This design comes from an exercise in tuning for small area on the open sky130 flow, not from production work. Where RTL was checked, it was by simulation tests only, not by an equivalence proof against the original. The series may have gaps, and a smaller design here may also do less where the tests do not look. The RTL of runs 2 to 7 was laid out without a check of its function. No activity file was given, so power comes from the tool's default toggle rates.

**flow/design.v**
```verilog
module AHBDCD(
  input wire [31:0] HADDR,
  output wire HSEL_S0,
  output wire HSEL_S1,
  output wire HSEL_S2,
  output wire HSEL_S3,
  output wire HSEL_S4,
  output wire HSEL_S5,
  output wire HSEL_S6,
  output wire HSEL_S7,
  output wire HSEL_S8,
  output wire HSEL_S9,
  output wire HSEL_NOMAP,
  output reg [3:0] MUX_SEL
    );
reg [15:0] dec;
assign HSEL_S0 = dec[0];    
assign HSEL_S1 = dec[1];    
assign HSEL_S2 = dec[2];    
assign HSEL_S3 = dec[3];    
assign HSEL_S4 = dec[4];    
assign HSEL_S5 = dec[5];    
assign HSEL_S6 = dec[6];    
assign HSEL_S7 = dec[7];    
assign HSEL_S8 = dec[8];    
assign HSEL_S9 = dec[9];    
assign HSEL_NOMAP = dec[15];  
always@*
begin
  case(HADDR[31:24])
    8'h00: 						 
      begin
        dec = 16'b0000_0000_00000001;
        MUX_SEL = 4'b0000;
      end
    8'h50: 						 
      begin
        dec = 16'b0000_0000_0000_0010;
        MUX_SEL = 4'b0001;
      end
    8'h51: 						 
      begin
        dec =16'b0000_0000_0000_0100;
        MUX_SEL = 4'b0010;
      end   
    8'h52:  					 
      begin
        dec = 16'b0000_0000_0000_1000;
        MUX_SEL = 4'b0011;
      end
    8'h53: 						 
      begin
        dec = 16'b0000_0000_0001_0000;
        MUX_SEL = 4'b0100;
      end
    8'h54:						 
      begin
        dec = 16'b0000_0000_0010_0000;
        MUX_SEL = 4'b0101;
      end
    8'h55:						 
      begin
        dec = 16'b0000_0000_0100_0000;
        MUX_SEL = 4'b0110;
      end
    8'h56:						 
      begin
        dec = 16'b0000_0000_1000_0000;
        MUX_SEL = 4'b0111;
      end
    8'h57: 						 
      begin
        dec = 16'b0000_0001_0000_0000;
        MUX_SEL = 4'b1000;
      end
    8'h58:						 
      begin
        dec = 16'b0000_0010_0000_0000;
        MUX_SEL = 4'b1001;
      end
    default:  
      begin
        dec = 16'b1000_0000_00000000;
        MUX_SEL = 4'b1111;
      end
  endcase
end
endmodule
module AHBMUX(
  input wire HCLK,
  input wire HRESETn,
  input wire [3:0] MUX_SEL,
  input wire [31:0] HRDATA_S0,		
  input wire [31:0] HRDATA_S1,
  input wire [31:0] HRDATA_S2,
  input wire [31:0] HRDATA_S3,
  input wire [31:0] HRDATA_S4,
  input wire [31:0] HRDATA_S5,
  input wire [31:0] HRDATA_S6,
  input wire [31:0] HRDATA_S7,
  input wire [31:0] HRDATA_S8,
  input wire [31:0] HRDATA_S9,
  input wire [31:0] HRDATA_NOMAP,
  input wire HREADYOUT_S0,
  input wire HREADYOUT_S1,
  input wire HREADYOUT_S2,
  input wire HREADYOUT_S3,
  input wire HREADYOUT_S4,
  input wire HREADYOUT_S5,
  input wire HREADYOUT_S6,
  input wire HREADYOUT_S7,
  input wire HREADYOUT_S8,
  input wire HREADYOUT_S9,
  input wire HREADYOUT_NOMAP,
  output reg HREADY,
  output reg [31:0] HRDATA
);
  reg [3:0] APHASE_MUX_SEL;			 
  always@ (posedge HCLK or negedge HRESETn)
  begin
    if(!HRESETn)
      APHASE_MUX_SEL <= 4'h0;
    else if(HREADY)						 
      APHASE_MUX_SEL <= MUX_SEL;
  end
  always@*
  begin
    case(APHASE_MUX_SEL)
      4'b0000: begin						 
        HRDATA = HRDATA_S0;
        HREADY = HREADYOUT_S0;
      end
      4'b0001: begin
        HRDATA = HRDATA_S1;
        HREADY = HREADYOUT_S1;
      end
      4'b0010: begin
        HRDATA = HRDATA_S2;
        HREADY = HREADYOUT_S2;
      end
      4'b0011: begin
        HRDATA = HRDATA_S3;
        HREADY = HREADYOUT_S3;
      end
      4'b0100: begin
        HRDATA = HRDATA_S4;
        HREADY = HREADYOUT_S4;
      end
      4'b0101: begin
        HRDATA = HRDATA_S5;
        HREADY = HREADYOUT_S5;
      end
      4'b0110: begin
        HRDATA = HRDATA_S6;
        HREADY = HREADYOUT_S6;
      end
      4'b0111: begin
        HRDATA = HRDATA_S7;
        HREADY = HREADYOUT_S7;
      end
      4'b1000: begin
        HRDATA = HRDATA_S8;
        HREADY = HREADYOUT_S8;
      end
      4'b1001: begin
        HRDATA = HRDATA_S9;
        HREADY = HREADYOUT_S9;
      end
      default: begin            
        HRDATA = HRDATA_NOMAP;
        HREADY = HREADYOUT_NOMAP;
      end
    endcase
  end
endmodule
module BAUDGEN
(
  input wire clk,
  input wire resetn,
  input wire write_enable,
  input wire [15:0] divisor,
  output wire baudtick
);
reg [21:0] count_reg;
wire [21:0] count_next;
reg [15:0] count_div;
always @ (posedge clk, negedge resetn)
  begin
    if(!resetn) begin
      count_reg <= 0;
      count_div <= 16'd162;
    end 
    else if (write_enable) begin
      count_div <= (divisor == 16'd326) ? {16'd326} :
                   (divisor == 16'd162) ? {16'd162} :
                   (divisor == 16'd81) ?  {16'd81} :
                   (divisor == 16'd54) ?  {16'd54} :
                   (divisor == 16'd27) ?  {16'd27} :
                                          {16'd162} ;
      count_reg  <= 0;
    end                                         
    else
      count_reg <= count_next;
end
assign count_next = ((count_reg == count_div) ? 0 : count_reg + 1'b1);
assign baudtick = ((count_reg == count_div) ? 1'b1 : 1'b0);
endmodule
module FIFO #(parameter DWIDTH=8, AWIDTH=1)
(
  input wire clk,
  input wire resetn,
  input wire rd,
  input wire wr,
  input wire [DWIDTH-1:0] w_data,
  output wire empty,
  output wire full,
  output wire [DWIDTH-1:0] r_data
);
  reg [DWIDTH-1:0] array_reg [2**AWIDTH-1:0];
  reg [AWIDTH-1:0] w_ptr_reg;
  reg [AWIDTH-1:0] w_ptr_next;
  reg [AWIDTH-1:0] w_ptr_succ;
  reg [AWIDTH-1:0] r_ptr_reg;
  reg [AWIDTH-1:0] r_ptr_next;
  reg [AWIDTH-1:0] r_ptr_succ;
  reg full_reg;
  reg empty_reg;
  reg full_next;
  reg empty_next;
  wire w_en;
  always @ (posedge clk)
    if(w_en)
    begin
      array_reg[w_ptr_reg] <= w_data;
    end
  assign r_data = array_reg[r_ptr_reg];   
  assign w_en = wr & ~full_reg;           
  always @ (posedge clk, negedge resetn)
  begin
    if(!resetn)
      begin
        w_ptr_reg <= 0;
        r_ptr_reg <= 0;
        full_reg <= 1'b0;
        empty_reg <= 1'b1;
      end
    else
      begin
        w_ptr_reg <= w_ptr_next;
        r_ptr_reg <= r_ptr_next;
        full_reg <= full_next;
        empty_reg <= empty_next;
      end
  end
  always @*
  begin
    w_ptr_succ = w_ptr_reg + 1;
    r_ptr_succ = r_ptr_reg + 1;
    w_ptr_next = w_ptr_reg;
    r_ptr_next = r_ptr_reg;
    full_next = full_reg;
    empty_next = empty_reg;
    case({w_en,rd})
      2'b01:
        if(~empty_reg)
          begin
            r_ptr_next = r_ptr_succ;
            full_next = 1'b0;
            if (r_ptr_succ == w_ptr_reg)
              empty_next = 1'b1;
          end
      2'b10:
        if(~full_reg)
          begin
            w_ptr_next = w_ptr_succ;
            empty_next = 1'b0;
            if (w_ptr_succ == r_ptr_reg)
              full_next = 1'b1;
          end
      2'b11:
        begin
          w_ptr_next = w_ptr_succ;
          r_ptr_next = r_ptr_succ;
        end
    endcase
  end
  assign full = full_reg;
  assign empty = empty_reg;
endmodule
module UART_TX(
  input wire clk,
  input wire resetn,
  input wire tx_start,        
  input wire b_tick,           
  input wire [7:0] d_in,       
  input wire parity_en,
  input wire parity_odd,
  output reg tx_done,          
  output wire tx               
  );
  localparam [2:0] idle_st   = 3'b000;
  localparam [2:0] start_st  = 3'b001;
  localparam [2:0] data_st   = 3'b010;
  localparam [2:0] parity_st = 3'b011;
  localparam [2:0] stop_st   = 3'b100;
  reg [2:0] current_state;
  reg [2:0] next_state;
  reg [3:0] b_reg;           
  reg [3:0] b_next;
  reg [2:0] count_reg;       
  reg [2:0] count_next;
  reg [7:0] data_reg;        
  reg [7:0] data_next;
  reg tx_reg;                
  reg tx_next;
  reg parity_reg;
  reg parity_next;
  always @(posedge clk, negedge resetn)
  begin
    if(!resetn)
      begin
        current_state <= idle_st;
        b_reg <= 0;
        count_reg <= 0;
        data_reg <= 0;
        tx_reg <= 1'b1;
        parity_reg <= 1'b0;
      end
    else
      begin
        current_state <= next_state;
        b_reg <= b_next;
        count_reg <= count_next;
        data_reg <= data_next;
        tx_reg <= tx_next;
        parity_reg <= parity_next;
      end
  end
  always @*
  begin
    next_state = current_state;
    tx_done = 1'b0;
    b_next = b_reg;
    count_next = count_reg;
    data_next = data_reg;
    tx_next = tx_reg;
    parity_next = parity_reg;
    case(current_state)
      idle_st:
      begin
        tx_next = 1'b1;
        if(tx_start)
        begin
          next_state = start_st;
          b_next = 0;
          data_next = d_in;
          parity_next = parity_en ? (parity_odd ? ~(^d_in) : ^d_in) : 1'b0;
        end
      end
      start_st:  
      begin
        tx_next = 1'b0;
        if(b_tick)
          if(b_reg==15)
            begin
              next_state = data_st;
              b_next = 0;
              count_next = 0;
            end
          else
            b_next = b_reg + 1;
      end
      data_st:  
      begin
        tx_next = data_reg[0];
        if(b_tick)
          if(b_reg == 15)
            begin
              b_next = 0;
              data_next = data_reg >> 1;
              if(count_reg == 7)     
                next_state = parity_en ? parity_st : stop_st;
              else
                count_next = count_reg + 1;
            end
          else
            b_next = b_reg + 1;
      end
      parity_st:  
      begin
        tx_next = parity_reg;
        if(b_tick)
          if(b_reg == 15)
            begin
              next_state = stop_st;
              b_next = 0;
            end
          else
            b_next = b_reg + 1;
      end
      stop_st:  
      begin
        tx_next = 1'b1;
        if(b_tick)
          if(b_reg == 15)    
            begin
              next_state = idle_st;
              tx_done = 1'b1;
            end
          else
            b_next = b_reg + 1;
      end
    endcase
  end
  assign tx = tx_reg;
endmodule
module UART_RX(
  input wire clk,
  input wire resetn,
  input wire b_tick,         
  input wire rx,             
  input wire parity_en,
  input wire parity_odd,
  output reg parity_err,
  output reg rx_done,        
  output wire [7:0] dout     
  );
  localparam [2:0] idle_st   = 3'b000;
  localparam [2:0] start_st  = 3'b001;
  localparam [2:0] data_st   = 3'b010;
  localparam [2:0] parity_st = 3'b011;
  localparam [2:0] stop_st   = 3'b100;
  reg [2:0] current_state;
  reg [2:0] next_state;
  reg [3:0] b_reg;  
  reg [3:0] b_next;
  reg [2:0] count_reg;  
  reg [2:0] count_next;
  reg [7:0] data_reg;  
  reg [7:0] data_next;
  reg parity_err_next;
  always @ (posedge clk, negedge resetn)
  begin
    if(!resetn)
      begin
        current_state <= idle_st;
        b_reg <= 0;
        count_reg <= 0;
        data_reg <=0;
        parity_err <= 1'b0;
      end
    else
      begin
        current_state <= next_state;
        b_reg <= b_next;
        count_reg <= count_next;
        data_reg <= data_next;
        parity_err <= parity_err_next;
      end
  end
  always @*
  begin
    next_state = current_state;
    b_next = b_reg;
    count_next = count_reg;
    data_next = data_reg;
    rx_done = 1'b0;
    parity_err_next = parity_err;
    case(current_state)
      idle_st:
        if(~rx)
          begin
            next_state = start_st;
            b_next = 0;
          end
      start_st:
        if(b_tick)
          if(b_reg == 7)
            begin
              next_state = data_st;
              b_next = 0;
              count_next = 0;
            end
          else
            b_next = b_reg + 1'b1;
      data_st:
        if(b_tick)
          if(b_reg == 15)
            begin
              b_next = 0;
              data_next = {rx, data_reg [7:1]};
              if(count_next == 7)  
                next_state = parity_en ? parity_st : stop_st;
              else
                count_next = count_reg + 1'b1;
            end
          else
            b_next = b_reg + 1;
      parity_st:
        if (b_tick)
          if (b_reg == 15)
            begin
              b_next = 0;
              if (parity_odd)
              begin
                if (rx == ^data_reg)  
                  parity_err_next = 1'b1;
                else
                  parity_err_next = 1'b0;
              end 
              else
              begin
                if (rx == ^data_reg)
                  parity_err_next = 1'b0;
                else
                  parity_err_next = 1'b1;
              end
              next_state = stop_st;
            end 
          else 
            b_next = b_reg + 1;
      stop_st:
        if(b_tick)
          if(b_reg == 15)  
            begin
              next_state = idle_st;
              rx_done = 1'b1;
            end
          else
           b_next = b_reg + 1;
    endcase
  end
  assign dout = data_reg;
endmodule
module AHBUART(
  input wire         HCLK,
  input wire         HRESETn,
  input wire  [31:0] HADDR,
  input wire  [1:0]  HTRANS,
  input wire  [31:0] HWDATA,
  input wire         HWRITE,
  input wire         HREADY,
  output wire        HREADYOUT,
  output wire [31:0] HRDATA,
  input wire         HSEL,
  input wire         RsRx,   
  output wire        RsTx,   
  output wire uart_irq   
);
  localparam DATA_ADDR = 8'h00;
  localparam BAUD_ADDR = 8'h04;
  localparam PARITY_ADDR = 8'h08;
  localparam STATUS_ADDR = 8'h0C;
  wire [7:0] uart_wdata;  
  wire [7:0] uart_rdata;
  wire uart_wr;
  wire uart_rd;
  wire [7:0] tx_data;
  wire [7:0] rx_data;
  wire [7:0] status;
  wire tx_full;
  wire tx_empty;
  wire rx_full;
  wire rx_empty;
  wire tx_done;
  wire rx_done;
  wire b_tick;
  reg [1:0] last_HTRANS;
  reg [31:0] last_HADDR;
  reg last_HWRITE;
  reg last_HSEL;
  reg [15:0] BAUD_DIVISOR;
  reg w_baudgen;
  reg [7:0] PARITY_REGISTER;
  wire uart_parity_err;
  always@ (posedge HCLK)
  begin
    if(HREADY)
    begin
      last_HTRANS <= HTRANS;
      last_HWRITE <= HWRITE;
      last_HSEL <= HSEL;
      last_HADDR <= HADDR;
    end
  end
  assign HREADYOUT = ~tx_full;
  assign uart_wr = last_HTRANS[1] & last_HWRITE & last_HSEL & (last_HADDR[7:0]==8'h00);
  assign uart_rd = last_HTRANS[1] & ~last_HWRITE & last_HSEL & (last_HADDR[7:0]==8'h00);
  always @(posedge HCLK, negedge HRESETn)
  begin
    if(!HRESETn)
      begin
        BAUD_DIVISOR <= 16'd326;  
        PARITY_REGISTER <= 16'd0;
        w_baudgen <= 1'b0;
      end
    else if(last_HTRANS[1] & last_HWRITE & last_HSEL &  last_HADDR[7:0] == BAUD_ADDR & HREADYOUT)
      begin
        BAUD_DIVISOR <= HWDATA[15:0];
        w_baudgen <= 1'b1;
      end
    else if(last_HTRANS[1] & last_HWRITE & last_HSEL &  last_HADDR[7:0] == PARITY_ADDR)
      begin
        PARITY_REGISTER <= HWDATA[15:0];
      end
    else
      begin
        w_baudgen <= 1'b0;
      end
  end
  assign uart_wdata = HWDATA[7:0];
  assign HRDATA = (last_HADDR[7:0] == DATA_ADDR) ? {24'h000000, uart_rdata} :
                  (last_HADDR[7:0] == BAUD_ADDR) ? {16'h0000, BAUD_DIVISOR} :
                  (last_HADDR[7:0] == PARITY_ADDR) ? {16'h0000, PARITY_REGISTER} :
                  (last_HADDR[7:0] == STATUS_ADDR) ? {24'h000000, status} :
                  32'h00000000;
  assign status = {5'b00000, tx_full, rx_empty, uart_parity_err};  
  assign uart_irq = ~rx_empty; 
  BAUDGEN uBAUDGEN(
    .clk(HCLK),
    .resetn(HRESETn),
    .write_enable(w_baudgen),
    .divisor(BAUD_DIVISOR),
    .baudtick(b_tick)
  );
  FIFO  
   #(.DWIDTH(8), .AWIDTH(4))
	uFIFO_TX 
  (
    .clk(HCLK),
    .resetn(HRESETn),
    .rd(tx_done),
    .wr(uart_wr),
    .w_data(uart_wdata[7:0]),
    .empty(tx_empty),
    .full(tx_full),
    .r_data(tx_data[7:0])
  );
  FIFO 
   #(.DWIDTH(8), .AWIDTH(4))
	uFIFO_RX(
    .clk(HCLK),
    .resetn(HRESETn),
    .rd(uart_rd),
    .wr(rx_done),
    .w_data(rx_data[7:0]),
    .empty(rx_empty),
    .full(rx_full),
    .r_data(uart_rdata[7:0])
  );
  UART_RX uUART_RX(
    .clk(HCLK),
    .resetn(HRESETn),
    .b_tick(b_tick),
    .rx(RsRx),
    .parity_en(PARITY_REGISTER[1]),
    .parity_odd(PARITY_REGISTER[0]),
    .parity_err(uart_parity_err),
    .rx_done(rx_done),
    .dout(rx_data[7:0])
  );
  UART_TX uUART_TX(
    .clk(HCLK),
    .resetn(HRESETn),
    .tx_start(!tx_empty),
    .b_tick(b_tick),
    .d_in(tx_data[7:0]),
    .parity_en(PARITY_REGISTER[1]),
    .parity_odd(PARITY_REGISTER[0]),
    .tx_done(tx_done),
    .tx(RsTx)
  );
endmodule
module prescaler(
  input wire inclk,
  input wire resetn,
  output wire outclk
    );
reg [3:0] counter;
always @(posedge inclk, negedge resetn)
  if (!resetn)
    counter <= 4'b0000;
  else
    counter <= counter + 1'b1;
assign outclk = counter == 4'b1111;
endmodule
module AHBTIMER(
	input wire HCLK,
	input wire HRESETn,
  input wire [31:0] HADDR,
  input wire [31:0] HWDATA,
  input wire [1:0] HTRANS,
  input wire HWRITE,
  input wire HSEL,
  input wire HREADY,
  input wire capture_event,
  output wire [31:0] HRDATA,
	output wire HREADYOUT,
	output wire PWM_OUT,
  output reg timer_irq
);
  localparam [7:0] LDADDR = 8'h00;    
  localparam [7:0] VALADDR = 8'h04;   
  localparam [7:0] CTLADDR = 8'h08;   
  localparam [7:0] CLRADDR = 8'h0C;   
  localparam [7:0] CMPADDR = 8'h10;
  localparam [7:0] CAPTADDR = 8'h14; 
  localparam [2:0] FREE_RUN = 3'b000;
  localparam [2:0] PERIODIC = 3'b001;
  localparam [2:0] COMPARE  = 3'b010;
  localparam [2:0] PWM      = 3'b011;
  localparam [2:0] CAPTURE  = 3'b100;
  localparam st_idle = 1'b0;
  localparam st_count = 1'b1;
  reg current_state;
  reg next_state;
  reg [31:0] value_next;
  reg timer_irq_next;
  reg t_out_next;
  reg [31:0] cap_val_next;
  reg last_HWRITE;
  reg [31:0] last_HADDR;
  reg last_HSEL;
  reg [1:0] last_HTRANS;
  reg [4:0] control;
  reg [31:0] load;
  reg clear;
  reg [31:0] value;
  reg [31:0] cmp_val;
  reg [31:0] cap_val;
  reg t_out;
  wire enable;
  wire [2:0] mode;
  wire clk16;        
  wire timerclk;
  prescaler uprescaler16(
    .inclk(HCLK),
    .resetn(HRESETn),
    .outclk(clk16)
  );
  assign HREADYOUT = 1'b1;  
  always @(posedge HCLK)
    if(HREADY)
      begin
        last_HWRITE <= HWRITE;
        last_HSEL <= HSEL;
        last_HADDR <= HADDR;
        last_HTRANS <= HTRANS;
      end
  assign timerclk = ((control[4]) ? clk16 : 1'b1);   
  assign enable = control[0];
  assign mode = (control[3:1] == FREE_RUN) ? FREE_RUN :
                (control[3:1] == PERIODIC) ? PERIODIC :
                (control[3:1] == COMPARE)  ? COMPARE  :
                (control[3:1] == PWM)      ? PWM      :
                (control[3:1] == CAPTURE)  ? CAPTURE  :
                FREE_RUN;
  always @(posedge HCLK, negedge HRESETn)
    if(!HRESETn)
      control <= 5'b00000;
    else if(last_HWRITE & last_HSEL & last_HTRANS[1])
      if(last_HADDR[7:0] == CTLADDR)
        control <= HWDATA[4:0];
  always @(posedge HCLK, negedge HRESETn)
    if(!HRESETn)
      load <= 32'h0000_0000;
    else if(last_HWRITE & last_HSEL & last_HTRANS[1])
      if(last_HADDR[7:0] == LDADDR)
        load <= HWDATA;
  always @(posedge HCLK, negedge HRESETn)
    if(!HRESETn)
      cmp_val <= 32'h0000_0000;
    else if(last_HWRITE & last_HSEL & last_HTRANS[1])
      if(last_HADDR[7:0] == CMPADDR)
        cmp_val <= HWDATA;
  always @(posedge HCLK, negedge HRESETn)
    if(!HRESETn)
      clear <= 1'b0;
    else if(last_HWRITE & last_HSEL & last_HTRANS[1])
      if(last_HADDR[7:0] == CLRADDR)
        clear <= HWDATA[0];
  always @(posedge HCLK, negedge HRESETn)
    if(!HRESETn)
      timer_irq <= 1'b0;
    else
      timer_irq <= timer_irq_next;
  always @(posedge HCLK, negedge HRESETn)
    if(!HRESETn)
      begin
        current_state <= st_idle;
        value <= 32'h0000_0000;
        t_out <= 1'b1;
        cap_val <= 32'h0000_0000;
      end
    else
      begin
        value <= value_next;
        current_state <= next_state;
        t_out <= t_out_next;
        cap_val <= cap_val_next;
      end
  always @*
  begin
    next_state = current_state;
    value_next = value;
    t_out_next = t_out;
    cap_val_next = cap_val;
    timer_irq_next = (clear) ? 0 : timer_irq;
    case(current_state)
      st_idle:
        if(enable && timerclk)
            begin
              value_next = load;
              next_state = st_count;
              t_out_next = 1'b1;
            end
      st_count:
        if(enable && timerclk)
        begin
          case(mode)
            FREE_RUN: begin
                        if (value == 32'h0000_0000)
                          begin
                            timer_irq_next = 1;
                          end
                        value_next = value - 1;
                      end
            PERIODIC: begin
                        if (value == 32'h0000_0000)
                          begin
                            timer_irq_next = 1;
                            value_next = load;
                          end
                        else
                          value_next = value - 1;
                      end
            COMPARE: begin
                        if (value == cmp_val)
                          begin
                            timer_irq_next = 1;
                            value_next = load;
                          end
                        else
                          value_next = value - 1;
                      end
            PWM: begin
                   if (value == cmp_val)
                     begin
                       timer_irq_next = 1;
                       t_out_next = 1'b0;
                       value_next = value - 1;
                     end
                    else if (value == 32'h0000_0000)
                      begin
                        timer_irq_next = 1;
                        t_out_next = 1'b1;
                        value_next = load;
                      end
                   else
                     value_next = value - 1;
                 end
            CAPTURE: begin
                 if(capture_event)
                   begin
                     cap_val_next = value;
                     timer_irq_next = 1;
                   end
                   value_next = value - 1;
                end
            default: begin
                       value_next = value - 1;
                     end
          endcase
        end
    endcase
  end
  assign HRDATA = (last_HADDR[7:0] == LDADDR) ? load :
                  (last_HADDR[7:0] == VALADDR) ? value :
                  (last_HADDR[7:0] == CTLADDR) ? control :
                  (last_HADDR[7:0] == CMPADDR) ? cmp_val :
                  (last_HADDR[7:0] == CAPTADDR) ? cap_val :
                   32'h0000_0000;
  assign PWM_OUT = t_out;
endmodule
module AHBGPIO(
  input wire HCLK,
  input wire HRESETn,
  input wire [31:0] HADDR,
  input wire [1:0] HTRANS,
  input wire [31:0] HWDATA,
  input wire HWRITE,
  input wire HSEL,
  input wire HREADY,
  input wire [15:0] GPIOIN,
  output wire HREADYOUT,
  output wire [31:0] HRDATA,
  output wire [15:0] GPIOOUT,
  output wire gpio_irq   
  );
  localparam [7:0] gpio_data_addr = 8'h00;
  localparam [7:0] gpio_dir_addr  = 8'h04;
  localparam [7:0] gpio_mask_addr = 8'h08;
  reg [15:0] gpio_dataout;
  reg [15:0] gpio_datain;
  reg [15:0] gpio_dir;
  reg [15:0] gpio_data_next;
  reg [15:0] gpio_mask;
  reg [31:0] last_HADDR;
  reg [1:0] last_HTRANS;
  reg last_HWRITE;
  reg last_HSEL;
  integer i;
  assign HREADYOUT = 1'b1;
  always @(posedge HCLK)
  begin
    if(HREADY)
    begin
      last_HADDR <= HADDR;
      last_HTRANS <= HTRANS;
      last_HWRITE <= HWRITE;
      last_HSEL <= HSEL;
    end
  end
  always @(posedge HCLK, negedge HRESETn)
  begin
    if(!HRESETn)
    begin
      gpio_mask <= 16'h0000;
    end
    else if ((last_HADDR[7:0] == gpio_mask_addr) & last_HSEL & last_HWRITE & last_HTRANS[1])
      gpio_mask <= HWDATA[15:0];
  end
  always @(posedge HCLK, negedge HRESETn)
  begin
    if(!HRESETn)
    begin
      gpio_dir <= 16'h0000;
    end
    else if ((last_HADDR[7:0] == gpio_dir_addr) & last_HSEL & last_HWRITE & last_HTRANS[1])
      gpio_dir <= HWDATA[15:0];
  end
  always @(posedge HCLK, negedge HRESETn)
  begin
    if(!HRESETn)
    begin
      gpio_dataout <= 16'h0000;
    end
    else if ((last_HADDR[7:0] == gpio_data_addr) & last_HSEL & last_HWRITE & last_HTRANS[1])
      gpio_dataout <= ((gpio_dataout & ~(gpio_mask & gpio_dir)) | (HWDATA[15:0] & (gpio_mask & gpio_dir)));
  end
  always @(posedge HCLK, negedge HRESETn)
  begin
    if (!HRESETn)
      gpio_datain <= 16'h0000;
    else begin
      for(i=0; i<16; i=i+1)
      begin
        if(gpio_dir[i] == 1'b1)
          gpio_datain[i] <= gpio_dataout[i];
        else
          gpio_datain[i] <= GPIOIN[i];
      end
    end
  end  
  reg [15:0] prev_GPIOIN;
  reg        gpio_irq_reg;
  always @(posedge HCLK, negedge HRESETn)
  begin
    if (!HRESETn) begin
      prev_GPIOIN  <= 16'h0000;
      gpio_irq_reg <= 1'b0;
    end
    else begin
      if ((GPIOIN & ~gpio_dir) != (prev_GPIOIN & ~gpio_dir))
        gpio_irq_reg <= 1'b1;
      else
        gpio_irq_reg <= 1'b0;
      prev_GPIOIN <= GPIOIN;
    end
  end
  assign gpio_irq = gpio_irq_reg;
  assign HRDATA[31:16] = 16'h0000;
  assign HRDATA[15:0] = gpio_datain;  
  assign GPIOOUT = gpio_dataout;
endmodule
module AHB7SEGDEC(
  input wire HCLK,
  input wire HRESETn,
  input wire [31:0] HADDR,
  input wire [31:0] HWDATA,
  input wire [1:0] HTRANS,
  input wire HWRITE,
  input wire HSEL,
  input wire HREADY,
  output [31:0] HRDATA,
  output HREADYOUT,
  output [6:0] seg,
  output [3:0] an,
  output dp
  );
  localparam [7:0] DIGIT1_ADDR = 4'h0;
  localparam [7:0] DIGIT2_ADDR = 4'h4;
  localparam [7:0] DIGIT3_ADDR = 4'h8;
  localparam [7:0] DIGIT4_ADDR = 4'hC;
  localparam [7:0] DISP_ADDR = 8'h10;
  reg last_HWRITE;
  reg [31:0] last_HADDR;
  reg last_HSEL;
  reg [1:0] last_HTRANS;
  reg [7:0] DIGIT1;
  reg [7:0] DIGIT2;
  reg [7:0] DIGIT3; 
  reg [7:0] DIGIT4;
  reg DISP;
  assign HREADYOUT = 1'b1;  
  always @(posedge HCLK)
    if(HREADY)
      begin
        last_HWRITE <= HWRITE;
        last_HSEL <= HSEL;
        last_HADDR <= HADDR;
        last_HTRANS <= HTRANS;
      end
  always @(posedge HCLK, negedge HRESETn)
  begin
    if(!HRESETn)
	 begin
      DIGIT1 <= 7'b0_0101;
		DIGIT2 <= 7'b0_1110;
		DIGIT3 <= 7'b0_0000;
		DIGIT4 <= 7'b0_0001;
        DISP <= 1'b0;
	 end
    else if(last_HWRITE & last_HSEL & last_HTRANS[1])
	 begin
		if(last_HADDR[7:0] == DIGIT1_ADDR)
        	DIGIT1 <= HWDATA[7:0];
		else if(last_HADDR[7:0] == DIGIT2_ADDR)
			DIGIT2 <= HWDATA[7:0];
		else if(last_HADDR[7:0] == DIGIT3_ADDR)
			DIGIT3 <= HWDATA[7:0];
		else if(last_HADDR[7:0] == DIGIT4_ADDR)
			DIGIT4 <= HWDATA[7:0];
    else if(last_HADDR[7:0] == DISP_ADDR)
			DISP <= HWDATA[7:0];
	  end
	end
  assign HRDATA = (last_HADDR[7:0] == DIGIT1_ADDR) ? {24'h000_0000,DIGIT1} :
                  (last_HADDR[7:0] == DIGIT2_ADDR) ? {24'h000_0000,DIGIT2} :
                  (last_HADDR[7:0] == DIGIT3_ADDR) ? {24'h000_0000,DIGIT3} :
                  (last_HADDR[7:0] == DIGIT4_ADDR) ? {24'h000_0000,DIGIT4} :
                  (last_HADDR[7:0] == DISP_ADDR)   ? {31'h000_0000,DISP}   :
                   32'h0000_0000;
  reg [31:0] counter;
  reg [3:0] ring;
  wire [7:0] code;
  wire [6:0] seg_out;
  assign seg = ~seg_out;
  assign an = ~ring;
  always @(posedge HCLK or negedge HRESETn)
  begin
	if(!HRESETn)
		counter <= 32'h0000_0000;
	else
		counter <= counter + 1'b1;
  end
  always @(posedge HCLK or negedge HRESETn)
  begin
	if(!HRESETn)
		ring <= 4'b0001;
	else if (counter[15:0] == 16'h7FFF)
		ring <= {ring[2:0],ring[3]};
  end
  assign code =
	(ring == 4'b0001) ? DIGIT1[7:0] :
	(ring == 4'b0010) ? DIGIT2[7:0] :
	(ring == 4'b0100) ? DIGIT3[7:0] :
	(ring == 4'b1000) ? DIGIT4[7:0] :
		4'b1110;
	assign dp = ~code[7];
parameter A      = 7'b0000001;
parameter B      = 7'b0000010;
parameter C      = 7'b0000100;
parameter D      = 7'b0001000;
parameter E      = 7'b0010000;
parameter F      = 7'b0100000;
parameter G      = 7'b1000000;
wire [6:0] hex_decoded;
assign hex_decoded =
    (code[6:0] == 7'h0) ? (A|B|C|D|E|F) :
    (code[6:0] == 7'h1) ? (B|C) :
    (code[6:0] == 7'h2) ? (A|B|G|E|D) :
    (code[6:0] == 7'h3) ? (A|B|C|D|G) :
    (code[6:0] == 7'h4) ? (F|B|G|C) :
    (code[6:0] == 7'h5) ? (A|F|G|C|D) : 
    (code[6:0] == 7'h6) ? (A|F|G|C|D|E) :
    (code[6:0] == 7'h7) ? (A|B|C) :
    (code[6:0] == 7'h8) ? (A|B|C|D|E|F|G) :
    (code[6:0] == 7'h9) ? (A|B|C|D|F|G) :
    (code[6:0] == 7'ha) ? (A|F|B|G|E|C) :
    (code[6:0] == 7'hb) ? (F|G|C|D|E) :
    (code[6:0] == 7'hc) ? (A|F|E|D) :
    (code[6:0] == 7'hd) ? (B|C|D|E|G) :
    (code[6:0] == 7'he) ? (A|F|G|E|D) :
    (code[6:0] == 7'hf) ? (A|F|G|E) : 7'b000_0000;
wire [6:0] decimal_decoded;
assign decimal_decoded =
    (code[6:0] == 7'h0) ? (A|B|C|D|E|F) :
    (code[6:0] == 7'h1) ? (B|C) :
    (code[6:0] == 7'h2) ? (A|B|G|E|D) :
    (code[6:0] == 7'h3) ? (A|B|C|D|G) :
    (code[6:0] == 7'h4) ? (F|B|G|C) :
    (code[6:0] == 7'h5) ? (A|F|G|C|D) :
    (code[6:0] == 7'h6) ? (A|F|G|C|D|E) :
    (code[6:0] == 7'h7) ? (A|B|C) :
    (code[6:0] == 7'h8) ? (A|B|C|D|E|F|G) :
    (code[6:0] == 7'h9) ? (A|B|C|D|F|G) :
    7'b000_0000;    
assign seg_out = (DISP) ? decimal_decoded : hex_decoded;
endmodule
module AHBPERIPH(
  input  wire        HCLK,
  input  wire        HRESETn,
  input  wire [31:0] HADDR,
  input  wire [1:0]  HTRANS,
  input  wire        HWRITE,
  input  wire [31:0] HWDATA,
  output wire [31:0] HRDATA,
  output wire        HREADY,
  input  wire        RsRx,
  output wire        RsTx,
  input  wire        capture_event,
  output wire        PWM_OUT,
  input  wire [15:0] GPIOIN,
  output wire [15:0] GPIOOUT,
  output wire [6:0]  seg,
  output wire        dp,
  output wire [3:0]  an,
  output wire        uart_irq,
  output wire        timer_irq,
  output wire        gpio_irq
);
  wire [3:0]  mux_sel;
  wire        hsel_uart, hsel_timer, hsel_gpio, hsel_7seg;
  wire [31:0] hrdata_uart, hrdata_timer, hrdata_gpio, hrdata_7seg;
  wire        hready_uart, hready_timer, hready_gpio, hready_7seg;
  AHBDCD uAHBDCD (
    .HADDR(HADDR),
    .HSEL_S0(),
    .HSEL_S1(),
    .HSEL_S2(hsel_uart),
    .HSEL_S3(hsel_timer),
    .HSEL_S4(hsel_gpio),
    .HSEL_S5(hsel_7seg),
    .HSEL_S6(),
    .HSEL_S7(),
    .HSEL_S8(),
    .HSEL_S9(),
    .HSEL_NOMAP(),
    .MUX_SEL(mux_sel)
  );
  AHBMUX uAHBMUX (
    .HCLK(HCLK),
    .HRESETn(HRESETn),
    .MUX_SEL(mux_sel),
    .HRDATA_S0(32'h0000_0000),
    .HRDATA_S1(32'h0000_0000),
    .HRDATA_S2(hrdata_uart),
    .HRDATA_S3(hrdata_timer),
    .HRDATA_S4(hrdata_gpio),
    .HRDATA_S5(hrdata_7seg),
    .HRDATA_S6(32'h0000_0000),
    .HRDATA_S7(32'h0000_0000),
    .HRDATA_S8(32'h0000_0000),
    .HRDATA_S9(32'h0000_0000),
    .HRDATA_NOMAP(32'hDEADBEEF),
    .HREADYOUT_S0(1'b1),
    .HREADYOUT_S1(1'b1),
    .HREADYOUT_S2(hready_uart),
    .HREADYOUT_S3(hready_timer),
    .HREADYOUT_S4(hready_gpio),
    .HREADYOUT_S5(hready_7seg),
    .HREADYOUT_S6(1'b1),
    .HREADYOUT_S7(1'b1),
    .HREADYOUT_S8(1'b1),
    .HREADYOUT_S9(1'b1),
    .HREADYOUT_NOMAP(1'b1),
    .HRDATA(HRDATA),
    .HREADY(HREADY)
  );
  AHBUART uAHBUART (
    .HCLK(HCLK),
    .HRESETn(HRESETn),
    .HADDR(HADDR),
    .HTRANS(HTRANS),
    .HWDATA(HWDATA),
    .HWRITE(HWRITE),
    .HREADY(HREADY),
    .HREADYOUT(hready_uart),
    .HRDATA(hrdata_uart),
    .HSEL(hsel_uart),
    .RsRx(RsRx),
    .RsTx(RsTx),
    .uart_irq(uart_irq)
  );
  AHB7SEGDEC uAHB7SEGDEC (
    .HCLK(HCLK),
    .HRESETn(HRESETn),
    .HADDR(HADDR),
    .HTRANS(HTRANS),
    .HWDATA(HWDATA),
    .HWRITE(HWRITE),
    .HREADY(HREADY),
    .HREADYOUT(hready_7seg),
    .HRDATA(hrdata_7seg),
    .HSEL(hsel_7seg),
    .seg(seg),
    .an(an),
    .dp(dp)
  );
  AHBTIMER uAHBTIMER (
    .HCLK(HCLK),
    .HRESETn(HRESETn),
    .HADDR(HADDR),
    .HTRANS(HTRANS),
    .HWDATA(HWDATA),
    .HWRITE(HWRITE),
    .HREADY(HREADY),
    .HREADYOUT(hready_timer),
    .HRDATA(hrdata_timer),
    .PWM_OUT(PWM_OUT),
    .HSEL(hsel_timer),
    .capture_event(capture_event),
    .timer_irq(timer_irq)
  );
  AHBGPIO uAHBGPIO (
    .HCLK(HCLK),
    .HRESETn(HRESETn),
    .HADDR(HADDR),
    .HWRITE(HWRITE),
    .HWDATA(HWDATA),
    .HTRANS(HTRANS),
    .HSEL(hsel_gpio),
    .HREADY(HREADY),
    .GPIOIN(GPIOIN),
    .HREADYOUT(hready_gpio),
    .HRDATA(hrdata_gpio),
    .GPIOOUT(GPIOOUT),
    .gpio_irq(gpio_irq)
  );
endmodule
```
**flow/run.sh**
```bash
#!/bin/bash
# synth_recipe.tcl (not shown) runs the flow's synth.tcl, then flattens the netlist and writes it again
# the make line also repeats each setting of config.mk as NAME=value (left out here)
make -C /OpenROAD-flow-scripts/flow DESIGN_CONFIG=/design/flow/config.mk WORK_HOME=/design/flow/orfs CLKGATE_MAP_FILE= SYNTH_SCRIPT=/design/flow/synth_recipe.tcl finish
```
**flow/config.mk**
```make
export PLATFORM = sky130hd
export DESIGN_NAME = AHBPERIPH
export DESIGN_NICKNAME = AHBPERIPH
export VERILOG_FILES = /design/flow/design.v
export SDC_FILE = /design/flow/constraint.sdc
export NUM_CORES = 4
export LEC_CHECK = 0
export CAP_MARGIN = 20
export CORE_MARGIN = 2
export CORE_UTILIZATION = 40
export PLACE_DENSITY = 0.6
export SLEW_MARGIN = 20
```
**flow/constraint.sdc**
```tcl
create_clock -name core_clock -period 10.0 [get_ports {HCLK}]
set_input_delay 2.0000 -clock core_clock [delete_from_list [all_inputs] [get_ports {HCLK}]]
set_output_delay 2.0000 -clock core_clock [all_outputs]
set_load 0.01 [all_outputs]
```
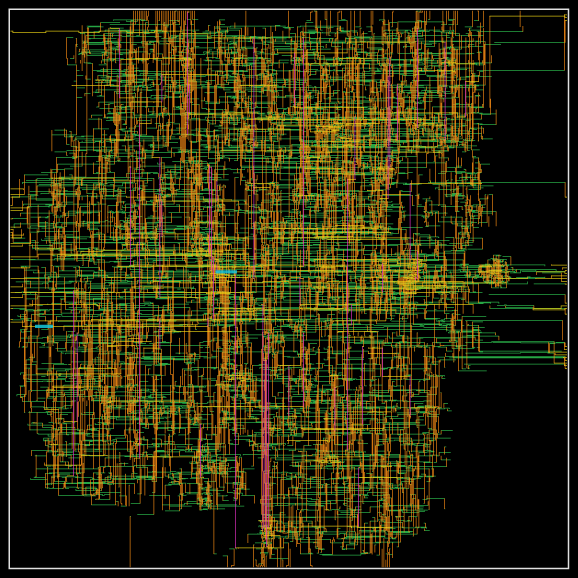
Run 1: metal layers overlaid
Drawn at 2 px/um.
| color | layer | wire length |
|---|---|---|
| yellow | met3 | 4980 um |
| orange | met2 | 36.6 mm |
| cyan | met5 | 16.6 um |
| magenta | met4 | 2240 um |
| green | met1 | 34.5 mm |
final wirelength: 78400 um
drt wl/cell: 22.7 um

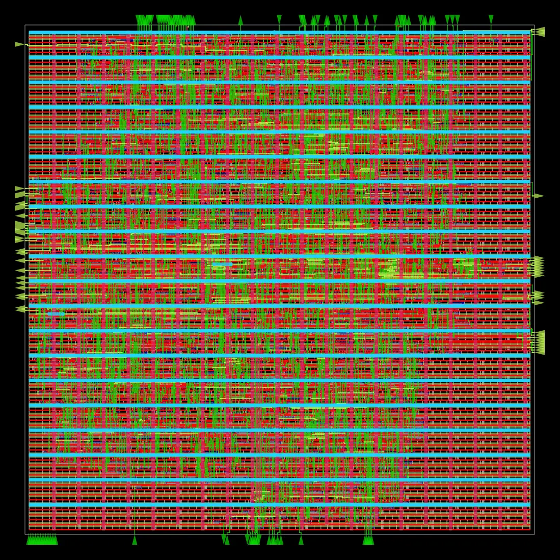
Run 1: the whole layout, all layers
num rows: 100
die height: 279 um
Non-Filler Instances: 3445
# IOs: 153

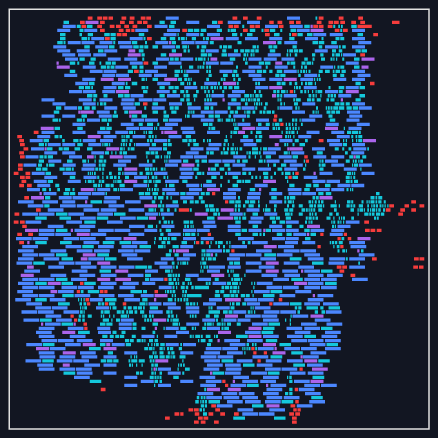
Run 1: placement by cell class
Drawn at 1.5 px/um.
| color | class | cells | share of their area |
|---|---|---|---|
| red | other buffers and delay cells | 186 | 5.2% |
| cyan | all other logic | 1495 | 35% |
| purple | clock drivers and dummy loads | 130 | 6.9% |
| blue | flops | 664 | 53% |
Seq area share: 0.514
design area: 0.0350 mm2
final core utilization: 0.470

==> key figures, run 1 <==
Finish
  • Multi-input gate count: 1436
  • Commonest cells after routing, fill and taps aside: 374 x dfrtp_1, 270 x edfxtp_1, 225 x mux2_2
  • Final nets: 2526
  • Sequential Area: 0.0180 mm2
  • Layout buffer count excluding clock buffers: 186
  • Number of diodes: 1
  • Area growth syn-to-layout: 15.9%
  • Fraction of area in multi-input gates: 0.328
  • Seq_cells: 664
  • Dominant kind of cell: sequential cells
  • Fill cell count: 6546
  • Multi-input gate area: 0.0115 mm2
  • Layout clock area frac: 0.0670
  • Most common cell after layout, fill and taps aside: dfrtp_1
  • Count of non-CTS inverters in the layout: 59
  • NonClk Buf Share: 0.0506
  • Clock buffer cells: 108
  • Share of cells above drive strength 1: 0.204

Routing
  • Iteration-0 DRC Markers: 1823
  • DR vias: 19800
  • DRT antenna net count: 0
  • DRC violations left: 0
  • Avg Vias per Cell: 5.74
  • Drt first pass iters: 5

Min path
  • Hold/Removal Path Class: reg -> reg
  • Hold path startpoint: uAHBTIMER.uprescaler16.counter[0]$_DFF_PN0_
  • Worst Hold End: uAHBTIMER.uprescaler16.counter[0]$_DFF_PN0_
  • Hold Path Stages: 1

Global route
  • First-pass GRT wire length: 120000 um
  • Met3 Resource Use GR: 0.0419
  • Antenna violations before repair: 8
  • Met1 usage: 0.279
  • GR peak layer: met2
  • Grt total ovfl: 0
  • Met2 usage: 0.315
  • GRT Total Usage: 0.202
  • Vias in the first global route: 19800
  • Pin count of the biggest net entering global routing: 187

Synthesis
  • Post-synth ARST share: 0.593
  • Largest area contributor in the netlist: dfrtp_1
  • Synthesized Nets: 2407
  • Unique masters post-synth: 78
  • Synthesized instance count: 2299
  • Synth Flop Type: dfrtp_1
  • Post-synthesis sequential area ratio: 0.595
  • Post-synthesis register bit count: 664
  • EDFF count, synth: 270
  • Top cells by area, synth: dfrtp_1 31%, edfxtp_1 27%, mux2_2 8.4%
  • Netlist Area Pre-Place: 0.0302 mm2
  • Post-synth top area share: 0.311
  • Synth warn: 11
  • Post-synthesis average cell area: 13.1 um2

Power
  • Peak supply drop: 130 uV
  • Leakage: 12.9 nW
  • Power per cell area: 171 mW/mm2

Die
  • Die Area: 0.0778 mm2
  • Tapcells: 969
  • Die W: 279 um
  • Starting density of the core: 0.405
  • Core area: 0.0746 mm2

STA
  • Smallest hold slack: 0.451 ns
  • Slew @ Worst Pin: 1.12 ns
  • Final hold vios: 0
  • Fin crit period: 6.75 ns
  • Setup TNS: 0 ns
  • Slew headroom: 0.251
  • Max Clk Rate: 0.148 GHz
  • Clock skew: 0.0355 ns
  • RSZ-0062 raised after global routing: no
  • Final Setup Violations: 0
  • Final slew viol count: 0
  • Final period util: 0.675

Clock tree
  • Clock Latency Late Sink: 0.62 ns
  • Clk sinks: 664
  • H-tree depth: 3
  • CTS buffer count: 71
  • CTS Hold Bufs: 0
  • Postcts setup bufs: 0
  • Root buffer cell: clkbuf_16
  • Post-cts sizing count: 0
  • CTS tree: done
  • Worst-path clk slew: 0.06 ns
  • Clock buffer depth: 3

Critical path
  • Worst R2R End: uAHBUART.uFIFO_RX.array_reg[15][2]$_DFFE_PP_
  • Crit end category: output port
  • Worst R2R Setup Slack: 5.63 ns
  • Worst-path cell chain: nor4_1 > nand3_1 > nor2_1 > a221oi_1 > nor3_1 > a2111oi_0 > o31ai_1 > clkdlybuf4s50_1
  • R2r worst-path depth: 7
  • Slowest CP cell: nor2_1
  • Crit-path max FO: 13
  • Beginning of the critical path: uAHBGPIO.last_HADDR[6]$_DFFE_PP_
  • Critical path required time: 8.00 ns
  • CP Class: reg -> out
  • Worst path max stage delay: 0.88 ns
  • Worst r2r src: uAHBUART.uBAUDGEN.count_reg[10]$_DFF_PN0_
  • Kind of start point of the critical path: flop
  • Worst Path Arrival: 4.75 ns

Status
  • Status: timing/DRC/antenna clean

Flow run
  • Max-cap viol count: 0

Place
  • Post-DP HPWL: 51900 um
  • Port bufs: 135
  • Placed Instances: 3313
  • Routability cong.: 0.844
run 1: worst max-delay path: cells and delay by family, from the launching register on:
family	cells	cell delay [ns]
AND/OR/NAND/NOR	4	2.36
AO/OA/AOI/OAI	3	0.69
buffers and inverters	1	0.67
flip-flops	1	0.40
run 1: worst max path at each step:
| stage | endpoint | slack (ns) |
|---|---|---|
| floorplan | HRDATA[4] | 5.41 |
| global placement | HRDATA[1] | 4.02 |
| detailed placement | HRDATA[1] | 3.96 |
| CTS | HRDATA[1] | 3.28 |
| global route | HRDATA[1] | 2.86 |
| finish | HRDATA[7] | 3.25 |
run 1: Yosys cell counts, drive strengths merged (9+ instances only):
cell,instances
a22oi,28
and3,18
nand2,114
nor2,131
xor2,66
mux4,76
mux2,225
and2,9
nor2b,11
nand4,30
ha,21
inv,59
mux2i,31
a22o,15
o22ai,33
clkbuf,114
a21oi,98
o21ai,104
buf,26
xnor2,75
nand3,73
a2111oi,9
a221oi,35
nor3,50
edfxtp,270
o31ai,13
nor4,41
a221o,12
dfstp,18
dfrtp,376
or3,11
run 1: metal layers:
| metal | up-vias | wire [um] |
|---|---|---|
| li1 | 8885 | - |
| met1 | 10200 | 34500 |
| met2 | 579 | 36600 |
| met3 | 107 | 4980 |
| met4 | 4 | 2240 |
| met5 | - | 16 |
run 1: power breakdown:
group / switching [W] / internal, W / total (W)
Combinational: 0.000201 / 0.000151 / 0.000352
Clock: 0.00107 / 0.00158 / 0.00264
Sequential: 0.0000751 / 0.00291 / 0.00298
run 1: stage by stage:
stage               area [um2]  total power (W)  setup WS, ns
global route             35000          0.00620          2.86
floorplan                30200          0.00321          5.41
detailed placement       32600          0.00338          3.96
CTS                      35000          0.00604          3.28
global placement         32600          0.00337          4.02
finish                   35000          0.00598          3.25
run 1: kinds of logic after synthesis:
family	Yosys count	synth area share
buffers and inverters	199	0.0258
adder cells (fa/ha/maj)	21	0.00870
XOR/XNOR	142	0.0416
AND/OR/NAND/NOR	541	0.0901
multiplexers	332	0.151
flip-flops	664	0.595
AO/OA/AOI/OAI	400	0.0876
Run 1, floorplan with the power grid:
Drawn at 1.5 px/um. Pins as bars on the die edge. Tap cells in gray.
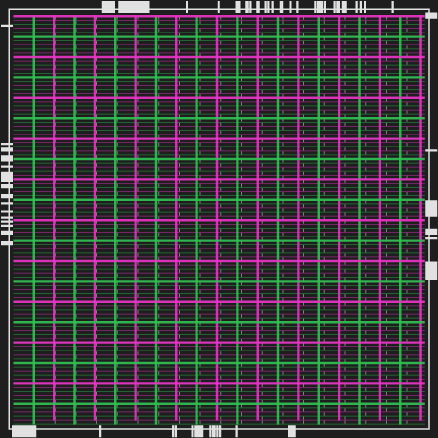

--- run 2 (changed files replaced; the others as in run 1) ---
==> flow/design.v <==
module FIFO (
  input  wire       clk,
  input  wire       resetn,
  input  wire       rd,
  input  wire       wr,
  input  wire [7:0] w_data,
  output wire       empty,
  output wire       full,
  output wire [3:0] r_ptr,
  output wire [127:0] mem_flat
);
  reg [7:0] mem [0:15];
  reg [3:0] w_ptr_reg, r_ptr_reg;
  reg       full_reg, empty_reg;
  wire      w_en = wr & ~full_reg;
  always @(posedge clk)
    if (w_en) mem[w_ptr_reg] <= w_data;
  genvar g;
  generate for (g = 0; g < 16; g = g + 1) begin : flat
    assign mem_flat[g*8 +: 8] = mem[g];
  end endgenerate
  wire [3:0] w_succ = w_ptr_reg + 1'b1;
  wire [3:0] r_succ = r_ptr_reg + 1'b1;
  always @(posedge clk or negedge resetn)
    if (!resetn) begin
      w_ptr_reg <= 4'd0;
      r_ptr_reg <= 4'd0;
      full_reg  <= 1'b0;
      empty_reg <= 1'b1;
    end else begin
      case ({w_en, rd})
        2'b01: if (~empty_reg) begin
                 r_ptr_reg <= r_succ;
                 full_reg  <= 1'b0;
                 if (r_succ == w_ptr_reg) empty_reg <= 1'b1;
               end
        2'b10: begin
                 w_ptr_reg <= w_succ;
                 empty_reg <= 1'b0;
                 if (w_succ == r_ptr_reg) full_reg <= 1'b1;
               end
        2'b11: begin
                 w_ptr_reg <= w_succ;
                 r_ptr_reg <= r_succ;
               end
        default: ;
      endcase
    end
  assign empty = empty_reg;
  assign full  = full_reg;
  assign r_ptr = r_ptr_reg;
endmodule
module AHBPERIPH(
  input  wire        HCLK,
  input  wire        HRESETn,
  input  wire [31:0] HADDR,
  input  wire [1:0]  HTRANS,
  input  wire        HWRITE,
  input  wire [31:0] HWDATA,
  output reg  [31:0] HRDATA,
  output wire        HREADY,
  input  wire        RsRx,
  output wire        RsTx,
  input  wire        capture_event,
  output wire        PWM_OUT,
  input  wire [15:0] GPIOIN,
  output wire [15:0] GPIOOUT,
  output wire [6:0]  seg,
  output wire        dp,
  output wire [3:0]  an,
  output wire        uart_irq,
  output wire        timer_irq,
  output wire        gpio_irq
);
  localparam [2:0] S_Z = 3'b000;    
  localparam [2:0] S_N = 3'b001;    
  localparam [2:0] S_U = 3'b100;
  localparam [2:0] S_T = 3'b101;
  localparam [2:0] S_G = 3'b110;
  localparam [2:0] S_S = 3'b111;
  reg [2:0] slot_n;
  always @* begin
    case (HADDR[31:24])
      8'h00, 8'h50, 8'h55, 8'h56, 8'h57, 8'h58: slot_n = S_Z;
      8'h51: slot_n = S_U;
      8'h52: slot_n = S_T;
      8'h53: slot_n = S_G;
      8'h54: slot_n = S_S;
      default: slot_n = S_N;
    endcase
  end
  reg [2:0] a_slot;
  reg [7:0] a_addr;
  reg       a_wr;
  reg       a_tr;
  always @(posedge HCLK)
    if (HREADY) begin
      a_slot <= slot_n;
      a_addr <= HADDR[7:0];
      a_wr   <= HWRITE;
      a_tr   <= HTRANS[1];
    end
  reg rflag;
  always @(posedge HCLK or negedge HRESETn)
    if (!HRESETn) rflag <= 1'b1;
    else          rflag <= 1'b0;
  wire [2:0] d_slot = rflag ? S_Z : a_slot;
  wire a_aligned = (a_addr[7:5] == 3'b000) & (a_addr[1:0] == 2'b00);
  wire [2:0] a_idx = a_addr[4:2];
  wire ra0 = a_aligned & (a_idx == 3'd0);
  wire ra1 = a_aligned & (a_idx == 3'd1);
  wire ra2 = a_aligned & (a_idx == 3'd2);
  wire ra3 = a_aligned & (a_idx == 3'd3);
  wire ra4 = a_aligned & (a_idx == 3'd4);
  wire ra5 = a_aligned & (a_idx == 3'd5);
  wire acc_w = a_tr & a_wr;
  wire sel_u = a_tr & (a_slot == S_U);
  wire wr_t  = acc_w & (a_slot == S_T);
  wire wr_g  = acc_w & (a_slot == S_G);
  wire wr_s  = acc_w & (a_slot == S_S);
  wire tx_full, tx_empty, rx_full, rx_empty;
  wire [3:0] tx_rptr, rx_rptr;
  wire [127:0] tx_mem, rx_mem;
  assign HREADY = ~((d_slot == S_U) & tx_full);
  wire uart_wr = sel_u &  a_wr & ra0;
  wire uart_rd = sel_u & ~a_wr & ra0;
  wire baud_wr = sel_u &  a_wr & ra1 & ~tx_full;
  wire par_wr  = sel_u &  a_wr & ra2;
  reg [15:0] BAUD;
  reg [7:0]  PARR;
  reg        w_baud;
  always @(posedge HCLK or negedge HRESETn)
    if (!HRESETn) begin
      BAUD   <= 16'd326;
      PARR   <= 8'd0;
      w_baud <= 1'b0;
    end else if (baud_wr) begin
      BAUD   <= HWDATA[15:0];
      w_baud <= 1'b1;
    end else if (par_wr) begin
      PARR   <= HWDATA[7:0];
    end else begin
      w_baud <= 1'b0;
    end
  wire baud_hi0 = (BAUD[15:9] == 7'd0);
  reg [2:0] fcode;
  always @* begin
    fcode = 3'd0;
    if (baud_hi0) begin
      if (BAUD[8:0] == 9'd326) fcode = 3'd1;
      if (BAUD[8:0] == 9'd81)  fcode = 3'd2;
      if (BAUD[8:0] == 9'd54)  fcode = 3'd3;
      if (BAUD[8:0] == 9'd27)  fcode = 3'd4;
    end
  end
  reg [2:0] dcode;
  reg [8:0] bcnt;
  reg [8:0] blim;
  always @* begin
    case (dcode)
      3'd1:    blim = 9'd326;
      3'd2:    blim = 9'd81;
      3'd3:    blim = 9'd54;
      3'd4:    blim = 9'd27;
      default: blim = 9'd162;
    endcase
  end
  wire btick = (bcnt == blim);
  always @(posedge HCLK or negedge HRESETn)
    if (!HRESETn) begin
      bcnt  <= 9'd0;
      dcode <= 3'd0;
    end else if (w_baud) begin
      bcnt  <= 9'd0;
      dcode <= fcode;
    end else begin
      bcnt  <= btick ? 9'd0 : bcnt + 1'b1;
    end
  localparam [2:0] ST_IDLE = 3'd0, ST_START = 3'd1, ST_DATA = 3'd2,
                   ST_PAR = 3'd3, ST_STOP = 3'd4;
  reg [2:0] tx_st;
  reg [3:0] tx_b;
  reg [2:0] tx_cnt;
  reg       tx_reg;
  reg       tx_p;       
  reg       tx_pen;     
  wire      tx_bend = btick & (tx_b == 4'd15);
  wire [7:0] tx_head = tx_mem[tx_rptr*8 +: 8];
  wire      tx_bit  = tx_head[tx_cnt];
  wire      tx_done = (tx_st == ST_STOP) & tx_bend;
  always @(posedge HCLK or negedge HRESETn)
    if (!HRESETn) begin
      tx_st  <= ST_IDLE;
      tx_reg <= 1'b1;
    end else begin
      case (tx_st)
        ST_IDLE:  begin
                    tx_reg <= 1'b1;
                    if (~tx_empty) tx_st <= ST_START;
                  end
        ST_START: begin
                    tx_reg <= 1'b0;
                    if (tx_bend) tx_st <= ST_DATA;
                  end
        ST_DATA:  begin
                    tx_reg <= tx_bit;
                    if (tx_bend & (tx_cnt == 3'd7))
                      tx_st <= PARR[1] ? ST_PAR : ST_STOP;
                  end
        ST_PAR:   begin
                    tx_reg <= tx_p;
                    if (tx_bend) tx_st <= ST_STOP;
                  end
        ST_STOP:  begin
                    tx_reg <= 1'b1;
                    if (tx_bend) tx_st <= ST_IDLE;
                  end
        default:  ;
      endcase
    end
  always @(posedge HCLK)
    case (tx_st)
      ST_IDLE: begin
        tx_b   <= 4'd0;
        tx_p   <= PARR[1] & PARR[0];
        tx_pen <= PARR[1];
      end
      ST_START: if (btick) begin
        tx_b   <= tx_b + 1'b1;
        if (tx_b == 4'd15) tx_cnt <= 3'd0;
      end
      ST_DATA: if (btick) begin
        tx_b <= tx_b + 1'b1;
        if (tx_b == 4'd15) begin
          tx_p <= tx_p ^ (tx_pen & tx_bit);
          if (tx_cnt != 3'd7) tx_cnt <= tx_cnt + 1'b1;
        end
      end
      ST_PAR: if (btick) tx_b <= tx_b + 1'b1;
      ST_STOP: if (btick & (tx_b != 4'd15)) tx_b <= tx_b + 1'b1;
      default: ;
    endcase
  assign RsTx = tx_reg;
  FIFO uFIFO_TX (
    .clk(HCLK), .resetn(HRESETn), .rd(tx_done), .wr(uart_wr),
    .w_data(HWDATA[7:0]), .empty(tx_empty), .full(tx_full),
    .r_ptr(tx_rptr), .mem_flat(tx_mem)
  );
  reg [2:0] rx_st;
  reg [3:0] rx_b;
  reg [2:0] rx_cnt;
  reg [7:0] rx_data;
  reg       rx_perr;
  wire      rx_bend = btick & (rx_b == 4'd15);
  wire      rx_done = (rx_st == ST_STOP) & rx_bend;
  always @(posedge HCLK or negedge HRESETn)
    if (!HRESETn) begin
      rx_st   <= ST_IDLE;
      rx_perr <= 1'b0;
    end else begin
      case (rx_st)
        ST_IDLE:  if (~RsRx) rx_st <= ST_START;
        ST_START: if (btick & (rx_b == 4'd7)) rx_st <= ST_DATA;
        ST_DATA:  if (rx_bend & (rx_cnt == 3'd7))
                    rx_st <= PARR[1] ? ST_PAR : ST_STOP;
        ST_PAR:   if (rx_bend) begin
                    rx_st   <= ST_STOP;
                    rx_perr <= RsRx ^ (^rx_data) ^ PARR[0];
                  end
        ST_STOP:  if (rx_bend) rx_st <= ST_IDLE;
        default:  ;
      endcase
    end
  always @(posedge HCLK)
    case (rx_st)
      ST_IDLE: rx_b <= 4'd0;
      ST_START: if (btick) begin
        if (rx_b == 4'd7) begin
          rx_b   <= 4'd0;
          rx_cnt <= 3'd0;
        end else
          rx_b <= rx_b + 1'b1;
      end
      ST_DATA: if (btick) begin
        rx_b <= rx_b + 1'b1;
        if (rx_b == 4'd15) begin
          rx_data <= {RsRx, rx_data[7:1]};
          if (rx_cnt != 3'd7) rx_cnt <= rx_cnt + 1'b1;
        end
      end
      ST_PAR: if (btick) rx_b <= rx_b + 1'b1;
      ST_STOP: if (btick & (rx_b != 4'd15)) rx_b <= rx_b + 1'b1;
      default: ;
    endcase
  FIFO uFIFO_RX (
    .clk(HCLK), .resetn(HRESETn), .rd(uart_rd), .wr(rx_done),
    .w_data(rx_data), .empty(rx_empty), .full(rx_full),
    .r_ptr(rx_rptr), .mem_flat(rx_mem)
  );
  wire [7:0] rx_head = rx_mem[rx_rptr*8 +: 8];
  assign uart_irq = ~rx_empty;
  reg [17:0] scan;
  always @(posedge HCLK or negedge HRESETn)
    if (!HRESETn) scan <= 18'h08000;
    else          scan <= scan + 1'b1;
  wire clk16 = &scan[3:0];
  wire [1:0] ring = scan[17:16];
  reg  [4:0]  control;
  reg  [31:0] load, cmp_val, value, cap_val;
  reg         clear, t_state, t_out, t_irq;
  always @(posedge HCLK or negedge HRESETn)
    if (!HRESETn) begin
      control <= 5'd0;
      load    <= 32'd0;
      cmp_val <= 32'd0;
      clear   <= 1'b0;
    end else if (wr_t) begin
      if (ra2) control <= HWDATA[4:0];
      if (ra0) load    <= HWDATA;
      if (ra4) cmp_val <= HWDATA;
      if (ra3) clear   <= HWDATA[0];
    end
  wire t_tick  = control[0] & (~control[4] | clk16);
  wire [2:0] t_mode = control[3:1];
  wire m_per = (t_mode == 3'd1);
  wire m_cmp = (t_mode == 3'd2);
  wire m_pwm = (t_mode == 3'd3);
  wire m_cap = (t_mode == 3'd4);
  wire m_free = ~(m_per | m_cmp | m_pwm | m_cap);
  wire v_zero = (value == 32'd0);
  wire v_eq   = (value == cmp_val);
  wire run    = t_tick & t_state;
  wire reload = ~t_state | (m_per & v_zero) | (m_cmp & v_eq) |
                (m_pwm & ~v_eq & v_zero);
  wire irq_set = ((m_free | m_per) & v_zero) | (m_cmp & v_eq) |
                 (m_pwm & (v_eq | v_zero)) | (m_cap & capture_event);
  always @(posedge HCLK or negedge HRESETn)
    if (!HRESETn) begin
      t_state <= 1'b0;
      value   <= 32'd0;
      t_out   <= 1'b1;
      cap_val <= 32'd0;
      t_irq   <= 1'b0;
    end else begin
      if (t_tick) begin
        t_state <= 1'b1;
        value   <= reload ? load : value - 1'b1;
      end
      if (t_tick & ~t_state)
        t_out <= 1'b1;
      else if (run & m_pwm & v_eq)
        t_out <= 1'b0;
      else if (run & m_pwm & v_zero)
        t_out <= 1'b1;
      if (run & m_cap & capture_event)
        cap_val <= value;
      t_irq <= (run & irq_set) | (t_irq & ~clear);
    end
  assign PWM_OUT   = t_out;
  assign timer_irq = t_irq;
  reg [15:0] g_out, g_dir, g_mask, g_in, g_prev;
  reg        g_irq;
  always @(posedge HCLK or negedge HRESETn)
    if (!HRESETn) begin
      g_out  <= 16'd0;
      g_dir  <= 16'd0;
      g_mask <= 16'd0;
    end else if (wr_g) begin
      if (a_addr == 8'h08) g_mask <= HWDATA[15:0];
      if (a_addr == 8'h04) g_dir  <= HWDATA[15:0];
      if (a_addr == 8'h00)
        g_out <= (g_out & ~(g_mask & g_dir)) | (HWDATA[15:0] & g_mask & g_dir);
    end
  always @(posedge HCLK)
    g_in <= (g_dir & g_out) | (~g_dir & GPIOIN);
  always @(posedge HCLK or negedge HRESETn)
    if (!HRESETn) begin
      g_prev <= 16'd0;
      g_irq  <= 1'b0;
    end else begin
      g_prev <= GPIOIN;
      g_irq  <= |((GPIOIN ^ g_prev) & ~g_dir);
    end
  assign GPIOOUT  = g_out;
  assign gpio_irq = g_irq;
  reg [7:0] DIG1, DIG2, DIG3, DIG4;
  reg       DISP;
  always @(posedge HCLK or negedge HRESETn)
    if (!HRESETn) begin
      DIG1 <= 8'h05;
      DIG2 <= 8'h0E;
      DIG3 <= 8'h00;
      DIG4 <= 8'h01;
      DISP <= 1'b0;
    end else if (wr_s) begin
      if (ra0) DIG1 <= HWDATA[7:0];
      if (ra1) DIG2 <= HWDATA[7:0];
      if (ra2) DIG3 <= HWDATA[7:0];
      if (ra3) DIG4 <= HWDATA[7:0];
      if (ra4) DISP <= HWDATA[0];
    end
  reg [7:0] code;
  always @* begin
    case (ring)
      2'd0: code = DIG1;
      2'd1: code = DIG2;
      2'd2: code = DIG3;
      default: code = DIG4;
    endcase
  end
  assign an = ~(4'b0001 << ring);
  assign dp = ~code[7];
  reg [6:0] seg_on;    
  always @* begin
    seg_on = 7'b0000000;
    if (code[6:4] == 3'b000) begin
      case (code[3:0])
        4'h0: seg_on = 7'b0111111;
        4'h1: seg_on = 7'b0000110;
        4'h2: seg_on = 7'b1011011;
        4'h3: seg_on = 7'b1001111;
        4'h4: seg_on = 7'b1100110;
        4'h5: seg_on = 7'b1101101;
        4'h6: seg_on = 7'b1111101;
        4'h7: seg_on = 7'b0000111;
        4'h8: seg_on = 7'b1111111;
        4'h9: seg_on = 7'b1101111;
        4'ha: seg_on = DISP ? 7'b0 : 7'b1110111;
        4'hb: seg_on = DISP ? 7'b0 : 7'b1111100;
        4'hc: seg_on = DISP ? 7'b0 : 7'b0111001;
        4'hd: seg_on = DISP ? 7'b0 : 7'b1011110;
        4'he: seg_on = DISP ? 7'b0 : 7'b1111001;
        default: seg_on = DISP ? 7'b0 : 7'b1110001;
      endcase
    end
  end
  assign seg = ~seg_on;
  always @* begin
    HRDATA = 32'd0;
    case (d_slot)
      S_N: HRDATA = 32'hDEADBEEF;
      S_U: begin
        if (ra0) HRDATA[7:0]  = rx_head;
        if (ra1) HRDATA[15:0] = BAUD;
        if (ra2) HRDATA[7:0]  = PARR;
        if (ra3) HRDATA[2:0]  = {tx_full, rx_empty, rx_perr};
      end
      S_T: begin
        if (ra0) HRDATA = load;
        if (ra1) HRDATA = value;
        if (ra2) HRDATA[4:0] = control;
        if (ra4) HRDATA = cmp_val;
        if (ra5) HRDATA = cap_val;
      end
      S_G: HRDATA[15:0] = g_in;
      S_S: begin
        if (ra0) HRDATA[7:0] = DIG1;
        if (ra1) HRDATA[7:0] = DIG2;
        if (ra2) HRDATA[7:0] = DIG3;
        if (ra3) HRDATA[7:0] = DIG4;
        if (ra4) HRDATA[0]   = DISP;
      end
      default: ;
    endcase
  end
endmodule
==> flow/config.mk <==
export PLATFORM = sky130hd
export DESIGN_NAME = AHBPERIPH
export DESIGN_NICKNAME = AHBPERIPH
export VERILOG_FILES = /design/flow/design.v
export SDC_FILE = /design/flow/constraint.sdc
export NUM_CORES = 4
export LEC_CHECK = 0
export CAP_MARGIN = 20
export CORE_MARGIN = 2
export CORE_UTILIZATION = 60
export CTS_BUF_LIST = sky130_fd_sc_hd__clkbuf_4
export PLACE_DENSITY = 0.7
export SLEW_MARGIN = 20
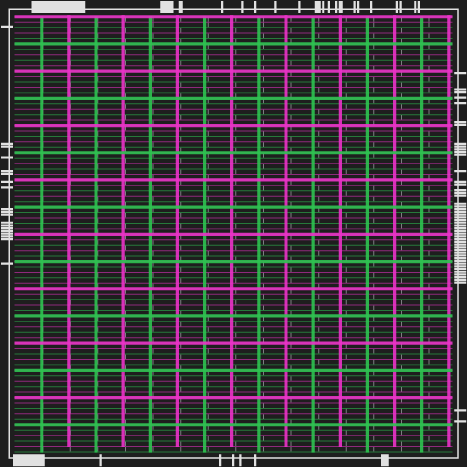
Run 2: floorplan with the power grid
Drawn at 2 px/um. Pins as bars on the die edge. Tap cells in gray.
| color | net |
|---|---|
| green | VSS |
| magenta | VDD |
met1 rails: 81
tap cells: 615
Die W: 224 um
peak supply drop: 195 uV
die height: 224 um
core area: 0.0476 mm2

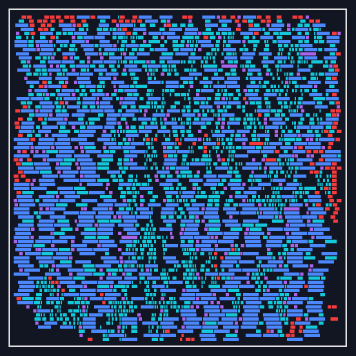
Run 2: placement by cell class
Drawn at 1.5 px/um.
| color | class | cells | share of their area |
|---|---|---|---|
| red | other buffers and delay cells | 171 | 5.1% |
| blue | flops | 628 | 53% |
| cyan | all other logic | 1383 | 35% |
| purple | clock drivers and dummy loads | 293 | 6.8% |
final core utilization: 0.694
num rows: 80
design area: 0.0331 mm2

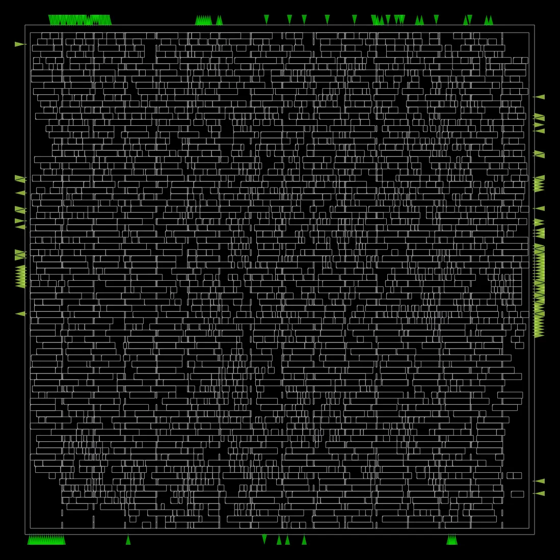
Run 2: cell outlines without signal wires
fill cell count: 3438
Tapcells: 615
Seq area share: 0.518
Non-Filler Instances: 3094

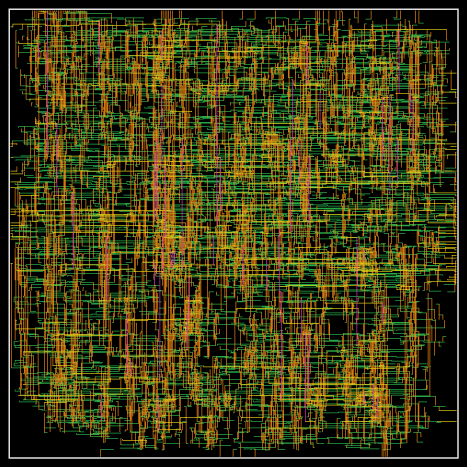
Run 2: metal layers overlaid
Drawn at 2 px/um.
GRT Total Usage: 0.289
final wirelength: 70600 um
drt wl/cell: 22.8 um
DR vias: 19200

==> run 2 against run 1 <==
- cell area decreased by 5.6%
- first-iteration DRC count increased by 14%
- via count decreased by 3.1%
- largest cell class unchanged
- critical path depth unchanged
- sequential cell count decreased by 36
- critical path type unchanged
==> key figures, run 2 <==
Critical path
  • Critical path required time: 8.00 ns (about the same)
  • Bufs and invs on worst path: 1 (unchanged)
  • CP Class: reg -> out
  • Worst R2R Setup Slack: 6.02 ns (+0.39 ns)
  • Slowest CP cell: or4_1
  • Crit end category: output port
  • Worst R2R End: value[30]$_DFFE_PN0P_
  • Worst-path cell chain: or4_1 > nor3_2 > nand3_1 > nor2_1 > nor3_1 > a211oi_1 > o221ai_1 > clkdlybuf4s50_1
  • Crit-path max FO: 12 (-1)
  • Worst Path Arrival: 5.00 ns (+0.25 ns)
  • Worst r2r src: value[11]$_DFFE_PN0P_
  • Family with the most delay on the worst path: simple AND/OR/NAND/NOR gates
  • Beginning of the critical path: a_addr[6]$_DFFE_PN_
  • R2r worst-path depth: 8 (+1)
  • Worst path max stage delay: 0.69 ns (-0.19 ns)
  • Kind of start point of the critical path: flop

Synthesis
  • Unique masters post-synth: 81 (+3.8%)
  • Post-synthesis register bit count: 628 (-5.4%)
  • Xor and xnor fraction of the mapped netlist area: 0.0360 (-0.00562)
  • Netlist Area Pre-Place: 0.0290 mm2 (-4.2%)
  • Synth warn: 2 (-9)
  • Top cells by area, synth: edfxtp_1 30%, dfrtp_1 26%, mux2_2 9.1%
  • Count leader, synth: dfrtp_1
  • Mux contribution to synthesized area: 0.175 (+0.0247)
  • Main combinational cell family by area after synthesis: multiplexers
  • Post-synth ARST share: 0.508 (-0.0854)
  • Post-synthesis average cell area: 13.5 um2 (+3.0%)
  • Post-synth top area share: 0.304 (-0.00754)
  • Simple-gate portion of the synthesized area: 0.0897 (-0.000400)
  • Adder-cell area share of the yosys netlist: 0.0112 (+0.00254)
  • EDFF count, synth: 293 (+8.5%)
  • Synth Area in Compound Gates: 0.0696 (-0.0180)
  • Post-synthesis sequential area ratio: 0.591 (-0.00408)
  • Synthesized Nets: 2251 (-6.5%)
  • Synthesized instance count: 2138 (-7.0%)
  • Synth Flop Type: dfrtp_1
  • Post-synth top cells: 303 x dfrtp_1, 293 x edfxtp_1, 234 x mux2_2
  • Largest area contributor in the netlist: edfxtp_1

Die
  • Die Area: 0.0500 mm2 (-36%)
  • Starting density of the core: 0.608 (+0.203)
  • # IOs: 153 (unchanged)

Clock tree
  • CTS Hold Bufs: 0 (unchanged)
  • H-tree depth: 4 (+1)
  • CTS tree: done
  • CTS buffer count: 161 (+130%)
  • Post-cts sizing count: 0 (unchanged)
  • Clk sinks: 628 (-5.4%)
  • Root buffer cell: clkbuf_4
  • Clock buffer depth: 3 (unchanged)
  • Postcts setup bufs: 0 (unchanged)
  • Clock Latency Late Sink: 1.01 ns (+0.39 ns)
  • Worst-path clk slew: 0.07 ns (about the same)

Flow run
  • Max-cap viol count: 0 (unchanged)

Min path
  • Hold Path Stages: 1 (unchanged)
  • Hold/Removal Path Class: reg -> reg
  • Worst Hold End: scan[0]$_DFF_PN0_
  • Hold path startpoint: scan[0]$_DFF_PN0_

Global route
  • Pin count of the biggest net entering global routing: 154 (-18%)
  • Antenna violations before repair: 3 (-5)
  • Grt total ovfl: 0 (unchanged)
  • Vias in the first global route: 19100 (-3.5%)
  • First-pass GRT wire length: 109000 um (-9.3%)

STA
  • Final Setup Violations: 0 (unchanged)
  • Final slew viol count: 0 (unchanged)
  • Setup TNS: 0 ns (unchanged)
  • Slew @ Worst Pin: 1.05 ns (-0.0696 ns)
  • RSZ-0062 raised after global routing: no
  • Final hold vios: 0 (unchanged)
  • Slew headroom: 0.295 (+0.0445)
  • Fin crit period: 7.00 ns (+0.245 ns)
  • Max Clk Rate: 0.143 GHz (-3.5%)
  • Clock skew: 0.0458 ns (+0.0103 ns)
  • Final period util: 0.700 (+0.0245)

Power
  • Power per cell area: 172 mW/mm2 (+0.91%)
  • Leakage: 12.3 nW (-4.7%)

Status
  • Status: timing/DRC/antenna clean

Finish
  • Most common cell after layout, fill and taps aside: dfrtp_1
  • Share of cells above drive strength 1: 0.269 (+0.0646)
  • Area growth syn-to-layout: 14.2%
  • Final nets: 2458 (-2.7%)
  • Commonest cells after routing, fill and taps aside: 301 x dfrtp_1, 293 x edfxtp_1, 258 x clkbuf_4

Place
  • Post-DP HPWL: 45500 um (-12%)
  • Routability cong.: 0.855 (+1.3%)
  • Port bufs: 135 (unchanged)

Routing
  • Iteration-0 DRC Markers: 2085 (+14%)
  • Avg Vias per Cell: 6.19 (+7.9%)
  • Drt first pass iters: 7 (+2)
  • DRC violations left: 0 (unchanged)
  • DRT antenna net count: 0 (unchanged)
run 2: routing by layer:
metal  up-vias  GRT usage  routed length, um  part of all wire
li1       8575          -                  -                 -
met4         0      0.102               1450             0.021
met5         -          0                  0                 0
met2       737      0.438              32900              0.47
met1      9726      0.416              31600              0.45
met3       121     0.0627               4720             0.067
run 2: layout make-up:
type | instances | area, um2 | area share
Sequential cell | 628 | 17100 | 0.518
Multi-Input combinational cell | 1324 | 11100 | 0.336
Clock buffer | 258 | 1940 | 0.0586
Timing Repair Buffer | 171 | 1650 | 0.0499
Tap cell | 615 | 769 | 0.0233
Clock inverter | 35 | 246 | 0.00746
Inverter | 59 | 221 | 0.00670
Antenna cell | 4 | 10.0 | 0.000303
run 2: worst register-to-register path: stages, from the launching register on:
cell	delay, ns
dfrtp_1	0.46
or4_4	0.60
nand4bb_4	0.29
or4_4	0.63
a211oi_1	0.25
a311o_2	0.55
buf_4	0.58
a21oi_1	0.15
a311o_1	0.33
run 2: report_power, final:
part / switching, W / internal (W) / leakage, nW
clock network: 0.00104 / 0.00127 / 1.30
registers: 0.000141 / 0.00281 / 6.66
logic: 0.000214 / 0.000218 / 4.36
total: 0.00140 / 0.00430 / 12.3
run 2: cells by family (layout without fill, tap and decap cells):
family | after synthesis | count (layout)
buffers and inverters | 186 | 523
adder cells (fa/ha/maj) | 26 | 26
XOR/XNOR | 119 | 119
flip-flops | 628 | 628
other | 1 | 5
multiplexers | 377 | 377
AO/OA/AOI/OAI | 292 | 292
AND/OR/NAND/NOR | 509 | 509
run 2: per-stage QoR:
step | hold slack (ns) | area, um2 | power [W] | worst slack [ns] | cells
4_1_cts | 0.457 | 33000 | 0.00574 | 2.61 | 3089
3_5_place_dp | 0.448 | 30800 | 0.00343 | 3.75 | 2796
6_report | 0.460 | 33100 | 0.00569 | 3.00 | 3094
3_3_place_gp | 0.438 | 30800 | 0.00341 | 3.72 | 2796
2_1_floorplan | 0.422 | 29000 | 0.00324 | 5.09 | 2138
5_1_grt | 0.469 | 33100 | 0.00594 | 2.81 | 3093
run 2: worst max-delay path by stage:
stage / slack (ns) / cells past startpoint / end
after floorplan: 5.09 / 7 / HRDATA[2]
after global placement: 3.72 / 8 / HRDATA[7]
after detailed placement: 3.75 / 8 / HRDATA[7]
after CTS: 2.61 / 8 / HRDATA[7]
after global routing: 2.81 / 8 / HRDATA[7]
final: 3.00 / 8 / HRDATA[7]
Run 2, the whole layout, all layers:
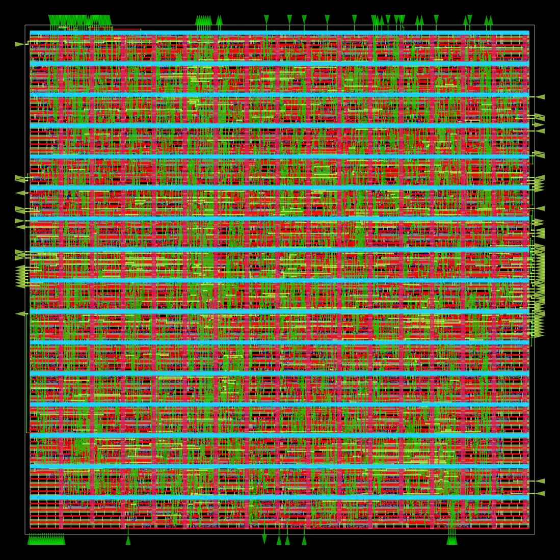

--- run 3 (diff from run 2) ---
--- a/flow/config.mk
+++ b/flow/config.mk
@@ -7,7 +7,6 @@
 export LEC_CHECK = 0
 export CAP_MARGIN = 20
 export CORE_MARGIN = 2
-export CORE_UTILIZATION = 60
-export CTS_BUF_LIST = sky130_fd_sc_hd__clkbuf_4
-export PLACE_DENSITY = 0.7
+export CORE_UTILIZATION = 40
+export PLACE_DENSITY = 0.6
 export SLEW_MARGIN = 20
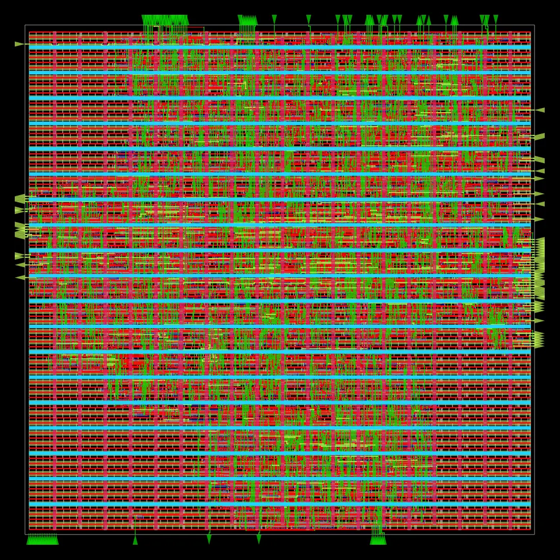
Run 3: the whole layout, all layers
die height: 273 um
Non-Filler Instances: 3263
num rows: 98
Die Area: 0.0746 mm2
final core utilization: 0.469

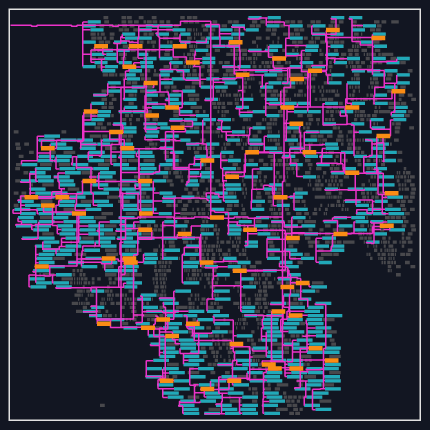
Run 3: clock wires, drivers and flops
Drawn at 1.5 px/um.
[cyan] flip-flops | count: 628
[orange] cells driving clock nets | count: 70
[magenta] clock wires | length: 8020 um
routed clock nets: 71
Clock power frac: 0.428
clock skew: 0.0326 ns
clock distribution power: 0.00254 W
Clock Latency Late Sink: 0.63 ns

==> run 3 against run 2 <==
- sequential cell count stayed put
- cell count is 5.5% higher
- wire length is 2.6% higher
- clock-buffer cell count is 149 lower
- non-clock buffer count is 2 higher
- combinational power is 2% higher
- setup slack better by 0.41 ns
- clock power is about 10% higher
- synthesized cell count stayed put
- clock skew is 0.013 ns lower
- largest cell class unchanged
==> key figures, run 3 <==
Critical path
  • Worst path max stage delay: 0.89 ns (+0.20 ns)
  • Critical path required time: 8.00 ns (about the same)
  • Crit-path max FO: 12 (unchanged)
  • R2r worst-path depth: 5 (-3)
  • Kind of start point of the critical path: flop
  • Worst Path Arrival: 4.59 ns (-0.41 ns)
  • Slowest CP cell: nor2_1
  • Worst-path cell chain: or4_1 > or4_1 > nor2_1 > a222oi_1 > o221ai_1 > clkdlybuf4s50_1

Routing
  • DR vias: 18400 (-3.7%)
  • DRC violations left: 0 (unchanged)
  • Drt first pass iters: 5 (-2)
  • Final wirelength: 72400 um (+2.6%)
  • Iteration-0 DRC Markers: 1533 (-26%)
  • DRT antenna net count: 0 (unchanged)
  • Avg Vias per Cell: 5.65 (-8.7%)

STA
  • Slew headroom: 0.284 (-0.0112)
  • Final Setup Violations: 0 (unchanged)
  • Final period util: 0.659 (-0.0407)
  • Worst setup margin: 3.41 ns (+0.407 ns)
  • Final hold vios: 0 (unchanged)
  • Slew @ Worst Pin: 1.07 ns (+0.0186 ns)
  • RSZ-0062 raised after global routing: no
  • Max Clk Rate: 0.152 GHz (+6.2%)

Finish
  • Area growth syn-to-layout: 16.0%
  • Most common cell after layout, fill and taps aside: dfrtp_1
  • Share of cells above drive strength 1: 0.217 (-0.0516)
  • Fill cell count: 6311 (+84%)
  • Commonest cells after routing, fill and taps aside: 300 x dfrtp_1, 293 x edfxtp_1, 234 x mux2_2

Global route
  • Pin count of the biggest net entering global routing: 142 (-7.8%)
  • First-pass GRT wire length: 112000 um (+2.3%)
  • Antenna violations before repair: 1 (-2)
  • GRT Total Usage: 0.194 (-0.0942)
  • Vias in the first global route: 18500 (-3.2%)
  • Grt total ovfl: 0 (unchanged)

Clock tree
  • CTS Hold Bufs: 0 (unchanged)
  • CTS tree: done
  • H-tree depth: 3 (-1)
  • CTS buffer count: 70 (-57%)
  • Worst-path clk slew: 0.06 ns (about the same)
  • Postcts setup bufs: 0 (unchanged)
  • Root buffer cell: clkbuf_16

Synthesis
  • Post-synth top area share: 0.304 (unchanged)
  • Post-synthesis register bit count: 628 (unchanged)
  • Post-synthesis sequential area ratio: 0.591 (unchanged)
  • Adder-cell area share of the yosys netlist: 0.0112 (unchanged)
  • Post-synthesis average cell area: 13.5 um2 (unchanged)
  • Main combinational cell family by area after synthesis: multiplexers
  • Synthesized instance count: 2138 (unchanged)
  • Netlist Area Pre-Place: 0.0290 mm2 (unchanged)
  • Top cells by area, synth: edfxtp_1 30%, dfrtp_1 26%, mux2_2 9.1%
  • Synth warn: 2 (unchanged)
  • Unique masters post-synth: 81 (unchanged)
  • Count leader, synth: dfrtp_1

Place
  • Post-DP HPWL: 47600 um (+4.7%)
  • Placed Instances: 3133 (+12%)
  • Placement Setup Slack: 4.14 ns (+0.384 ns)

Die
  • Starting density of the core: 0.404 (-0.203)

Min path
  • Hold/Removal Path Class: reg -> reg
  • Hold Path Stages: 1 (unchanged)

Power
  • Leakage: 12.1 nW (-1.5%)
  • Power per cell area: 177 mW/mm2 (+2.6%)

Status
  • Status: timing/DRC/antenna clean
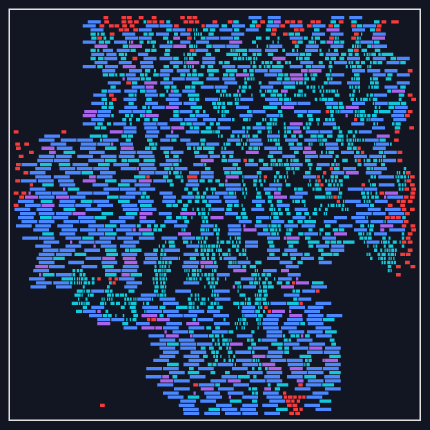
Run 3: placement by cell class
Drawn at 1.5 px/um.
| color | class | cells | share of their area |
|---|---|---|---|
| red | other buffers and delay cells | 173 | 5.1% |
| purple | clock drivers and dummy loads | 129 | 7.1% |
| blue | flops | 628 | 53% |
| cyan | all other logic | 1383 | 35% |
Seq area share: 0.510
design area: 0.0336 mm2
core area: 0.0716 mm2

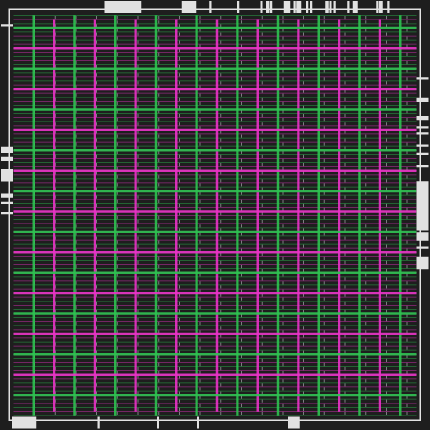
Run 3: floorplan with the power grid
Drawn at 1.5 px/um. Pins as bars on the die edge. Tap cells in gray.
| color | net |
|---|---|
| magenta | VDD |
| green | VSS |
met5 straps: 19
met4 straps: 19
Die W: 273 um
peak supply drop: 155 uV

-- run 3: cell counts after synthesis --
No cell type changed its count.
-- run 3: worst max-delay path: cells and delay by family (launching register included) --
family / cells / cell delay (ns)
simple gates: 3 / 2.20
buf+inv: 1 / 0.64
compound gates: 2 / 0.78
flops: 1 / 0.35
-- run 3: path summary, 6_finish.rpt --
path	startpoint	endpoint
setup reg to reg	a_addr[6]$_DFFE_PN_	g_mask[9]$_DFFE_PN0P_
max in group asynchronous	HRESETn	cap_val[11]$_DFFE_PN0P_
setup / recovery	a_addr[6]$_DFFE_PN_	HRDATA[5]
hold reg to reg	scan[0]$_DFF_PN0_	scan[0]$_DFF_PN0_
hold / removal	scan[0]$_DFF_PN0_	scan[0]$_DFF_PN0_
min in group asynchronous	HRESETn	cmp_val[28]$_DFFE_PN0P_
-- run 3: area by class of cell --
class | instances | area [um2] | area share
Timing Repair Buffer | 173 | 1650 | 0.0492
Multi-Input combinational cell | 1324 | 11100 | 0.331
Inverter | 59 | 221 | 0.00659
Sequential cell | 628 | 17100 | 0.510
Tap cell | 950 | 1190 | 0.0354
Clock buffer | 109 | 2100 | 0.0626
Clock inverter | 20 | 204 | 0.00607
-- run 3: cells by family after synthesis --
logic type,after synthesis
AND/OR/NAND/NOR,509
flip-flops,628
XOR/XNOR,119
multiplexers,377
other,1
AO/OA/AOI/OAI,292
adder cells (fa/ha/maj),26
buffers and inverters,186
-- run 3: layer usage --
| metal | wire, um | track usage | share of wire |
|---|---|---|---|
| met2 | 33600 | 0.303 | 0.46 |
| met5 | 0 | 0 | 0 |
| met4 | 1530 | 0.0600 | 0.021 |
| met1 | 33600 | 0.281 | 0.46 |
| met3 | 3720 | 0.0291 | 0.051 |
-- run 3: per-stage QoR --
step                instance area, um2  hold slack, ns  power [W]  utilization
finish                           33600           0.456    0.00594        0.469
global route                     33600           0.468    0.00616        0.469
CTS                              33600           0.456    0.00600        0.469
detailed placement               31300           0.450    0.00344        0.437
global placement                 31300           0.440    0.00343        0.437
floorplan                        29000           0.422    0.00324            -
-- run 3: power by group --
group          switching, W  internal, W  leakage (nW)
Clock               0.00106      0.00148          1.12
Combinational      0.000220     0.000219          4.37
Sequential         0.000144      0.00281          6.66
Run 3, cell outlines without signal wires:
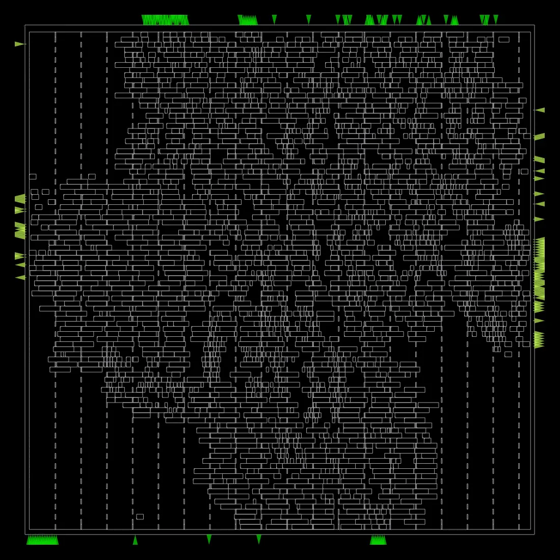

--- run 4 (diff from run 3) ---
--- a/flow/design.v
+++ b/flow/design.v
@@ -126,16 +126,20 @@
   wire uart_rd = sel_u & ~a_wr & ra0;
   wire baud_wr = sel_u &  a_wr & ra1 & ~tx_full;
   wire par_wr  = sel_u &  a_wr & ra2;
-  reg [15:0] BAUD;
+  reg [15:0] BAUD_r;
+  reg        baud_v;
   reg [7:0]  PARR;
   reg        w_baud;
+  wire [15:0] BAUD = baud_v ? BAUD_r : 16'd326;
+  always @(posedge HCLK)
+    if (baud_wr) BAUD_r <= HWDATA[15:0];
   always @(posedge HCLK or negedge HRESETn)
     if (!HRESETn) begin
-      BAUD   <= 16'd326;
+      baud_v <= 1'b0;
       PARR   <= 8'd0;
       w_baud <= 1'b0;
     end else if (baud_wr) begin
-      BAUD   <= HWDATA[15:0];
+      baud_v <= 1'b1;
       w_baud <= 1'b1;
     end else if (par_wr) begin
       PARR   <= HWDATA[7:0];
@@ -307,18 +311,24 @@
   wire [1:0] ring = scan[17:16];
   reg  [4:0]  control;
   reg  [31:0] load, cmp_val, value, cap_val;
+  reg         load_v, cmp_v, cap_v;
   reg         clear, t_state, t_out, t_irq;
   always @(posedge HCLK or negedge HRESETn)
     if (!HRESETn) begin
       control <= 5'd0;
-      load    <= 32'd0;
-      cmp_val <= 32'd0;
       clear   <= 1'b0;
+      load_v  <= 1'b0;
+      cmp_v   <= 1'b0;
     end else if (wr_t) begin
       if (ra2) control <= HWDATA[4:0];
+      if (ra3) clear   <= HWDATA[0];
+      if (ra0) load_v  <= 1'b1;
+      if (ra4) cmp_v   <= 1'b1;
+    end
+  always @(posedge HCLK)
+    if (wr_t) begin
       if (ra0) load    <= HWDATA;
       if (ra4) cmp_val <= HWDATA;
-      if (ra3) clear   <= HWDATA[0];
     end
   wire t_tick  = control[0] & (~control[4] | clk16);
   wire [2:0] t_mode = control[3:1];
@@ -328,50 +338,55 @@
   wire m_cap = (t_mode == 3'd4);
   wire m_free = ~(m_per | m_cmp | m_pwm | m_cap);
   wire v_zero = (value == 32'd0);
-  wire v_eq   = (value == cmp_val);
+  wire v_eq   = cmp_v ? (value == cmp_val) : v_zero;
   wire run    = t_tick & t_state;
   wire reload = ~t_state | (m_per & v_zero) | (m_cmp & v_eq) |
                 (m_pwm & ~v_eq & v_zero);
   wire irq_set = ((m_free | m_per) & v_zero) | (m_cmp & v_eq) |
                  (m_pwm & (v_eq | v_zero)) | (m_cap & capture_event);
+  wire cap_now = run & m_cap & capture_event;
+  always @(posedge HCLK)
+    if (t_tick)
+      value <= reload ? (load_v ? load : 32'd0) : value - 1'b1;
+  always @(posedge HCLK)
+    if (cap_now) cap_val <= value;
   always @(posedge HCLK or negedge HRESETn)
     if (!HRESETn) begin
       t_state <= 1'b0;
-      value   <= 32'd0;
       t_out   <= 1'b1;
-      cap_val <= 32'd0;
+      cap_v   <= 1'b0;
       t_irq   <= 1'b0;
     end else begin
-      if (t_tick) begin
-        t_state <= 1'b1;
-        value   <= reload ? load : value - 1'b1;
-      end
+      if (t_tick) t_state <= 1'b1;
       if (t_tick & ~t_state)
         t_out <= 1'b1;
       else if (run & m_pwm & v_eq)
         t_out <= 1'b0;
       else if (run & m_pwm & v_zero)
         t_out <= 1'b1;
-      if (run & m_cap & capture_event)
-        cap_val <= value;
+      if (cap_now) cap_v <= 1'b1;
       t_irq <= (run & irq_set) | (t_irq & ~clear);
     end
   assign PWM_OUT   = t_out;
   assign timer_irq = t_irq;
   reg [15:0] g_out, g_dir, g_mask, g_in, g_prev;
+  reg        g_mask_v;
   reg        g_irq;
+  wire [15:0] g_wmask = g_mask & g_dir & {16{g_mask_v}};
   always @(posedge HCLK or negedge HRESETn)
     if (!HRESETn) begin
-      g_out  <= 16'd0;
-      g_dir  <= 16'd0;
-      g_mask <= 16'd0;
+      g_out    <= 16'd0;
+      g_dir    <= 16'd0;
+      g_mask_v <= 1'b0;
     end else if (wr_g) begin
-      if (a_addr == 8'h08) g_mask <= HWDATA[15:0];
+      if (a_addr == 8'h08) g_mask_v <= 1'b1;
       if (a_addr == 8'h04) g_dir  <= HWDATA[15:0];
       if (a_addr == 8'h00)
-        g_out <= (g_out & ~(g_mask & g_dir)) | (HWDATA[15:0] & g_mask & g_dir);
+        g_out <= (g_out & ~g_wmask) | (HWDATA[15:0] & g_wmask);
     end
   always @(posedge HCLK)
+    if (wr_g & (a_addr == 8'h08)) g_mask <= HWDATA[15:0];
+  always @(posedge HCLK)
     g_in <= (g_dir & g_out) | (~g_dir & GPIOIN);
   always @(posedge HCLK or negedge HRESETn)
     if (!HRESETn) begin
@@ -446,11 +461,11 @@
         if (ra3) HRDATA[2:0]  = {tx_full, rx_empty, rx_perr};
       end
       S_T: begin
-        if (ra0) HRDATA = load;
-        if (ra1) HRDATA = value;
+        if (ra0 & load_v)  HRDATA = load;
+        if (ra1 & t_state) HRDATA = value;
         if (ra2) HRDATA[4:0] = control;
-        if (ra4) HRDATA = cmp_val;
-        if (ra5) HRDATA = cap_val;
+        if (ra4 & cmp_v)   HRDATA = cmp_val;
+        if (ra5 & cap_v)   HRDATA = cap_val;
       end
       S_G: HRDATA[15:0] = g_in;
       S_S: begin
==> flow/flow/run.sh (new file) <==
#!/bin/bash
set -euo pipefail
W=$PWD
# Synthesis script: synth_recipe.tcl with abc's -script argument replaced.
{
  echo "proc abc {args} {"
  echo "  set i [lsearch -exact \$args -script]"
  echo "  if {\$i >= 0} { lset args [expr {\$i + 1}] $W/flow/area.abc }"
  echo "  yosys abc {*}\$args"
  echo "}"
  cat synth_recipe.tcl
} > my_synth.tcl
sed "s|SYNTH_SCRIPT=[^ ]*|SYNTH_SCRIPT=$W/my_synth.tcl|" standard.sh > my_standard.sh
grep -q "SYNTH_SCRIPT=$W/my_synth.tcl" my_standard.sh
export BUFFER_PORTS_ARGS="-buffer_cell sky130_fd_sc_hd__buf_1"
export CTS_ARGS="-sink_clustering_enable -repair_clock_nets -dont_use_dummy_load -buf_list sky130_fd_sc_hd__clkbuf_4 -root_buf sky130_fd_sc_hd__clkbuf_16 -sink_clustering_size 8 -sink_clustering_max_diameter 40"
bash my_standard.sh > standard.log 2>&1
==> flow/flow/area.abc (new file) <==
strash
dc2
dch -f
amap -m -F 4 -A 8
==> flow/standard.sh (new file) <==
#!/bin/bash
# synth_recipe.tcl (not shown) runs the flow's synth.tcl, then flattens the netlist and writes it again
# the make line also repeats each setting of config.mk as NAME=value (left out here)
make -C /OpenROAD-flow-scripts/flow DESIGN_CONFIG=/design/flow/config.mk WORK_HOME=/design/flow/orfs CLKGATE_MAP_FILE= SYNTH_SCRIPT=/design/flow/synth_recipe.tcl "${@:-finish}"
removed: flow/run.sh
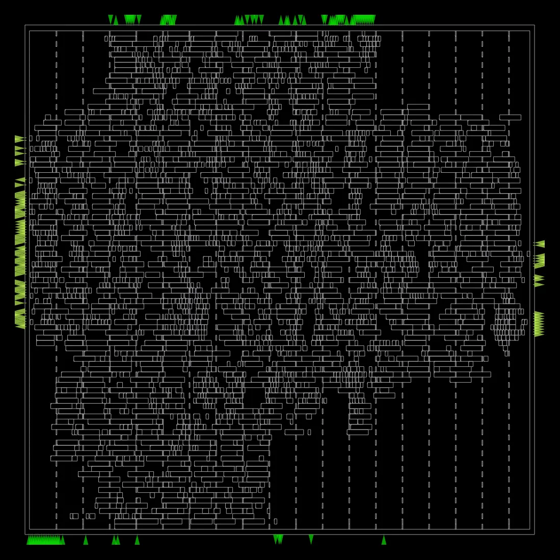
Run 4: cell outlines without signal wires
final core utilization: 0.447
Tapcells: 873
Non-Filler Instances: 3427
fill cell count: 6183
Seq area share: 0.602

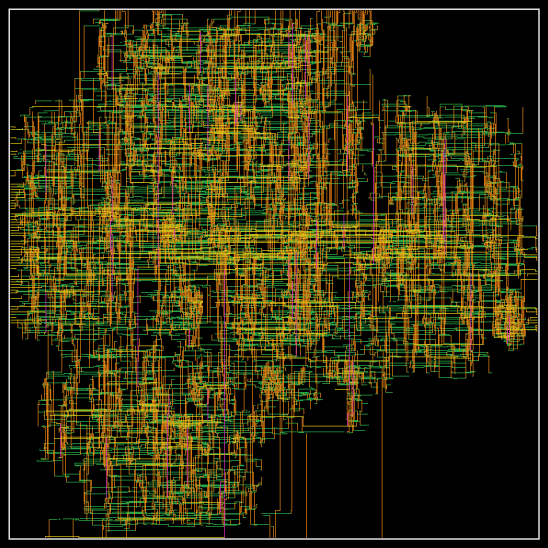
Run 4: metal layers overlaid
Drawn at 2 px/um.
final wirelength: 77400 um
drt wl/cell: 22.6 um

==> run 4 against run 3 <==
- still clean on timing, DRC and antenna
- combinational power decreased by about 80%
- via count increased by 11%
- non-clock buffer count decreased by 1
- setup slack got worse by 1.0 ns
- core utilization decreased by 2.2 points
- fmax decreased by 14%
- synthesized area decreased by 6.5%
- cell area decreased by 11%
- largest power group unchanged
- highest routed layer unchanged
==> key figures, run 4 <==
Synthesis
  • Post-synthesis register bit count: 633 (+0.80%)
  • Count leader, synth: edfxtp_1
  • Post-synthesis average cell area: 11.9 um2 (-12%)
  • Post-synth top area share: 0.502 (+0.199)
  • Synthesized instance count: 2277 (+6.5%)
  • Top cells by area, synth: edfxtp_1 50%, dfrtp_1 14%, o22ai_1 5.5%
  • Synthesized Nets: 2390
  • Unique masters post-synth: 58 (-28%)
  • Synth warn: 2 (unchanged)
  • Post-synth top cells: 453 x edfxtp_1, 295 x clkinv_1, 238 x nor2_1
  • Synth Flop Type: edfxtp_1
  • Post-synth ARST share: 0.259
  • Post-synthesis sequential area ratio: 0.666 (+0.0751)
  • Netlist Area Pre-Place: 0.0271 mm2 (-6.5%)
  • Largest area contributor in the netlist: edfxtp_1
  • EDFF count, synth: 453

Place
  • Port bufs: 135
  • Routability cong.: 0.889
  • Dpl cell area: 0.0290 mm2 (-7.2%)
  • Placement Setup Slack: 3.03 ns (-1.11 ns)
  • Post-DP HPWL: 51700 um (+8.6%)

Routing
  • Drt first pass iters: 8 (+3)
  • Avg Vias per Cell: 5.98 (+5.8%)
  • DR vias: 20500 (+11%)
  • DRT antenna net count: 0 (unchanged)
  • DRC violations left: 0 (unchanged)
  • Iteration-0 DRC Markers: 2391 (+56%)

Clock tree
  • CTS Hold Bufs: 0 (unchanged)
  • Worst-path clk slew: 0.08 ns (+0.02 ns)
  • Post-cts sizing count: 0
  • CTS tree: done
  • CTS buffer count: 105 (+50%)
  • Postcts setup bufs: 0 (unchanged)
  • Root buffer cell: clkbuf_16
  • Clock buffer depth: 3
  • Clk sinks: 633
  • Clock Latency Late Sink: 0.60 ns (-0.03 ns)
  • H-tree depth: 3 (unchanged)

Finish
  • Final nets: 2669
  • Number of diodes: 0
  • Design area: 0.0300 mm2 (-11%)
  • Commonest cells after routing, fill and taps aside: 453 x edfxtp_1, 295 x clkinv_1, 237 x o22ai_1
  • Area growth syn-to-layout: 10.7%
  • Share of cells above drive strength 1: 0.0630 (-0.154)
  • Most common cell after layout, fill and taps aside: edfxtp_1

Global route
  • Antenna violations before repair: 1 (unchanged)
  • Pin count of the biggest net entering global routing: 165 (+16%)
  • First-pass GRT wire length: 119000 um (+6.3%)
  • Vias in the first global route: 20000 (+7.9%)
  • GRT Total Usage: 0.220 (+0.0256)
  • Grt total ovfl: 0 (unchanged)

Critical path
  • Worst Path Arrival: 5.63 ns (+1.04 ns)
  • Crit end category: output port
  • Worst-path cell chain: nor3_1 > nand3b_1 > nor3_1 > clkinv_1 > nor2_1 > buf_4 > clkinv_1 > buf_4 > o221ai_1 > o221ai_1 > o2111a_1 > o21ai_0 > buf_1
  • Crit-path max FO: 18 (+6)
  • Worst path max stage delay: 0.80 ns (-0.09 ns)
  • Family with the most delay on the worst path: buffers and inverters
  • Kind of start point of the critical path: flop
  • Bufs and invs on worst path: 5 (+4)
  • Critical path required time: 8.00 ns (about the same)
  • Slowest CP cell: clkinv_1
  • CP Class: reg -> out

STA
  • RSZ-0062 raised after global routing: no
  • Worst setup margin: 2.37 ns (-1.04 ns)
  • Final Setup Violations: 0 (unchanged)
  • Setup TNS: 0 ns
  • Slew headroom: 0.302 (+0.0178)
  • Slew @ Worst Pin: 1.03 ns (-0.0372 ns)
  • Final hold vios: 0 (unchanged)
  • Fin crit period: 7.63 ns
  • Final slew viol count: 0
  • Max Clk Rate: 0.131 GHz (-14%)
  • Final period util: 0.763 (+0.104)

Die
  • Num rows: 95 (-3.1%)
  • # IOs: 153
  • Die Area: 0.0698 mm2 (-6.4%)
  • Starting density of the core: 0.404 (-0.000508)

Power
  • Leakage: 9.49 nW (-22%)
  • Power per cell area: 145 mW/mm2 (-18%)

Min path
  • Hold/Removal Path Class: reg -> reg

Status
  • Status: timing/DRC/antenna clean

Flow run
  • Max-cap viol count: 0
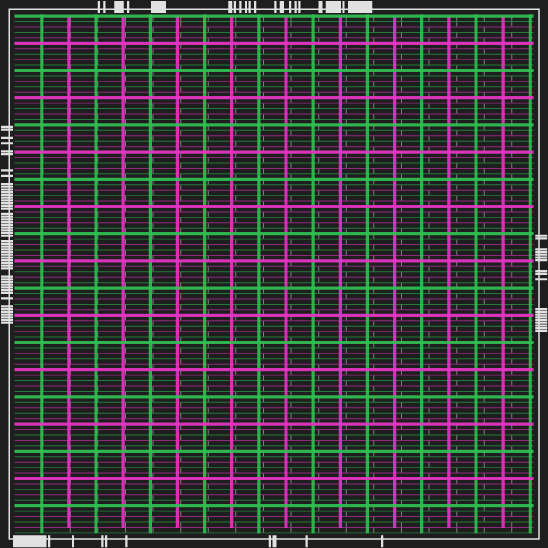
Run 4: floorplan with the power grid
Drawn at 2 px/um. Pins as bars on the die edge. Tap cells in gray.
| color | net |
|---|---|
| magenta | VDD |
| green | VSS |
signal pins: 153
met1 rails: 96
met5 straps: 19
tap cells: 873
Die W: 264 um
peak supply drop: 106 uV
core area: 0.0670 mm2

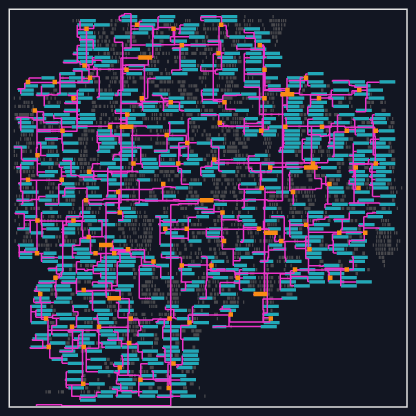
Run 4: clock wires, drivers and flops
Drawn at 1.5 px/um.
clock distribution power: 0.00145 W
Clock power frac: 0.334
clock skew: 0.0808 ns

run 4: cell count changes after synthesis, sizes merged, moves of 113 or more:
cell | previous run | this run
clkinv | 0 | 295
mux2 | 234 | 0
o22ai | 21 | 237
edfxtp | 293 | 453
dfrtp | 303 | 152
nor2 | 125 | 238
run 4: worst paths after layout:
check	startpoint	end	slack, ns	cells after the start
min in group asynchronous	HRESETn	g_prev[10]$_DFF_PN0_	1.48	2
setup reg to reg	value[28]$_DFFE_PP_	value[11]$_DFFE_PP_	4.83	14
hold / removal	value[19]$_DFFE_PP_	cap_val[19]$_DFFE_PP_	0.47	0
hold reg to reg	value[19]$_DFFE_PP_	cap_val[19]$_DFFE_PP_	0.47	0
setup / recovery	a_addr[5]$_DFFE_PN_	HRDATA[0]	2.37	13
max in group asynchronous	HRESETn	cmp_v$_DFFE_PN0P_	7.59	2
run 4: report_power, final:
part / total (W) / internal [W] / leakage, nW / switching [W]
logic: 0.0000885 / 0.0000186 / 2.95 / 0.0000699
clock network: 0.00145 / 0.000606 / 0.553 / 0.000847
registers: 0.00281 / 0.00280 / 5.98 / 0.00000370
run 4: final cells by class:
type | count | area [um2]
sequential | 633 | 18000
fill | 6183 | 37100
multi-input combinational | 1349 | 7950
timing repair buffer | 172 | 838
clock buffer | 105 | 946
inverter | 295 | 1110
tap | 873 | 1090
run 4: per-layer routing:
layer | wire length [um] | share of wire | track usage | up-vias
met1 | 33500 | 0.43 | 0.312 | 10100
li1 | - | - | - | 9388
met5 | 0 | 0 | 0 | -
met4 | 1440 | 0.019 | 0.0614 | 0
met3 | 7150 | 0.092 | 0.0481 | 110
met2 | 35300 | 0.46 | 0.341 | 915
run 4: per-stage QoR:
stage,hold WS (ns),total power [W],std cells,util
final,0.471,0.00435,3427,0.447
after global routing,0.478,0.00450,3427,0.447
after detailed placement,0.454,0.00295,3322,0.433
after CTS,0.472,0.00440,3427,0.447
after global placement,0.451,0.00295,3319,0.432
after floorplan,0.434,0.00288,2277,-
run 4: kinds of logic after synthesis:
group	count (synthesis)	share of synthesized area
xor+xnor	2	0.000647
other cells	1	0.000139
simple gates	534	0.0855
buf+inv	295	0.0409
flops	633	0.666
compound gates	786	0.194
fa+ha+maj	26	0.0120
Run 4, placement by cell class:
Drawn at 1.5 px/um.
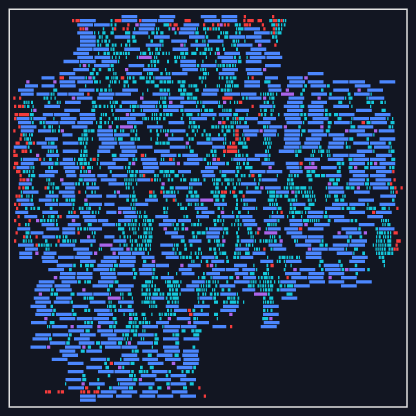

--- run 5 (diff from run 4) ---
--- a/flow/config.mk
+++ b/flow/config.mk
@@ -7,6 +7,6 @@
 export LEC_CHECK = 0
 export CAP_MARGIN = 20
 export CORE_MARGIN = 2
-export CORE_UTILIZATION = 40
-export PLACE_DENSITY = 0.6
+export CORE_UTILIZATION = 55
+export PLACE_DENSITY = 0.7
 export SLEW_MARGIN = 20
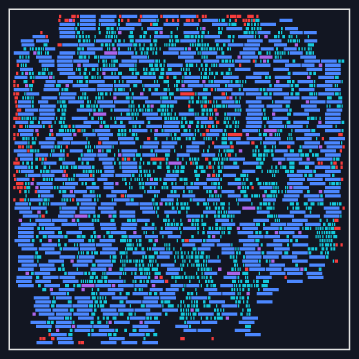
Run 5: placement by cell class
Drawn at 1.5 px/um.
| color | class | cells | share of their area |
|---|---|---|---|
| purple | cells driving clock nets | 99 | 3.1% |
| blue | flops | 633 | 63% |
| red | other buffers and delay cells | 172 | 3.0% |
| cyan | all other logic | 1644 | 31% |
design area: 0.0297 mm2
core area: 0.0487 mm2
num rows: 81
Seq area share: 0.608

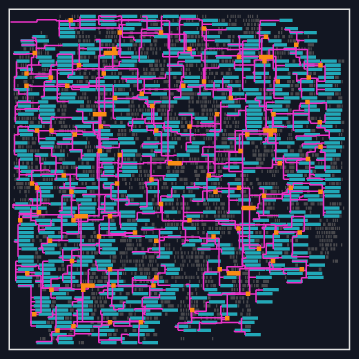
Run 5: clock wires, drivers and flops
Drawn at 1.5 px/um.
clock distribution power: 0.00143 W
Clock Latency Late Sink: 0.61 ns
Clock power frac: 0.332

==> run 5 against run 4 <==
- clock power about the same
- cell count is 6.2% lower
- synthesized area unchanged
- sequential share of layout area is 0.57 points higher
- largest cell class unchanged
- clock skew decreased by 0.028 ns
- worst hold slack got worse by 0.0015 ns
- via count grew 1.2%
- setup slack improved by 0.013 ns
- clock-buffer cell count is 6 lower
- synthesized cell count did not move
==> key figures, run 5 <==
Critical path
  • Crit-path max FO: 27 (+9)
  • Bufs and invs on worst path: 4 (-1)
  • Worst path max stage delay: 0.81 ns (about the same)
  • Critical path required time: 8.00 ns (about the same)
  • R2r worst-path depth: 17 (+3)
  • Crit end category: output port
  • Worst R2R Setup Slack: 4.94 ns (+0.11 ns)
  • Worst r2r src: value[15]$_DFFE_PP_
  • Worst Path Arrival: 5.62 ns (about the same)
  • CP Class: reg -> out
  • Slowest CP cell: clkinv_1
  • Worst R2R End: value[9]$_DFFE_PP_
  • Family with the most delay on the worst path: buffers and inverters
  • Kind of start point of the critical path: flop
  • Worst-path cell chain: nor3_1 > nand3b_1 > nor3_1 > clkinv_1 > nor2_1 > buf_4 > clkinv_1 > o21ai_0 > o22ai_1 > o221ai_1 > nand3_1 > buf_1

Die
  • # IOs: 153 (unchanged)
  • Die Area: 0.0510 mm2 (-27%)
  • Starting density of the core: 0.555 (+0.152)

Global route
  • Antenna violations before repair: 1 (unchanged)
  • Pin count of the biggest net entering global routing: 76 (-54%)
  • Vias in the first global route: 19600 (-1.7%)
  • Grt total ovfl: 0 (unchanged)
  • GRT Total Usage: 0.294 (+0.0743)
  • First-pass GRT wire length: 114000 um (-4.3%)

Synthesis
  • Post-synthesis average cell area: 11.9 um2 (unchanged)
  • Netlist Area Pre-Place: 0.0271 mm2 (unchanged)
  • Synth warn: 2 (unchanged)
  • Post-synth ARST share: 0.259 (unchanged)
  • Unique masters post-synth: 58 (unchanged)
  • Synthesized instance count: 2277 (unchanged)
  • Post-synthesis sequential area ratio: 0.666 (unchanged)
  • Count leader, synth: edfxtp_1
  • Post-synthesis register bit count: 633 (unchanged)
  • Top cells by area, synth: edfxtp_1 50%, dfrtp_1 14%, o22ai_1 5.5%
  • Largest area contributor in the netlist: edfxtp_1
  • Post-synth top cells: 453 x edfxtp_1, 295 x clkinv_1, 238 x nor2_1
  • Synthesized Nets: 2390 (unchanged)
  • Post-synth top area share: 0.502 (unchanged)
  • EDFF count, synth: 453 (unchanged)
  • Synth Flop Type: edfxtp_1

STA
  • Slew headroom: 0.305 (+0.00299)
  • Worst setup margin: 2.38 ns (+0.0128 ns)
  • Final hold vios: 0 (unchanged)
  • RSZ-0062 raised after global routing: no
  • Max Clk Rate: 0.131 GHz (+0.17%)
  • Smallest hold slack: 0.470 ns (-0.00149 ns)
  • Setup TNS: 0 ns (unchanged)
  • Final Setup Violations: 0 (unchanged)
  • Fin crit period: 7.62 ns (-0.0128 ns)
  • Slew @ Worst Pin: 1.04 ns (+0.00366 ns)
  • Clock skew: 0.0531 ns (-0.0278 ns)
  • Final slew viol count: 0 (unchanged)
  • Final period util: 0.762 (-0.00128)

Place
  • Routability cong.: 0.948 (+6.6%)
  • Dpl cell area: 0.0287 mm2 (-1.1%)
  • Port bufs: 135 (unchanged)
  • Placed Instances: 3110 (-6.4%)
  • Post-DP HPWL: 49500 um (-4.3%)
  • Placement Setup Slack: 3.25 ns (+0.220 ns)

Flow run
  • Max-cap viol count: 0 (unchanged)

Clock tree
  • CTS tree: done
  • Clk sinks: 633 (unchanged)
  • Worst-path clk slew: 0.08 ns (about the same)
  • Clock buffer depth: 3 (unchanged)
  • H-tree depth: 3 (unchanged)
  • CTS buffer count: 99 (-5.7%)
  • Postcts setup bufs: 0 (unchanged)
  • Post-cts sizing count: 0 (unchanged)
  • Root buffer cell: clkbuf_16
  • CTS Hold Bufs: 0 (unchanged)

Power
  • Combinational power share: 0.020 (about the same)
  • Int Power: 0.00340 W (-0.79%)
  • Seq pwr share: 0.649 (+0.004)
  • Switching part of the total: 0.214 (+0.00213)
  • Power per cell area: 146 mW/mm2 (+0.42%)
  • Leakage: 9.47 nW (-0.20%)
  • Switching Power: 0.000926 W (+0.48%)

Routing
  • Final wirelength: 74800 um (-3.4%)
  • DR vias: 20700 (+1.2%)
  • Drt first pass iters: 6 (-2)
  • DRT antenna net count: 0 (unchanged)
  • Iteration-0 DRC Markers: 2396 (+0.21%)
  • Drt wl/cell: 23.3 um (+3.1%)
  • DRC violations left: 0 (unchanged)
  • Avg Vias per Cell: 6.46 (+8.0%)

Min path
  • Hold path startpoint: value[19]$_DFFE_PP_
  • Hold/Removal Path Class: reg -> reg
  • Hold Path Stages: 0 (unchanged)
  • Worst Hold End: cap_val[19]$_DFFE_PP_

Finish
  • Share of cells above drive strength 1: 0.0612 (-0.00181)
  • Area growth syn-to-layout: 9.70%
  • Final nets: 2663 (-0.22%)
  • Most common cell after layout, fill and taps aside: edfxtp_1
  • Commonest cells after routing, fill and taps aside: 453 x edfxtp_1, 295 x clkinv_1, 237 x o22ai_1

Status
  • Status: timing/DRC/antenna clean
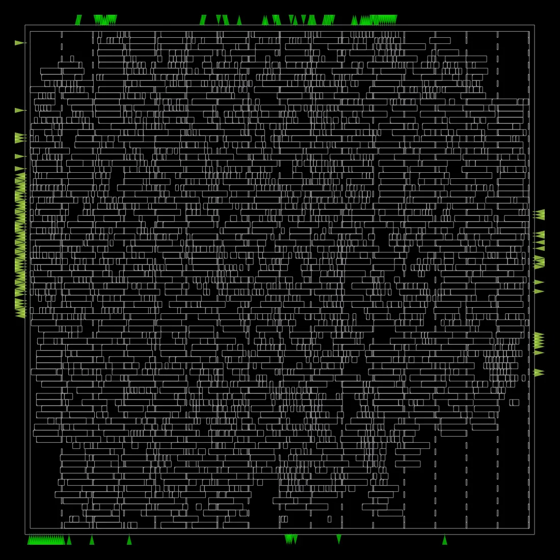
Run 5: cell outlines without signal wires
Tapcells: 664
final core utilization: 0.609
Non-Filler Instances: 3213
fill cell count: 4006

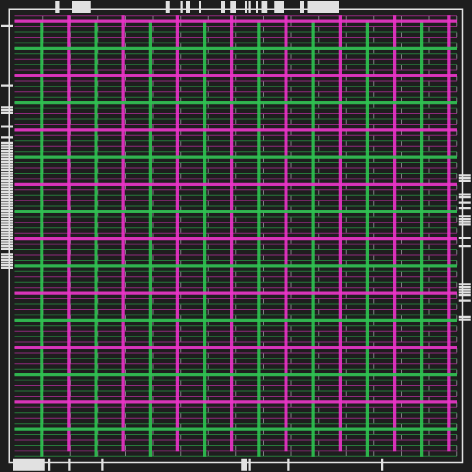
Run 5: floorplan with the power grid
Drawn at 2 px/um. Pins as bars on the die edge. Tap cells in gray.
peak supply drop: 112 uV
die height: 226 um
Die W: 226 um

run 5: cell counts after synthesis:
No cell type changed its count.
run 5: worst max path at each step:
| stage | from | to | slack [ns] | cells after the start |
|---|---|---|---|---|
| 2_1_floorplan | a_addr[5]$_DFFE_PN_ | HRDATA[0] | 3.05 | 7 |
| 3_3_place_gp | a_addr[5]$_DFFE_PN_ | HRDATA[0] | 3.32 | 12 |
| 3_5_place_dp | a_addr[5]$_DFFE_PN_ | HRDATA[0] | 3.25 | 12 |
| 4_1_cts | a_addr[5]$_DFFE_PN_ | HRDATA[0] | 2.59 | 12 |
| 5_1_grt | a_addr[5]$_DFFE_PN_ | HRDATA[2] | 2.11 | 12 |
| 6_report | a_addr[5]$_DFFE_PN_ | HRDATA[2] | 2.38 | 12 |
run 5: per-layer routing:
metal,share of wire,GRT usage,vias up
met4,0.030,0.108,0
li1,-,-,9392
met1,0.41,0.419,10000
met2,0.46,0.447,1172
met5,0,0,-
met3,0.11,0.0647,151
run 5: layout make-up:
| class | instances | area, um2 |
|---|---|---|
| Fill cell | 4006 | 19000 |
| Sequential cell | 633 | 18000 |
| Multi-Input combinational cell | 1349 | 7960 |
| Inverter | 295 | 1110 |
| Clock buffer | 99 | 901 |
| Timing Repair Buffer | 172 | 856 |
| Tap cell | 664 | 831 |
| Antenna cell | 1 | 2.50 |
run 5: cell families after synthesis:
kind of cell,Yosys count,share of synthesized area
XOR/XNOR,2,0.000647
adder cells (fa/ha/maj),26,0.0120
flip-flops,633,0.666
buffers and inverters,295,0.0409
AND/OR/NAND/NOR,534,0.0855
other,1,0.000139
AO/OA/AOI/OAI,786,0.194
run 5: power by group through the flow:
stage / logic, W / registers, W / clock network [W]
after CTS: 0.0000837 / 0.00281 / 0.00146
after detailed placement: 0.0000835 / 0.00286 / 0
after global routing: 0.0000924 / 0.00281 / 0.00156
after floorplan: 0.0000197 / 0.00286 / 0
after global placement: 0.0000813 / 0.00286 / 0
final: 0.0000851 / 0.00281 / 0.00143
run 5: per-stage QoR:
step / power, W / util
5_1_grt: 0.00446 / 0.609
3_3_place_gp: 0.00295 / 0.589
3_5_place_dp: 0.00295 / 0.589
6_report: 0.00433 / 0.609
4_1_cts: 0.00435 / 0.608
2_1_floorplan: 0.00288 / -
Run 5, the whole layout, all layers:
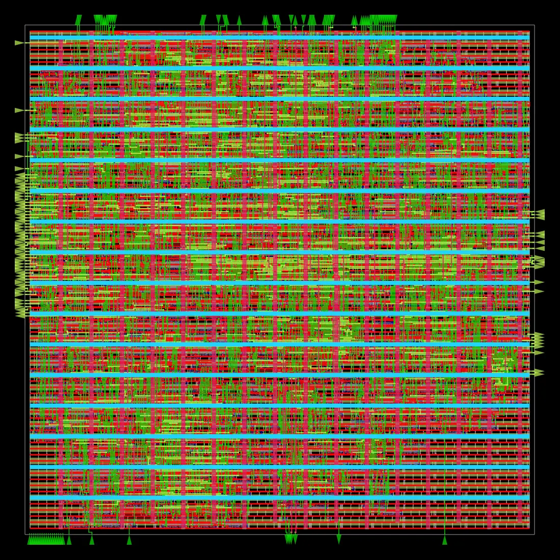

--- run 6 (diff from run 5) ---
--- a/flow/flow/run.sh
+++ b/flow/flow/run.sh
@@ -13,5 +13,5 @@
 sed "s|SYNTH_SCRIPT=[^ ]*|SYNTH_SCRIPT=$W/my_synth.tcl|" standard.sh > my_standard.sh
 grep -q "SYNTH_SCRIPT=$W/my_synth.tcl" my_standard.sh
 export BUFFER_PORTS_ARGS="-buffer_cell sky130_fd_sc_hd__buf_1"
-export CTS_ARGS="-sink_clustering_enable -repair_clock_nets -dont_use_dummy_load -buf_list sky130_fd_sc_hd__clkbuf_4 -root_buf sky130_fd_sc_hd__clkbuf_16 -sink_clustering_size 8 -sink_clustering_max_diameter 40"
+export CTS_ARGS="-sink_clustering_enable -repair_clock_nets -dont_use_dummy_load -buf_list sky130_fd_sc_hd__clkbuf_8 -sink_clustering_size 14 -sink_clustering_max_diameter 50"
 bash my_standard.sh > standard.log 2>&1
--- a/flow/config.mk
+++ b/flow/config.mk
@@ -7,6 +7,6 @@
 export LEC_CHECK = 0
 export CAP_MARGIN = 20
 export CORE_MARGIN = 2
-export CORE_UTILIZATION = 55
-export PLACE_DENSITY = 0.7
+export CORE_UTILIZATION = 40
+export PLACE_DENSITY = 0.6
 export SLEW_MARGIN = 20
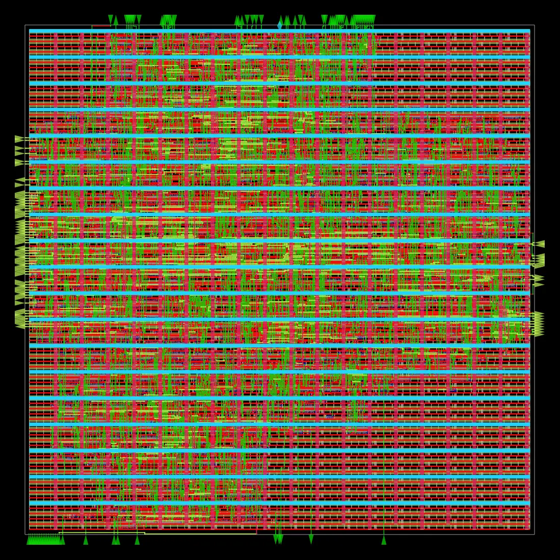
Run 6: the whole layout, all layers
final core utilization: 0.448
num rows: 95
die height: 264 um
Die W: 264 um

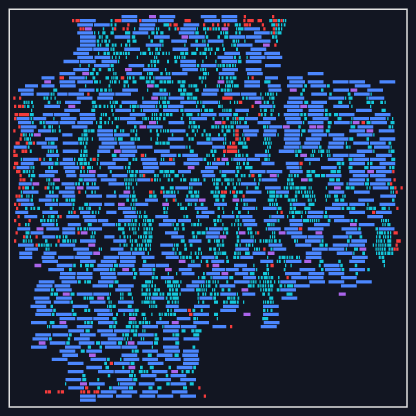
Run 6: placement by cell class
Drawn at 1.5 px/um.
| color | class | cells | share of their area |
|---|---|---|---|
| cyan | all other logic | 1644 | 31% |
| purple | cells driving clock nets | 74 | 3.5% |
| blue | flops | 633 | 62% |
| red | other buffers and delay cells | 172 | 2.9% |
design area: 0.0301 mm2
core area: 0.0670 mm2
Seq area share: 0.600

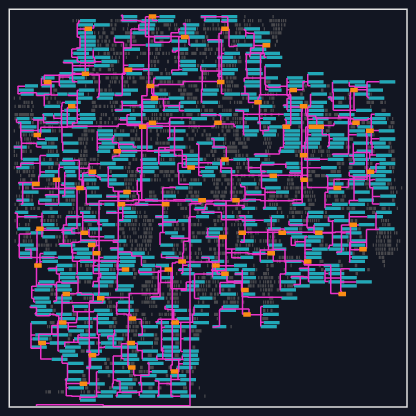
Run 6: clock wires, drivers and flops
Drawn at 1.5 px/um.
clock distribution power: 0.00151 W
clock skew: 0.0964 ns
Clock Latency Late Sink: 0.71 ns
Clock power frac: 0.343

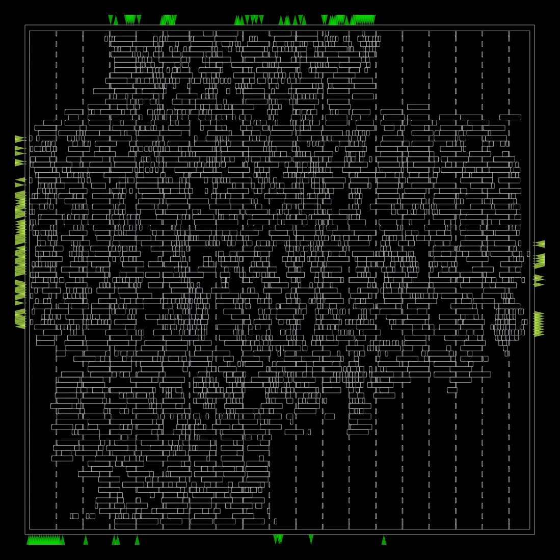
Run 6: cell outlines without signal wires
Non-Filler Instances: 3397
seq_cells: 633

==> run 6 against run 5 <==
- still clean on timing, DRC and antenna
- largest power group unchanged
- sequential power hardly changed
- sequential cell count is the same
- highest routed layer unchanged
- critical path depth up 1
- clock skew up 0.043 ns
==> key figures, run 6 <==
Routing
  • Avg Vias per Cell: 6.00 (-7.0%)
  • Final wirelength: 77500 um (+3.7%)
  • Iteration-0 DRC Markers: 2415 (+0.79%)
  • Drt first pass iters: 9 (+3)
  • DRC violations left: 0 (unchanged)
  • Drt wl/cell: 22.8 um (-2.0%)
  • DR vias: 20400 (-1.7%)
  • DRT antenna net count: 0 (unchanged)

Flow run
  • Max-cap viol count: 0 (unchanged)

Critical path
  • Worst r2r src: value[28]$_DFFE_PP_
  • Worst R2R Setup Slack: 4.86 ns (-0.08 ns)
  • Crit end category: output port
  • R2r worst-path depth: 14 (-3)
  • Beginning of the critical path: a_addr[5]$_DFFE_PN_
  • Worst R2R End: value[11]$_DFFE_PP_
  • Worst Path Arrival: 5.65 ns (+0.03 ns)
  • Kind of start point of the critical path: flop
  • CP Class: reg -> out
  • Crit-path max FO: 18 (-33%)
  • Critical path required time: 8.00 ns (about the same)

Finish
  • Area growth syn-to-layout: 11.0%
  • Most common cell after layout, fill and taps aside: edfxtp_1
  • Commonest cells after routing, fill and taps aside: 453 x edfxtp_1, 295 x clkinv_1, 237 x o22ai_1
  • Sequential Area: 0.0180 mm2 (unchanged)
  • Share of cells above drive strength 1: 0.0515 (-0.00970)
  • Multi-input gate area: 0.00795 mm2 (about the same)
  • Fill cell count: 6171 (+54%)
  • Final nets: 2638 (-0.94%)

Synthesis
  • EDFF count, synth: 453 (unchanged)
  • Synthesized Nets: 2390 (unchanged)
  • Largest area contributor in the netlist: edfxtp_1
  • Synthesized instance count: 2277 (unchanged)
  • Post-synth top area share: 0.502 (unchanged)
  • Count leader, synth: edfxtp_1
  • Post-synthesis sequential area ratio: 0.666 (unchanged)
  • Post-synth ARST share: 0.259 (unchanged)
  • Synth Flop Type: edfxtp_1
  • Unique masters post-synth: 58 (unchanged)
  • Post-synth top cells: 453 x edfxtp_1, 295 x clkinv_1, 238 x nor2_1
  • Netlist Area Pre-Place: 0.0271 mm2 (unchanged)
  • Top cells by area, synth: edfxtp_1 50%, dfrtp_1 14%, o22ai_1 5.5%
  • Synth warn: 2 (unchanged)
  • Post-synthesis register bit count: 633 (unchanged)
  • Post-synthesis average cell area: 11.9 um2 (unchanged)

STA
  • Final hold vios: 0 (unchanged)
  • Fin crit period: 7.65 ns (+0.0363 ns)
  • Smallest hold slack: 0.465 ns (-0.00499 ns)
  • Final slew viol count: 0 (unchanged)
  • Final period util: 0.765 (+0.00363)
  • Final Setup Violations: 0 (unchanged)
  • Slew @ Worst Pin: 1.05 ns (+0.0136 ns)
  • Setup TNS: 0 ns (unchanged)
  • RSZ-0062 raised after global routing: no
  • Max Clk Rate: 0.131 GHz (-0.48%)
  • Slew headroom: 0.290 (-0.0147)

Global route
  • First-pass GRT wire length: 118000 um (+4.3%)
  • Vias in the first global route: 19800 (+0.67%)
  • Pin count of the biggest net entering global routing: 165 (+120%)
  • Antenna violations before repair: 2 (+1)
  • Grt total ovfl: 0 (unchanged)
  • GRT Total Usage: 0.219 (-0.0748)

Die
  • Die Area: 0.0698 mm2 (+37%)
  • Starting density of the core: 0.404 (-0.152)
  • # IOs: 153 (unchanged)

Power
  • Peak supply drop: 86.1 uV (-23%)
  • Power per cell area: 147 mW/mm2 (+0.74%)
  • Leakage: 9.47 nW (about the same)
  • Final Total Pwr: 0.00441 W (+1.9%)

Clock tree
  • CTS tree: done
  • Worst-path clk slew: 0.09 ns (about the same)
  • Postcts setup bufs: 0 (unchanged)
  • Clock buffer depth: 3 (unchanged)
  • CTS Hold Bufs: 0 (unchanged)
  • H-tree depth: 3 (unchanged)
  • Post-cts sizing count: 0 (unchanged)
  • Clk sinks: 633 (unchanged)
  • Root buffer cell: clkbuf_8
  • CTS buffer count: 74 (-25%)

Min path
  • Worst Hold End: cap_val[7]$_DFFE_PP_
  • Hold/Removal Path Class: reg -> reg
  • Hold path startpoint: value[7]$_DFFE_PP_
  • Hold Path Stages: 0 (unchanged)

Place
  • Routability cong.: 0.889 (-6.2%)
  • Post-DP HPWL: 51700 um (+4.5%)
  • Placed Instances: 3322 (+6.8%)
  • Port bufs: 135 (unchanged)

Status
  • Status: timing/DRC/antenna clean
-- run 6: changes by cell type in the layout (fill, tap and decap cells not counted), sizes merged --
cell,before,now
clkbuf,100,75
-- run 6: kinds of logic after synthesis --
family	count (synthesis)	synth area share
other cells	1	0.000139
buf+inv	295	0.0409
simple gates	534	0.0855
fa+ha+maj	26	0.0120
xor+xnor	2	0.000647
flops	633	0.666
compound gates	786	0.194
-- run 6: report_power, final --
part | internal (W) | switching, W | total, W
clock | 0.000656 | 0.000858 | 0.00151
combinational | 0.0000186 | 0.0000694 | 0.0000880
sequential | 0.00280 | 0.00000368 | 0.00281
-- run 6: cell type report --
class / count / area share
sequential: 633 / 0.600
multi-input combinational: 1349 / 0.265
antenna: 1 / 0.0000833
clock buffer: 74 / 0.0339
inverter: 295 / 0.0368
timing repair buffer: 172 / 0.0279
tap: 873 / 0.0363
-- run 6: layer usage --
metal	track usage	vias to the layer above	wire length, um
met5	0	-	0
met4	0.0568	0	1520
met3	0.0442	115	7050
met2	0.342	930	35500
met1	0.314	10100	33400
li1	-	9283	-
-- run 6: worst max-delay path by stage --
stage | end | slack [ns]
2_1_floorplan | HRDATA[0] | 3.05
3_3_place_gp | HRDATA[0] | 3.09
3_5_place_dp | HRDATA[0] | 3.03
4_1_cts | HRDATA[0] | 2.30
5_1_grt | HRDATA[1] | 2.00
6_report | HRDATA[0] | 2.35
-- run 6: per-stage QoR --
step / util / setup slack [ns] / area [um2]
5_1_grt: 0.448 / 2.00 / 30100
3_3_place_gp: 0.432 / 3.09 / 29000
6_report: 0.448 / 2.35 / 30100
4_1_cts: 0.448 / 2.30 / 30100
2_1_floorplan: - / 3.05 / 27100
3_5_place_dp: 0.433 / 3.03 / 29000
-- run 6: worst max-delay path, cell delays in order (launching register included) --
cell and delay (ns):
edfxtp_1 0.37, nor3_1 0.50, nand3b_1 0.23, nor3_1 0.63, clkinv_1 0.79, nor2_1 0.25, buf_4 0.26, clkinv_1 0.46
buf_4 0.39, o221ai_1 0.16, o221ai_1 0.26, o2111a_1 0.20, o21ai_0 0.28, buf_1 0.22
Run 6, metal layers overlaid:
Drawn at 2 px/um.
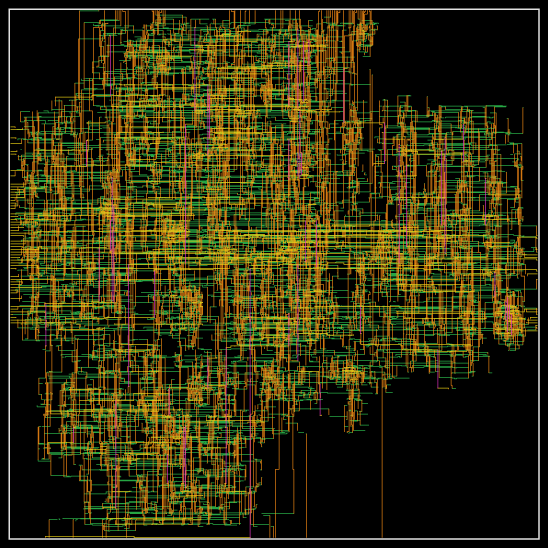

--- run 7 (diff from run 6) ---
--- a/flow/flow/run.sh
+++ b/flow/flow/run.sh
@@ -13,5 +13,5 @@
 sed "s|SYNTH_SCRIPT=[^ ]*|SYNTH_SCRIPT=$W/my_synth.tcl|" standard.sh > my_standard.sh
 grep -q "SYNTH_SCRIPT=$W/my_synth.tcl" my_standard.sh
 export BUFFER_PORTS_ARGS="-buffer_cell sky130_fd_sc_hd__buf_1"
-export CTS_ARGS="-sink_clustering_enable -repair_clock_nets -dont_use_dummy_load -buf_list sky130_fd_sc_hd__clkbuf_8 -sink_clustering_size 14 -sink_clustering_max_diameter 50"
+export CTS_ARGS="-sink_clustering_enable -repair_clock_nets -dont_use_dummy_load -buf_list sky130_fd_sc_hd__clkbuf_4 -root_buf sky130_fd_sc_hd__clkbuf_16 -sink_clustering_size 11 -sink_clustering_max_diameter 45"
 bash my_standard.sh > standard.log 2>&1
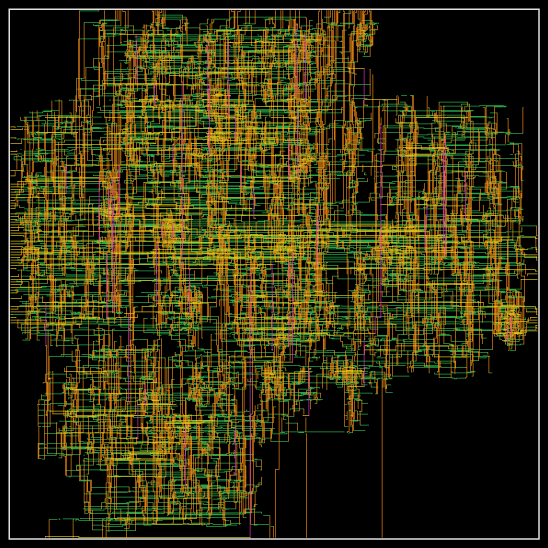
Run 7: metal layers overlaid
Drawn at 2 px/um.
| color | layer | wire length |
|---|---|---|
| yellow | met3 | 7140 um |
| green | met1 | 33.4 mm |
| magenta | met4 | 1460 um |
| orange | met2 | 35.5 mm |
final wirelength: 77500 um
GRT Total Usage: 0.220
drt wl/cell: 22.7 um
DR vias: 20400

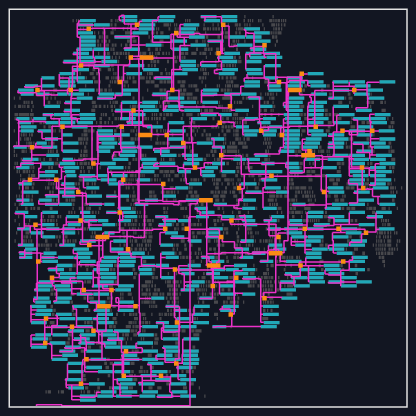
Run 7: clock wires, drivers and flops
Drawn at 1.5 px/um.
[orange] cells driving clock nets | count: 87
[cyan] flip-flops | count: 633
[magenta] clock wires | length: 7630 um
flops lie: all over the die
routed clock nets: 88
Clock power frac: 0.320
Clock Latency Late Sink: 0.63 ns
clock skew: 0.0833 ns

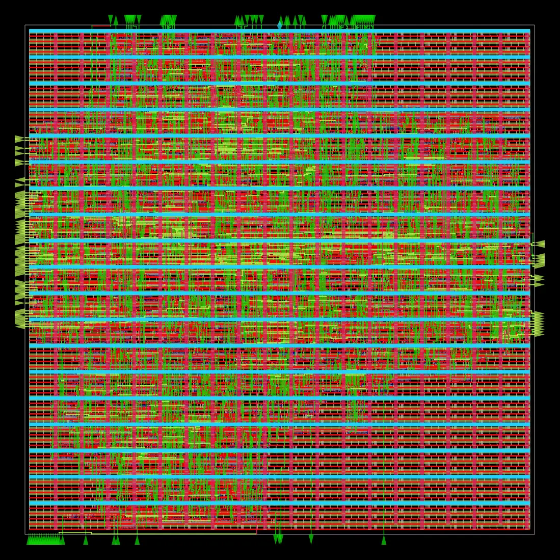
Run 7: the whole layout, all layers
Non-Filler Instances: 3411
Die Area: 0.0698 mm2
design area: 0.0299 mm2

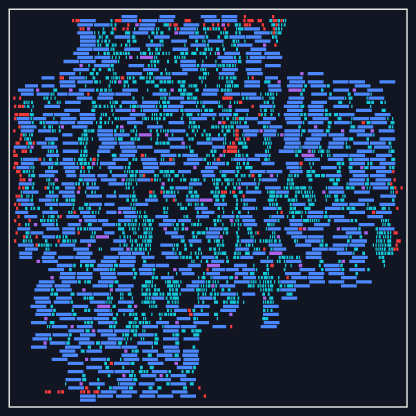
Run 7: placement by cell class
Drawn at 1.5 px/um.
| color | class | cells | share of their area |
|---|---|---|---|
| red | other buffers and delay cells | 172 | 2.9% |
| purple | cells driving clock nets | 87 | 2.8% |
| blue | flops | 633 | 63% |
| cyan | all other logic | 1644 | 32% |
Seq area share: 0.604
final core utilization: 0.445

==> run 7 against run 6 <==
- die area did not move
- sequential power barely moved
- worst hold slack improved by 0.0028 ns
- fmax barely moved
- critical path type unchanged
- non-clock buffer count did not move
- via count barely moved
- cell area fell by 0.68%
- still clean
==> key figures, run 7 <==
STA
  • Worst setup margin: 2.34 ns (-0.00332 ns)
  • Max Clk Rate: 0.131 GHz (about the same)
  • RSZ-0062 raised after global routing: no
  • Slew headroom: 0.289 (-0.00106)
  • Slew @ Worst Pin: 1.06 ns (+0.00983 ns)
  • Final slew viol count: 0 (unchanged)
  • Fin crit period: 7.66 ns (+0.00332 ns)
  • Final hold vios: 0 (unchanged)
  • Setup TNS: 0 ns (unchanged)
  • Final Setup Violations: 0 (unchanged)
  • Final period util: 0.766 (about the same)

Clock tree
  • CTS buffer count: 87 (+18%)
  • CTS tree: done
  • Root buffer cell: clkbuf_16
  • Clk sinks: 633 (unchanged)
  • CTS Hold Bufs: 0 (unchanged)
  • Worst-path clk slew: 0.11 ns (+0.02 ns)
  • Clock buffer depth: 3 (unchanged)
  • H-tree depth: 3 (unchanged)
  • Postcts setup bufs: 0 (unchanged)
  • Post-cts sizing count: 0 (unchanged)

Global route
  • First-pass GRT wire length: 119000 um (+0.36%)
  • Antenna violations before repair: 2 (unchanged)
  • Pin count of the biggest net entering global routing: 165 (unchanged)
  • Vias in the first global route: 19900 (+0.70%)
  • Grt total ovfl: 0 (unchanged)

Routing
  • DRT antenna net count: 0 (unchanged)
  • Drt first pass iters: 6 (-3)
  • Iteration-0 DRC Markers: 2355 (-2.5%)
  • DRC violations left: 0 (unchanged)
  • Avg Vias per Cell: 5.98 (-0.38%)

Finish
  • Area growth syn-to-layout: 10.3%
  • Most common cell after layout, fill and taps aside: edfxtp_1
  • Final nets: 2651 (+0.49%)
  • Share of cells above drive strength 1: 0.0564 (+0.00486)
  • Commonest cells after routing, fill and taps aside: 453 x edfxtp_1, 295 x clkinv_1, 237 x o22ai_1

Synthesis
  • Synthesized Nets: 2390 (unchanged)
  • Synth Area in Compound Gates: 0.194 (unchanged)
  • Simple-gate portion of the synthesized area: 0.0855 (unchanged)
  • Synthesized instance count: 2277 (unchanged)
  • Post-synthesis sequential area ratio: 0.666 (unchanged)
  • Unique masters post-synth: 58 (unchanged)
  • Post-synth top cells: 453 x edfxtp_1, 295 x clkinv_1, 238 x nor2_1
  • Post-synth top area share: 0.502 (unchanged)
  • Largest area contributor in the netlist: edfxtp_1
  • Main combinational cell family by area after synthesis: compound AO/OA/AOI/OAI gates
  • Post-synthesis average cell area: 11.9 um2 (unchanged)
  • Netlist Area Pre-Place: 0.0271 mm2 (unchanged)
  • Xor and xnor fraction of the mapped netlist area: 0.000647 (unchanged)
  • Post-synthesis register bit count: 633 (unchanged)
  • Synth warn: 2 (unchanged)
  • Post-synth ARST share: 0.259 (unchanged)
  • Synth Flop Type: edfxtp_1
  • Count leader, synth: edfxtp_1
  • EDFF count, synth: 453 (unchanged)
  • Top cells by area, synth: edfxtp_1 50%, dfrtp_1 14%, o22ai_1 5.5%
  • Mux contribution to synthesized area: 0 (unchanged)
  • Adder-cell area share of the yosys netlist: 0.0120 (unchanged)

Critical path
  • Crit-path max FO: 18 (unchanged)
  • Worst Path Arrival: 5.66 ns (about the same)
  • Critical path required time: 8.00 ns (about the same)
  • CP Class: reg -> out
  • Worst path max stage delay: 0.80 ns (about the same)
  • Crit end category: output port
  • Family with the most delay on the worst path: buffers and inverters
  • Bufs and invs on worst path: 5 (unchanged)
  • Slowest CP cell: clkinv_1
  • Kind of start point of the critical path: flop
  • Worst-path cell chain: nor3_1 > nand3b_1 > nor3_1 > clkinv_1 > nor2_1 > buf_4 > clkinv_1 > buf_4 > o221ai_1 > o221ai_1 > o2111a_1 > o21ai_0 > buf_1

Power
  • Power per cell area: 143 mW/mm2 (-2.8%)
  • Combinational power share: 0.021 (about the same)
  • Int Power: 0.00335 W (-3.8%)
  • Leakage: 9.40 nW (-0.66%)
  • Switching Power: 0.000913 W (-1.9%)
  • Final Total Pwr: 0.00426 W (-3.4%)
  • Switching part of the total: 0.214 (+0.00335)
  • Peak supply drop: 89.7 uV (+4.2%)
  • Seq pwr share: 0.659 (+0.022)

Die
  • Num rows: 95 (unchanged)
  • # IOs: 153 (unchanged)
  • Die W: 264 um (unchanged)
  • Starting density of the core: 0.404 (unchanged)
  • Core area: 0.0670 mm2 (unchanged)
  • Die height: 264 um (unchanged)

Place
  • Placed Instances: 3322 (unchanged)
  • Placement Setup Slack: 3.03 ns (unchanged)
  • Port bufs: 135 (unchanged)
  • Routability cong.: 0.889 (unchanged)
  • Post-DP HPWL: 51700 um (unchanged)

Status
  • Status: timing/DRC/antenna clean

Min path
  • Hold/Removal Path Class: reg -> reg

Flow run
  • Max-cap viol count: 0 (unchanged)
## run 7: metal layers
metal | global-route usage | vias up | share of wire
met4 | 0.0633 | 0 | 0.019
met3 | 0.0477 | 109 | 0.092
met5 | 0 | - | 0
li1 | - | 9345 | -
met1 | 0.312 | 10100 | 0.43
met2 | 0.341 | 892 | 0.46
## run 7: final timing paths
| path | startpoint | endpoint | slack [ns] | cells after the start |
|---|---|---|---|---|
| hold reg to reg | value[23]$_DFFE_PP_ | cap_val[23]$_DFFE_PP_ | 0.47 | 0 |
| max in group asynchronous | HRESETn | cmp_v$_DFFE_PN0P_ | 7.64 | 2 |
| setup / recovery | a_addr[5]$_DFFE_PN_ | HRDATA[0] | 2.34 | 13 |
| min in group asynchronous | HRESETn | asynchronous set/reset pin | 1.50 | 2 |
| setup reg to reg | value[28]$_DFFE_PP_ | value[14]$_DFFE_PP_ | 4.93 | 14 |
| hold / removal | value[23]$_DFFE_PP_ | cap_val[23]$_DFFE_PP_ | 0.47 | 0 |
## run 7: layout make-up
| type | count | area (um2) |
|---|---|---|
| flip-flops and latches | 633 | 18000 |
| repair buffers | 172 | 838 |
| fillers | 6199 | 37200 |
| diodes | 2 | 5.00 |
| clock buffers | 87 | 811 |
| multi-input cells | 1349 | 7950 |
| inverters | 295 | 1110 |
| well taps | 873 | 1090 |
## run 7: metrics by stage
step / util / cell area [um2] / hold WS [ns]
after CTS: 0.445 / 29800 / 0.457
after global routing: 0.445 / 29800 / 0.457
after floorplan: - / 27100 / 0.434
final: 0.445 / 29900 / 0.467
after detailed placement: 0.433 / 29000 / 0.454
after global placement: 0.432 / 29000 / 0.451
## run 7: power by group through the flow
stage / clock [W] / sequential [W] / combinational [W]
2_1_floorplan: 0 / 0.00286 / 0.0000197
3_3_place_gp: 0 / 0.00286 / 0.0000866
3_5_place_dp: 0 / 0.00286 / 0.0000881
4_1_cts: 0.00140 / 0.00281 / 0.0000886
5_1_grt: 0.00150 / 0.00281 / 0.0000963
6_report: 0.00136 / 0.00281 / 0.0000883
## run 7: logic make-up after synthesis
| kind of cell | Yosys count |
|---|---|
| other | 1 |
| flip-flops | 633 |
| AND/OR/NAND/NOR | 534 |
| AO/OA/AOI/OAI | 786 |
| buffers and inverters | 295 |
| XOR/XNOR | 2 |
| adder cells (fa/ha/maj) | 26 |
Run 7, cell outlines without signal wires:
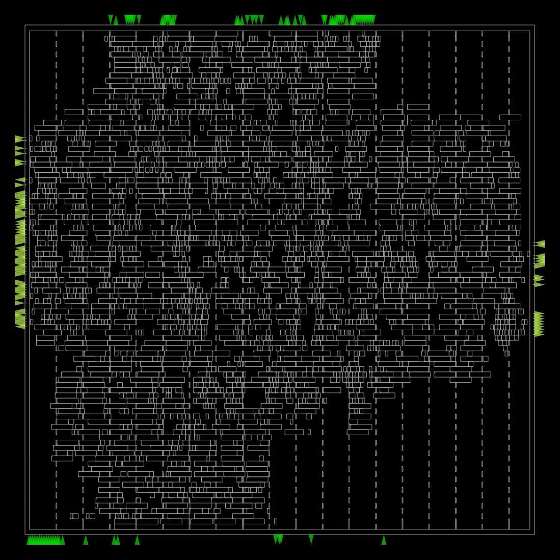

--- run 8 (diff from run 7) ---
--- a/flow/design.v
+++ b/flow/design.v
@@ -72,31 +72,34 @@
   output wire        timer_irq,
   output wire        gpio_irq
 );
-  localparam [2:0] S_Z = 3'b000;    
-  localparam [2:0] S_N = 3'b001;    
-  localparam [2:0] S_U = 3'b100;
-  localparam [2:0] S_T = 3'b101;
-  localparam [2:0] S_G = 3'b110;
-  localparam [2:0] S_S = 3'b111;
+  localparam [2:0] S_Z  = 3'b001;   
+  localparam [2:0] S_N  = 3'b011;   
+  localparam [2:0] S_UU = 3'b000;   
+  localparam [2:0] S_GU = 3'b010;   
+  localparam [2:0] S_U  = 3'b100;
+  localparam [2:0] S_T  = 3'b101;
+  localparam [2:0] S_G  = 3'b110;
+  localparam [2:0] S_S  = 3'b111;
+  wire h_aligned = (HADDR[7:5] == 3'b000) & (HADDR[1:0] == 2'b00);
   reg [2:0] slot_n;
   always @* begin
     case (HADDR[31:24])
+      8'h51: slot_n = h_aligned ? S_U : S_UU;
+      8'h52: slot_n = h_aligned ? S_T : S_Z;
+      8'h53: slot_n = h_aligned ? S_G : S_GU;
+      8'h54: slot_n = h_aligned ? S_S : S_Z;
       8'h00, 8'h50, 8'h55, 8'h56, 8'h57, 8'h58: slot_n = S_Z;
-      8'h51: slot_n = S_U;
-      8'h52: slot_n = S_T;
-      8'h53: slot_n = S_G;
-      8'h54: slot_n = S_S;
       default: slot_n = S_N;
     endcase
   end
   reg [2:0] a_slot;
-  reg [7:0] a_addr;
+  reg [2:0] a_idx;      
   reg       a_wr;
   reg       a_tr;
   always @(posedge HCLK)
     if (HREADY) begin
       a_slot <= slot_n;
-      a_addr <= HADDR[7:0];
+      a_idx  <= HADDR[4:2];
       a_wr   <= HWRITE;
       a_tr   <= HTRANS[1];
     end
@@ -105,14 +108,12 @@
     if (!HRESETn) rflag <= 1'b1;
     else          rflag <= 1'b0;
   wire [2:0] d_slot = rflag ? S_Z : a_slot;
-  wire a_aligned = (a_addr[7:5] == 3'b000) & (a_addr[1:0] == 2'b00);
-  wire [2:0] a_idx = a_addr[4:2];
-  wire ra0 = a_aligned & (a_idx == 3'd0);
-  wire ra1 = a_aligned & (a_idx == 3'd1);
-  wire ra2 = a_aligned & (a_idx == 3'd2);
-  wire ra3 = a_aligned & (a_idx == 3'd3);
-  wire ra4 = a_aligned & (a_idx == 3'd4);
-  wire ra5 = a_aligned & (a_idx == 3'd5);
+  wire ra0 = (a_idx == 3'd0);
+  wire ra1 = (a_idx == 3'd1);
+  wire ra2 = (a_idx == 3'd2);
+  wire ra3 = (a_idx == 3'd3);
+  wire ra4 = (a_idx == 3'd4);
+  wire ra5 = (a_idx == 3'd5);
   wire acc_w = a_tr & a_wr;
   wire sel_u = a_tr & (a_slot == S_U);
   wire wr_t  = acc_w & (a_slot == S_T);
@@ -121,7 +122,7 @@
   wire tx_full, tx_empty, rx_full, rx_empty;
   wire [3:0] tx_rptr, rx_rptr;
   wire [127:0] tx_mem, rx_mem;
-  assign HREADY = ~((d_slot == S_U) & tx_full);
+  assign HREADY = ~((d_slot[1:0] == 2'b00) & tx_full);
   wire uart_wr = sel_u &  a_wr & ra0;
   wire uart_rd = sel_u & ~a_wr & ra0;
   wire baud_wr = sel_u &  a_wr & ra1 & ~tx_full;
@@ -310,7 +311,8 @@
   wire clk16 = &scan[3:0];
   wire [1:0] ring = scan[17:16];
   reg  [4:0]  control;
-  reg  [31:0] load, cmp_val, value, cap_val;
+  reg  [31:0] load, cmp_val, nvalue, cap_val;
+  wire [31:0] value = ~nvalue;    
   reg         load_v, cmp_v, cap_v;
   reg         clear, t_state, t_out, t_irq;
   always @(posedge HCLK or negedge HRESETn)
@@ -347,7 +349,7 @@
   wire cap_now = run & m_cap & capture_event;
   always @(posedge HCLK)
     if (t_tick)
-      value <= reload ? (load_v ? load : 32'd0) : value - 1'b1;
+      nvalue <= reload ? ~(load_v ? load : 32'd0) : nvalue + 1'b1;
   always @(posedge HCLK)
     if (cap_now) cap_val <= value;
   always @(posedge HCLK or negedge HRESETn)
@@ -375,17 +377,22 @@
   wire [15:0] g_wmask = g_mask & g_dir & {16{g_mask_v}};
   always @(posedge HCLK or negedge HRESETn)
     if (!HRESETn) begin
-      g_out    <= 16'd0;
       g_dir    <= 16'd0;
       g_mask_v <= 1'b0;
     end else if (wr_g) begin
-      if (a_addr == 8'h08) g_mask_v <= 1'b1;
-      if (a_addr == 8'h04) g_dir  <= HWDATA[15:0];
-      if (a_addr == 8'h00)
-        g_out <= (g_out & ~g_wmask) | (HWDATA[15:0] & g_wmask);
+      if (ra2) g_mask_v <= 1'b1;
+      if (ra1) g_dir  <= HWDATA[15:0];
     end
+  genvar gi;
+  generate for (gi = 0; gi < 16; gi = gi + 1) begin : gpio_out
+    always @(posedge HCLK or negedge HRESETn)
+      if (!HRESETn)
+        g_out[gi] <= 1'b0;
+      else if (wr_g & ra0 & g_wmask[gi])
+        g_out[gi] <= HWDATA[gi];
+  end endgenerate
   always @(posedge HCLK)
-    if (wr_g & (a_addr == 8'h08)) g_mask <= HWDATA[15:0];
+    if (wr_g & ra2) g_mask <= HWDATA[15:0];
   always @(posedge HCLK)
     g_in <= (g_dir & g_out) | (~g_dir & GPIOIN);
   always @(posedge HCLK or negedge HRESETn)
@@ -467,7 +474,7 @@
         if (ra4 & cmp_v)   HRDATA = cmp_val;
         if (ra5 & cap_v)   HRDATA = cap_val;
       end
-      S_G: HRDATA[15:0] = g_in;
+      S_G, S_GU: HRDATA[15:0] = g_in;
       S_S: begin
         if (ra0) HRDATA[7:0] = DIG1;
         if (ra1) HRDATA[7:0] = DIG2;
--- a/flow/flow/run.sh
+++ b/flow/flow/run.sh
@@ -13,5 +13,5 @@
 sed "s|SYNTH_SCRIPT=[^ ]*|SYNTH_SCRIPT=$W/my_synth.tcl|" standard.sh > my_standard.sh
 grep -q "SYNTH_SCRIPT=$W/my_synth.tcl" my_standard.sh
 export BUFFER_PORTS_ARGS="-buffer_cell sky130_fd_sc_hd__buf_1"
-export CTS_ARGS="-sink_clustering_enable -repair_clock_nets -dont_use_dummy_load -buf_list sky130_fd_sc_hd__clkbuf_4 -root_buf sky130_fd_sc_hd__clkbuf_16 -sink_clustering_size 11 -sink_clustering_max_diameter 45"
+export CTS_ARGS="-sink_clustering_enable -repair_clock_nets -dont_use_dummy_load -buf_list sky130_fd_sc_hd__clkbuf_4 -root_buf sky130_fd_sc_hd__clkbuf_16 -sink_clustering_size 8 -sink_clustering_max_diameter 40"
 bash my_standard.sh > standard.log 2>&1
==> flow/flow/area.abc (replaced) <==
strash
dc2
&get -n
&deepsyn -T 30
&put
dc2
dch -f
amap -m -F 4 -A 8
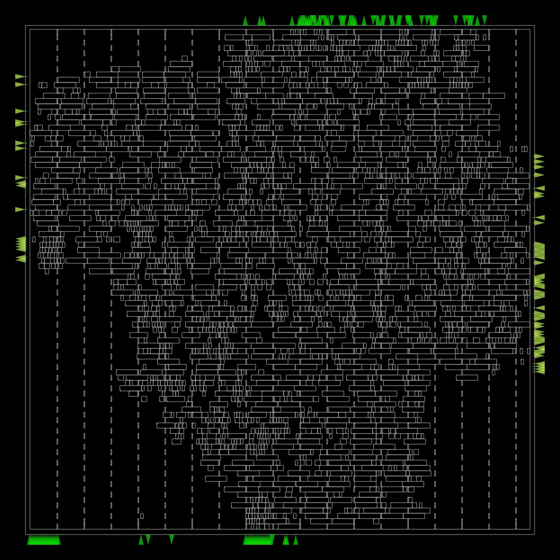
Run 8: cell outlines without signal wires
num rows: 94
Seq area share: 0.613
core area: 0.0654 mm2
seq_cells: 628

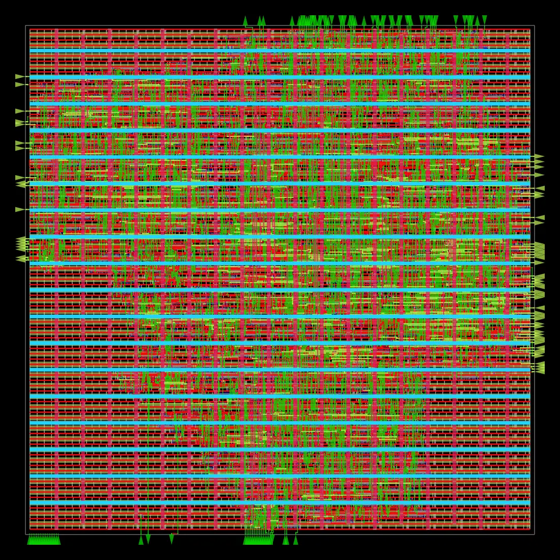
Run 8: the whole layout, all layers
Die W: 260 um
design area: 0.0292 mm2
final core utilization: 0.447
Die Area: 0.0678 mm2

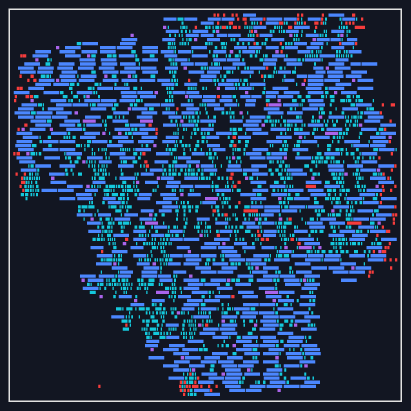
Run 8: placement by cell class
Drawn at 1.5 px/um.
| color | class | cells | share of their area |
|---|---|---|---|
| blue | flops | 628 | 64% |
| purple | cells driving clock nets | 105 | 3.4% |
| cyan | all other logic | 1551 | 30% |
| red | other buffers and delay cells | 170 | 3.0% |

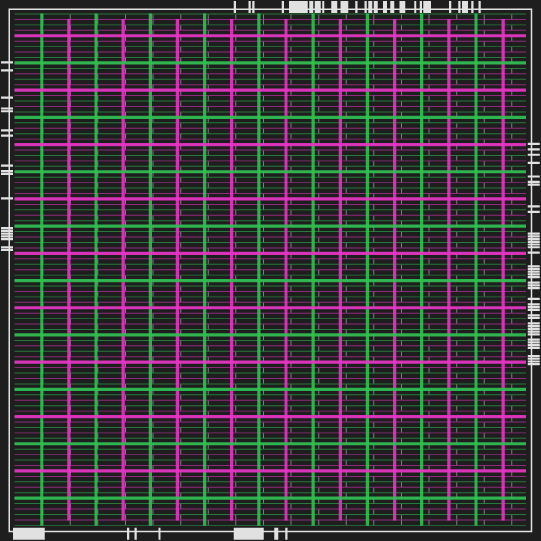
Run 8: floorplan with the power grid
Drawn at 2 px/um. Pins as bars on the die edge. Tap cells in gray.
peak supply drop: 106 uV
die height: 260 um

==> run 8 against run 7 <==
- clock-buffer cell count up 18
- critical endpoint is now nvalue[29]$_DFFE_PP_
- largest cell class unchanged
- setup slack worse by 0.72 ns
- via count down 3.8%
- cell count down 2.7%
- wire length down 1.3%
==> key figures, run 8 <==
STA
  • Setup TNS: 0 ns (unchanged)
  • Smallest hold slack: 0.457 ns (-0.0109 ns)
  • Final Setup Violations: 0 (unchanged)
  • Fin crit period: 8.38 ns (+0.721 ns)
  • Worst setup margin: 1.62 ns (-0.721 ns)
  • Slew headroom: 0.234 (-0.0555)
  • RSZ-0062 raised after global routing: no
  • Final slew viol count: 0 (unchanged)
  • Clock skew: 0.0602 ns (-0.0231 ns)
  • Final hold vios: 0 (unchanged)
  • Max Clk Rate: 0.119 GHz (-8.6%)
  • Final period util: 0.838 (+0.0721)
  • Slew @ Worst Pin: 1.14 ns (+0.0778 ns)

Global route
  • Grt total ovfl: 0 (unchanged)
  • GR peak layer: met2
  • Pin count of the biggest net entering global routing: 165 (unchanged)
  • First-pass GRT wire length: 115000 um (-3.1%)
  • Met3 Resource Use GR: 0.0450 (-0.00276)
  • Met2 usage: 0.364 (+0.0226)
  • Met1 usage: 0.290 (-0.0221)
  • GRT Total Usage: 0.223 (+0.00328)
  • Vias in the first global route: 19300 (-3.1%)
  • Antenna violations before repair: 0 (-2)

Min path
  • Hold path startpoint: g_mask[4]$_DFFE_PP_
  • Worst Hold End: g_out[4]$_DFFE_PN0P_
  • Hold/Removal Path Class: reg -> reg
  • Hold Path Stages: 1 (+1)

Critical path
  • Crit-path max FO: 54 (+36)
  • Critical path required time: 10.28 ns (+2.28 ns)
  • Slowest CP cell: edfxtp_1
  • Crit end category: flop
  • CP Class: reg -> reg
  • Kind of start point of the critical path: flop
  • Worst R2R Setup Slack: 1.62 ns (-3.31 ns)
  • Worst r2r src: nvalue[1]$_DFFE_PP_
  • Worst R2R End: nvalue[29]$_DFFE_PP_
  • Worst path max stage delay: 0.45 ns (-0.35 ns)
  • R2r worst-path depth: 38 (+24)
  • Worst Path Arrival: 8.65 ns (+2.99 ns)

Place
  • Port bufs: 135 (unchanged)
  • Placement Setup Slack: 1.82 ns (-1.21 ns)
  • Routability cong.: 0.925 (+4.0%)
  • Post-DP HPWL: 51700 um (about the same)

Routing
  • DRT antenna net count: 0 (unchanged)
  • DRC violations left: 0 (unchanged)
  • Drt first pass iters: 7 (+1)
  • DR vias: 19600 (-3.8%)
  • Avg Vias per Cell: 5.91 (-1.2%)
  • Final wirelength: 76400 um (-1.3%)
  • Iteration-0 DRC Markers: 2137 (-9.3%)
  • Drt wl/cell: 23.0 um (+1.4%)

Clock tree
  • CTS Hold Bufs: 0 (unchanged)
  • Postcts setup bufs: 0 (unchanged)
  • H-tree depth: 3 (unchanged)
  • CTS buffer count: 105 (+21%)
  • Clock Latency Late Sink: 0.60 ns (-0.03 ns)
  • Root buffer cell: clkbuf_16
  • Post-cts sizing count: 0 (unchanged)
  • CTS tree: done
  • Clk sinks: 628 (-0.79%)
  • Clock buffer depth: 3 (unchanged)
  • Worst-path clk slew: 0.08 ns (-0.03 ns)

Power
  • Switching Power: 0.000994 W (+8.9%)
  • Int Power: 0.00344 W (+2.9%)
  • Power per cell area: 152 mW/mm2 (+6.5%)
  • Final Total Pwr: 0.00444 W (+4.2%)
  • Combinational power share: 0.034 (+0.013)
  • Switching part of the total: 0.224 (+0.00959)
  • Leakage: 9.59 nW (+1.9%)
  • Clock power frac: 0.332 (+0.012)
  • Seq pwr share: 0.634 (-0.025)

Finish
  • Final nets: 2569 (-3.1%)
  • Number of diodes: 0 (-2)
  • Fill cell count: 6074 (-2.0%)
  • Most common cell after layout, fill and taps aside: edfxtp_1
  • Share of cells above drive strength 1: 0.0648 (+0.00840)
  • Area growth syn-to-layout: 11.0%
  • Commonest cells after routing, fill and taps aside: 448 x edfxtp_1, 307 x clkinv_1, 274 x nor2_1

Synthesis
  • Synthesized Nets: 2292 (-4.1%)
  • Netlist Area Pre-Place: 0.0263 mm2 (-2.9%)
  • Top cells by area, synth: edfxtp_1 51%, dfrtp_1 14%, clkinv_1 4.4%
  • Count leader, synth: edfxtp_1
  • Post-synthesis register bit count: 628 (-0.79%)
  • Largest area contributor in the netlist: edfxtp_1
  • Synth Flop Type: edfxtp_1
  • Synthesized instance count: 2179 (-4.3%)
  • Post-synth top area share: 0.512 (+0.00916)
  • Post-synthesis sequential area ratio: 0.680 (+0.0140)
  • Post-synth ARST share: 0.261 (+0.00206)
  • EDFF count, synth: 448 (-1.1%)
  • Unique masters post-synth: 57 (-1.7%)
  • Synth warn: 2 (unchanged)
  • Post-synth top cells: 448 x edfxtp_1, 307 x clkinv_1, 279 x nor2_1
  • Post-synthesis average cell area: 12.1 um2 (+1.5%)

Die
  • Starting density of the core: 0.402 (-0.00173)
  • # IOs: 153 (unchanged)

Flow run
  • Max-cap viol count: 0 (unchanged)

Status
  • Status: timing/DRC/antenna clean
run 8: layout make-up:
type	instances	area (um2)	share of cell area
repair buffers	170	838	0.0287
inverters	307	1150	0.0395
multi-input cells	1244	7290	0.250
flip-flops and latches	628	17900	0.613
clock buffers	105	946	0.0324
well taps	864	1080	0.0370
run 8: logic make-up after synthesis:
| group | count (synthesis) | synth area share |
|---|---|---|
| AOI/OAI and AO/OA | 664 | 0.172 |
| xor gates and xnor gates | 1 | 0.000333 |
| adders and majority gates | 26 | 0.0124 |
| buffers and inverters | 307 | 0.0438 |
| DFF | 628 | 0.680 |
| muxes | 1 | 0.000428 |
| other | 1 | 0.000143 |
| and+or+nand+nor | 551 | 0.0907 |
run 8: through the flow:
stage	std cells	instance area, um2
global placement	3210	28200
global route	3318	29200
detailed placement	3210	28200
finish	3318	29200
floorplan	2179	26300
CTS	3315	29100
run 8: worst max-delay path by stage:
stage / cells past startpoint / from / endpoint / slack (ns)
2_1_floorplan: 36 / nvalue[0]$_DFFE_PP_ / nvalue[19]$_DFFE_PP_ / 0.22
3_3_place_gp: 38 / nvalue[0]$_DFFE_PP_ / nvalue[29]$_DFFE_PP_ / 1.90
3_5_place_dp: 38 / nvalue[0]$_DFFE_PP_ / nvalue[29]$_DFFE_PP_ / 1.82
4_1_cts: 38 / nvalue[1]$_DFFE_PP_ / nvalue[29]$_DFFE_PP_ / 1.78
5_1_grt: 38 / nvalue[1]$_DFFE_PP_ / nvalue[29]$_DFFE_PP_ / 0.81
6_report: 38 / nvalue[1]$_DFFE_PP_ / nvalue[29]$_DFFE_PP_ / 1.62
run 8: power groups by stage:
stage                     registers [W]  clock network, W  logic (W)
after CTS                       0.00281           0.00151   0.000150
after global routing            0.00281           0.00161   0.000165
after global placement          0.00287                 0   0.000143
after detailed placement        0.00287                 0   0.000150
final                           0.00281           0.00148   0.000150
after floorplan                 0.00287                 0  0.0000641
run 8: worst max-delay path, delay by kind of cell, from the launching register on:
kind	cells	cell delay (ns)
AO/OA/AOI/OAI	6	1.19
adder cells (fa/ha/maj)	1	0.22
buffers and inverters	14	2.00
flip-flops	1	0.45
AND/OR/NAND/NOR	17	4.17
run 8: routing by layer:
| layer | vias up | part of all wire |
|---|---|---|
| met2 | 936 | 0.47 |
| met3 | 185 | 0.081 |
| li1 | 8898 | - |
| met4 | 0 | 0.041 |
| met1 | 9592 | 0.41 |
| met5 | - | 0 |
Run 8, metal layers overlaid:
Drawn at 2 px/um.
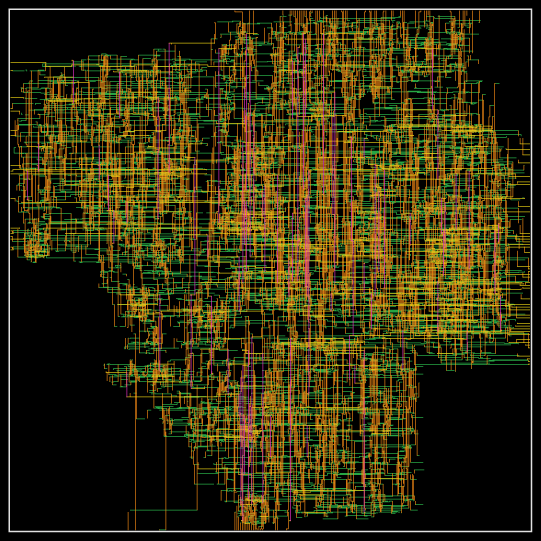

--- run 9 (diff from run 8) ---
--- a/flow/design.v
+++ b/flow/design.v
@@ -57,7 +57,7 @@
   input  wire [1:0]  HTRANS,
   input  wire        HWRITE,
   input  wire [31:0] HWDATA,
-  output reg  [31:0] HRDATA,
+  output wire [31:0] HRDATA,
   output wire        HREADY,
   input  wire        RsRx,
   output wire        RsTx,
@@ -421,16 +421,10 @@
       if (ra3) DIG4 <= HWDATA[7:0];
       if (ra4) DISP <= HWDATA[0];
     end
-  reg [7:0] code;
-  always @* begin
-    case (ring)
-      2'd0: code = DIG1;
-      2'd1: code = DIG2;
-      2'd2: code = DIG3;
-      default: code = DIG4;
-    endcase
-  end
-  assign an = ~(4'b0001 << ring);
+  wire [3:0] ring_oh = 4'b0001 << ring;
+  wire [7:0] code = ({8{ring_oh[0]}} & DIG1) | ({8{ring_oh[1]}} & DIG2) |
+                    ({8{ring_oh[2]}} & DIG3) | ({8{ring_oh[3]}} & DIG4);
+  assign an = ~ring_oh;
   assign dp = ~code[7];
   reg [6:0] seg_on;    
   always @* begin
@@ -457,32 +451,29 @@
     end
   end
   assign seg = ~seg_on;
-  always @* begin
-    HRDATA = 32'd0;
-    case (d_slot)
-      S_N: HRDATA = 32'hDEADBEEF;
-      S_U: begin
-        if (ra0) HRDATA[7:0]  = rx_head;
-        if (ra1) HRDATA[15:0] = BAUD;
-        if (ra2) HRDATA[7:0]  = PARR;
-        if (ra3) HRDATA[2:0]  = {tx_full, rx_empty, rx_perr};
-      end
-      S_T: begin
-        if (ra0 & load_v)  HRDATA = load;
-        if (ra1 & t_state) HRDATA = value;
-        if (ra2) HRDATA[4:0] = control;
-        if (ra4 & cmp_v)   HRDATA = cmp_val;
-        if (ra5 & cap_v)   HRDATA = cap_val;
-      end
-      S_G, S_GU: HRDATA[15:0] = g_in;
-      S_S: begin
-        if (ra0) HRDATA[7:0] = DIG1;
-        if (ra1) HRDATA[7:0] = DIG2;
-        if (ra2) HRDATA[7:0] = DIG3;
-        if (ra3) HRDATA[7:0] = DIG4;
-        if (ra4) HRDATA[0]   = DISP;
-      end
-      default: ;
-    endcase
-  end
+  wire dU = (d_slot == S_U);
+  wire dT = (d_slot == S_T);
+  wire dS = (d_slot == S_S);
+  wire dG = (d_slot[1:0] == 2'b10);
+  wire dN = (d_slot == S_N);
+  wire sU0 = dU & ra0, sU1 = dU & ra1, sU2 = dU & ra2, sU3 = dU & ra3;
+  wire sT0 = dT & ra0 & load_v, sT1 = dT & ra1 & t_state, sT2 = dT & ra2;
+  wire sT4 = dT & ra4 & cmp_v, sT5 = dT & ra5 & cap_v;
+  wire sS0 = dS & ra0, sS1 = dS & ra1, sS2 = dS & ra2, sS3 = dS & ra3;
+  wire sS4 = dS & ra4;
+  assign HRDATA = ({32{sU0}} & {24'd0, rx_head}) |
+                  ({32{sU1}} & {16'd0, BAUD}) |
+                  ({32{sU2}} & {24'd0, PARR}) |
+                  ({32{sU3}} & {29'd0, tx_full, rx_empty, rx_perr}) |
+                  ({32{sT0}} & load) |
+                  ({32{sT1}} & value) |
+                  ({32{sT2}} & {27'd0, control}) |
+                  ({32{sT4}} & cmp_val) |
+                  ({32{sT5}} & cap_val) |
+                  ({32{sS0}} & {24'd0, DIG1}) |
+                  ({32{sS1}} & {24'd0, DIG2}) |
+                  ({32{sS2}} & {24'd0, DIG3}) |
+                  ({32{sS3}} & {24'd0, DIG4}) |
+                  ({32{sS4}} & {31'd0, DISP}) |
+                  ({32{dG}} & {16'd0, g_in}) | ({32{dN}} & 32'hDEADBEEF);
 endmodule
--- a/flow/flow/run.sh
+++ b/flow/flow/run.sh
@@ -13,5 +13,5 @@
 sed "s|SYNTH_SCRIPT=[^ ]*|SYNTH_SCRIPT=$W/my_synth.tcl|" standard.sh > my_standard.sh
 grep -q "SYNTH_SCRIPT=$W/my_synth.tcl" my_standard.sh
 export BUFFER_PORTS_ARGS="-buffer_cell sky130_fd_sc_hd__buf_1"
-export CTS_ARGS="-sink_clustering_enable -repair_clock_nets -dont_use_dummy_load -buf_list sky130_fd_sc_hd__clkbuf_4 -root_buf sky130_fd_sc_hd__clkbuf_16 -sink_clustering_size 8 -sink_clustering_max_diameter 40"
+export CTS_ARGS="-sink_clustering_enable -repair_clock_nets -dont_use_dummy_load -buf_list sky130_fd_sc_hd__clkbuf_4 -root_buf sky130_fd_sc_hd__clkbuf_16 -sink_clustering_size 10 -sink_clustering_max_diameter 40"
 bash my_standard.sh > standard.log 2>&1
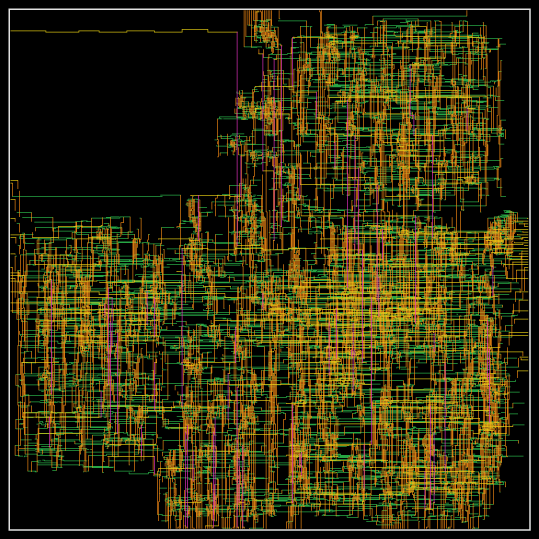
Run 9: metal layers overlaid
Drawn at 2 px/um.
DR vias: 19400
drt wl/cell: 23.1 um

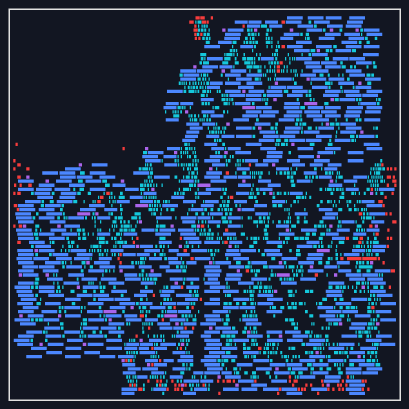
Run 9: placement by cell class
Drawn at 1.5 px/um.
core area: 0.0646 mm2
Seq area share: 0.617
num rows: 93
design area: 0.0290 mm2

==> run 9 against run 8 <==
- global-route usage down 0.12 points
- still clean on timing, DRC and antenna
- largest power group unchanged
- sequential cell count unchanged
- non-clock buffer count unchanged
- worst hold slack worse by 0.034 ns
==> key figures, run 9 <==
Die
  • Starting density of the core: 0.405 (+0.00260)
  • # IOs: 153 (unchanged)
  • Die W: 260 um (-0.30%)
  • Die height: 260 um (-0.30%)
  • Die Area: 0.0674 mm2 (-0.59%)

Place
  • Placement Setup Slack: 1.97 ns (+0.147 ns)
  • Port bufs: 135 (unchanged)
  • Post-DP HPWL: 52500 um (+1.4%)
  • Placed Instances: 3161 (-1.5%)
  • Routability cong.: 0.925 (about the same)

Global route
  • GR peak layer: met2
  • Met3 Resource Use GR: 0.0449 (about the same)
  • First-pass GRT wire length: 114000 um (-0.78%)
  • Vias in the first global route: 18800 (-2.5%)
  • Met1 usage: 0.308 (+0.0179)
  • Grt total ovfl: 0 (unchanged)
  • Antenna violations before repair: 3 (+3)
  • Pin count of the biggest net entering global routing: 61 (-63%)
  • GRT Total Usage: 0.222 (-0.00120)
  • Met2 usage: 0.349 (-0.0141)

Synthesis
  • Unique masters post-synth: 55 (-3.5%)
  • Count leader, synth: edfxtp_1
  • Post-synth top cells: 448 x edfxtp_1, 295 x clkinv_1, 260 x nor2_1
  • Top cells by area, synth: edfxtp_1 51%, dfrtp_1 15%, clkinv_1 4.2%
  • Synth Flop Type: edfxtp_1
  • Post-synth ARST share: 0.261 (unchanged)
  • Synthesized instance count: 2138 (-1.9%)
  • Synthesized Nets: 2250 (-1.8%)
  • Post-synthesis sequential area ratio: 0.685 (+0.00414)
  • Post-synthesis register bit count: 628 (unchanged)
  • Netlist Area Pre-Place: 0.0261 mm2 (-0.60%)
  • EDFF count, synth: 448 (unchanged)
  • Synth warn: 2 (unchanged)
  • Post-synth top area share: 0.515 (+0.00311)
  • Largest area contributor in the netlist: edfxtp_1
  • Post-synthesis average cell area: 12.2 um2 (+1.3%)

Critical path
  • Critical path required time: 10.43 ns (+0.15 ns)
  • Kind of start point of the critical path: flop
  • Slowest CP cell: o221ai_4
  • Crit-path max FO: 29 (-46%)
  • Crit end category: flop
  • Worst Path Arrival: 8.62 ns (-0.03 ns)
  • Worst R2R End: nvalue[12]$_DFFE_PP_
  • R2r worst-path depth: 31 (-18%)
  • Worst path max stage delay: 0.72 ns (+0.27 ns)
  • CP Class: reg -> reg
  • Worst R2R Setup Slack: 1.80 ns (+0.18 ns)
  • Worst r2r src: nvalue[0]$_DFFE_PP_

Status
  • Status: timing/DRC/antenna clean

Finish
  • Area growth syn-to-layout: 10.9%
  • Most common cell after layout, fill and taps aside: edfxtp_1
  • Commonest cells after routing, fill and taps aside: 448 x edfxtp_1, 295 x clkinv_1, 258 x nor2_1
  • Share of cells above drive strength 1: 0.0641 (-0.000732)
  • Final nets: 2518 (-2.0%)

STA
  • Setup TNS: 0 ns (unchanged)
  • Fin crit period: 8.20 ns (-0.180 ns)
  • Max Clk Rate: 0.122 GHz (+2.2%)
  • Final Setup Violations: 0 (unchanged)
  • Slew headroom: 0.313 (+0.0789)
  • RSZ-0062 raised after global routing: no
  • Slew @ Worst Pin: 1.02 ns (-0.114 ns)
  • Final hold vios: 0 (unchanged)
  • Final period util: 0.820 (-0.0180)
  • Final slew viol count: 0 (unchanged)
  • Worst setup margin: 1.80 ns (+0.180 ns)

Power
  • Switching part of the total: 0.215 (-0.00916)
  • Seq pwr share: 0.650 (+0.016)
  • Combinational power share: 0.024 (-0.010)
  • Switching Power: 0.000923 W (-7.1%)
  • Leakage: 9.39 nW (-2.1%)
  • Peak supply drop: 104 uV (-1.7%)
  • Int Power: 0.00337 W (-2.0%)
  • Power per cell area: 148 mW/mm2 (-2.4%)

Clock tree
  • Root buffer cell: clkbuf_16
  • Postcts setup bufs: 0 (unchanged)
  • Post-cts sizing count: 0 (unchanged)
  • CTS Hold Bufs: 0 (unchanged)
  • CTS buffer count: 96 (-8.6%)
  • Clk sinks: 628 (unchanged)
  • Clock buffer depth: 3 (unchanged)
  • H-tree depth: 3 (unchanged)
  • Worst-path clk slew: 0.10 ns (+0.02 ns)
  • CTS tree: done

Routing
  • Iteration-0 DRC Markers: 2156 (+0.89%)
  • Drt first pass iters: 6 (-1)
  • DRC violations left: 0 (unchanged)
  • Avg Vias per Cell: 5.94 (+0.56%)
  • Final wirelength: 75400 um (-1.3%)
  • DRT antenna net count: 0 (unchanged)

Flow run
  • Max-cap viol count: 0 (unchanged)

Min path
  • Hold/Removal Path Class: reg -> reg
  • Hold Path Stages: 1 (unchanged)
  • Worst Hold End: g_out[3]$_DFFE_PN0P_
  • Hold path startpoint: g_mask[3]$_DFFE_PP_
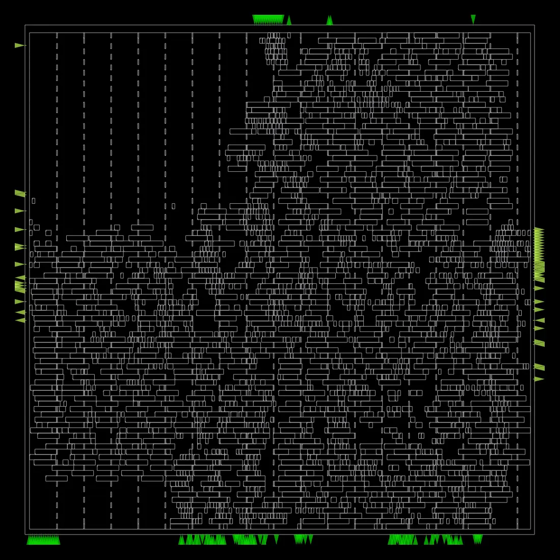
Run 9: cell outlines without signal wires
Tapcells: 855
fill cell count: 5980
Non-Filler Instances: 3262
final core utilization: 0.449

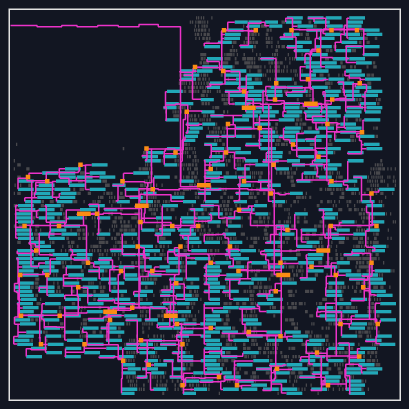
Run 9: clock wires, drivers and flops
Drawn at 1.5 px/um.
[orange] cells driving clock nets | count: 96
[magenta] clock wires | length: 7550 um
[cyan] flip-flops | count: 628
routed clock nets: 97
flops lie: all over the die
Clock power frac: 0.327
Clock Latency Late Sink: 0.62 ns
clock skew: 0.0730 ns
clock distribution power: 0.00140 W

run 9: logic make-up after synthesis:
logic type / Yosys count / share of synthesized area
DFF: 628 / 0.685
xor gates and xnor gates: 2 / 0.000670
buffers and inverters: 295 / 0.0424
AOI/OAI and AO/OA: 650 / 0.171
and+or+nand+nor: 537 / 0.0897
adders and majority gates: 25 / 0.0120
other: 1 / 0.000143
run 9: power groups by stage:
stage	sequential (W)	combinational (W)	clock (W)
6_report	0.00279	0.000102	0.00140
3_5_place_dp	0.00285	0.000103	0
5_1_grt	0.00279	0.000113	0.00155
2_1_floorplan	0.00285	0.0000307	0
3_3_place_gp	0.00285	0.000100	0
4_1_cts	0.00279	0.000103	0.00145
run 9: area by class of cell:
type                            count  area (um2)
Fill cell                        5980       35600
Clock buffer                       96         878
Inverter                          295        1110
Sequential cell                   628       17900
Tap cell                          855        1070
Timing Repair Buffer              170         813
Multi-Input combinational cell   1215        7210
Antenna cell                        3        7.51
run 9: per-layer routing:
| metal | wire, um | part of all wire |
|---|---|---|
| met2 | 35100 | 0.47 |
| met5 | 0 | 0 |
| met1 | 31600 | 0.42 |
| met3 | 6450 | 0.085 |
| met4 | 2270 | 0.030 |
run 9: worst max-delay path, delay by kind of cell (launching register included):
family                     cells  cell delay [ns]
adders and majority gates      1             0.19
buffers and inverters         11             1.73
AOI/OAI and AO/OA              2             0.89
DFF                            1             0.40
and+or+nand+nor               17             4.83
run 9: stage by stage:
step | instance area, um2 | power, W | hold slack (ns)
global route | 29000 | 0.00445 | 0.459
detailed placement | 28000 | 0.00295 | 0.444
CTS | 28900 | 0.00434 | 0.417
global placement | 28000 | 0.00295 | 0.436
floorplan | 26100 | 0.00288 | 0.430
finish | 29000 | 0.00430 | 0.423
run 9: how the worst max path moves through the flow:
stage,endpoint,startpoint,cells after the start
2_1_floorplan,nvalue[0]$_DFFE_PP_,nvalue[0]$_DFFE_PP_,30
3_3_place_gp,nvalue[8]$_DFFE_PP_,nvalue[0]$_DFFE_PP_,30
3_5_place_dp,nvalue[12]$_DFFE_PP_,nvalue[0]$_DFFE_PP_,30
4_1_cts,nvalue[12]$_DFFE_PP_,nvalue[0]$_DFFE_PP_,31
5_1_grt,nvalue[0]$_DFFE_PP_,nvalue[0]$_DFFE_PP_,30
6_report,nvalue[12]$_DFFE_PP_,nvalue[0]$_DFFE_PP_,31
Run 9, the whole layout, all layers:
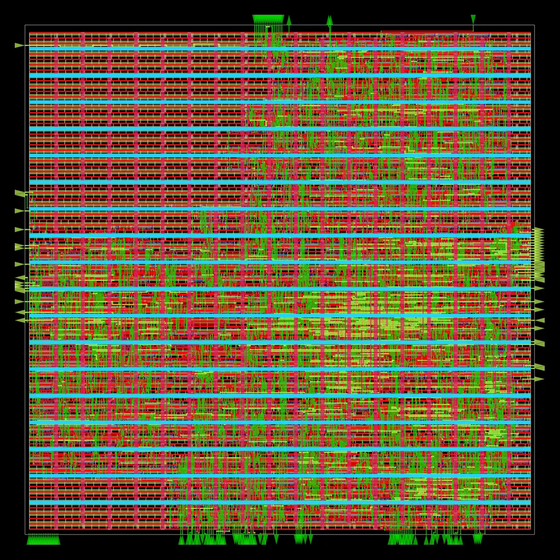

--- run 10 (diff from run 9) ---
--- a/flow/flow/run.sh
+++ b/flow/flow/run.sh
@@ -13,5 +13,5 @@
 sed "s|SYNTH_SCRIPT=[^ ]*|SYNTH_SCRIPT=$W/my_synth.tcl|" standard.sh > my_standard.sh
 grep -q "SYNTH_SCRIPT=$W/my_synth.tcl" my_standard.sh
 export BUFFER_PORTS_ARGS="-buffer_cell sky130_fd_sc_hd__buf_1"
-export CTS_ARGS="-sink_clustering_enable -repair_clock_nets -dont_use_dummy_load -buf_list sky130_fd_sc_hd__clkbuf_4 -root_buf sky130_fd_sc_hd__clkbuf_16 -sink_clustering_size 10 -sink_clustering_max_diameter 40"
+export CTS_ARGS="-sink_clustering_enable -repair_clock_nets -dont_use_dummy_load -buf_list sky130_fd_sc_hd__clkbuf_4 -root_buf sky130_fd_sc_hd__clkbuf_16 -sink_clustering_size 8 -sink_clustering_max_diameter 40"
 bash my_standard.sh > standard.log 2>&1
--- a/flow/config.mk
+++ b/flow/config.mk
@@ -5,8 +5,8 @@
 export SDC_FILE = /design/flow/constraint.sdc
 export NUM_CORES = 4
 export LEC_CHECK = 0
-export CAP_MARGIN = 20
+export CAP_MARGIN = 5
 export CORE_MARGIN = 2
 export CORE_UTILIZATION = 40
 export PLACE_DENSITY = 0.6
-export SLEW_MARGIN = 20
+export SLEW_MARGIN = 5
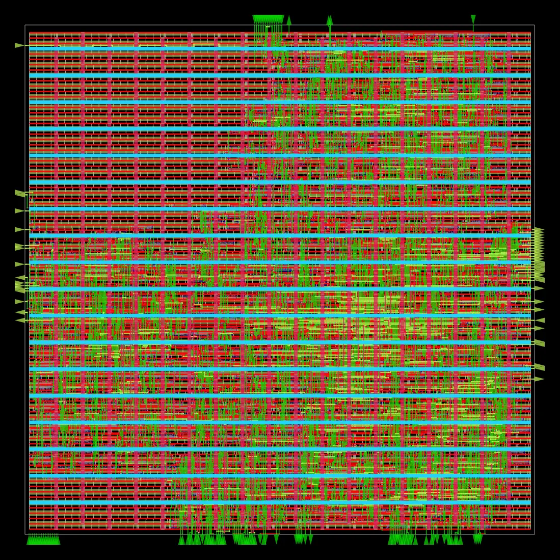
Run 10: the whole layout, all layers
Die Area: 0.0674 mm2
design area: 0.0290 mm2
final wirelength: 75600 um
Die W: 260 um
Non-Filler Instances: 3269

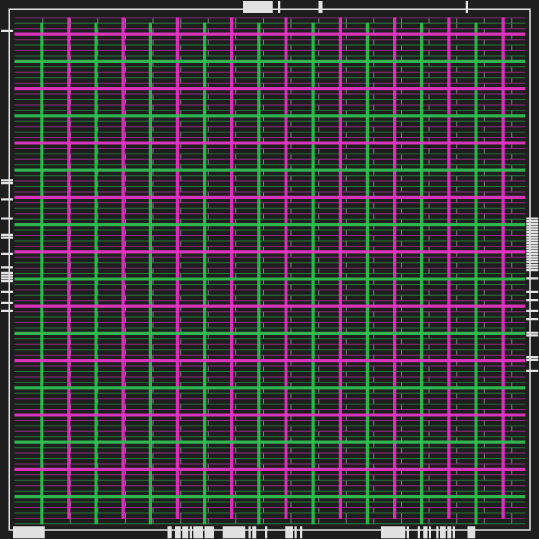
Run 10: floorplan with the power grid
Drawn at 2 px/um. Pins as bars on the die edge. Tap cells in gray.
die height: 260 um
peak supply drop: 96.8 uV

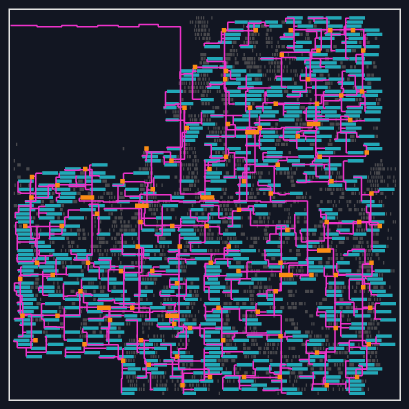
Run 10: clock wires, drivers and flops
Drawn at 1.5 px/um.
clock distribution power: 0.00146 W
Clock power frac: 0.335
clock skew: 0.0858 ns

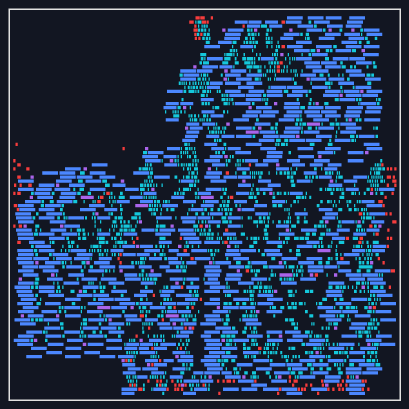
Run 10: placement by cell class
Drawn at 1.5 px/um.
final core utilization: 0.449
Seq area share: 0.617

==> run 10 against run 9 <==
- fmax is 0.90% higher
- wire length is 0.20% higher
- clock skew is 0.013 ns higher
- critical endpoint unchanged
==> key figures, run 10 <==
Status
  • Status: timing/DRC/antenna clean

Global route
  • Grt total ovfl: 0 (unchanged)
  • Antenna violations before repair: 3 (unchanged)
  • First-pass GRT wire length: 115000 um (+0.39%)
  • Vias in the first global route: 19000 (+1.1%)
  • Pin count of the biggest net entering global routing: 61 (unchanged)
  • GRT Total Usage: 0.223 (+0.00101)

Finish
  • Commonest cells after routing, fill and taps aside: 448 x edfxtp_1, 295 x clkinv_1, 258 x nor2_1
  • Fill cell count: 5987 (+0.12%)
  • Most common cell after layout, fill and taps aside: edfxtp_1
  • Area growth syn-to-layout: 10.9% (about the same)
  • Share of cells above drive strength 1: 0.0668 (+0.00272)
  • Final nets: 2525 (+0.28%)

Synthesis
  • Netlist Area Pre-Place: 0.0261 mm2 (unchanged)
  • Post-synthesis register bit count: 628 (unchanged)
  • EDFF count, synth: 448 (unchanged)
  • Synth Flop Type: edfxtp_1
  • Post-synth ARST share: 0.261 (unchanged)
  • Synthesized Nets: 2250 (unchanged)
  • Largest area contributor in the netlist: edfxtp_1
  • Unique masters post-synth: 55 (unchanged)
  • Post-synthesis sequential area ratio: 0.685 (unchanged)
  • Post-synth top area share: 0.515 (unchanged)
  • Post-synthesis average cell area: 12.2 um2 (unchanged)
  • Count leader, synth: edfxtp_1
  • Top cells by area, synth: edfxtp_1 51%, dfrtp_1 15%, clkinv_1 4.2%
  • Synth warn: 2 (unchanged)
  • Synthesized instance count: 2138 (unchanged)
  • Post-synth top cells: 448 x edfxtp_1, 295 x clkinv_1, 260 x nor2_1

STA
  • Fin crit period: 8.12 ns (-0.0732 ns)
  • Max Clk Rate: 0.123 GHz (+0.90%)
  • Slew @ Worst Pin: 1.16 ns (+0.140 ns)
  • Final slew viol count: 0 (unchanged)
  • Slew headroom: 0.223 (-0.0897)
  • Final hold vios: 0 (unchanged)
  • Setup TNS: 0 ns (unchanged)
  • Final period util: 0.812 (-0.00732)
  • Final Setup Violations: 0 (unchanged)
  • Smallest hold slack: 0.444 ns (+0.0212 ns)
  • RSZ-0062 raised after global routing: no

Die
  • Starting density of the core: 0.405 (unchanged)
  • Core area: 0.0646 mm2 (unchanged)
  • # IOs: 153 (unchanged)
  • Num rows: 93 (unchanged)

Clock tree
  • Root buffer cell: clkbuf_16
  • Clock Latency Late Sink: 0.61 ns (about the same)
  • CTS Hold Bufs: 0 (unchanged)
  • CTS tree: done
  • H-tree depth: 3 (unchanged)
  • Clk sinks: 628 (unchanged)
  • Worst-path clk slew: 0.08 ns (-0.02 ns)
  • Postcts setup bufs: 0 (unchanged)
  • Clock buffer depth: 3 (unchanged)
  • CTS buffer count: 105 (+9.4%)
  • Post-cts sizing count: 0 (unchanged)

Place
  • Port bufs: 135 (unchanged)
  • Routability cong.: 0.925 (unchanged)
  • Post-DP HPWL: 52500 um (unchanged)
  • Placed Instances: 3161 (unchanged)

Routing
  • Iteration-0 DRC Markers: 2069 (-4.0%)
  • Drt wl/cell: 23.1 um (about the same)
  • DR vias: 19400 (+0.12%)
  • Avg Vias per Cell: 5.94 (about the same)
  • DRT antenna net count: 0 (unchanged)
  • DRC violations left: 0 (unchanged)
  • Drt first pass iters: 8 (+2)

Min path
  • Hold/Removal Path Class: reg -> reg
  • Hold Path Stages: 1 (unchanged)
  • Hold path startpoint: g_mask[3]$_DFFE_PP_

Power
  • Power per cell area: 150 mW/mm2 (+1.2%)
  • Leakage: 9.41 nW (+0.20%)

Critical path
  • Beginning of the critical path: nvalue[0]$_DFFE_PP_
  • Crit-path max FO: 29 (unchanged)
  • Kind of start point of the critical path: flop
  • Critical path required time: 10.42 ns (about the same)
  • R2r worst-path depth: 31 (unchanged)
  • Worst path max stage delay: 0.72 ns (about the same)
  • Worst r2r src: nvalue[0]$_DFFE_PP_
  • Worst R2R Setup Slack: 1.88 ns (+0.07 ns)
  • Worst Path Arrival: 8.54 ns (-0.08 ns)
  • Slowest CP cell: o221ai_4
  • Crit end category: flop
  • CP Class: reg -> reg

Flow run
  • Max-cap viol count: 0 (unchanged)
-- run 10: cell counts after synthesis --
Identical to the previous run, type by type.
-- run 10: final cells by class --
| cell class | count | area [um2] | share of cell area |
|---|---|---|---|
| multi-input combinational | 1215 | 7210 | 0.249 |
| sequential | 628 | 17900 | 0.617 |
| clock buffer | 105 | 946 | 0.0326 |
| inverter | 295 | 1110 | 0.0382 |
| timing repair buffer | 168 | 758 | 0.0262 |
| antenna | 3 | 7.51 | 0.000259 |
| tap | 855 | 1070 | 0.0369 |
-- run 10: kinds of logic after synthesis --
family                   synth area share
other                            0.000143
XOR/XNOR                         0.000670
AND/OR/NAND/NOR                    0.0897
buffers and inverters              0.0424
AO/OA/AOI/OAI                       0.171
flip-flops                          0.685
adder cells (fa/ha/maj)            0.0120
-- run 10: report_power, final --
group,total [W],switching (W),internal (W)
clock,0.00146,0.000853,0.000605
combinational,0.000102,0.0000768,0.0000253
sequential,0.00279,0.00000785,0.00278
-- run 10: metal layers --
metal / vias to the layer above / track usage / share of wire
met1: 9555 / 0.308 / 0.42
li1: 8772 / - / -
met4: 0 / 0.0819 / 0.034
met2: 899 / 0.349 / 0.46
met5: - / 0 / 0
met3: 185 / 0.0470 / 0.084
-- run 10: final timing paths --
kind,endpoint
setup / recovery,nvalue[12]$_DFFE_PP_
hold / removal,g_out[3]$_DFFE_PN0P_
setup reg to reg,nvalue[12]$_DFFE_PP_
hold reg to reg,g_out[3]$_DFFE_PN0P_
max in group asynchronous,g_dir[15]$_DFFE_PN0P_
min in group asynchronous,uFIFO_RX.r_ptr_reg[3]$_DFFE_PN0P_
-- run 10: worst max-delay path: cells and delay by family (launching register included) --
family / cells / cell delay [ns]
AOI/OAI and AO/OA: 2 / 0.89
adders and majority gates: 1 / 0.20
buffers and inverters: 11 / 1.71
DFF: 1 / 0.41
and+or+nand+nor: 17 / 4.77
-- run 10: stage by stage --
| step | worst slack, ns | area, um2 | power [W] |
|---|---|---|---|
| floorplan | 1.65 | 26100 | 0.00288 |
| global placement | 2.13 | 28000 | 0.00295 |
| detailed placement | 1.97 | 28000 | 0.00295 |
| CTS | 1.95 | 29000 | 0.00440 |
| global route | 0.843 | 29000 | 0.00452 |
| finish | 1.88 | 29000 | 0.00435 |
Run 10, metal layers overlaid:
Drawn at 2 px/um.
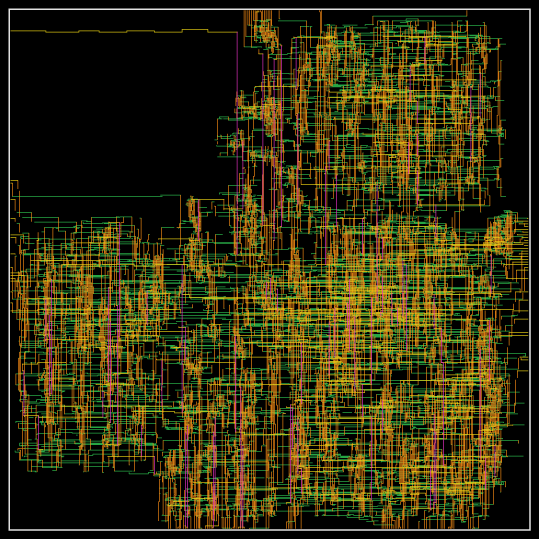

--- run 11 (diff from run 10) ---
--- a/flow/config.mk
+++ b/flow/config.mk
@@ -5,8 +5,9 @@
 export SDC_FILE = /design/flow/constraint.sdc
 export NUM_CORES = 4
 export LEC_CHECK = 0
-export CAP_MARGIN = 5
+export CAP_MARGIN = 20
 export CORE_MARGIN = 2
 export CORE_UTILIZATION = 40
+export GPL_TIMING_DRIVEN = 0
 export PLACE_DENSITY = 0.6
-export SLEW_MARGIN = 5
+export SLEW_MARGIN = 20
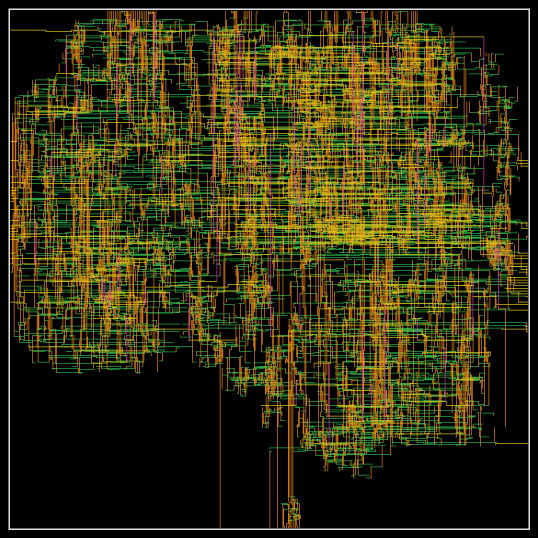
Run 11: metal layers overlaid
Drawn at 2 px/um.
drt wl/cell: 23.5 um
final wirelength: 76400 um
GRT Total Usage: 0.226
DR vias: 19700

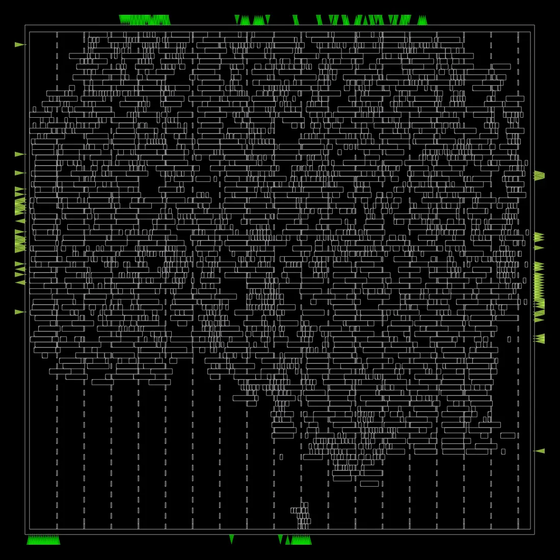
Run 11: cell outlines without signal wires
core area: 0.0645 mm2
fill cell count: 5949
final core utilization: 0.450
Seq area share: 0.617

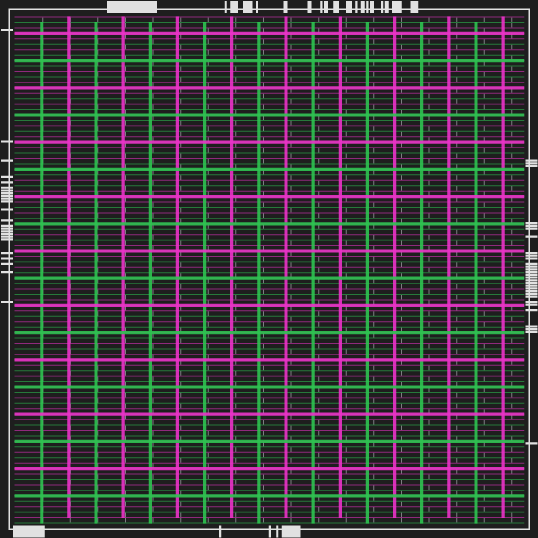
Run 11: floorplan with the power grid
Drawn at 2 px/um. Pins as bars on the die edge. Tap cells in gray.
| color | net |
|---|---|
| green | VSS |
| magenta | VDD |
met5 straps: 18
met4 straps: 18
signal pins: 153
tap cells: 855
rows: 93
peak supply drop: 104 uV
Die W: 259 um
die height: 259 um

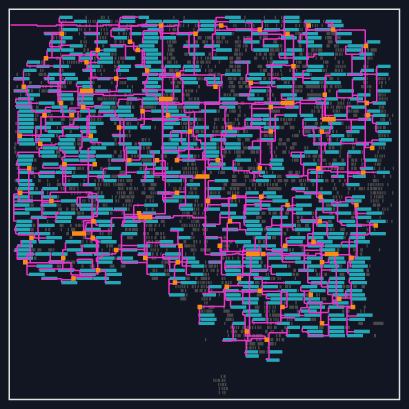
Run 11: clock wires, drivers and flops
Drawn at 1.5 px/um.
[cyan] flip-flops | count: 628
[magenta] clock wires | length: 7740 um
[orange] cells driving clock nets | count: 101
routed clock nets: 102
Clock Latency Late Sink: 0.59 ns
clock distribution power: 0.00144 W
Clock power frac: 0.330
clock skew: 0.0760 ns

==> run 11 against run 10 <==
- synthesized cell count decreased by 0.47%
- register-to-register slack improved by 0.48 ns
- setup slack improved by 0.48 ns
- critical path type unchanged
- sequential cell count unchanged
- sequential share of layout area about the same
- clock power about the same
- via count increased by 1.3%
- non-clock buffer count decreased by 6
- wire length increased by 1.1%
==> key figures, run 11 <==
Synthesis
  • Post-synth top cells: 448 x edfxtp_1, 278 x clkinv_1, 255 x nor2_1
  • Count leader, synth: edfxtp_1
  • Main combinational cell family by area after synthesis: compound AO/OA/AOI/OAI gates
  • Largest area contributor in the netlist: edfxtp_1
  • Top cells by area, synth: edfxtp_1 52%, dfrtp_1 15%, clkinv_1 4.0%
  • Simple-gate portion of the synthesized area: 0.0902 (+0.000476)
  • Xor and xnor fraction of the mapped netlist area: 0 (-0.000670)
  • Post-synth ARST share: 0.261 (unchanged)
  • Post-synthesis sequential area ratio: 0.687 (+0.00217)
  • Mux contribution to synthesized area: 0 (unchanged)
  • Synthesized Nets: 2240 (-0.44%)
  • Adder-cell area share of the yosys netlist: 0.0120 (+0.0000379)
  • Synthesized instance count: 2128 (-0.47%)
  • Post-synth top area share: 0.516 (+0.00163)
  • Netlist Area Pre-Place: 0.0261 mm2 (-0.32%)
  • Post-synthesis average cell area: 12.2 um2 (+0.15%)
  • Synth Flop Type: edfxtp_1
  • Synth Area in Compound Gates: 0.171 (+0.000301)
  • Synth warn: 2 (unchanged)
  • Unique masters post-synth: 49 (-11%)
  • EDFF count, synth: 448 (unchanged)
  • Post-synthesis register bit count: 628 (unchanged)

STA
  • Final Setup Violations: 0 (unchanged)
  • Max Clk Rate: 0.131 GHz (+6.2%)
  • Smallest hold slack: 0.459 ns (+0.0151 ns)
  • Final period util: 0.765 (-0.0478)
  • RSZ-0062 raised after global routing: no
  • Final hold vios: 0 (unchanged)
  • Final slew viol count: 0 (unchanged)
  • Fin crit period: 7.65 ns (-0.478 ns)
  • Slew headroom: 0.255 (+0.0320)
  • Slew @ Worst Pin: 1.11 ns (-0.0494 ns)

Global route
  • Antenna violations before repair: 1 (-2)
  • Pin count of the biggest net entering global routing: 50 (-18%)
  • First-pass GRT wire length: 116000 um (+0.68%)
  • Grt total ovfl: 0 (unchanged)
  • Vias in the first global route: 18700 (-1.4%)

Clock tree
  • Clock buffer depth: 3 (unchanged)
  • Clk sinks: 628 (unchanged)
  • H-tree depth: 3 (unchanged)
  • CTS tree: done
  • CTS buffer count: 101 (-3.8%)
  • CTS Hold Bufs: 0 (unchanged)
  • Post-cts sizing count: 0 (unchanged)
  • Root buffer cell: clkbuf_16
  • Worst-path clk slew: 0.09 ns (about the same)
  • Postcts setup bufs: 0 (unchanged)

Power
  • Combinational power share: 0.031 (+0.008)
  • Power per cell area: 151 mW/mm2 (+0.67%)
  • Int Power: 0.00342 W (about the same)
  • Seq pwr share: 0.640 (-0.002)
  • Final Total Pwr: 0.00438 W (+0.70%)
  • Switching Power: 0.000965 W (+3.0%)
  • Switching part of the total: 0.220 (+0.00484)
  • Leakage: 9.43 nW (+0.31%)

Critical path
  • Family with the most delay on the worst path: simple AND/OR/NAND/NOR gates
  • Bufs and invs on worst path: 5 (-6)
  • Kind of start point of the critical path: flop
  • Slowest CP cell: clkinv_2
  • CP most frequent cell: nand2_1
  • Crit end category: flop
  • CP Class: reg -> reg
  • Critical path required time: 10.42 ns (about the same)
  • Crit-path max FO: 49 (+69%)
  • Worst path max stage delay: 0.95 ns (+0.23 ns)
  • Worst Path Arrival: 8.07 ns (-0.47 ns)

Routing
  • DRC violations left: 0 (unchanged)
  • Avg Vias per Cell: 6.05 (+2.0%)
  • Iteration-0 DRC Markers: 2686 (+30%)
  • DRT antenna net count: 0 (unchanged)
  • Drt first pass iters: 9 (+1)

Finish
  • Most common cell after layout, fill and taps aside: edfxtp_1
  • Final nets: 2505 (-0.79%)
  • Area growth syn-to-layout: 11.3%
  • Share of cells above drive strength 1: 0.0686 (+0.00181)
  • Commonest cells after routing, fill and taps aside: 448 x edfxtp_1, 276 x clkinv_1, 247 x nor2_1

Min path
  • Hold/Removal Path Class: reg -> reg

Die
  • Die Area: 0.0672 mm2 (-0.31%)
  • Num rows: 93 (unchanged)
  • Starting density of the core: 0.404 (-0.000550)
  • # IOs: 153 (unchanged)

Place
  • Routability cong.: 0.929 (+0.50%)
  • Port bufs: 135 (unchanged)
  • Post-DP HPWL: 53800 um (+2.5%)

Status
  • Status: timing/DRC/antenna clean

Flow run
  • Max-cap viol count: 0 (unchanged)
==> run 11: area by class of cell <==
class	count	area, um2	area share
antenna	1	2.50	0.0000863
sequential	628	17900	0.617
multi-input combinational	1222	7190	0.248
timing repair buffer	162	880	0.0303
tap	855	1070	0.0369
clock buffer	101	916	0.0316
inverter	278	1050	0.0361
==> run 11: power by group through the flow <==
stage	Sequential, W	Clock (W)	Combinational [W]
after floorplan	0.00286	0	0.0000489
after global placement	0.00286	0	0.000120
after detailed placement	0.00286	0	0.000133
after CTS	0.00280	0.00148	0.000134
after global routing	0.00281	0.00158	0.000148
final	0.00280	0.00144	0.000134
==> run 11: per-stage QoR <==
stage	std cells	setup TNS, ns	worst slack (ns)	util	instance area, um2
floorplan	2128	0	3.69	-	26100
global placement	3118	-228.73	-1.51	0.429	27600
detailed placement	3145	0	2.57	0.435	28100
CTS	3246	0	2.48	0.450	29000
global route	3246	0	1.60	0.450	29000
finish	3247	0	2.35	0.450	29000
==> run 11: final timing paths <==
path	from	endpoint	slack [ns]	depth (start not counted)
hold reg to reg	g_mask[5]$_DFFE_PP_	g_out[5]$_DFFE_PN0P_	0.46	1
hold / removal	g_mask[5]$_DFFE_PP_	g_out[5]$_DFFE_PN0P_	0.46	1
max in group asynchronous	HRESETn	g_prev[2]$_DFF_PN0_	7.52	5
min in group asynchronous	HRESETn	uFIFO_RX.r_ptr_reg[2]$_DFFE_PN0P_	1.29	1
setup reg to reg	nvalue[0]$_DFFE_PP_	nvalue[28]$_DFFE_PP_	2.35	26
setup / recovery	nvalue[0]$_DFFE_PP_	nvalue[28]$_DFFE_PP_	2.35	26
==> run 11: cells by family (layout without fill, tap and decap cells) <==
logic type / Yosys count / in the layout
DFF: 628 / 628
adders and majority gates: 25 / 25
and+or+nand+nor: 546 / 546
buffers and inverters: 278 / 541
AOI/OAI and AO/OA: 650 / 650
other: 1 / 2
==> run 11: routing by layer <==
metal / wire length [um] / track usage / vias up / share of wire
met2: 34200 / 0.345 / 1095 / 0.45
met1: 32400 / 0.325 / 9664 / 0.42
met5: 0 / 0 / - / 0
li1: - / - / 8759 / -
met3: 8170 / 0.0519 / 140 / 0.11
met4: 1680 / 0.0603 / 0 / 0.022
Run 11, the whole layout, all layers:
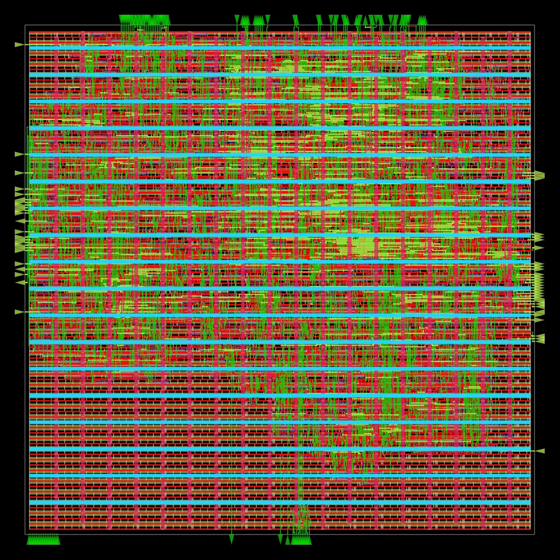

--- run 12 (diff from run 11) ---
--- a/flow/config.mk
+++ b/flow/config.mk
@@ -8,6 +8,5 @@
 export CAP_MARGIN = 20
 export CORE_MARGIN = 2
 export CORE_UTILIZATION = 40
-export GPL_TIMING_DRIVEN = 0
 export PLACE_DENSITY = 0.6
 export SLEW_MARGIN = 20
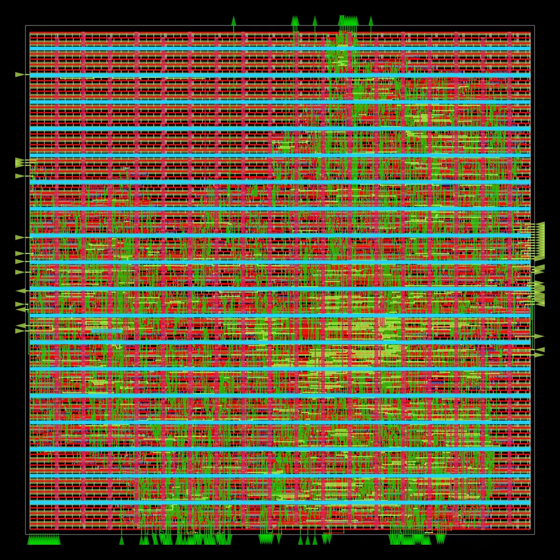
Run 12: the whole layout, all layers
design area: 0.0289 mm2
final wirelength: 76600 um
Non-Filler Instances: 3255
Die Area: 0.0672 mm2
Die W: 259 um

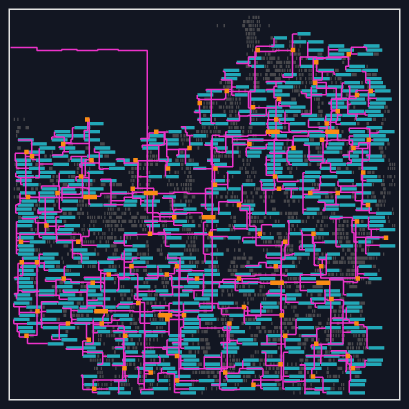
Run 12: clock wires, drivers and flops
Drawn at 1.5 px/um.
[cyan] flip-flops | count: 628
[orange] cells driving clock nets | count: 101
[magenta] clock wires | length: 7730 um
flops lie: all over the die
clock skew: 0.0767 ns
Clock power frac: 0.329

==> run 12 against run 11 <==
- cell area is 0.33% lower
- fmax is 2.5% lower
- highest routed layer is now met5
- synthesized cell count up 0.28%
- core utilization fell by 0.15 points
- die area barely moved
- setup slack got worse by 0.20 ns
- non-clock buffer count up 3
- power about the same
- register-to-register slack got worse by 0.20 ns
- clock skew is 0.00070 ns higher
- combinational power decreased by 4%
- cell count up 0.25%
==> key figures, run 12 <==
Flow run
  • Max-cap viol count: 0 (unchanged)

STA
  • RSZ-0062 raised after global routing: no
  • Fin crit period: 7.84 ns (+0.196 ns)
  • Final Setup Violations: 0 (unchanged)
  • Final period util: 0.784 (+0.0196)
  • Max Clk Rate: 0.128 GHz (-2.5%)
  • Worst setup margin: 2.16 ns (-0.196 ns)
  • Setup TNS: 0 ns (unchanged)
  • Slew headroom: 0.244 (-0.0108)
  • Smallest hold slack: 0.449 ns (-0.0106 ns)
  • Slew @ Worst Pin: 1.13 ns (+0.0161 ns)
  • Final hold vios: 0 (unchanged)
  • Final slew viol count: 0 (unchanged)

Die
  • Core area: 0.0645 mm2 (unchanged)
  • # IOs: 153 (unchanged)
  • Starting density of the core: 0.404 (about the same)
  • Num rows: 93 (unchanged)

Clock tree
  • Root buffer cell: clkbuf_16
  • Post-cts sizing count: 0 (unchanged)
  • Clock Latency Late Sink: 0.59 ns (about the same)
  • Postcts setup bufs: 0 (unchanged)
  • Worst-path clk slew: 0.09 ns (about the same)
  • CTS tree: done
  • CTS Hold Bufs: 0 (unchanged)
  • Clock buffer depth: 3 (unchanged)
  • Clk sinks: 628 (unchanged)
  • H-tree depth: 3 (unchanged)
  • CTS buffer count: 101 (unchanged)

Finish
  • Final nets: 2514 (+0.36%)
  • Multi-input gate area: 0.00714 mm2 (-0.68%)
  • Sequential Area: 0.0179 mm2 (unchanged)
  • Share of cells above drive strength 1: 0.0642 (-0.00442)
  • Fill cell count: 5949 (unchanged)
  • Commonest cells after routing, fill and taps aside: 448 x edfxtp_1, 291 x clkinv_1, 263 x nor2_1
  • Number of diodes: 0 (-1)
  • Most common cell after layout, fill and taps aside: edfxtp_1
  • Area growth syn-to-layout: 10.9%

Power
  • Final Total Pwr: 0.00438 W (about the same)
  • Peak supply drop: 110 uV (+5.7%)
  • Power per cell area: 152 mW/mm2 (+0.25%)
  • Leakage: 9.39 nW (-0.51%)

Critical path
  • Crit end category: flop
  • Slowest CP cell: o21ai_4
  • CP most frequent cell: nor3_1
  • Family with the most delay on the worst path: simple AND/OR/NAND/NOR gates
  • Crit-path max FO: 20 (-59%)
  • CP Class: reg -> reg
  • Worst Path Arrival: 8.17 ns (+0.10 ns)
  • Kind of start point of the critical path: flop
  • Bufs and invs on worst path: 11 (+6)
  • Worst path max stage delay: 0.48 ns (-0.47 ns)
  • Critical path required time: 10.33 ns (-0.09 ns)

Place
  • Routability cong.: 0.947 (+1.9%)
  • Dpl cell area: 0.0280 mm2 (-0.31%)
  • Placed Instances: 3154 (+0.29%)
  • Port bufs: 135 (unchanged)
  • Placement Setup Slack: 2.39 ns (-0.190 ns)
  • Post-DP HPWL: 53400 um (-0.64%)

Synthesis
  • Post-synth top cells: 448 x edfxtp_1, 291 x clkinv_1, 268 x nor2_1
  • Post-synthesis average cell area: 12.2 um2 (-0.23%)
  • Post-synthesis sequential area ratio: 0.686 (about the same)
  • Largest area contributor in the netlist: edfxtp_1
  • Netlist Area Pre-Place: 0.0261 mm2 (about the same)
  • EDFF count, synth: 448 (unchanged)
  • Top cells by area, synth: edfxtp_1 52%, dfrtp_1 15%, clkinv_1 4.2%
  • Unique masters post-synth: 56 (+14%)
  • Count leader, synth: edfxtp_1
  • Synth warn: 2 (unchanged)
  • Synthesized instance count: 2134 (+0.28%)
  • Synth Flop Type: edfxtp_1
  • Post-synth ARST share: 0.261 (unchanged)
  • Post-synth top area share: 0.516 (about the same)
  • Post-synthesis register bit count: 628 (unchanged)
  • Synthesized Nets: 2246 (+0.27%)

Global route
  • First-pass GRT wire length: 115000 um (-0.19%)
  • Pin count of the biggest net entering global routing: 69 (+38%)
  • Antenna violations before repair: 1 (unchanged)
  • Vias in the first global route: 18900 (+0.68%)
  • Grt total ovfl: 0 (unchanged)

Routing
  • DRC violations left: 0 (unchanged)
  • DRT antenna net count: 0 (unchanged)
  • Iteration-0 DRC Markers: 2236 (-17%)
  • Avg Vias per Cell: 5.93 (-2.0%)
  • Drt first pass iters: 9 (unchanged)

Min path
  • Hold/Removal Path Class: reg -> reg

Status
  • Status: timing/DRC/antenna clean
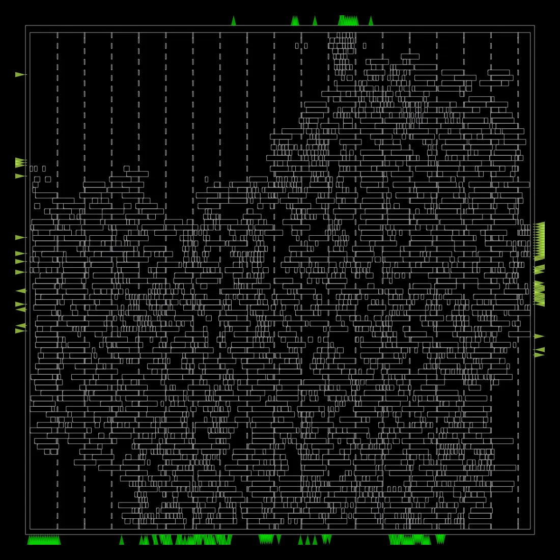
Run 12: cell outlines without signal wires
final core utilization: 0.448
Seq area share: 0.619

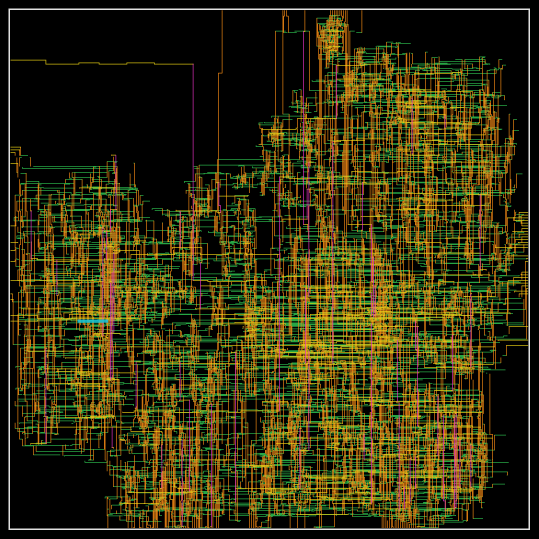
Run 12: metal layers overlaid
Drawn at 2 px/um.
| color | layer | wire length |
|---|---|---|
| orange | met2 | 35.8 mm |
| cyan | met5 | 13.8 um |
| magenta | met4 | 2110 um |
| green | met1 | 32.4 mm |
| yellow | met3 | 6340 um |
DR vias: 19300
GRT Total Usage: 0.225
drt wl/cell: 23.5 um

## run 12: cell types whose count changed after synthesis, sizes merged, moves of 5 or more
cell,previous run,this run
a222oi,74,55
clkinv,278,291
o22a,22,16
a221oi,11,22
o221ai,38,28
nor2,255,268
nor3,68,63
o21ai,136,115
nor4,21,14
nand2,124,103
o22ai,113,142
## run 12: final timing paths
check | startpoint | endpoint | slack, ns | depth (start not counted)
worst max-delay path | nvalue[0]$_DFFE_PP_ | nvalue[6]$_DFFE_PP_ | 2.16 | 34
worst min-delay path | g_mask[6]$_DFFE_PP_ | g_out[6]$_DFFE_PN0P_ | 0.45 | 1
worst max register to register | nvalue[0]$_DFFE_PP_ | nvalue[6]$_DFFE_PP_ | 2.16 | 34
worst min register to register | g_mask[6]$_DFFE_PP_ | g_out[6]$_DFFE_PN0P_ | 0.45 | 1
max in group asynchronous | HRESETn | DIG4[1]$_DFFE_PN0P_ | 6.93 | 2
min in group asynchronous | HRESETn | g_out[15]$_DFFE_PN0P_ | 1.52 | 1
## run 12: logic make-up (layout without fill, tap and decap cells)
logic type / count (synthesis) / count (layout) / synth area share
compound gates: 648 / 648 / 0.169
flops: 628 / 628 / 0.686
simple gates: 540 / 540 / 0.0900
fa+ha+maj: 25 / 25 / 0.0120
other cells: 1 / 1 / 0.000144
xor+xnor: 1 / 1 / 0.000336
buf+inv: 291 / 557 / 0.0419
## run 12: power by group
part | switching (W) | total (W) | leakage [nW] | internal, W
Combinational | 0.0000940 | 0.000128 | 2.89 | 0.0000341
Clock | 0.000855 | 0.00144 | 0.534 | 0.000588
Sequential | 0.0000142 | 0.00281 | 5.96 | 0.00279
Total | 0.000963 | 0.00438 | 9.39 | 0.00342
## run 12: cell type report
type,instances,area share
Clock buffer,101,0.0317
Inverter,291,0.0378
Multi-Input combinational cell,1215,0.247
Sequential cell,628,0.619
Tap cell,855,0.0370
Timing Repair Buffer,165,0.0273
## run 12: worst reg2reg max path, delay by kind of cell (launching register included)
kind | cells | cell delay, ns
adder cells (fa/ha/maj) | 1 | 0.23
flip-flops | 1 | 0.47
AND/OR/NAND/NOR | 20 | 4.34
AO/OA/AOI/OAI | 2 | 0.76
buffers and inverters | 11 | 1.79
## run 12: routing by layer
metal	track usage	vias up	routed length, um
met4	0.0709	2	2110
met1	0.310	9520	32400
met2	0.360	923	35800
met5	0	-	13
li1	-	8726	-
met3	0.0442	143	6340
Run 12, placement by cell class:
Drawn at 1.5 px/um.
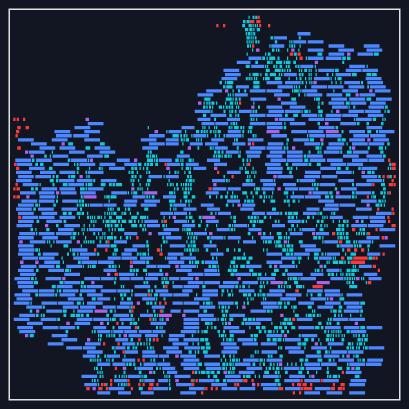

--- run 13 (diff from run 12) ---
--- a/flow/flow/run.sh
+++ b/flow/flow/run.sh
@@ -13,5 +13,5 @@
 sed "s|SYNTH_SCRIPT=[^ ]*|SYNTH_SCRIPT=$W/my_synth.tcl|" standard.sh > my_standard.sh
 grep -q "SYNTH_SCRIPT=$W/my_synth.tcl" my_standard.sh
 export BUFFER_PORTS_ARGS="-buffer_cell sky130_fd_sc_hd__buf_1"
-export CTS_ARGS="-sink_clustering_enable -repair_clock_nets -dont_use_dummy_load -buf_list sky130_fd_sc_hd__clkbuf_4 -root_buf sky130_fd_sc_hd__clkbuf_16 -sink_clustering_size 8 -sink_clustering_max_diameter 40"
+export CTS_ARGS="-sink_clustering_enable -repair_clock_nets -dont_use_dummy_load -buf_list sky130_fd_sc_hd__clkbuf_4 -root_buf sky130_fd_sc_hd__clkbuf_16 -sink_clustering_size 9 -sink_clustering_max_diameter 60"
 bash my_standard.sh > standard.log 2>&1
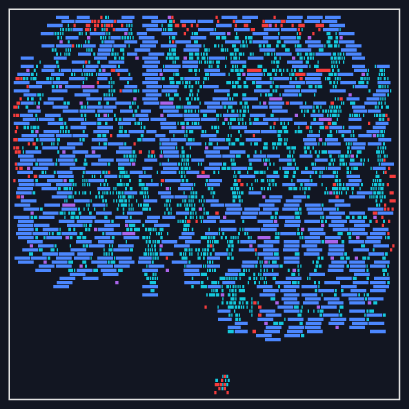
Run 13: placement by cell class
Drawn at 1.5 px/um.
| color | class | cells | share of their area |
|---|---|---|---|
| blue | flops | 628 | 65% |
| cyan | all other logic | 1500 | 30% |
| red | other buffers and delay cells | 166 | 2.9% |
| purple | cells driving clock nets | 80 | 2.7% |
Seq area share: 0.622
final core utilization: 0.446
design area: 0.0287 mm2

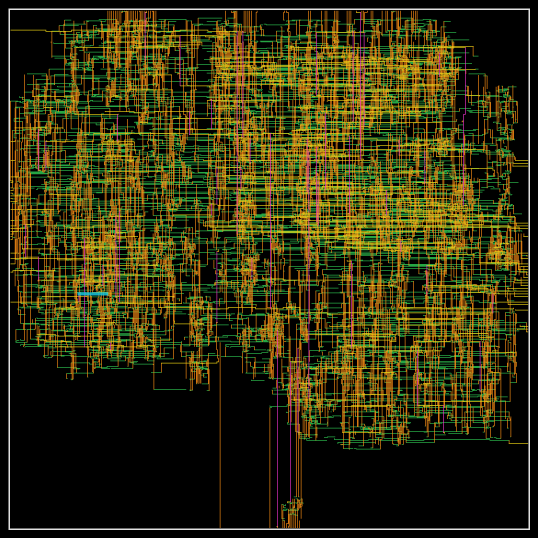
Run 13: metal layers overlaid
Drawn at 2 px/um.
DR vias: 19500
final wirelength: 76300 um

==> run 13 against run 12 <==
- sequential cell count unchanged
- power decreased by 2.8%
- first-iteration DRC count increased by 11%
- core utilization decreased by 0.24 points
- register-to-register slack improved by 0.87 ns
- critical path type is now reg -> out
- critical endpoint is now HRDATA[2]
- non-clock buffer count increased by 1
==> key figures, run 13 <==
STA
  • Max Clk Rate: 0.138 GHz (+8.1%)
  • Slew headroom: 0.284 (+0.0396)
  • Final hold vios: 0 (unchanged)
  • RSZ-0062 raised after global routing: no
  • Final Setup Violations: 0 (unchanged)
  • Final slew viol count: 0 (unchanged)
  • Clock skew: 0.0659 ns (-0.0107 ns)
  • Setup TNS: 0 ns (unchanged)
  • Slew @ Worst Pin: 1.07 ns (-0.0591 ns)
  • Final period util: 0.725 (-0.0589)
  • Fin crit period: 7.25 ns (-0.589 ns)

Synthesis
  • Synthesized instance count: 2128 (-0.28%)
  • Unique masters post-synth: 49 (-13%)
  • Post-synth top area share: 0.516 (about the same)
  • Netlist Area Pre-Place: 0.0261 mm2 (about the same)
  • Count leader, synth: edfxtp_1
  • Synthesized Nets: 2240 (-0.27%)
  • Post-synthesis register bit count: 628 (unchanged)
  • Largest area contributor in the netlist: edfxtp_1
  • EDFF count, synth: 448 (unchanged)
  • Post-synthesis average cell area: 12.2 um2 (+0.23%)
  • Synth warn: 2 (unchanged)
  • Post-synth ARST share: 0.261 (unchanged)
  • Top cells by area, synth: edfxtp_1 52%, dfrtp_1 15%, clkinv_1 4.0%
  • Post-synth top cells: 448 x edfxtp_1, 278 x clkinv_1, 255 x nor2_1
  • Post-synthesis sequential area ratio: 0.687 (about the same)
  • Synth Flop Type: edfxtp_1

Finish
  • Commonest cells after routing, fill and taps aside: 448 x edfxtp_1, 278 x clkinv_1, 252 x nor2_1
  • Most common cell after layout, fill and taps aside: edfxtp_1
  • Multi-input gate area: 0.00718 mm2 (+0.51%)
  • Share of cells above drive strength 1: 0.0564 (-0.00772)
  • Final nets: 2488 (-1.0%)
  • Area growth syn-to-layout: 10.3%
  • Sequential Area: 0.0179 mm2 (unchanged)

Routing
  • Avg Vias per Cell: 6.03 (+1.7%)
  • DRC violations left: 0 (unchanged)
  • Drt wl/cell: 23.6 um (+0.35%)
  • DRT antenna net count: 0 (unchanged)
  • Drt first pass iters: 6 (-3)
  • Iteration-0 DRC Markers: 2483 (+11%)

Critical path
  • Worst-path cell chain: clkinv_1 > or4_1 > nor3_2 > buf_4 > clkinv_1 > o21ai_0 > a2111oi_0 > o21ai_0 > buf_1
  • Crit end category: output port
  • Worst Path Arrival: 5.25 ns (-2.92 ns)
  • Worst path max stage delay: 1.02 ns (+0.54 ns)
  • Kind of start point of the critical path: flop
  • Beginning of the critical path: a_slot[2]$_DFFE_PN_
  • Critical path required time: 8.00 ns (-2.33 ns)
  • Critical Path Sink: HRDATA[2]
  • Worst R2R End: nvalue[28]$_DFFE_PP_
  • Slowest CP cell: or4_1
  • Crit-path max FO: 20 (unchanged)
  • Worst R2R Setup Slack: 3.03 ns (+0.87 ns)
  • R2r worst-path depth: 27 (-21%)
  • Worst r2r src: nvalue[0]$_DFFE_PP_
  • CP Class: reg -> out

Status
  • Status: timing/DRC/antenna clean

Die
  • # IOs: 153 (unchanged)
  • Die height: 259 um
  • Num rows: 93 (unchanged)
  • Die W: 259 um (about the same)
  • Starting density of the core: 0.404 (about the same)
  • Core area: 0.0645 mm2 (unchanged)

Clock tree
  • CTS Hold Bufs: 0 (unchanged)
  • Root buffer cell: clkbuf_16
  • Clock Latency Late Sink: 0.61 ns (+0.02 ns)
  • CTS buffer count: 80 (-21%)
  • CTS tree: done
  • Clk sinks: 628 (unchanged)
  • Clock buffer depth: 3 (unchanged)
  • Postcts setup bufs: 0 (unchanged)
  • H-tree depth: 3 (unchanged)
  • Worst-path clk slew: 0.10 ns (about the same)
  • Post-cts sizing count: 0 (unchanged)

Global route
  • Grt total ovfl: 0 (unchanged)
  • First-pass GRT wire length: 113000 um (-1.8%)
  • GRT Total Usage: 0.223 (-0.00270)
  • Antenna violations before repair: 3 (+2)
  • Vias in the first global route: 18500 (-1.7%)
  • Pin count of the biggest net entering global routing: 75 (+8.7%)

Place
  • Post-DP HPWL: 52800 um (-1.1%)
  • Routability cong.: 0.953 (+0.64%)
  • Port bufs: 135 (unchanged)

Min path
  • Hold Path Stages: 1 (unchanged)
  • Hold/Removal Path Class: reg -> reg
  • Hold path startpoint: g_mask[2]$_DFFE_PP_

Power
  • Final Total Pwr: 0.00426 W (-2.8%)
  • Peak supply drop: 93.8 uV (-15%)
  • Power per cell area: 148 mW/mm2 (-2.2%)
  • Leakage: 9.28 nW (-1.1%)

Flow run
  • Max-cap viol count: 0 (unchanged)
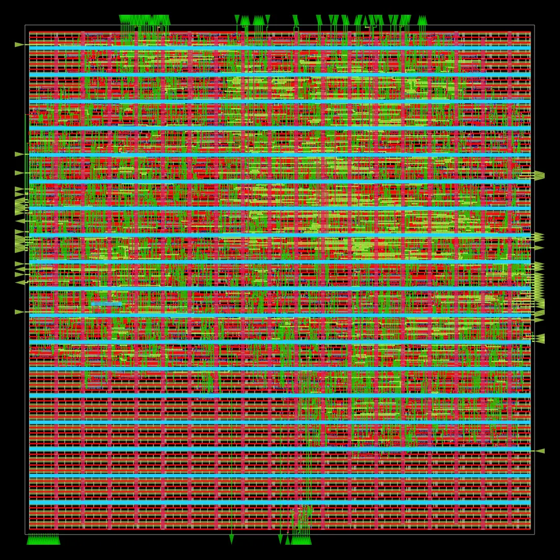
Run 13: the whole layout, all layers
Non-Filler Instances: 3232
Die Area: 0.0672 mm2

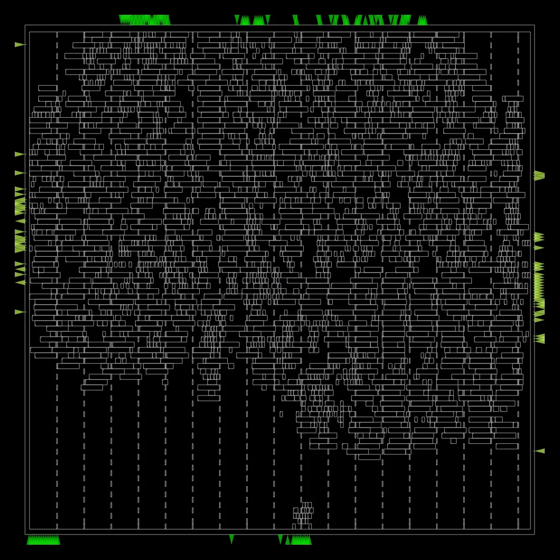
Run 13: cell outlines without signal wires
fill cell count: 5951

-- run 13: kinds of logic (layout without fill, tap and decap cells) --
group / count (synthesis) / in the layout / share of synthesized area
AO/OA/AOI/OAI: 650 / 650 / 0.171
flip-flops: 628 / 628 / 0.687
AND/OR/NAND/NOR: 546 / 546 / 0.0902
buffers and inverters: 278 / 524 / 0.0400
adder cells (fa/ha/maj): 25 / 25 / 0.0120
other: 1 / 4 / 0.000144
-- run 13: metal layers --
| layer | global-route usage | wire (um) | part of all wire |
|---|---|---|---|
| met2 | 0.343 | 34600 | 0.45 |
| met5 | 0 | 13 | 0.00017 |
| met3 | 0.0474 | 7770 | 0.10 |
| met4 | 0.0578 | 1600 | 0.021 |
| met1 | 0.321 | 32300 | 0.42 |
-- run 13: where the power goes --
| group | switching [W] | internal, W | total, W |
|---|---|---|---|
| logic | 0.0000928 | 0.0000348 | 0.000128 |
| registers | 0.0000121 | 0.00279 | 0.00280 |
| clock network | 0.000835 | 0.000492 | 0.00133 |
| total | 0.000940 | 0.00332 | 0.00426 |
-- run 13: worst min-delay path by stage --
stage / end / slack (ns)
after floorplan: g_out[0]$_DFFE_PN0P_ / 0.43
after global placement: g_out[5]$_DFFE_PN0P_ / 0.44
after detailed placement: g_out[7]$_DFFE_PN0P_ / 0.45
after CTS: g_out[7]$_DFFE_PN0P_ / 0.46
after global routing: g_out[7]$_DFFE_PN0P_ / 0.47
final: g_out[2]$_DFFE_PN0P_ / 0.46
-- run 13: worst max-delay path: cells and delay by family, from the launching register on --
family	cells	cell delay [ns]
and+or+nand+nor	2	1.21
DFF	1	0.41
AOI/OAI and AO/OA	3	1.14
buffers and inverters	4	1.90
-- run 13: final cells by class --
type,count,share of cell area
well taps,855,0.0372
inverters,278,0.0363
clock buffers,80,0.0264
multi-input cells,1222,0.250
repair buffers,166,0.0277
diodes,3,0.000261
flip-flops and latches,628,0.622
-- run 13: through the flow --
step	instance area, um2	worst slack, ns	instances	hold WS (ns)	utilization
6_report	28700	2.75	3232	0.464	0.446
5_1_grt	28700	2.31	3230	0.467	0.446
4_1_cts	28700	2.86	3226	0.463	0.445
3_5_place_dp	27900	3.24	3146	0.447	0.433
3_3_place_gp	27900	3.42	3146	0.438	0.433
2_1_floorplan	26100	3.69	2128	0.430	-
Run 13, clock wires, drivers and flops:
Drawn at 1.5 px/um.
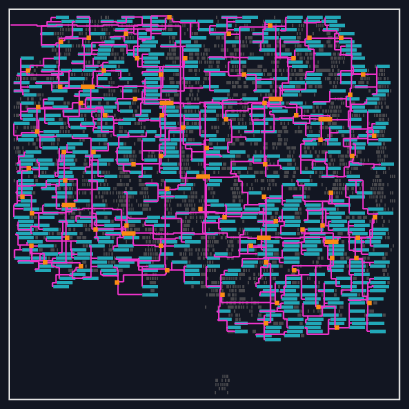

--- run 14 (diff from run 13) ---
--- a/flow/design.v
+++ b/flow/design.v
@@ -395,14 +395,13 @@
     if (wr_g & ra2) g_mask <= HWDATA[15:0];
   always @(posedge HCLK)
     g_in <= (g_dir & g_out) | (~g_dir & GPIOIN);
+  always @(posedge HCLK)
+    g_prev <= GPIOIN;
   always @(posedge HCLK or negedge HRESETn)
-    if (!HRESETn) begin
-      g_prev <= 16'd0;
-      g_irq  <= 1'b0;
-    end else begin
-      g_prev <= GPIOIN;
-      g_irq  <= |((GPIOIN ^ g_prev) & ~g_dir);
-    end
+    if (!HRESETn)
+      g_irq <= 1'b0;
+    else
+      g_irq <= rflag ? |GPIOIN : |((GPIOIN ^ g_prev) & ~g_dir);
   assign GPIOOUT  = g_out;
   assign gpio_irq = g_irq;
   reg [7:0] DIG1, DIG2, DIG3, DIG4;
--- a/flow/flow/run.sh
+++ b/flow/flow/run.sh
@@ -13,5 +13,5 @@
 sed "s|SYNTH_SCRIPT=[^ ]*|SYNTH_SCRIPT=$W/my_synth.tcl|" standard.sh > my_standard.sh
 grep -q "SYNTH_SCRIPT=$W/my_synth.tcl" my_standard.sh
 export BUFFER_PORTS_ARGS="-buffer_cell sky130_fd_sc_hd__buf_1"
-export CTS_ARGS="-sink_clustering_enable -repair_clock_nets -dont_use_dummy_load -buf_list sky130_fd_sc_hd__clkbuf_4 -root_buf sky130_fd_sc_hd__clkbuf_16 -sink_clustering_size 9 -sink_clustering_max_diameter 60"
+export CTS_ARGS="-sink_clustering_enable -repair_clock_nets -dont_use_dummy_load -buf_list {sky130_fd_sc_hd__clkbuf_2 sky130_fd_sc_hd__clkbuf_4 sky130_fd_sc_hd__clkbuf_8} -root_buf sky130_fd_sc_hd__clkbuf_16 -sink_clustering_size 9 -sink_clustering_max_diameter 40"
 bash my_standard.sh > standard.log 2>&1
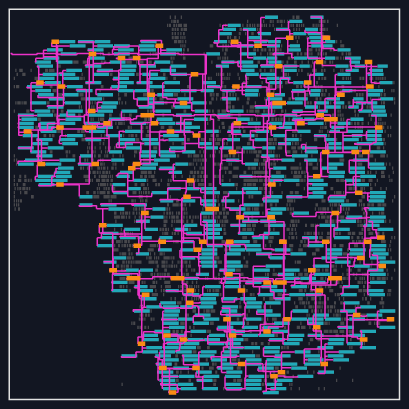
Run 14: clock wires, drivers and flops
Drawn at 1.5 px/um.
Clock power frac: 0.393
clock skew: 0.0780 ns
clock distribution power: 0.00188 W

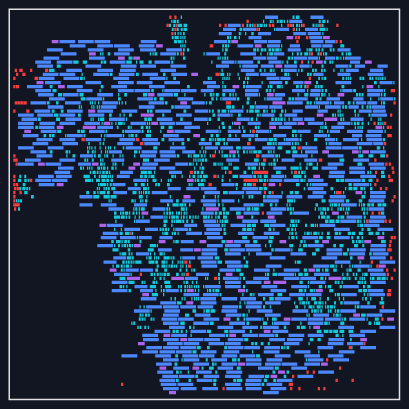
Run 14: placement by cell class
Drawn at 1.5 px/um.
| color | class | cells | share of their area |
|---|---|---|---|
| purple | cells driving clock nets | 100 | 5.2% |
| cyan | all other logic | 1506 | 29% |
| red | other buffers and delay cells | 169 | 2.9% |
| blue | flops | 628 | 63% |
design area: 0.0295 mm2
final core utilization: 0.458

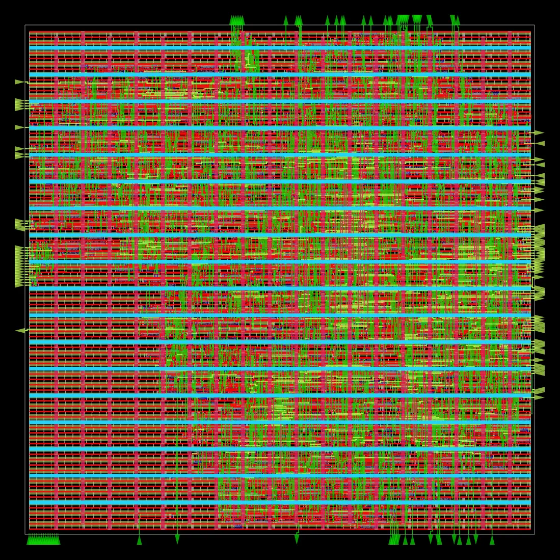
Run 14: the whole layout, all layers
die height: 259 um
Die W: 259 um

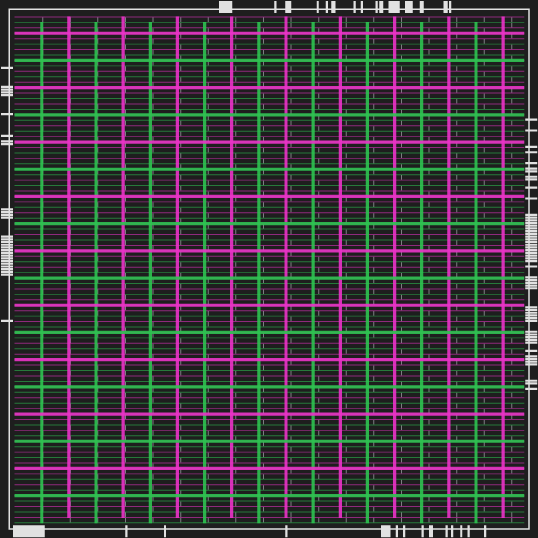
Run 14: floorplan with the power grid
Drawn at 2 px/um. Pins as bars on the die edge. Tap cells in gray.
| color | net |
|---|---|
| magenta | VDD |
| green | VSS |
rows: 93
met1 rails: 94
tap cells: 855
met4 straps: 18
signal pins: 153
peak supply drop: 123 uV

==> run 14 against run 13 <==
- clock power is 41% higher
- cell count is 0.80% higher
- worst hold slack worse by 0.0076 ns
- core utilization is 1.2 points higher
- sequential share of layout area is 1.9 points lower
- synthesized area hardly changed
- critical path type is now reg -> reg
==> key figures, run 14 <==
STA
  • Final hold vios: 0 (unchanged)
  • Final Setup Violations: 0 (unchanged)
  • Max Clk Rate: 0.111 GHz (-20%)
  • Slew headroom: 0.222 (-0.0617)
  • RSZ-0062 raised after global routing: no
  • Slew @ Worst Pin: 1.16 ns (+0.0922 ns)
  • Setup TNS: 0 ns (unchanged)
  • Fin crit period: 9.04 ns (+1.79 ns)
  • Smallest hold slack: 0.456 ns (-0.00759 ns)
  • Final slew viol count: 0 (unchanged)
  • Final period util: 0.904 (+0.179)

Critical path
  • Worst r2r src: nvalue[1]$_DFFE_PP_
  • Worst R2R Setup Slack: 0.96 ns (-2.07 ns)
  • Worst Path Arrival: 9.46 ns (+4.21 ns)
  • Kind of start point of the critical path: flop
  • CP most frequent cell: clkinv_1
  • Critical path required time: 10.42 ns (+2.42 ns)
  • Crit-path max FO: 38 (+90%)
  • R2r worst-path depth: 37 (+37%)
  • Slowest CP cell: o21ai_4
  • Worst path max stage delay: 0.47 ns (-0.55 ns)
  • CP Class: reg -> reg
  • Worst R2R End: nvalue[0]$_DFFE_PP_
  • Crit end category: flop

Place
  • Placed Instances: 3155 (+0.29%)
  • Port bufs: 135 (unchanged)
  • Routability cong.: 0.946 (-0.77%)
  • Post-DP HPWL: 53700 um (+1.6%)

Power
  • Biggest consumer: registers
  • P_seq: 0.00280 W (about the same)
  • Power per cell area: 162 mW/mm2 (+9.1%)
  • Seq pwr share: 0.587 (-0.071)
  • Final Total Pwr: 0.00477 W (+12%)
  • Combinational power share: 0.020 (-0.010)
  • Int Power: 0.00377 W (+14%)
  • Switching Power: 0.000996 W (+6.0%)
  • Leakage: 9.59 nW (+3.3%)
  • Comb group: 0.0000959 W (-25%)
  • Switching part of the total: 0.209 (-0.0118)

Finish
  • Most common cell after layout, fill and taps aside: edfxtp_1
  • Fill cell count: 5883 (-1.1%)
  • Number of diodes: 0 (-3)
  • Share of cells above drive strength 1: 0.0670 (+0.0106)
  • Sequential Area: 0.0178 mm2 (-0.45%)
  • Non-Filler Instances: 3258 (+0.80%)
  • Final nets: 2517 (+1.2%)
  • Multi-input gate area: 0.00718 mm2 (about the same)
  • Commonest cells after routing, fill and taps aside: 448 x edfxtp_1, 304 x clkinv_1, 259 x nor2_1
  • Area growth syn-to-layout: 13.3%

Min path
  • Hold/Removal Path Class: reg -> reg
  • Hold path startpoint: g_mask[4]$_DFFE_PP_
  • Hold Path Stages: 1 (unchanged)
  • Worst Hold End: g_out[4]$_DFFE_PN0P_

Routing
  • Avg Vias per Cell: 5.94 (-1.6%)
  • Iteration-0 DRC Markers: 2250 (-9.4%)
  • Final wirelength: 77600 um (+1.7%)
  • Drt wl/cell: 23.8 um (+0.90%)
  • DRT antenna net count: 0 (unchanged)
  • Drt first pass iters: 6 (unchanged)
  • DR vias: 19300 (-0.82%)
  • DRC violations left: 0 (unchanged)

Clock tree
  • CTS buffer count: 100 (+25%)
  • Worst-path clk slew: 0.07 ns (-0.03 ns)
  • Clock Latency Late Sink: 0.59 ns (-0.02 ns)
  • CTS Hold Bufs: 0 (unchanged)
  • Clk sinks: 628 (unchanged)
  • Clock buffer depth: 3 (unchanged)
  • H-tree depth: 3 (unchanged)
  • Root buffer cell: clkbuf_16
  • CTS tree: done

Synthesis
  • Post-synthesis register bit count: 628 (unchanged)
  • Synthesized instance count: 2133 (+0.23%)
  • Post-synth ARST share: 0.236 (-0.0255)
  • Post-synthesis average cell area: 12.2 um2 (-0.29%)
  • Top cells by area, synth: edfxtp_1 52%, dfrtp_1 13%, clkinv_1 4.4%
  • Synth warn: 2 (unchanged)
  • Post-synth top area share: 0.517 (about the same)
  • Synthesized Nets: 2245 (+0.22%)
  • Post-synth top cells: 448 x edfxtp_1, 304 x clkinv_1, 262 x nor2_1
  • Netlist Area Pre-Place: 0.0260 mm2 (about the same)
  • Count leader, synth: edfxtp_1
  • Unique masters post-synth: 55 (+12%)
  • Largest area contributor in the netlist: edfxtp_1
  • EDFF count, synth: 448 (unchanged)
  • Synth Flop Type: edfxtp_1
  • Post-synthesis sequential area ratio: 0.684 (-0.00268)

Flow run
  • Max-cap viol count: 0 (unchanged)

Die
  • Starting density of the core: 0.404 (about the same)
  • Die Area: 0.0672 mm2 (about the same)
  • # IOs: 153 (unchanged)
  • Num rows: 93 (unchanged)
  • Core area: 0.0645 mm2 (unchanged)

Global route
  • GRT Total Usage: 0.229 (+0.00641)
  • First-pass GRT wire length: 117000 um (+3.1%)
  • Antenna violations before repair: 2 (-1)
  • Pin count of the biggest net entering global routing: 75 (unchanged)
  • Grt total ovfl: 0 (unchanged)
  • Vias in the first global route: 19100 (+3.1%)

Status
  • Status: timing/DRC/antenna clean
[run 14: layout make-up]
type | count | area share
sequential | 628 | 0.604
clock buffer | 100 | 0.0501
inverter | 304 | 0.0387
multi-input combinational | 1202 | 0.243
timing repair buffer | 169 | 0.0276
tap | 855 | 0.0363
[run 14: how the worst max path moves through the flow]
stage	startpoint	endpoint	slack [ns]	depth (start not counted)
6_report	nvalue[1]$_DFFE_PP_	nvalue[0]$_DFFE_PP_	0.96	37
3_5_place_dp	nvalue[1]$_DFFE_PP_	nvalue[0]$_DFFE_PP_	0.87	37
5_1_grt	nvalue[1]$_DFFE_PP_	nvalue[0]$_DFFE_PP_	0.03	37
2_1_floorplan	nvalue[0]$_DFFE_PP_	nvalue[31]$_DFFE_PP_	1.02	36
3_3_place_gp	nvalue[1]$_DFFE_PP_	nvalue[0]$_DFFE_PP_	1.07	37
4_1_cts	nvalue[1]$_DFFE_PP_	nvalue[0]$_DFFE_PP_	0.81	37
[run 14: cells by family (layout without fill, tap and decap cells)]
group	after synthesis	in the layout	share of synthesized area
other cells	1	1	0.000144
simple gates	533	533	0.0889
fa+ha+maj	25	25	0.0120
buf+inv	304	573	0.0438
flops	628	628	0.684
compound gates	640	641	0.170
xor+xnor	2	2	0.000673
[run 14: repair_timing]
action	CTS	global route
setup endpoints to repair	0	27
resized for setup	0	3
hold endpoints to repair	0	0
buffers inserted	0	1
[run 14: metrics by stage]
stage           util  cell area, um2  setup WS [ns]
2_1_floorplan      -           26000           1.02
3_5_place_dp   0.434           27900          0.868
3_3_place_gp   0.433           27900           1.07
4_1_cts        0.456           29400          0.807
6_report       0.458           29500          0.961
5_1_grt        0.458           29500         0.0288
[run 14: worst max-delay path: cells and delay by family (launching register included)]
| family | cells | cell delay, ns |
|---|---|---|
| simple gates | 15 | 4.44 |
| buf+inv | 17 | 2.57 |
| compound gates | 4 | 1.21 |
| flops | 1 | 0.43 |
| fa+ha+maj | 1 | 0.20 |
[run 14: per-layer routing]
| layer | GRT usage | wire length [um] | vias up |
|---|---|---|---|
| met5 | 0 | 0 | - |
| met4 | 0.0822 | 2700 | 0 |
| met3 | 0.0413 | 6350 | 178 |
| met2 | 0.375 | 36600 | 981 |
| met1 | 0.307 | 31900 | 9432 |
| li1 | - | - | 8748 |
Run 14, cell outlines without signal wires:
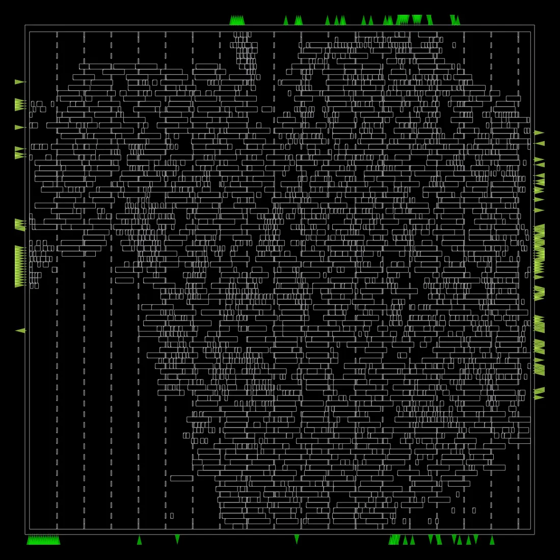

--- run 15 (diff from run 14) ---
--- a/flow/flow/run.sh
+++ b/flow/flow/run.sh
@@ -13,5 +13,5 @@
 sed "s|SYNTH_SCRIPT=[^ ]*|SYNTH_SCRIPT=$W/my_synth.tcl|" standard.sh > my_standard.sh
 grep -q "SYNTH_SCRIPT=$W/my_synth.tcl" my_standard.sh
 export BUFFER_PORTS_ARGS="-buffer_cell sky130_fd_sc_hd__buf_1"
-export CTS_ARGS="-sink_clustering_enable -repair_clock_nets -dont_use_dummy_load -buf_list {sky130_fd_sc_hd__clkbuf_2 sky130_fd_sc_hd__clkbuf_4 sky130_fd_sc_hd__clkbuf_8} -root_buf sky130_fd_sc_hd__clkbuf_16 -sink_clustering_size 9 -sink_clustering_max_diameter 40"
+export CTS_ARGS="-sink_clustering_enable -repair_clock_nets -dont_use_dummy_load -buf_list sky130_fd_sc_hd__clkbuf_4 -root_buf sky130_fd_sc_hd__clkbuf_16 -sink_clustering_size 9 -sink_clustering_max_diameter 40"
 bash my_standard.sh > standard.log 2>&1
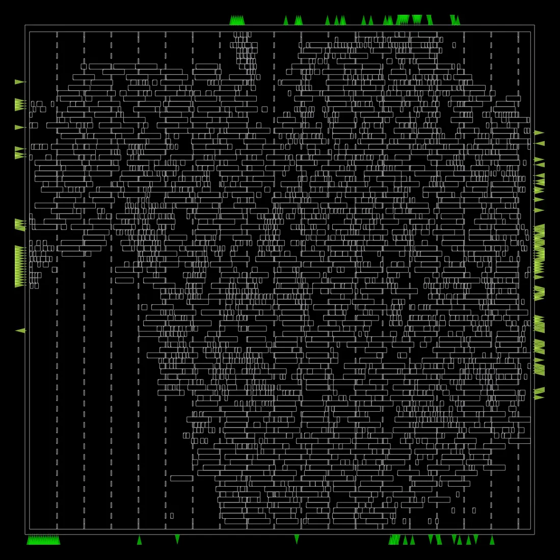
Run 15: cell outlines without signal wires
fill cell count: 5964
Non-Filler Instances: 3258
final core utilization: 0.449
Seq area share: 0.616

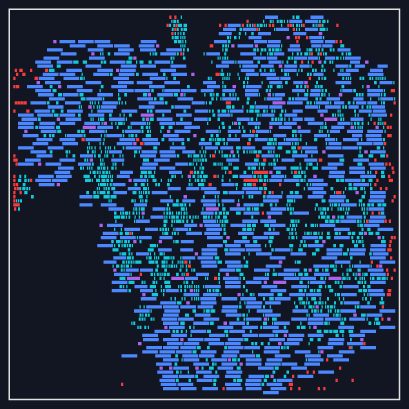
Run 15: placement by cell class
Drawn at 1.5 px/um.
design area: 0.0289 mm2

==> run 15 against run 14 <==
- non-clock buffer count unchanged
- largest power group unchanged
- still clean on timing, DRC and antenna
- worst hold slack got worse by 0.0042 ns
- critical endpoint unchanged
- first-iteration DRC count increased by 0.40%
==> key figures, run 15 <==
Synthesis
  • EDFF count, synth: 448 (unchanged)
  • Post-synth top cells: 448 x edfxtp_1, 304 x clkinv_1, 262 x nor2_1
  • Largest area contributor in the netlist: edfxtp_1
  • Main combinational cell family by area after synthesis: compound AO/OA/AOI/OAI gates
  • Mux contribution to synthesized area: 0 (unchanged)
  • Count leader, synth: edfxtp_1
  • Post-synth ARST share: 0.236 (unchanged)
  • Post-synthesis average cell area: 12.2 um2 (unchanged)
  • Synth Area in Compound Gates: 0.170 (unchanged)
  • Unique masters post-synth: 55 (unchanged)
  • Netlist Area Pre-Place: 0.0260 mm2 (unchanged)
  • Synth Flop Type: edfxtp_1
  • Synthesized Nets: 2245 (unchanged)
  • Top cells by area, synth: edfxtp_1 52%, dfrtp_1 13%, clkinv_1 4.4%
  • Simple-gate portion of the synthesized area: 0.0889 (unchanged)
  • Adder-cell area share of the yosys netlist: 0.0120 (unchanged)
  • Post-synth top area share: 0.517 (unchanged)
  • Post-synthesis register bit count: 628 (unchanged)
  • Post-synthesis sequential area ratio: 0.684 (unchanged)
  • Xor and xnor fraction of the mapped netlist area: 0.000673 (unchanged)
  • Synthesized instance count: 2133 (unchanged)
  • Synth warn: 2 (unchanged)

STA
  • Setup TNS: 0 ns (unchanged)
  • Final hold vios: 0 (unchanged)
  • RSZ-0062 raised after global routing: no
  • Slew @ Worst Pin: 1.19 ns (+0.0301 ns)
  • Final period util: 0.899 (-0.00476)
  • Max Clk Rate: 0.111 GHz (+0.53%)
  • Final Setup Violations: 0 (unchanged)
  • Final slew viol count: 0 (unchanged)
  • Fin crit period: 8.99 ns (-0.0476 ns)
  • Smallest hold slack: 0.452 ns (-0.00419 ns)
  • Worst setup margin: 1.01 ns (+0.0476 ns)
  • Slew headroom: 0.202 (-0.0201)

Finish
  • Area growth syn-to-layout: 11.1%
  • Share of cells above drive strength 1: 0.0670 (unchanged)
  • Most common cell after layout, fill and taps aside: edfxtp_1
  • Final nets: 2517 (unchanged)
  • Commonest cells after routing, fill and taps aside: 448 x edfxtp_1, 304 x clkinv_1, 259 x nor2_1
  • Sequential Area: 0.0178 mm2 (unchanged)
  • Number of diodes: 0 (unchanged)
  • Multi-input gate area: 0.00718 mm2 (unchanged)

Die
  • Die W: 259 um (unchanged)
  • Die height: 259 um (unchanged)
  • # IOs: 153 (unchanged)
  • Num rows: 93 (unchanged)
  • Core area: 0.0645 mm2 (unchanged)
  • Die Area: 0.0672 mm2 (unchanged)
  • Starting density of the core: 0.404 (unchanged)

Min path
  • Hold/Removal Path Class: reg -> reg

Place
  • Port bufs: 135 (unchanged)
  • Placement Setup Slack: 0.868 ns (unchanged)
  • Post-DP HPWL: 53700 um (unchanged)
  • Routability cong.: 0.946 (unchanged)
  • Placed Instances: 3155 (unchanged)
  • Dpl cell area: 0.0279 mm2 (unchanged)

Global route
  • Grt total ovfl: 0 (unchanged)
  • Vias in the first global route: 19100 (-0.20%)
  • Pin count of the biggest net entering global routing: 75 (unchanged)
  • Antenna violations before repair: 1 (-1)
  • First-pass GRT wire length: 117000 um (about the same)

Critical path
  • Critical path required time: 10.42 ns (about the same)
  • Crit-path max FO: 38 (unchanged)
  • Slowest CP cell: o21ai_4
  • CP most frequent cell: clkinv_1
  • Kind of start point of the critical path: flop
  • Worst path max stage delay: 0.47 ns (about the same)
  • CP Class: reg -> reg
  • Crit end category: flop
  • Worst Path Arrival: 9.41 ns (-0.05 ns)

Status
  • Status: timing/DRC/antenna clean

Clock tree
  • Clk sinks: 628 (unchanged)
  • Clock buffer depth: 3 (unchanged)
  • CTS tree: done
  • H-tree depth: 3 (unchanged)
  • Worst-path clk slew: 0.10 ns (+0.03 ns)
  • Clock Latency Late Sink: 0.59 ns (about the same)
  • CTS buffer count: 100 (unchanged)
  • Root buffer cell: clkbuf_16

Routing
  • Iteration-0 DRC Markers: 2259 (+0.40%)
  • DRC violations left: 0 (unchanged)
  • Avg Vias per Cell: 5.95 (+0.17%)
  • DRT antenna net count: 0 (unchanged)
  • Drt first pass iters: 8 (+2)

Power
  • Final Total Pwr: 0.00432 W (-9.3%)
  • Peak supply drop: 98.1 uV (-21%)
  • Power per cell area: 149 mW/mm2 (-7.5%)
  • Leakage: 9.35 nW (-2.5%)

Flow run
  • Max-cap viol count: 0 (unchanged)
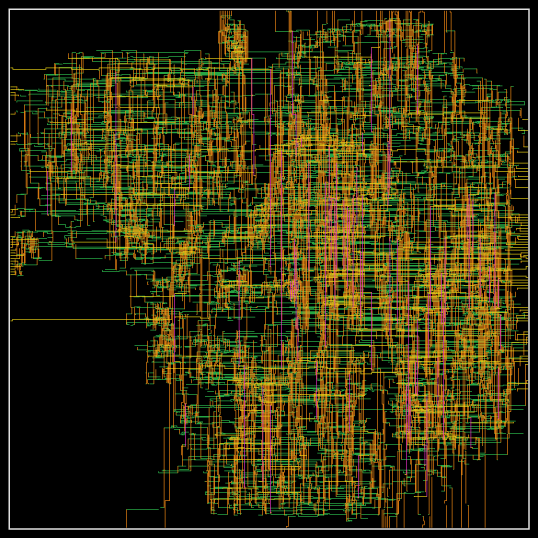
Run 15: metal layers overlaid
Drawn at 2 px/um.
| color | layer | wire length |
|---|---|---|
| green | met1 | 32.3 mm |
| yellow | met3 | 5950 um |
| orange | met2 | 36.7 mm |
| magenta | met4 | 2660 um |
drt wl/cell: 23.8 um
GRT Total Usage: 0.229
DR vias: 19400
final wirelength: 77600 um

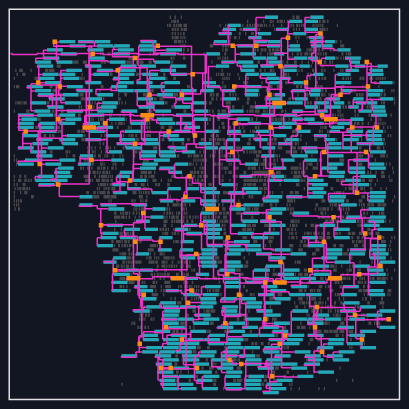
Run 15: clock wires, drivers and flops
Drawn at 1.5 px/um.
[cyan] flip-flops | count: 628
[magenta] clock wires | length: 7720 um
[orange] cells driving clock nets | count: 100
flops lie: all over the die
routed clock nets: 101
clock skew: 0.0831 ns
Clock power frac: 0.332
clock distribution power: 0.00144 W

==> run 15: cell type report <==
class                   instances  share of cell area
flip-flops and latches        628               0.616
well taps                     855              0.0370
inverters                     304              0.0394
multi-input cells            1202               0.248
clock buffers                 100              0.0314
repair buffers                169              0.0281
==> run 15: report_power, final <==
| part | total [W] | switching (W) | internal (W) |
|---|---|---|---|
| Sequential | 0.00279 | 0.00000846 | 0.00278 |
| Combinational | 0.0000959 | 0.0000738 | 0.0000221 |
| Clock | 0.00144 | 0.000854 | 0.000583 |
==> run 15: what timing repair did <==
action                     4_1_cts  5_1_grt
setup endpoints to repair        0       27
buffers inserted                 0        1
gates resized for setup          0        3
hold buffers                     0        0
==> run 15: logic make-up after synthesis <==
kind of cell	count (synthesis)
AO/OA/AOI/OAI	640
XOR/XNOR	2
adder cells (fa/ha/maj)	25
buffers and inverters	304
flip-flops	628
other	1
AND/OR/NAND/NOR	533
==> run 15: worst max-delay path: cells and delay by family (launching register included) <==
kind	cells	cell delay, ns
AND/OR/NAND/NOR	15	4.39
buffers and inverters	17	2.54
AO/OA/AOI/OAI	4	1.23
flip-flops	1	0.45
adder cells (fa/ha/maj)	1	0.21
==> run 15: final timing paths <==
check                               startpoint                    end  slack (ns)  depth (start not counted)
min                        g_mask[7]$_DFFE_PP_   g_out[7]$_DFFE_PN0P_        0.45                          1
max                        nvalue[1]$_DFFE_PP_    nvalue[0]$_DFFE_PP_        1.01                         37
min reg2reg                g_mask[7]$_DFFE_PP_   g_out[7]$_DFFE_PN0P_        0.45                          1
max in group asynchronous              HRESETn      bcnt[8]$_DFF_PN0_        6.71                          3
max reg2reg                nvalue[1]$_DFFE_PP_    nvalue[0]$_DFFE_PP_        1.01                         37
min in group asynchronous              HRESETn  g_out[12]$_DFFE_PN0P_        1.44                          1
==> run 15: layer usage <==
layer | track usage | vias up | wire length [um]
met5 | 0 | - | 0
met2 | 0.376 | 933 | 36700
met1 | 0.309 | 9461 | 32300
met4 | 0.0771 | 0 | 2660
met3 | 0.0398 | 180 | 5950
li1 | - | 8798 | -
Run 15, the whole layout, all layers:
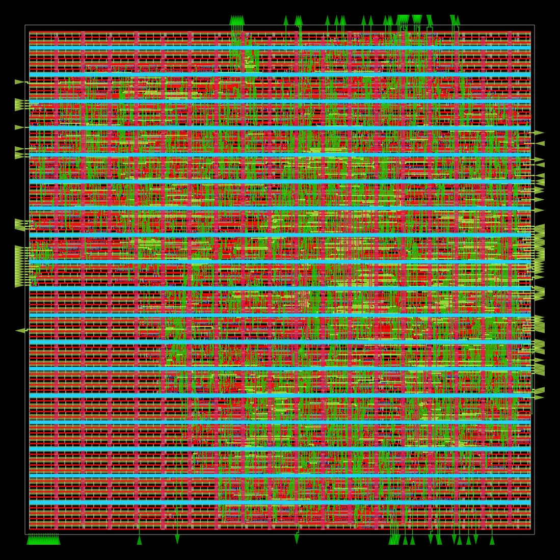

--- run 16 (diff from run 15) ---
--- a/flow/config.mk
+++ b/flow/config.mk
@@ -7,6 +7,6 @@
 export LEC_CHECK = 0
 export CAP_MARGIN = 20
 export CORE_MARGIN = 2
-export CORE_UTILIZATION = 40
-export PLACE_DENSITY = 0.6
+export CORE_UTILIZATION = 65
+export PLACE_DENSITY = 0.8
 export SLEW_MARGIN = 20
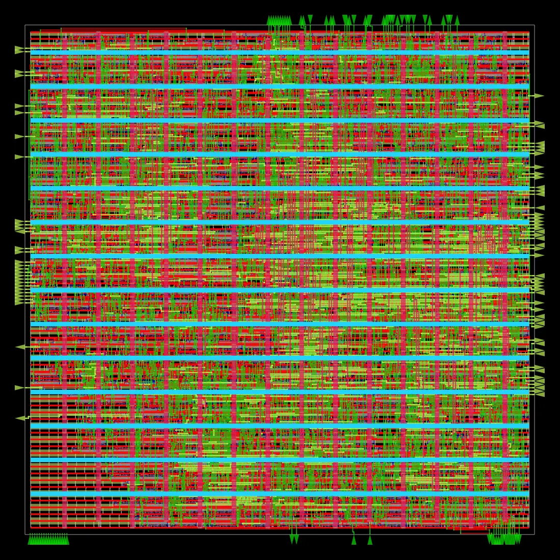
Run 16: the whole layout, all layers
num rows: 73
Die W: 204 um
Non-Filler Instances: 2918
final core utilization: 0.717

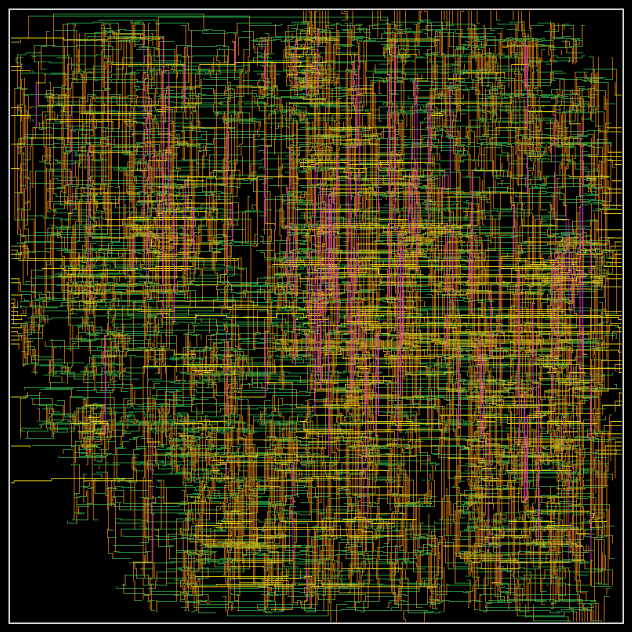
Run 16: metal layers overlaid
Drawn at 3 px/um.
| color | layer | wire length |
|---|---|---|
| yellow | met3 | 8170 um |
| orange | met2 | 34.2 mm |
| green | met1 | 27.1 mm |
| magenta | met4 | 3530 um |
GRT Total Usage: 0.350
final wirelength: 73000 um

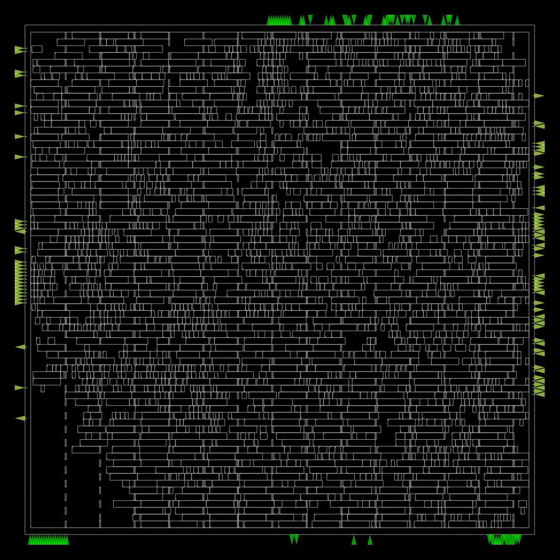
Run 16: cell outlines without signal wires
core area: 0.0396 mm2
Seq area share: 0.626
fill cell count: 2686

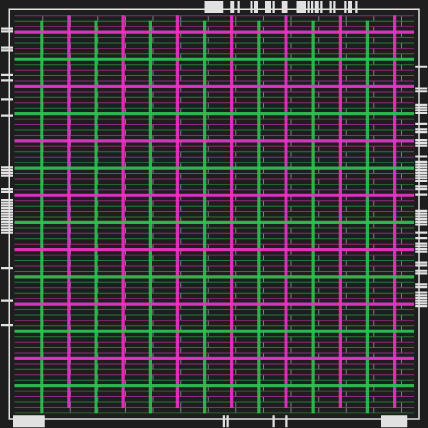
Run 16: floorplan with the power grid
Drawn at 2 px/um. Pins as bars on the die edge. Tap cells in gray.
| color | net |
|---|---|
| green | VSS |
| magenta | VDD |
rows: 73
met1 rails: 74
tap cells: 525
peak supply drop: 142 uV
die height: 204 um

==> run 16 against run 15 <==
- global-route usage grew 12 points
- synthesized area unchanged
- power decreased by 1.5%
- clock-buffer cell count decreased by 8
- register-to-register slack lost 0.05 ns
- sequential share of layout area increased by 1.1 points
- largest cell class unchanged
- still clean
- fmax decreased by 0.54%
- clock power is 5% lower
- die area decreased by 38%
- critical endpoint is now nvalue[23]$_DFFE_PP_
- via count rose by 3.2%
- sequential cell count unchanged
- non-clock buffer count decreased by 2
==> key figures, run 16 <==
Status
  • Status: timing/DRC/antenna clean

Synthesis
  • Post-synth top cells: 448 x edfxtp_1, 304 x clkinv_1, 262 x nor2_1
  • Synthesized instance count: 2133 (unchanged)
  • Largest area contributor in the netlist: edfxtp_1
  • Post-synthesis average cell area: 12.2 um2 (unchanged)
  • Post-synth top area share: 0.517 (unchanged)
  • Synthesized Nets: 2245 (unchanged)
  • Post-synthesis register bit count: 628 (unchanged)
  • Synth Flop Type: edfxtp_1
  • Netlist Area Pre-Place: 0.0260 mm2 (unchanged)
  • Post-synthesis sequential area ratio: 0.684 (unchanged)
  • Post-synth ARST share: 0.236 (unchanged)
  • Unique masters post-synth: 55 (unchanged)
  • Synth warn: 2 (unchanged)
  • EDFF count, synth: 448 (unchanged)
  • Top cells by area, synth: edfxtp_1 52%, dfrtp_1 13%, clkinv_1 4.4%
  • Count leader, synth: edfxtp_1

Clock tree
  • Root buffer cell: clkbuf_16
  • CTS tree: done
  • CTS buffer count: 92 (-8.0%)
  • Worst-path clk slew: 0.10 ns (about the same)
  • H-tree depth: 3 (unchanged)
  • Postcts setup bufs: 0 (unchanged)
  • Clock buffer depth: 3 (unchanged)
  • Clock Latency Late Sink: 0.58 ns (about the same)
  • Clk sinks: 628 (unchanged)

STA
  • RSZ-0062 raised after global routing: no
  • Final hold vios: 0 (unchanged)
  • Slew @ Worst Pin: 1.06 ns (-0.136 ns)
  • Slew headroom: 0.277 (+0.0751)
  • Final slew viol count: 0 (unchanged)
  • Worst setup margin: 0.960 ns (-0.0488 ns)
  • Fin crit period: 9.04 ns (+0.0488 ns)
  • Final period util: 0.904 (+0.00488)
  • Final Setup Violations: 0 (unchanged)
  • Max Clk Rate: 0.111 GHz (-0.54%)
  • Clock skew: 0.0534 ns (-0.0297 ns)
  • Smallest hold slack: 0.461 ns (+0.00883 ns)
  • Setup TNS: 0 ns (unchanged)

Power
  • Int Power: 0.00335 W (-1.1%)
  • Final Total Pwr: 0.00426 W (-1.5%)
  • Combinational power share: 0.022 (about the same)
  • Switching part of the total: 0.213 (-0.00353)
  • Power per cell area: 150 mW/mm2 (+0.17%)
  • Seq pwr share: 0.655 (+0.010)
  • Leakage: 9.31 nW (-0.48%)
  • Switching Power: 0.000907 W (-3.1%)
  • Clock power frac: 0.322 (-0.010)

Flow run
  • Max-cap viol count: 0 (unchanged)

Finish
  • Number of diodes: 0 (unchanged)
  • Final nets: 2507 (-0.40%)
  • Share of cells above drive strength 1: 0.0635 (-0.00348)
  • Area growth syn-to-layout: 9.19%
  • Commonest cells after routing, fill and taps aside: 448 x edfxtp_1, 304 x clkinv_1, 258 x nor2_1
  • Design area: 0.0284 mm2 (-1.7%)
  • Most common cell after layout, fill and taps aside: edfxtp_1

Critical path
  • Worst path max stage delay: 0.46 ns (about the same)
  • Kind of start point of the critical path: flop
  • Slowest CP cell: edfxtp_1
  • Critical path required time: 10.31 ns (-0.11 ns)
  • Crit-path max FO: 34 (-11%)
  • Family with the most delay on the worst path: simple AND/OR/NAND/NOR gates
  • Crit end category: flop
  • CP Class: reg -> reg
  • Worst Path Arrival: 9.35 ns (-0.06 ns)
  • CP most frequent cell: clkinv_1
  • Bufs and invs on worst path: 16 (-1)

Place
  • Placement Setup Slack: 1.02 ns (+0.156 ns)
  • Placed Instances: 2822 (-11%)
  • Post-DP HPWL: 49700 um (-7.5%)
  • Dpl cell area: 0.0275 mm2 (-1.6%)
  • Routability cong.: 0.976 (+3.2%)
  • Port bufs: 135 (unchanged)

Die
  • Starting density of the core: 0.657 (+0.253)
  • # IOs: 153 (unchanged)
  • Die Area: 0.0417 mm2 (-38%)

Routing
  • Drt first pass iters: 10 (+2)
  • DR vias: 20000 (+3.2%)
  • Drt wl/cell: 25.0 um (+5.1%)
  • Iteration-0 DRC Markers: 3244 (+44%)
  • DRT antenna net count: 0 (unchanged)
  • DRC violations left: 0 (unchanged)
  • Avg Vias per Cell: 6.85 (+15%)

Global route
  • First-pass GRT wire length: 109000 um (-6.4%)
  • Vias in the first global route: 19100 (+0.021%)
  • Grt total ovfl: 0 (unchanged)
  • Pin count of the biggest net entering global routing: 76 (+1.3%)
  • Antenna violations before repair: 1 (unchanged)

Min path
  • Hold/Removal Path Class: reg -> reg
## run 16: cell counts after synthesis
Identical to the previous run, type by type.
## run 16: worst paths after layout
check / from / to / slack [ns] / depth (start not counted)
max reg2reg: nvalue[1]$_DFFE_PP_ / nvalue[23]$_DFFE_PP_ / 0.96 / 37
max in group asynchronous: HRESETn / control[1]$_DFFE_PN0P_ / 7.01 / 2
min in group asynchronous: HRESETn / g_out[1]$_DFFE_PN0P_ / 1.46 / 1
max: nvalue[1]$_DFFE_PP_ / nvalue[23]$_DFFE_PP_ / 0.96 / 37
min: g_dir[14]$_DFFE_PN0P_ / g_in[14]$_DFF_P_ / 0.46 / 1
min reg2reg: g_dir[14]$_DFFE_PN0P_ / g_in[14]$_DFF_P_ / 0.46 / 1
## run 16: power groups by stage
stage          sequential (W)  clock (W)  combinational [W]
4_1_cts               0.00279    0.00138          0.0000933
2_1_floorplan         0.00285          0          0.0000250
3_5_place_dp          0.00285          0          0.0000927
5_1_grt               0.00279    0.00148           0.000103
3_3_place_gp          0.00285          0          0.0000898
6_report              0.00279    0.00137          0.0000954
## run 16: logic make-up (layout without fill, tap and decap cells)
kind of cell,count (synthesis),in the layout,synth area share
AO/OA/AOI/OAI,640,641,0.170
flip-flops,628,628,0.684
AND/OR/NAND/NOR,533,533,0.0889
buffers and inverters,304,563,0.0438
adder cells (fa/ha/maj),25,25,0.0120
XOR/XNOR,2,2,0.000673
other,1,1,0.000144
## run 16: what timing repair did
item	in CTS	in global routing
endpoints found under the setup margin	0	22
gates resized for setup	0	2
hold buffers	0	0
## run 16: routing by layer
| layer | global-route usage | share of wire | up-vias |
|---|---|---|---|
| met4 | 0.155 | 0.048 | 0 |
| met1 | 0.471 | 0.37 | 9575 |
| met2 | 0.553 | 0.47 | 1394 |
| met3 | 0.0767 | 0.11 | 267 |
| li1 | - | - | 8754 |
| met5 | 0 | 0 | - |
## run 16: cell type report
| class | count | area (um2) | area share |
|---|---|---|---|
| flip-flops and latches | 628 | 17800 | 0.626 |
| well taps | 525 | 657 | 0.0231 |
| repair buffers | 167 | 798 | 0.0281 |
| inverters | 304 | 1140 | 0.0401 |
| multi-input cells | 1202 | 7180 | 0.252 |
| clock buffers | 92 | 848 | 0.0298 |

-- afterwards: timing with drivers on the ports --
How much do the figures lean on ideal ports? The routed layouts below were timed once more, with nothing changed but the port constraints. Step 1 assumes that a clkbuf_16 drives the clock port and a buf_2 every other input. Step 2, shift: input delay + t, output delay - t, t = (earliest + latest rising clock arrival at the registers) / 2. This alone moves slack from input paths to output paths. Slacks: no drivers / after step 1 / after step 2; pairs: no drivers / after step 1.
run	t (ns)	setup slack, ns	worst setup path after step 2	worst register clock-pin slew, ns	pins driven straight from the clock port
run 1	0.663	3.249 / 3.185 / 3.848	register to output	0.06 / 0.06	1
run 2	1.039	3.003 / 2.947 / 3.986	register to output	0.07 / 0.07	1
run 3	0.680	3.410 / 3.345 / 4.025	register to output	0.06 / 0.06	1
run 4	0.618	2.372 / 2.314 / 2.932	register to output	0.09 / 0.09	1
run 5	0.635	2.385 / 2.326 / 2.961	register to output	0.10 / 0.10	1
run 6	0.710	2.348 / 2.294 / 3.003	register to output	0.09 / 0.09	1
run 7	0.639	2.345 / 2.287 / 2.927	register to output	0.12 / 0.12	1
run 8	0.631	1.624 / 1.624 / 1.624	register to register	0.10 / 0.10	1
run 9	0.624	1.804 / 1.804 / 1.804	register to register	0.12 / 0.12	1
run 10	0.627	1.877 / 1.877 / 1.877	register to register	0.10 / 0.10	1
run 11	0.625	2.355 / 2.307 / 2.355	register to register	0.11 / 0.11	1
run 12	0.610	2.159 / 2.159 / 2.159	register to register	0.10 / 0.10	1
run 13	0.637	2.748 / 2.684 / 3.028	register to register	0.12 / 0.12	1
run 14	0.618	0.961 / 0.961 / 0.961	register to register	0.07 / 0.07	1
run 15	0.619	1.009 / 1.009 / 1.009	register to register	0.11 / 0.11	1
run 16	0.613	0.960 / 0.960 / 0.960	register to register	0.11 / 0.11	1
After both steps every run listed still meets setup and hold.
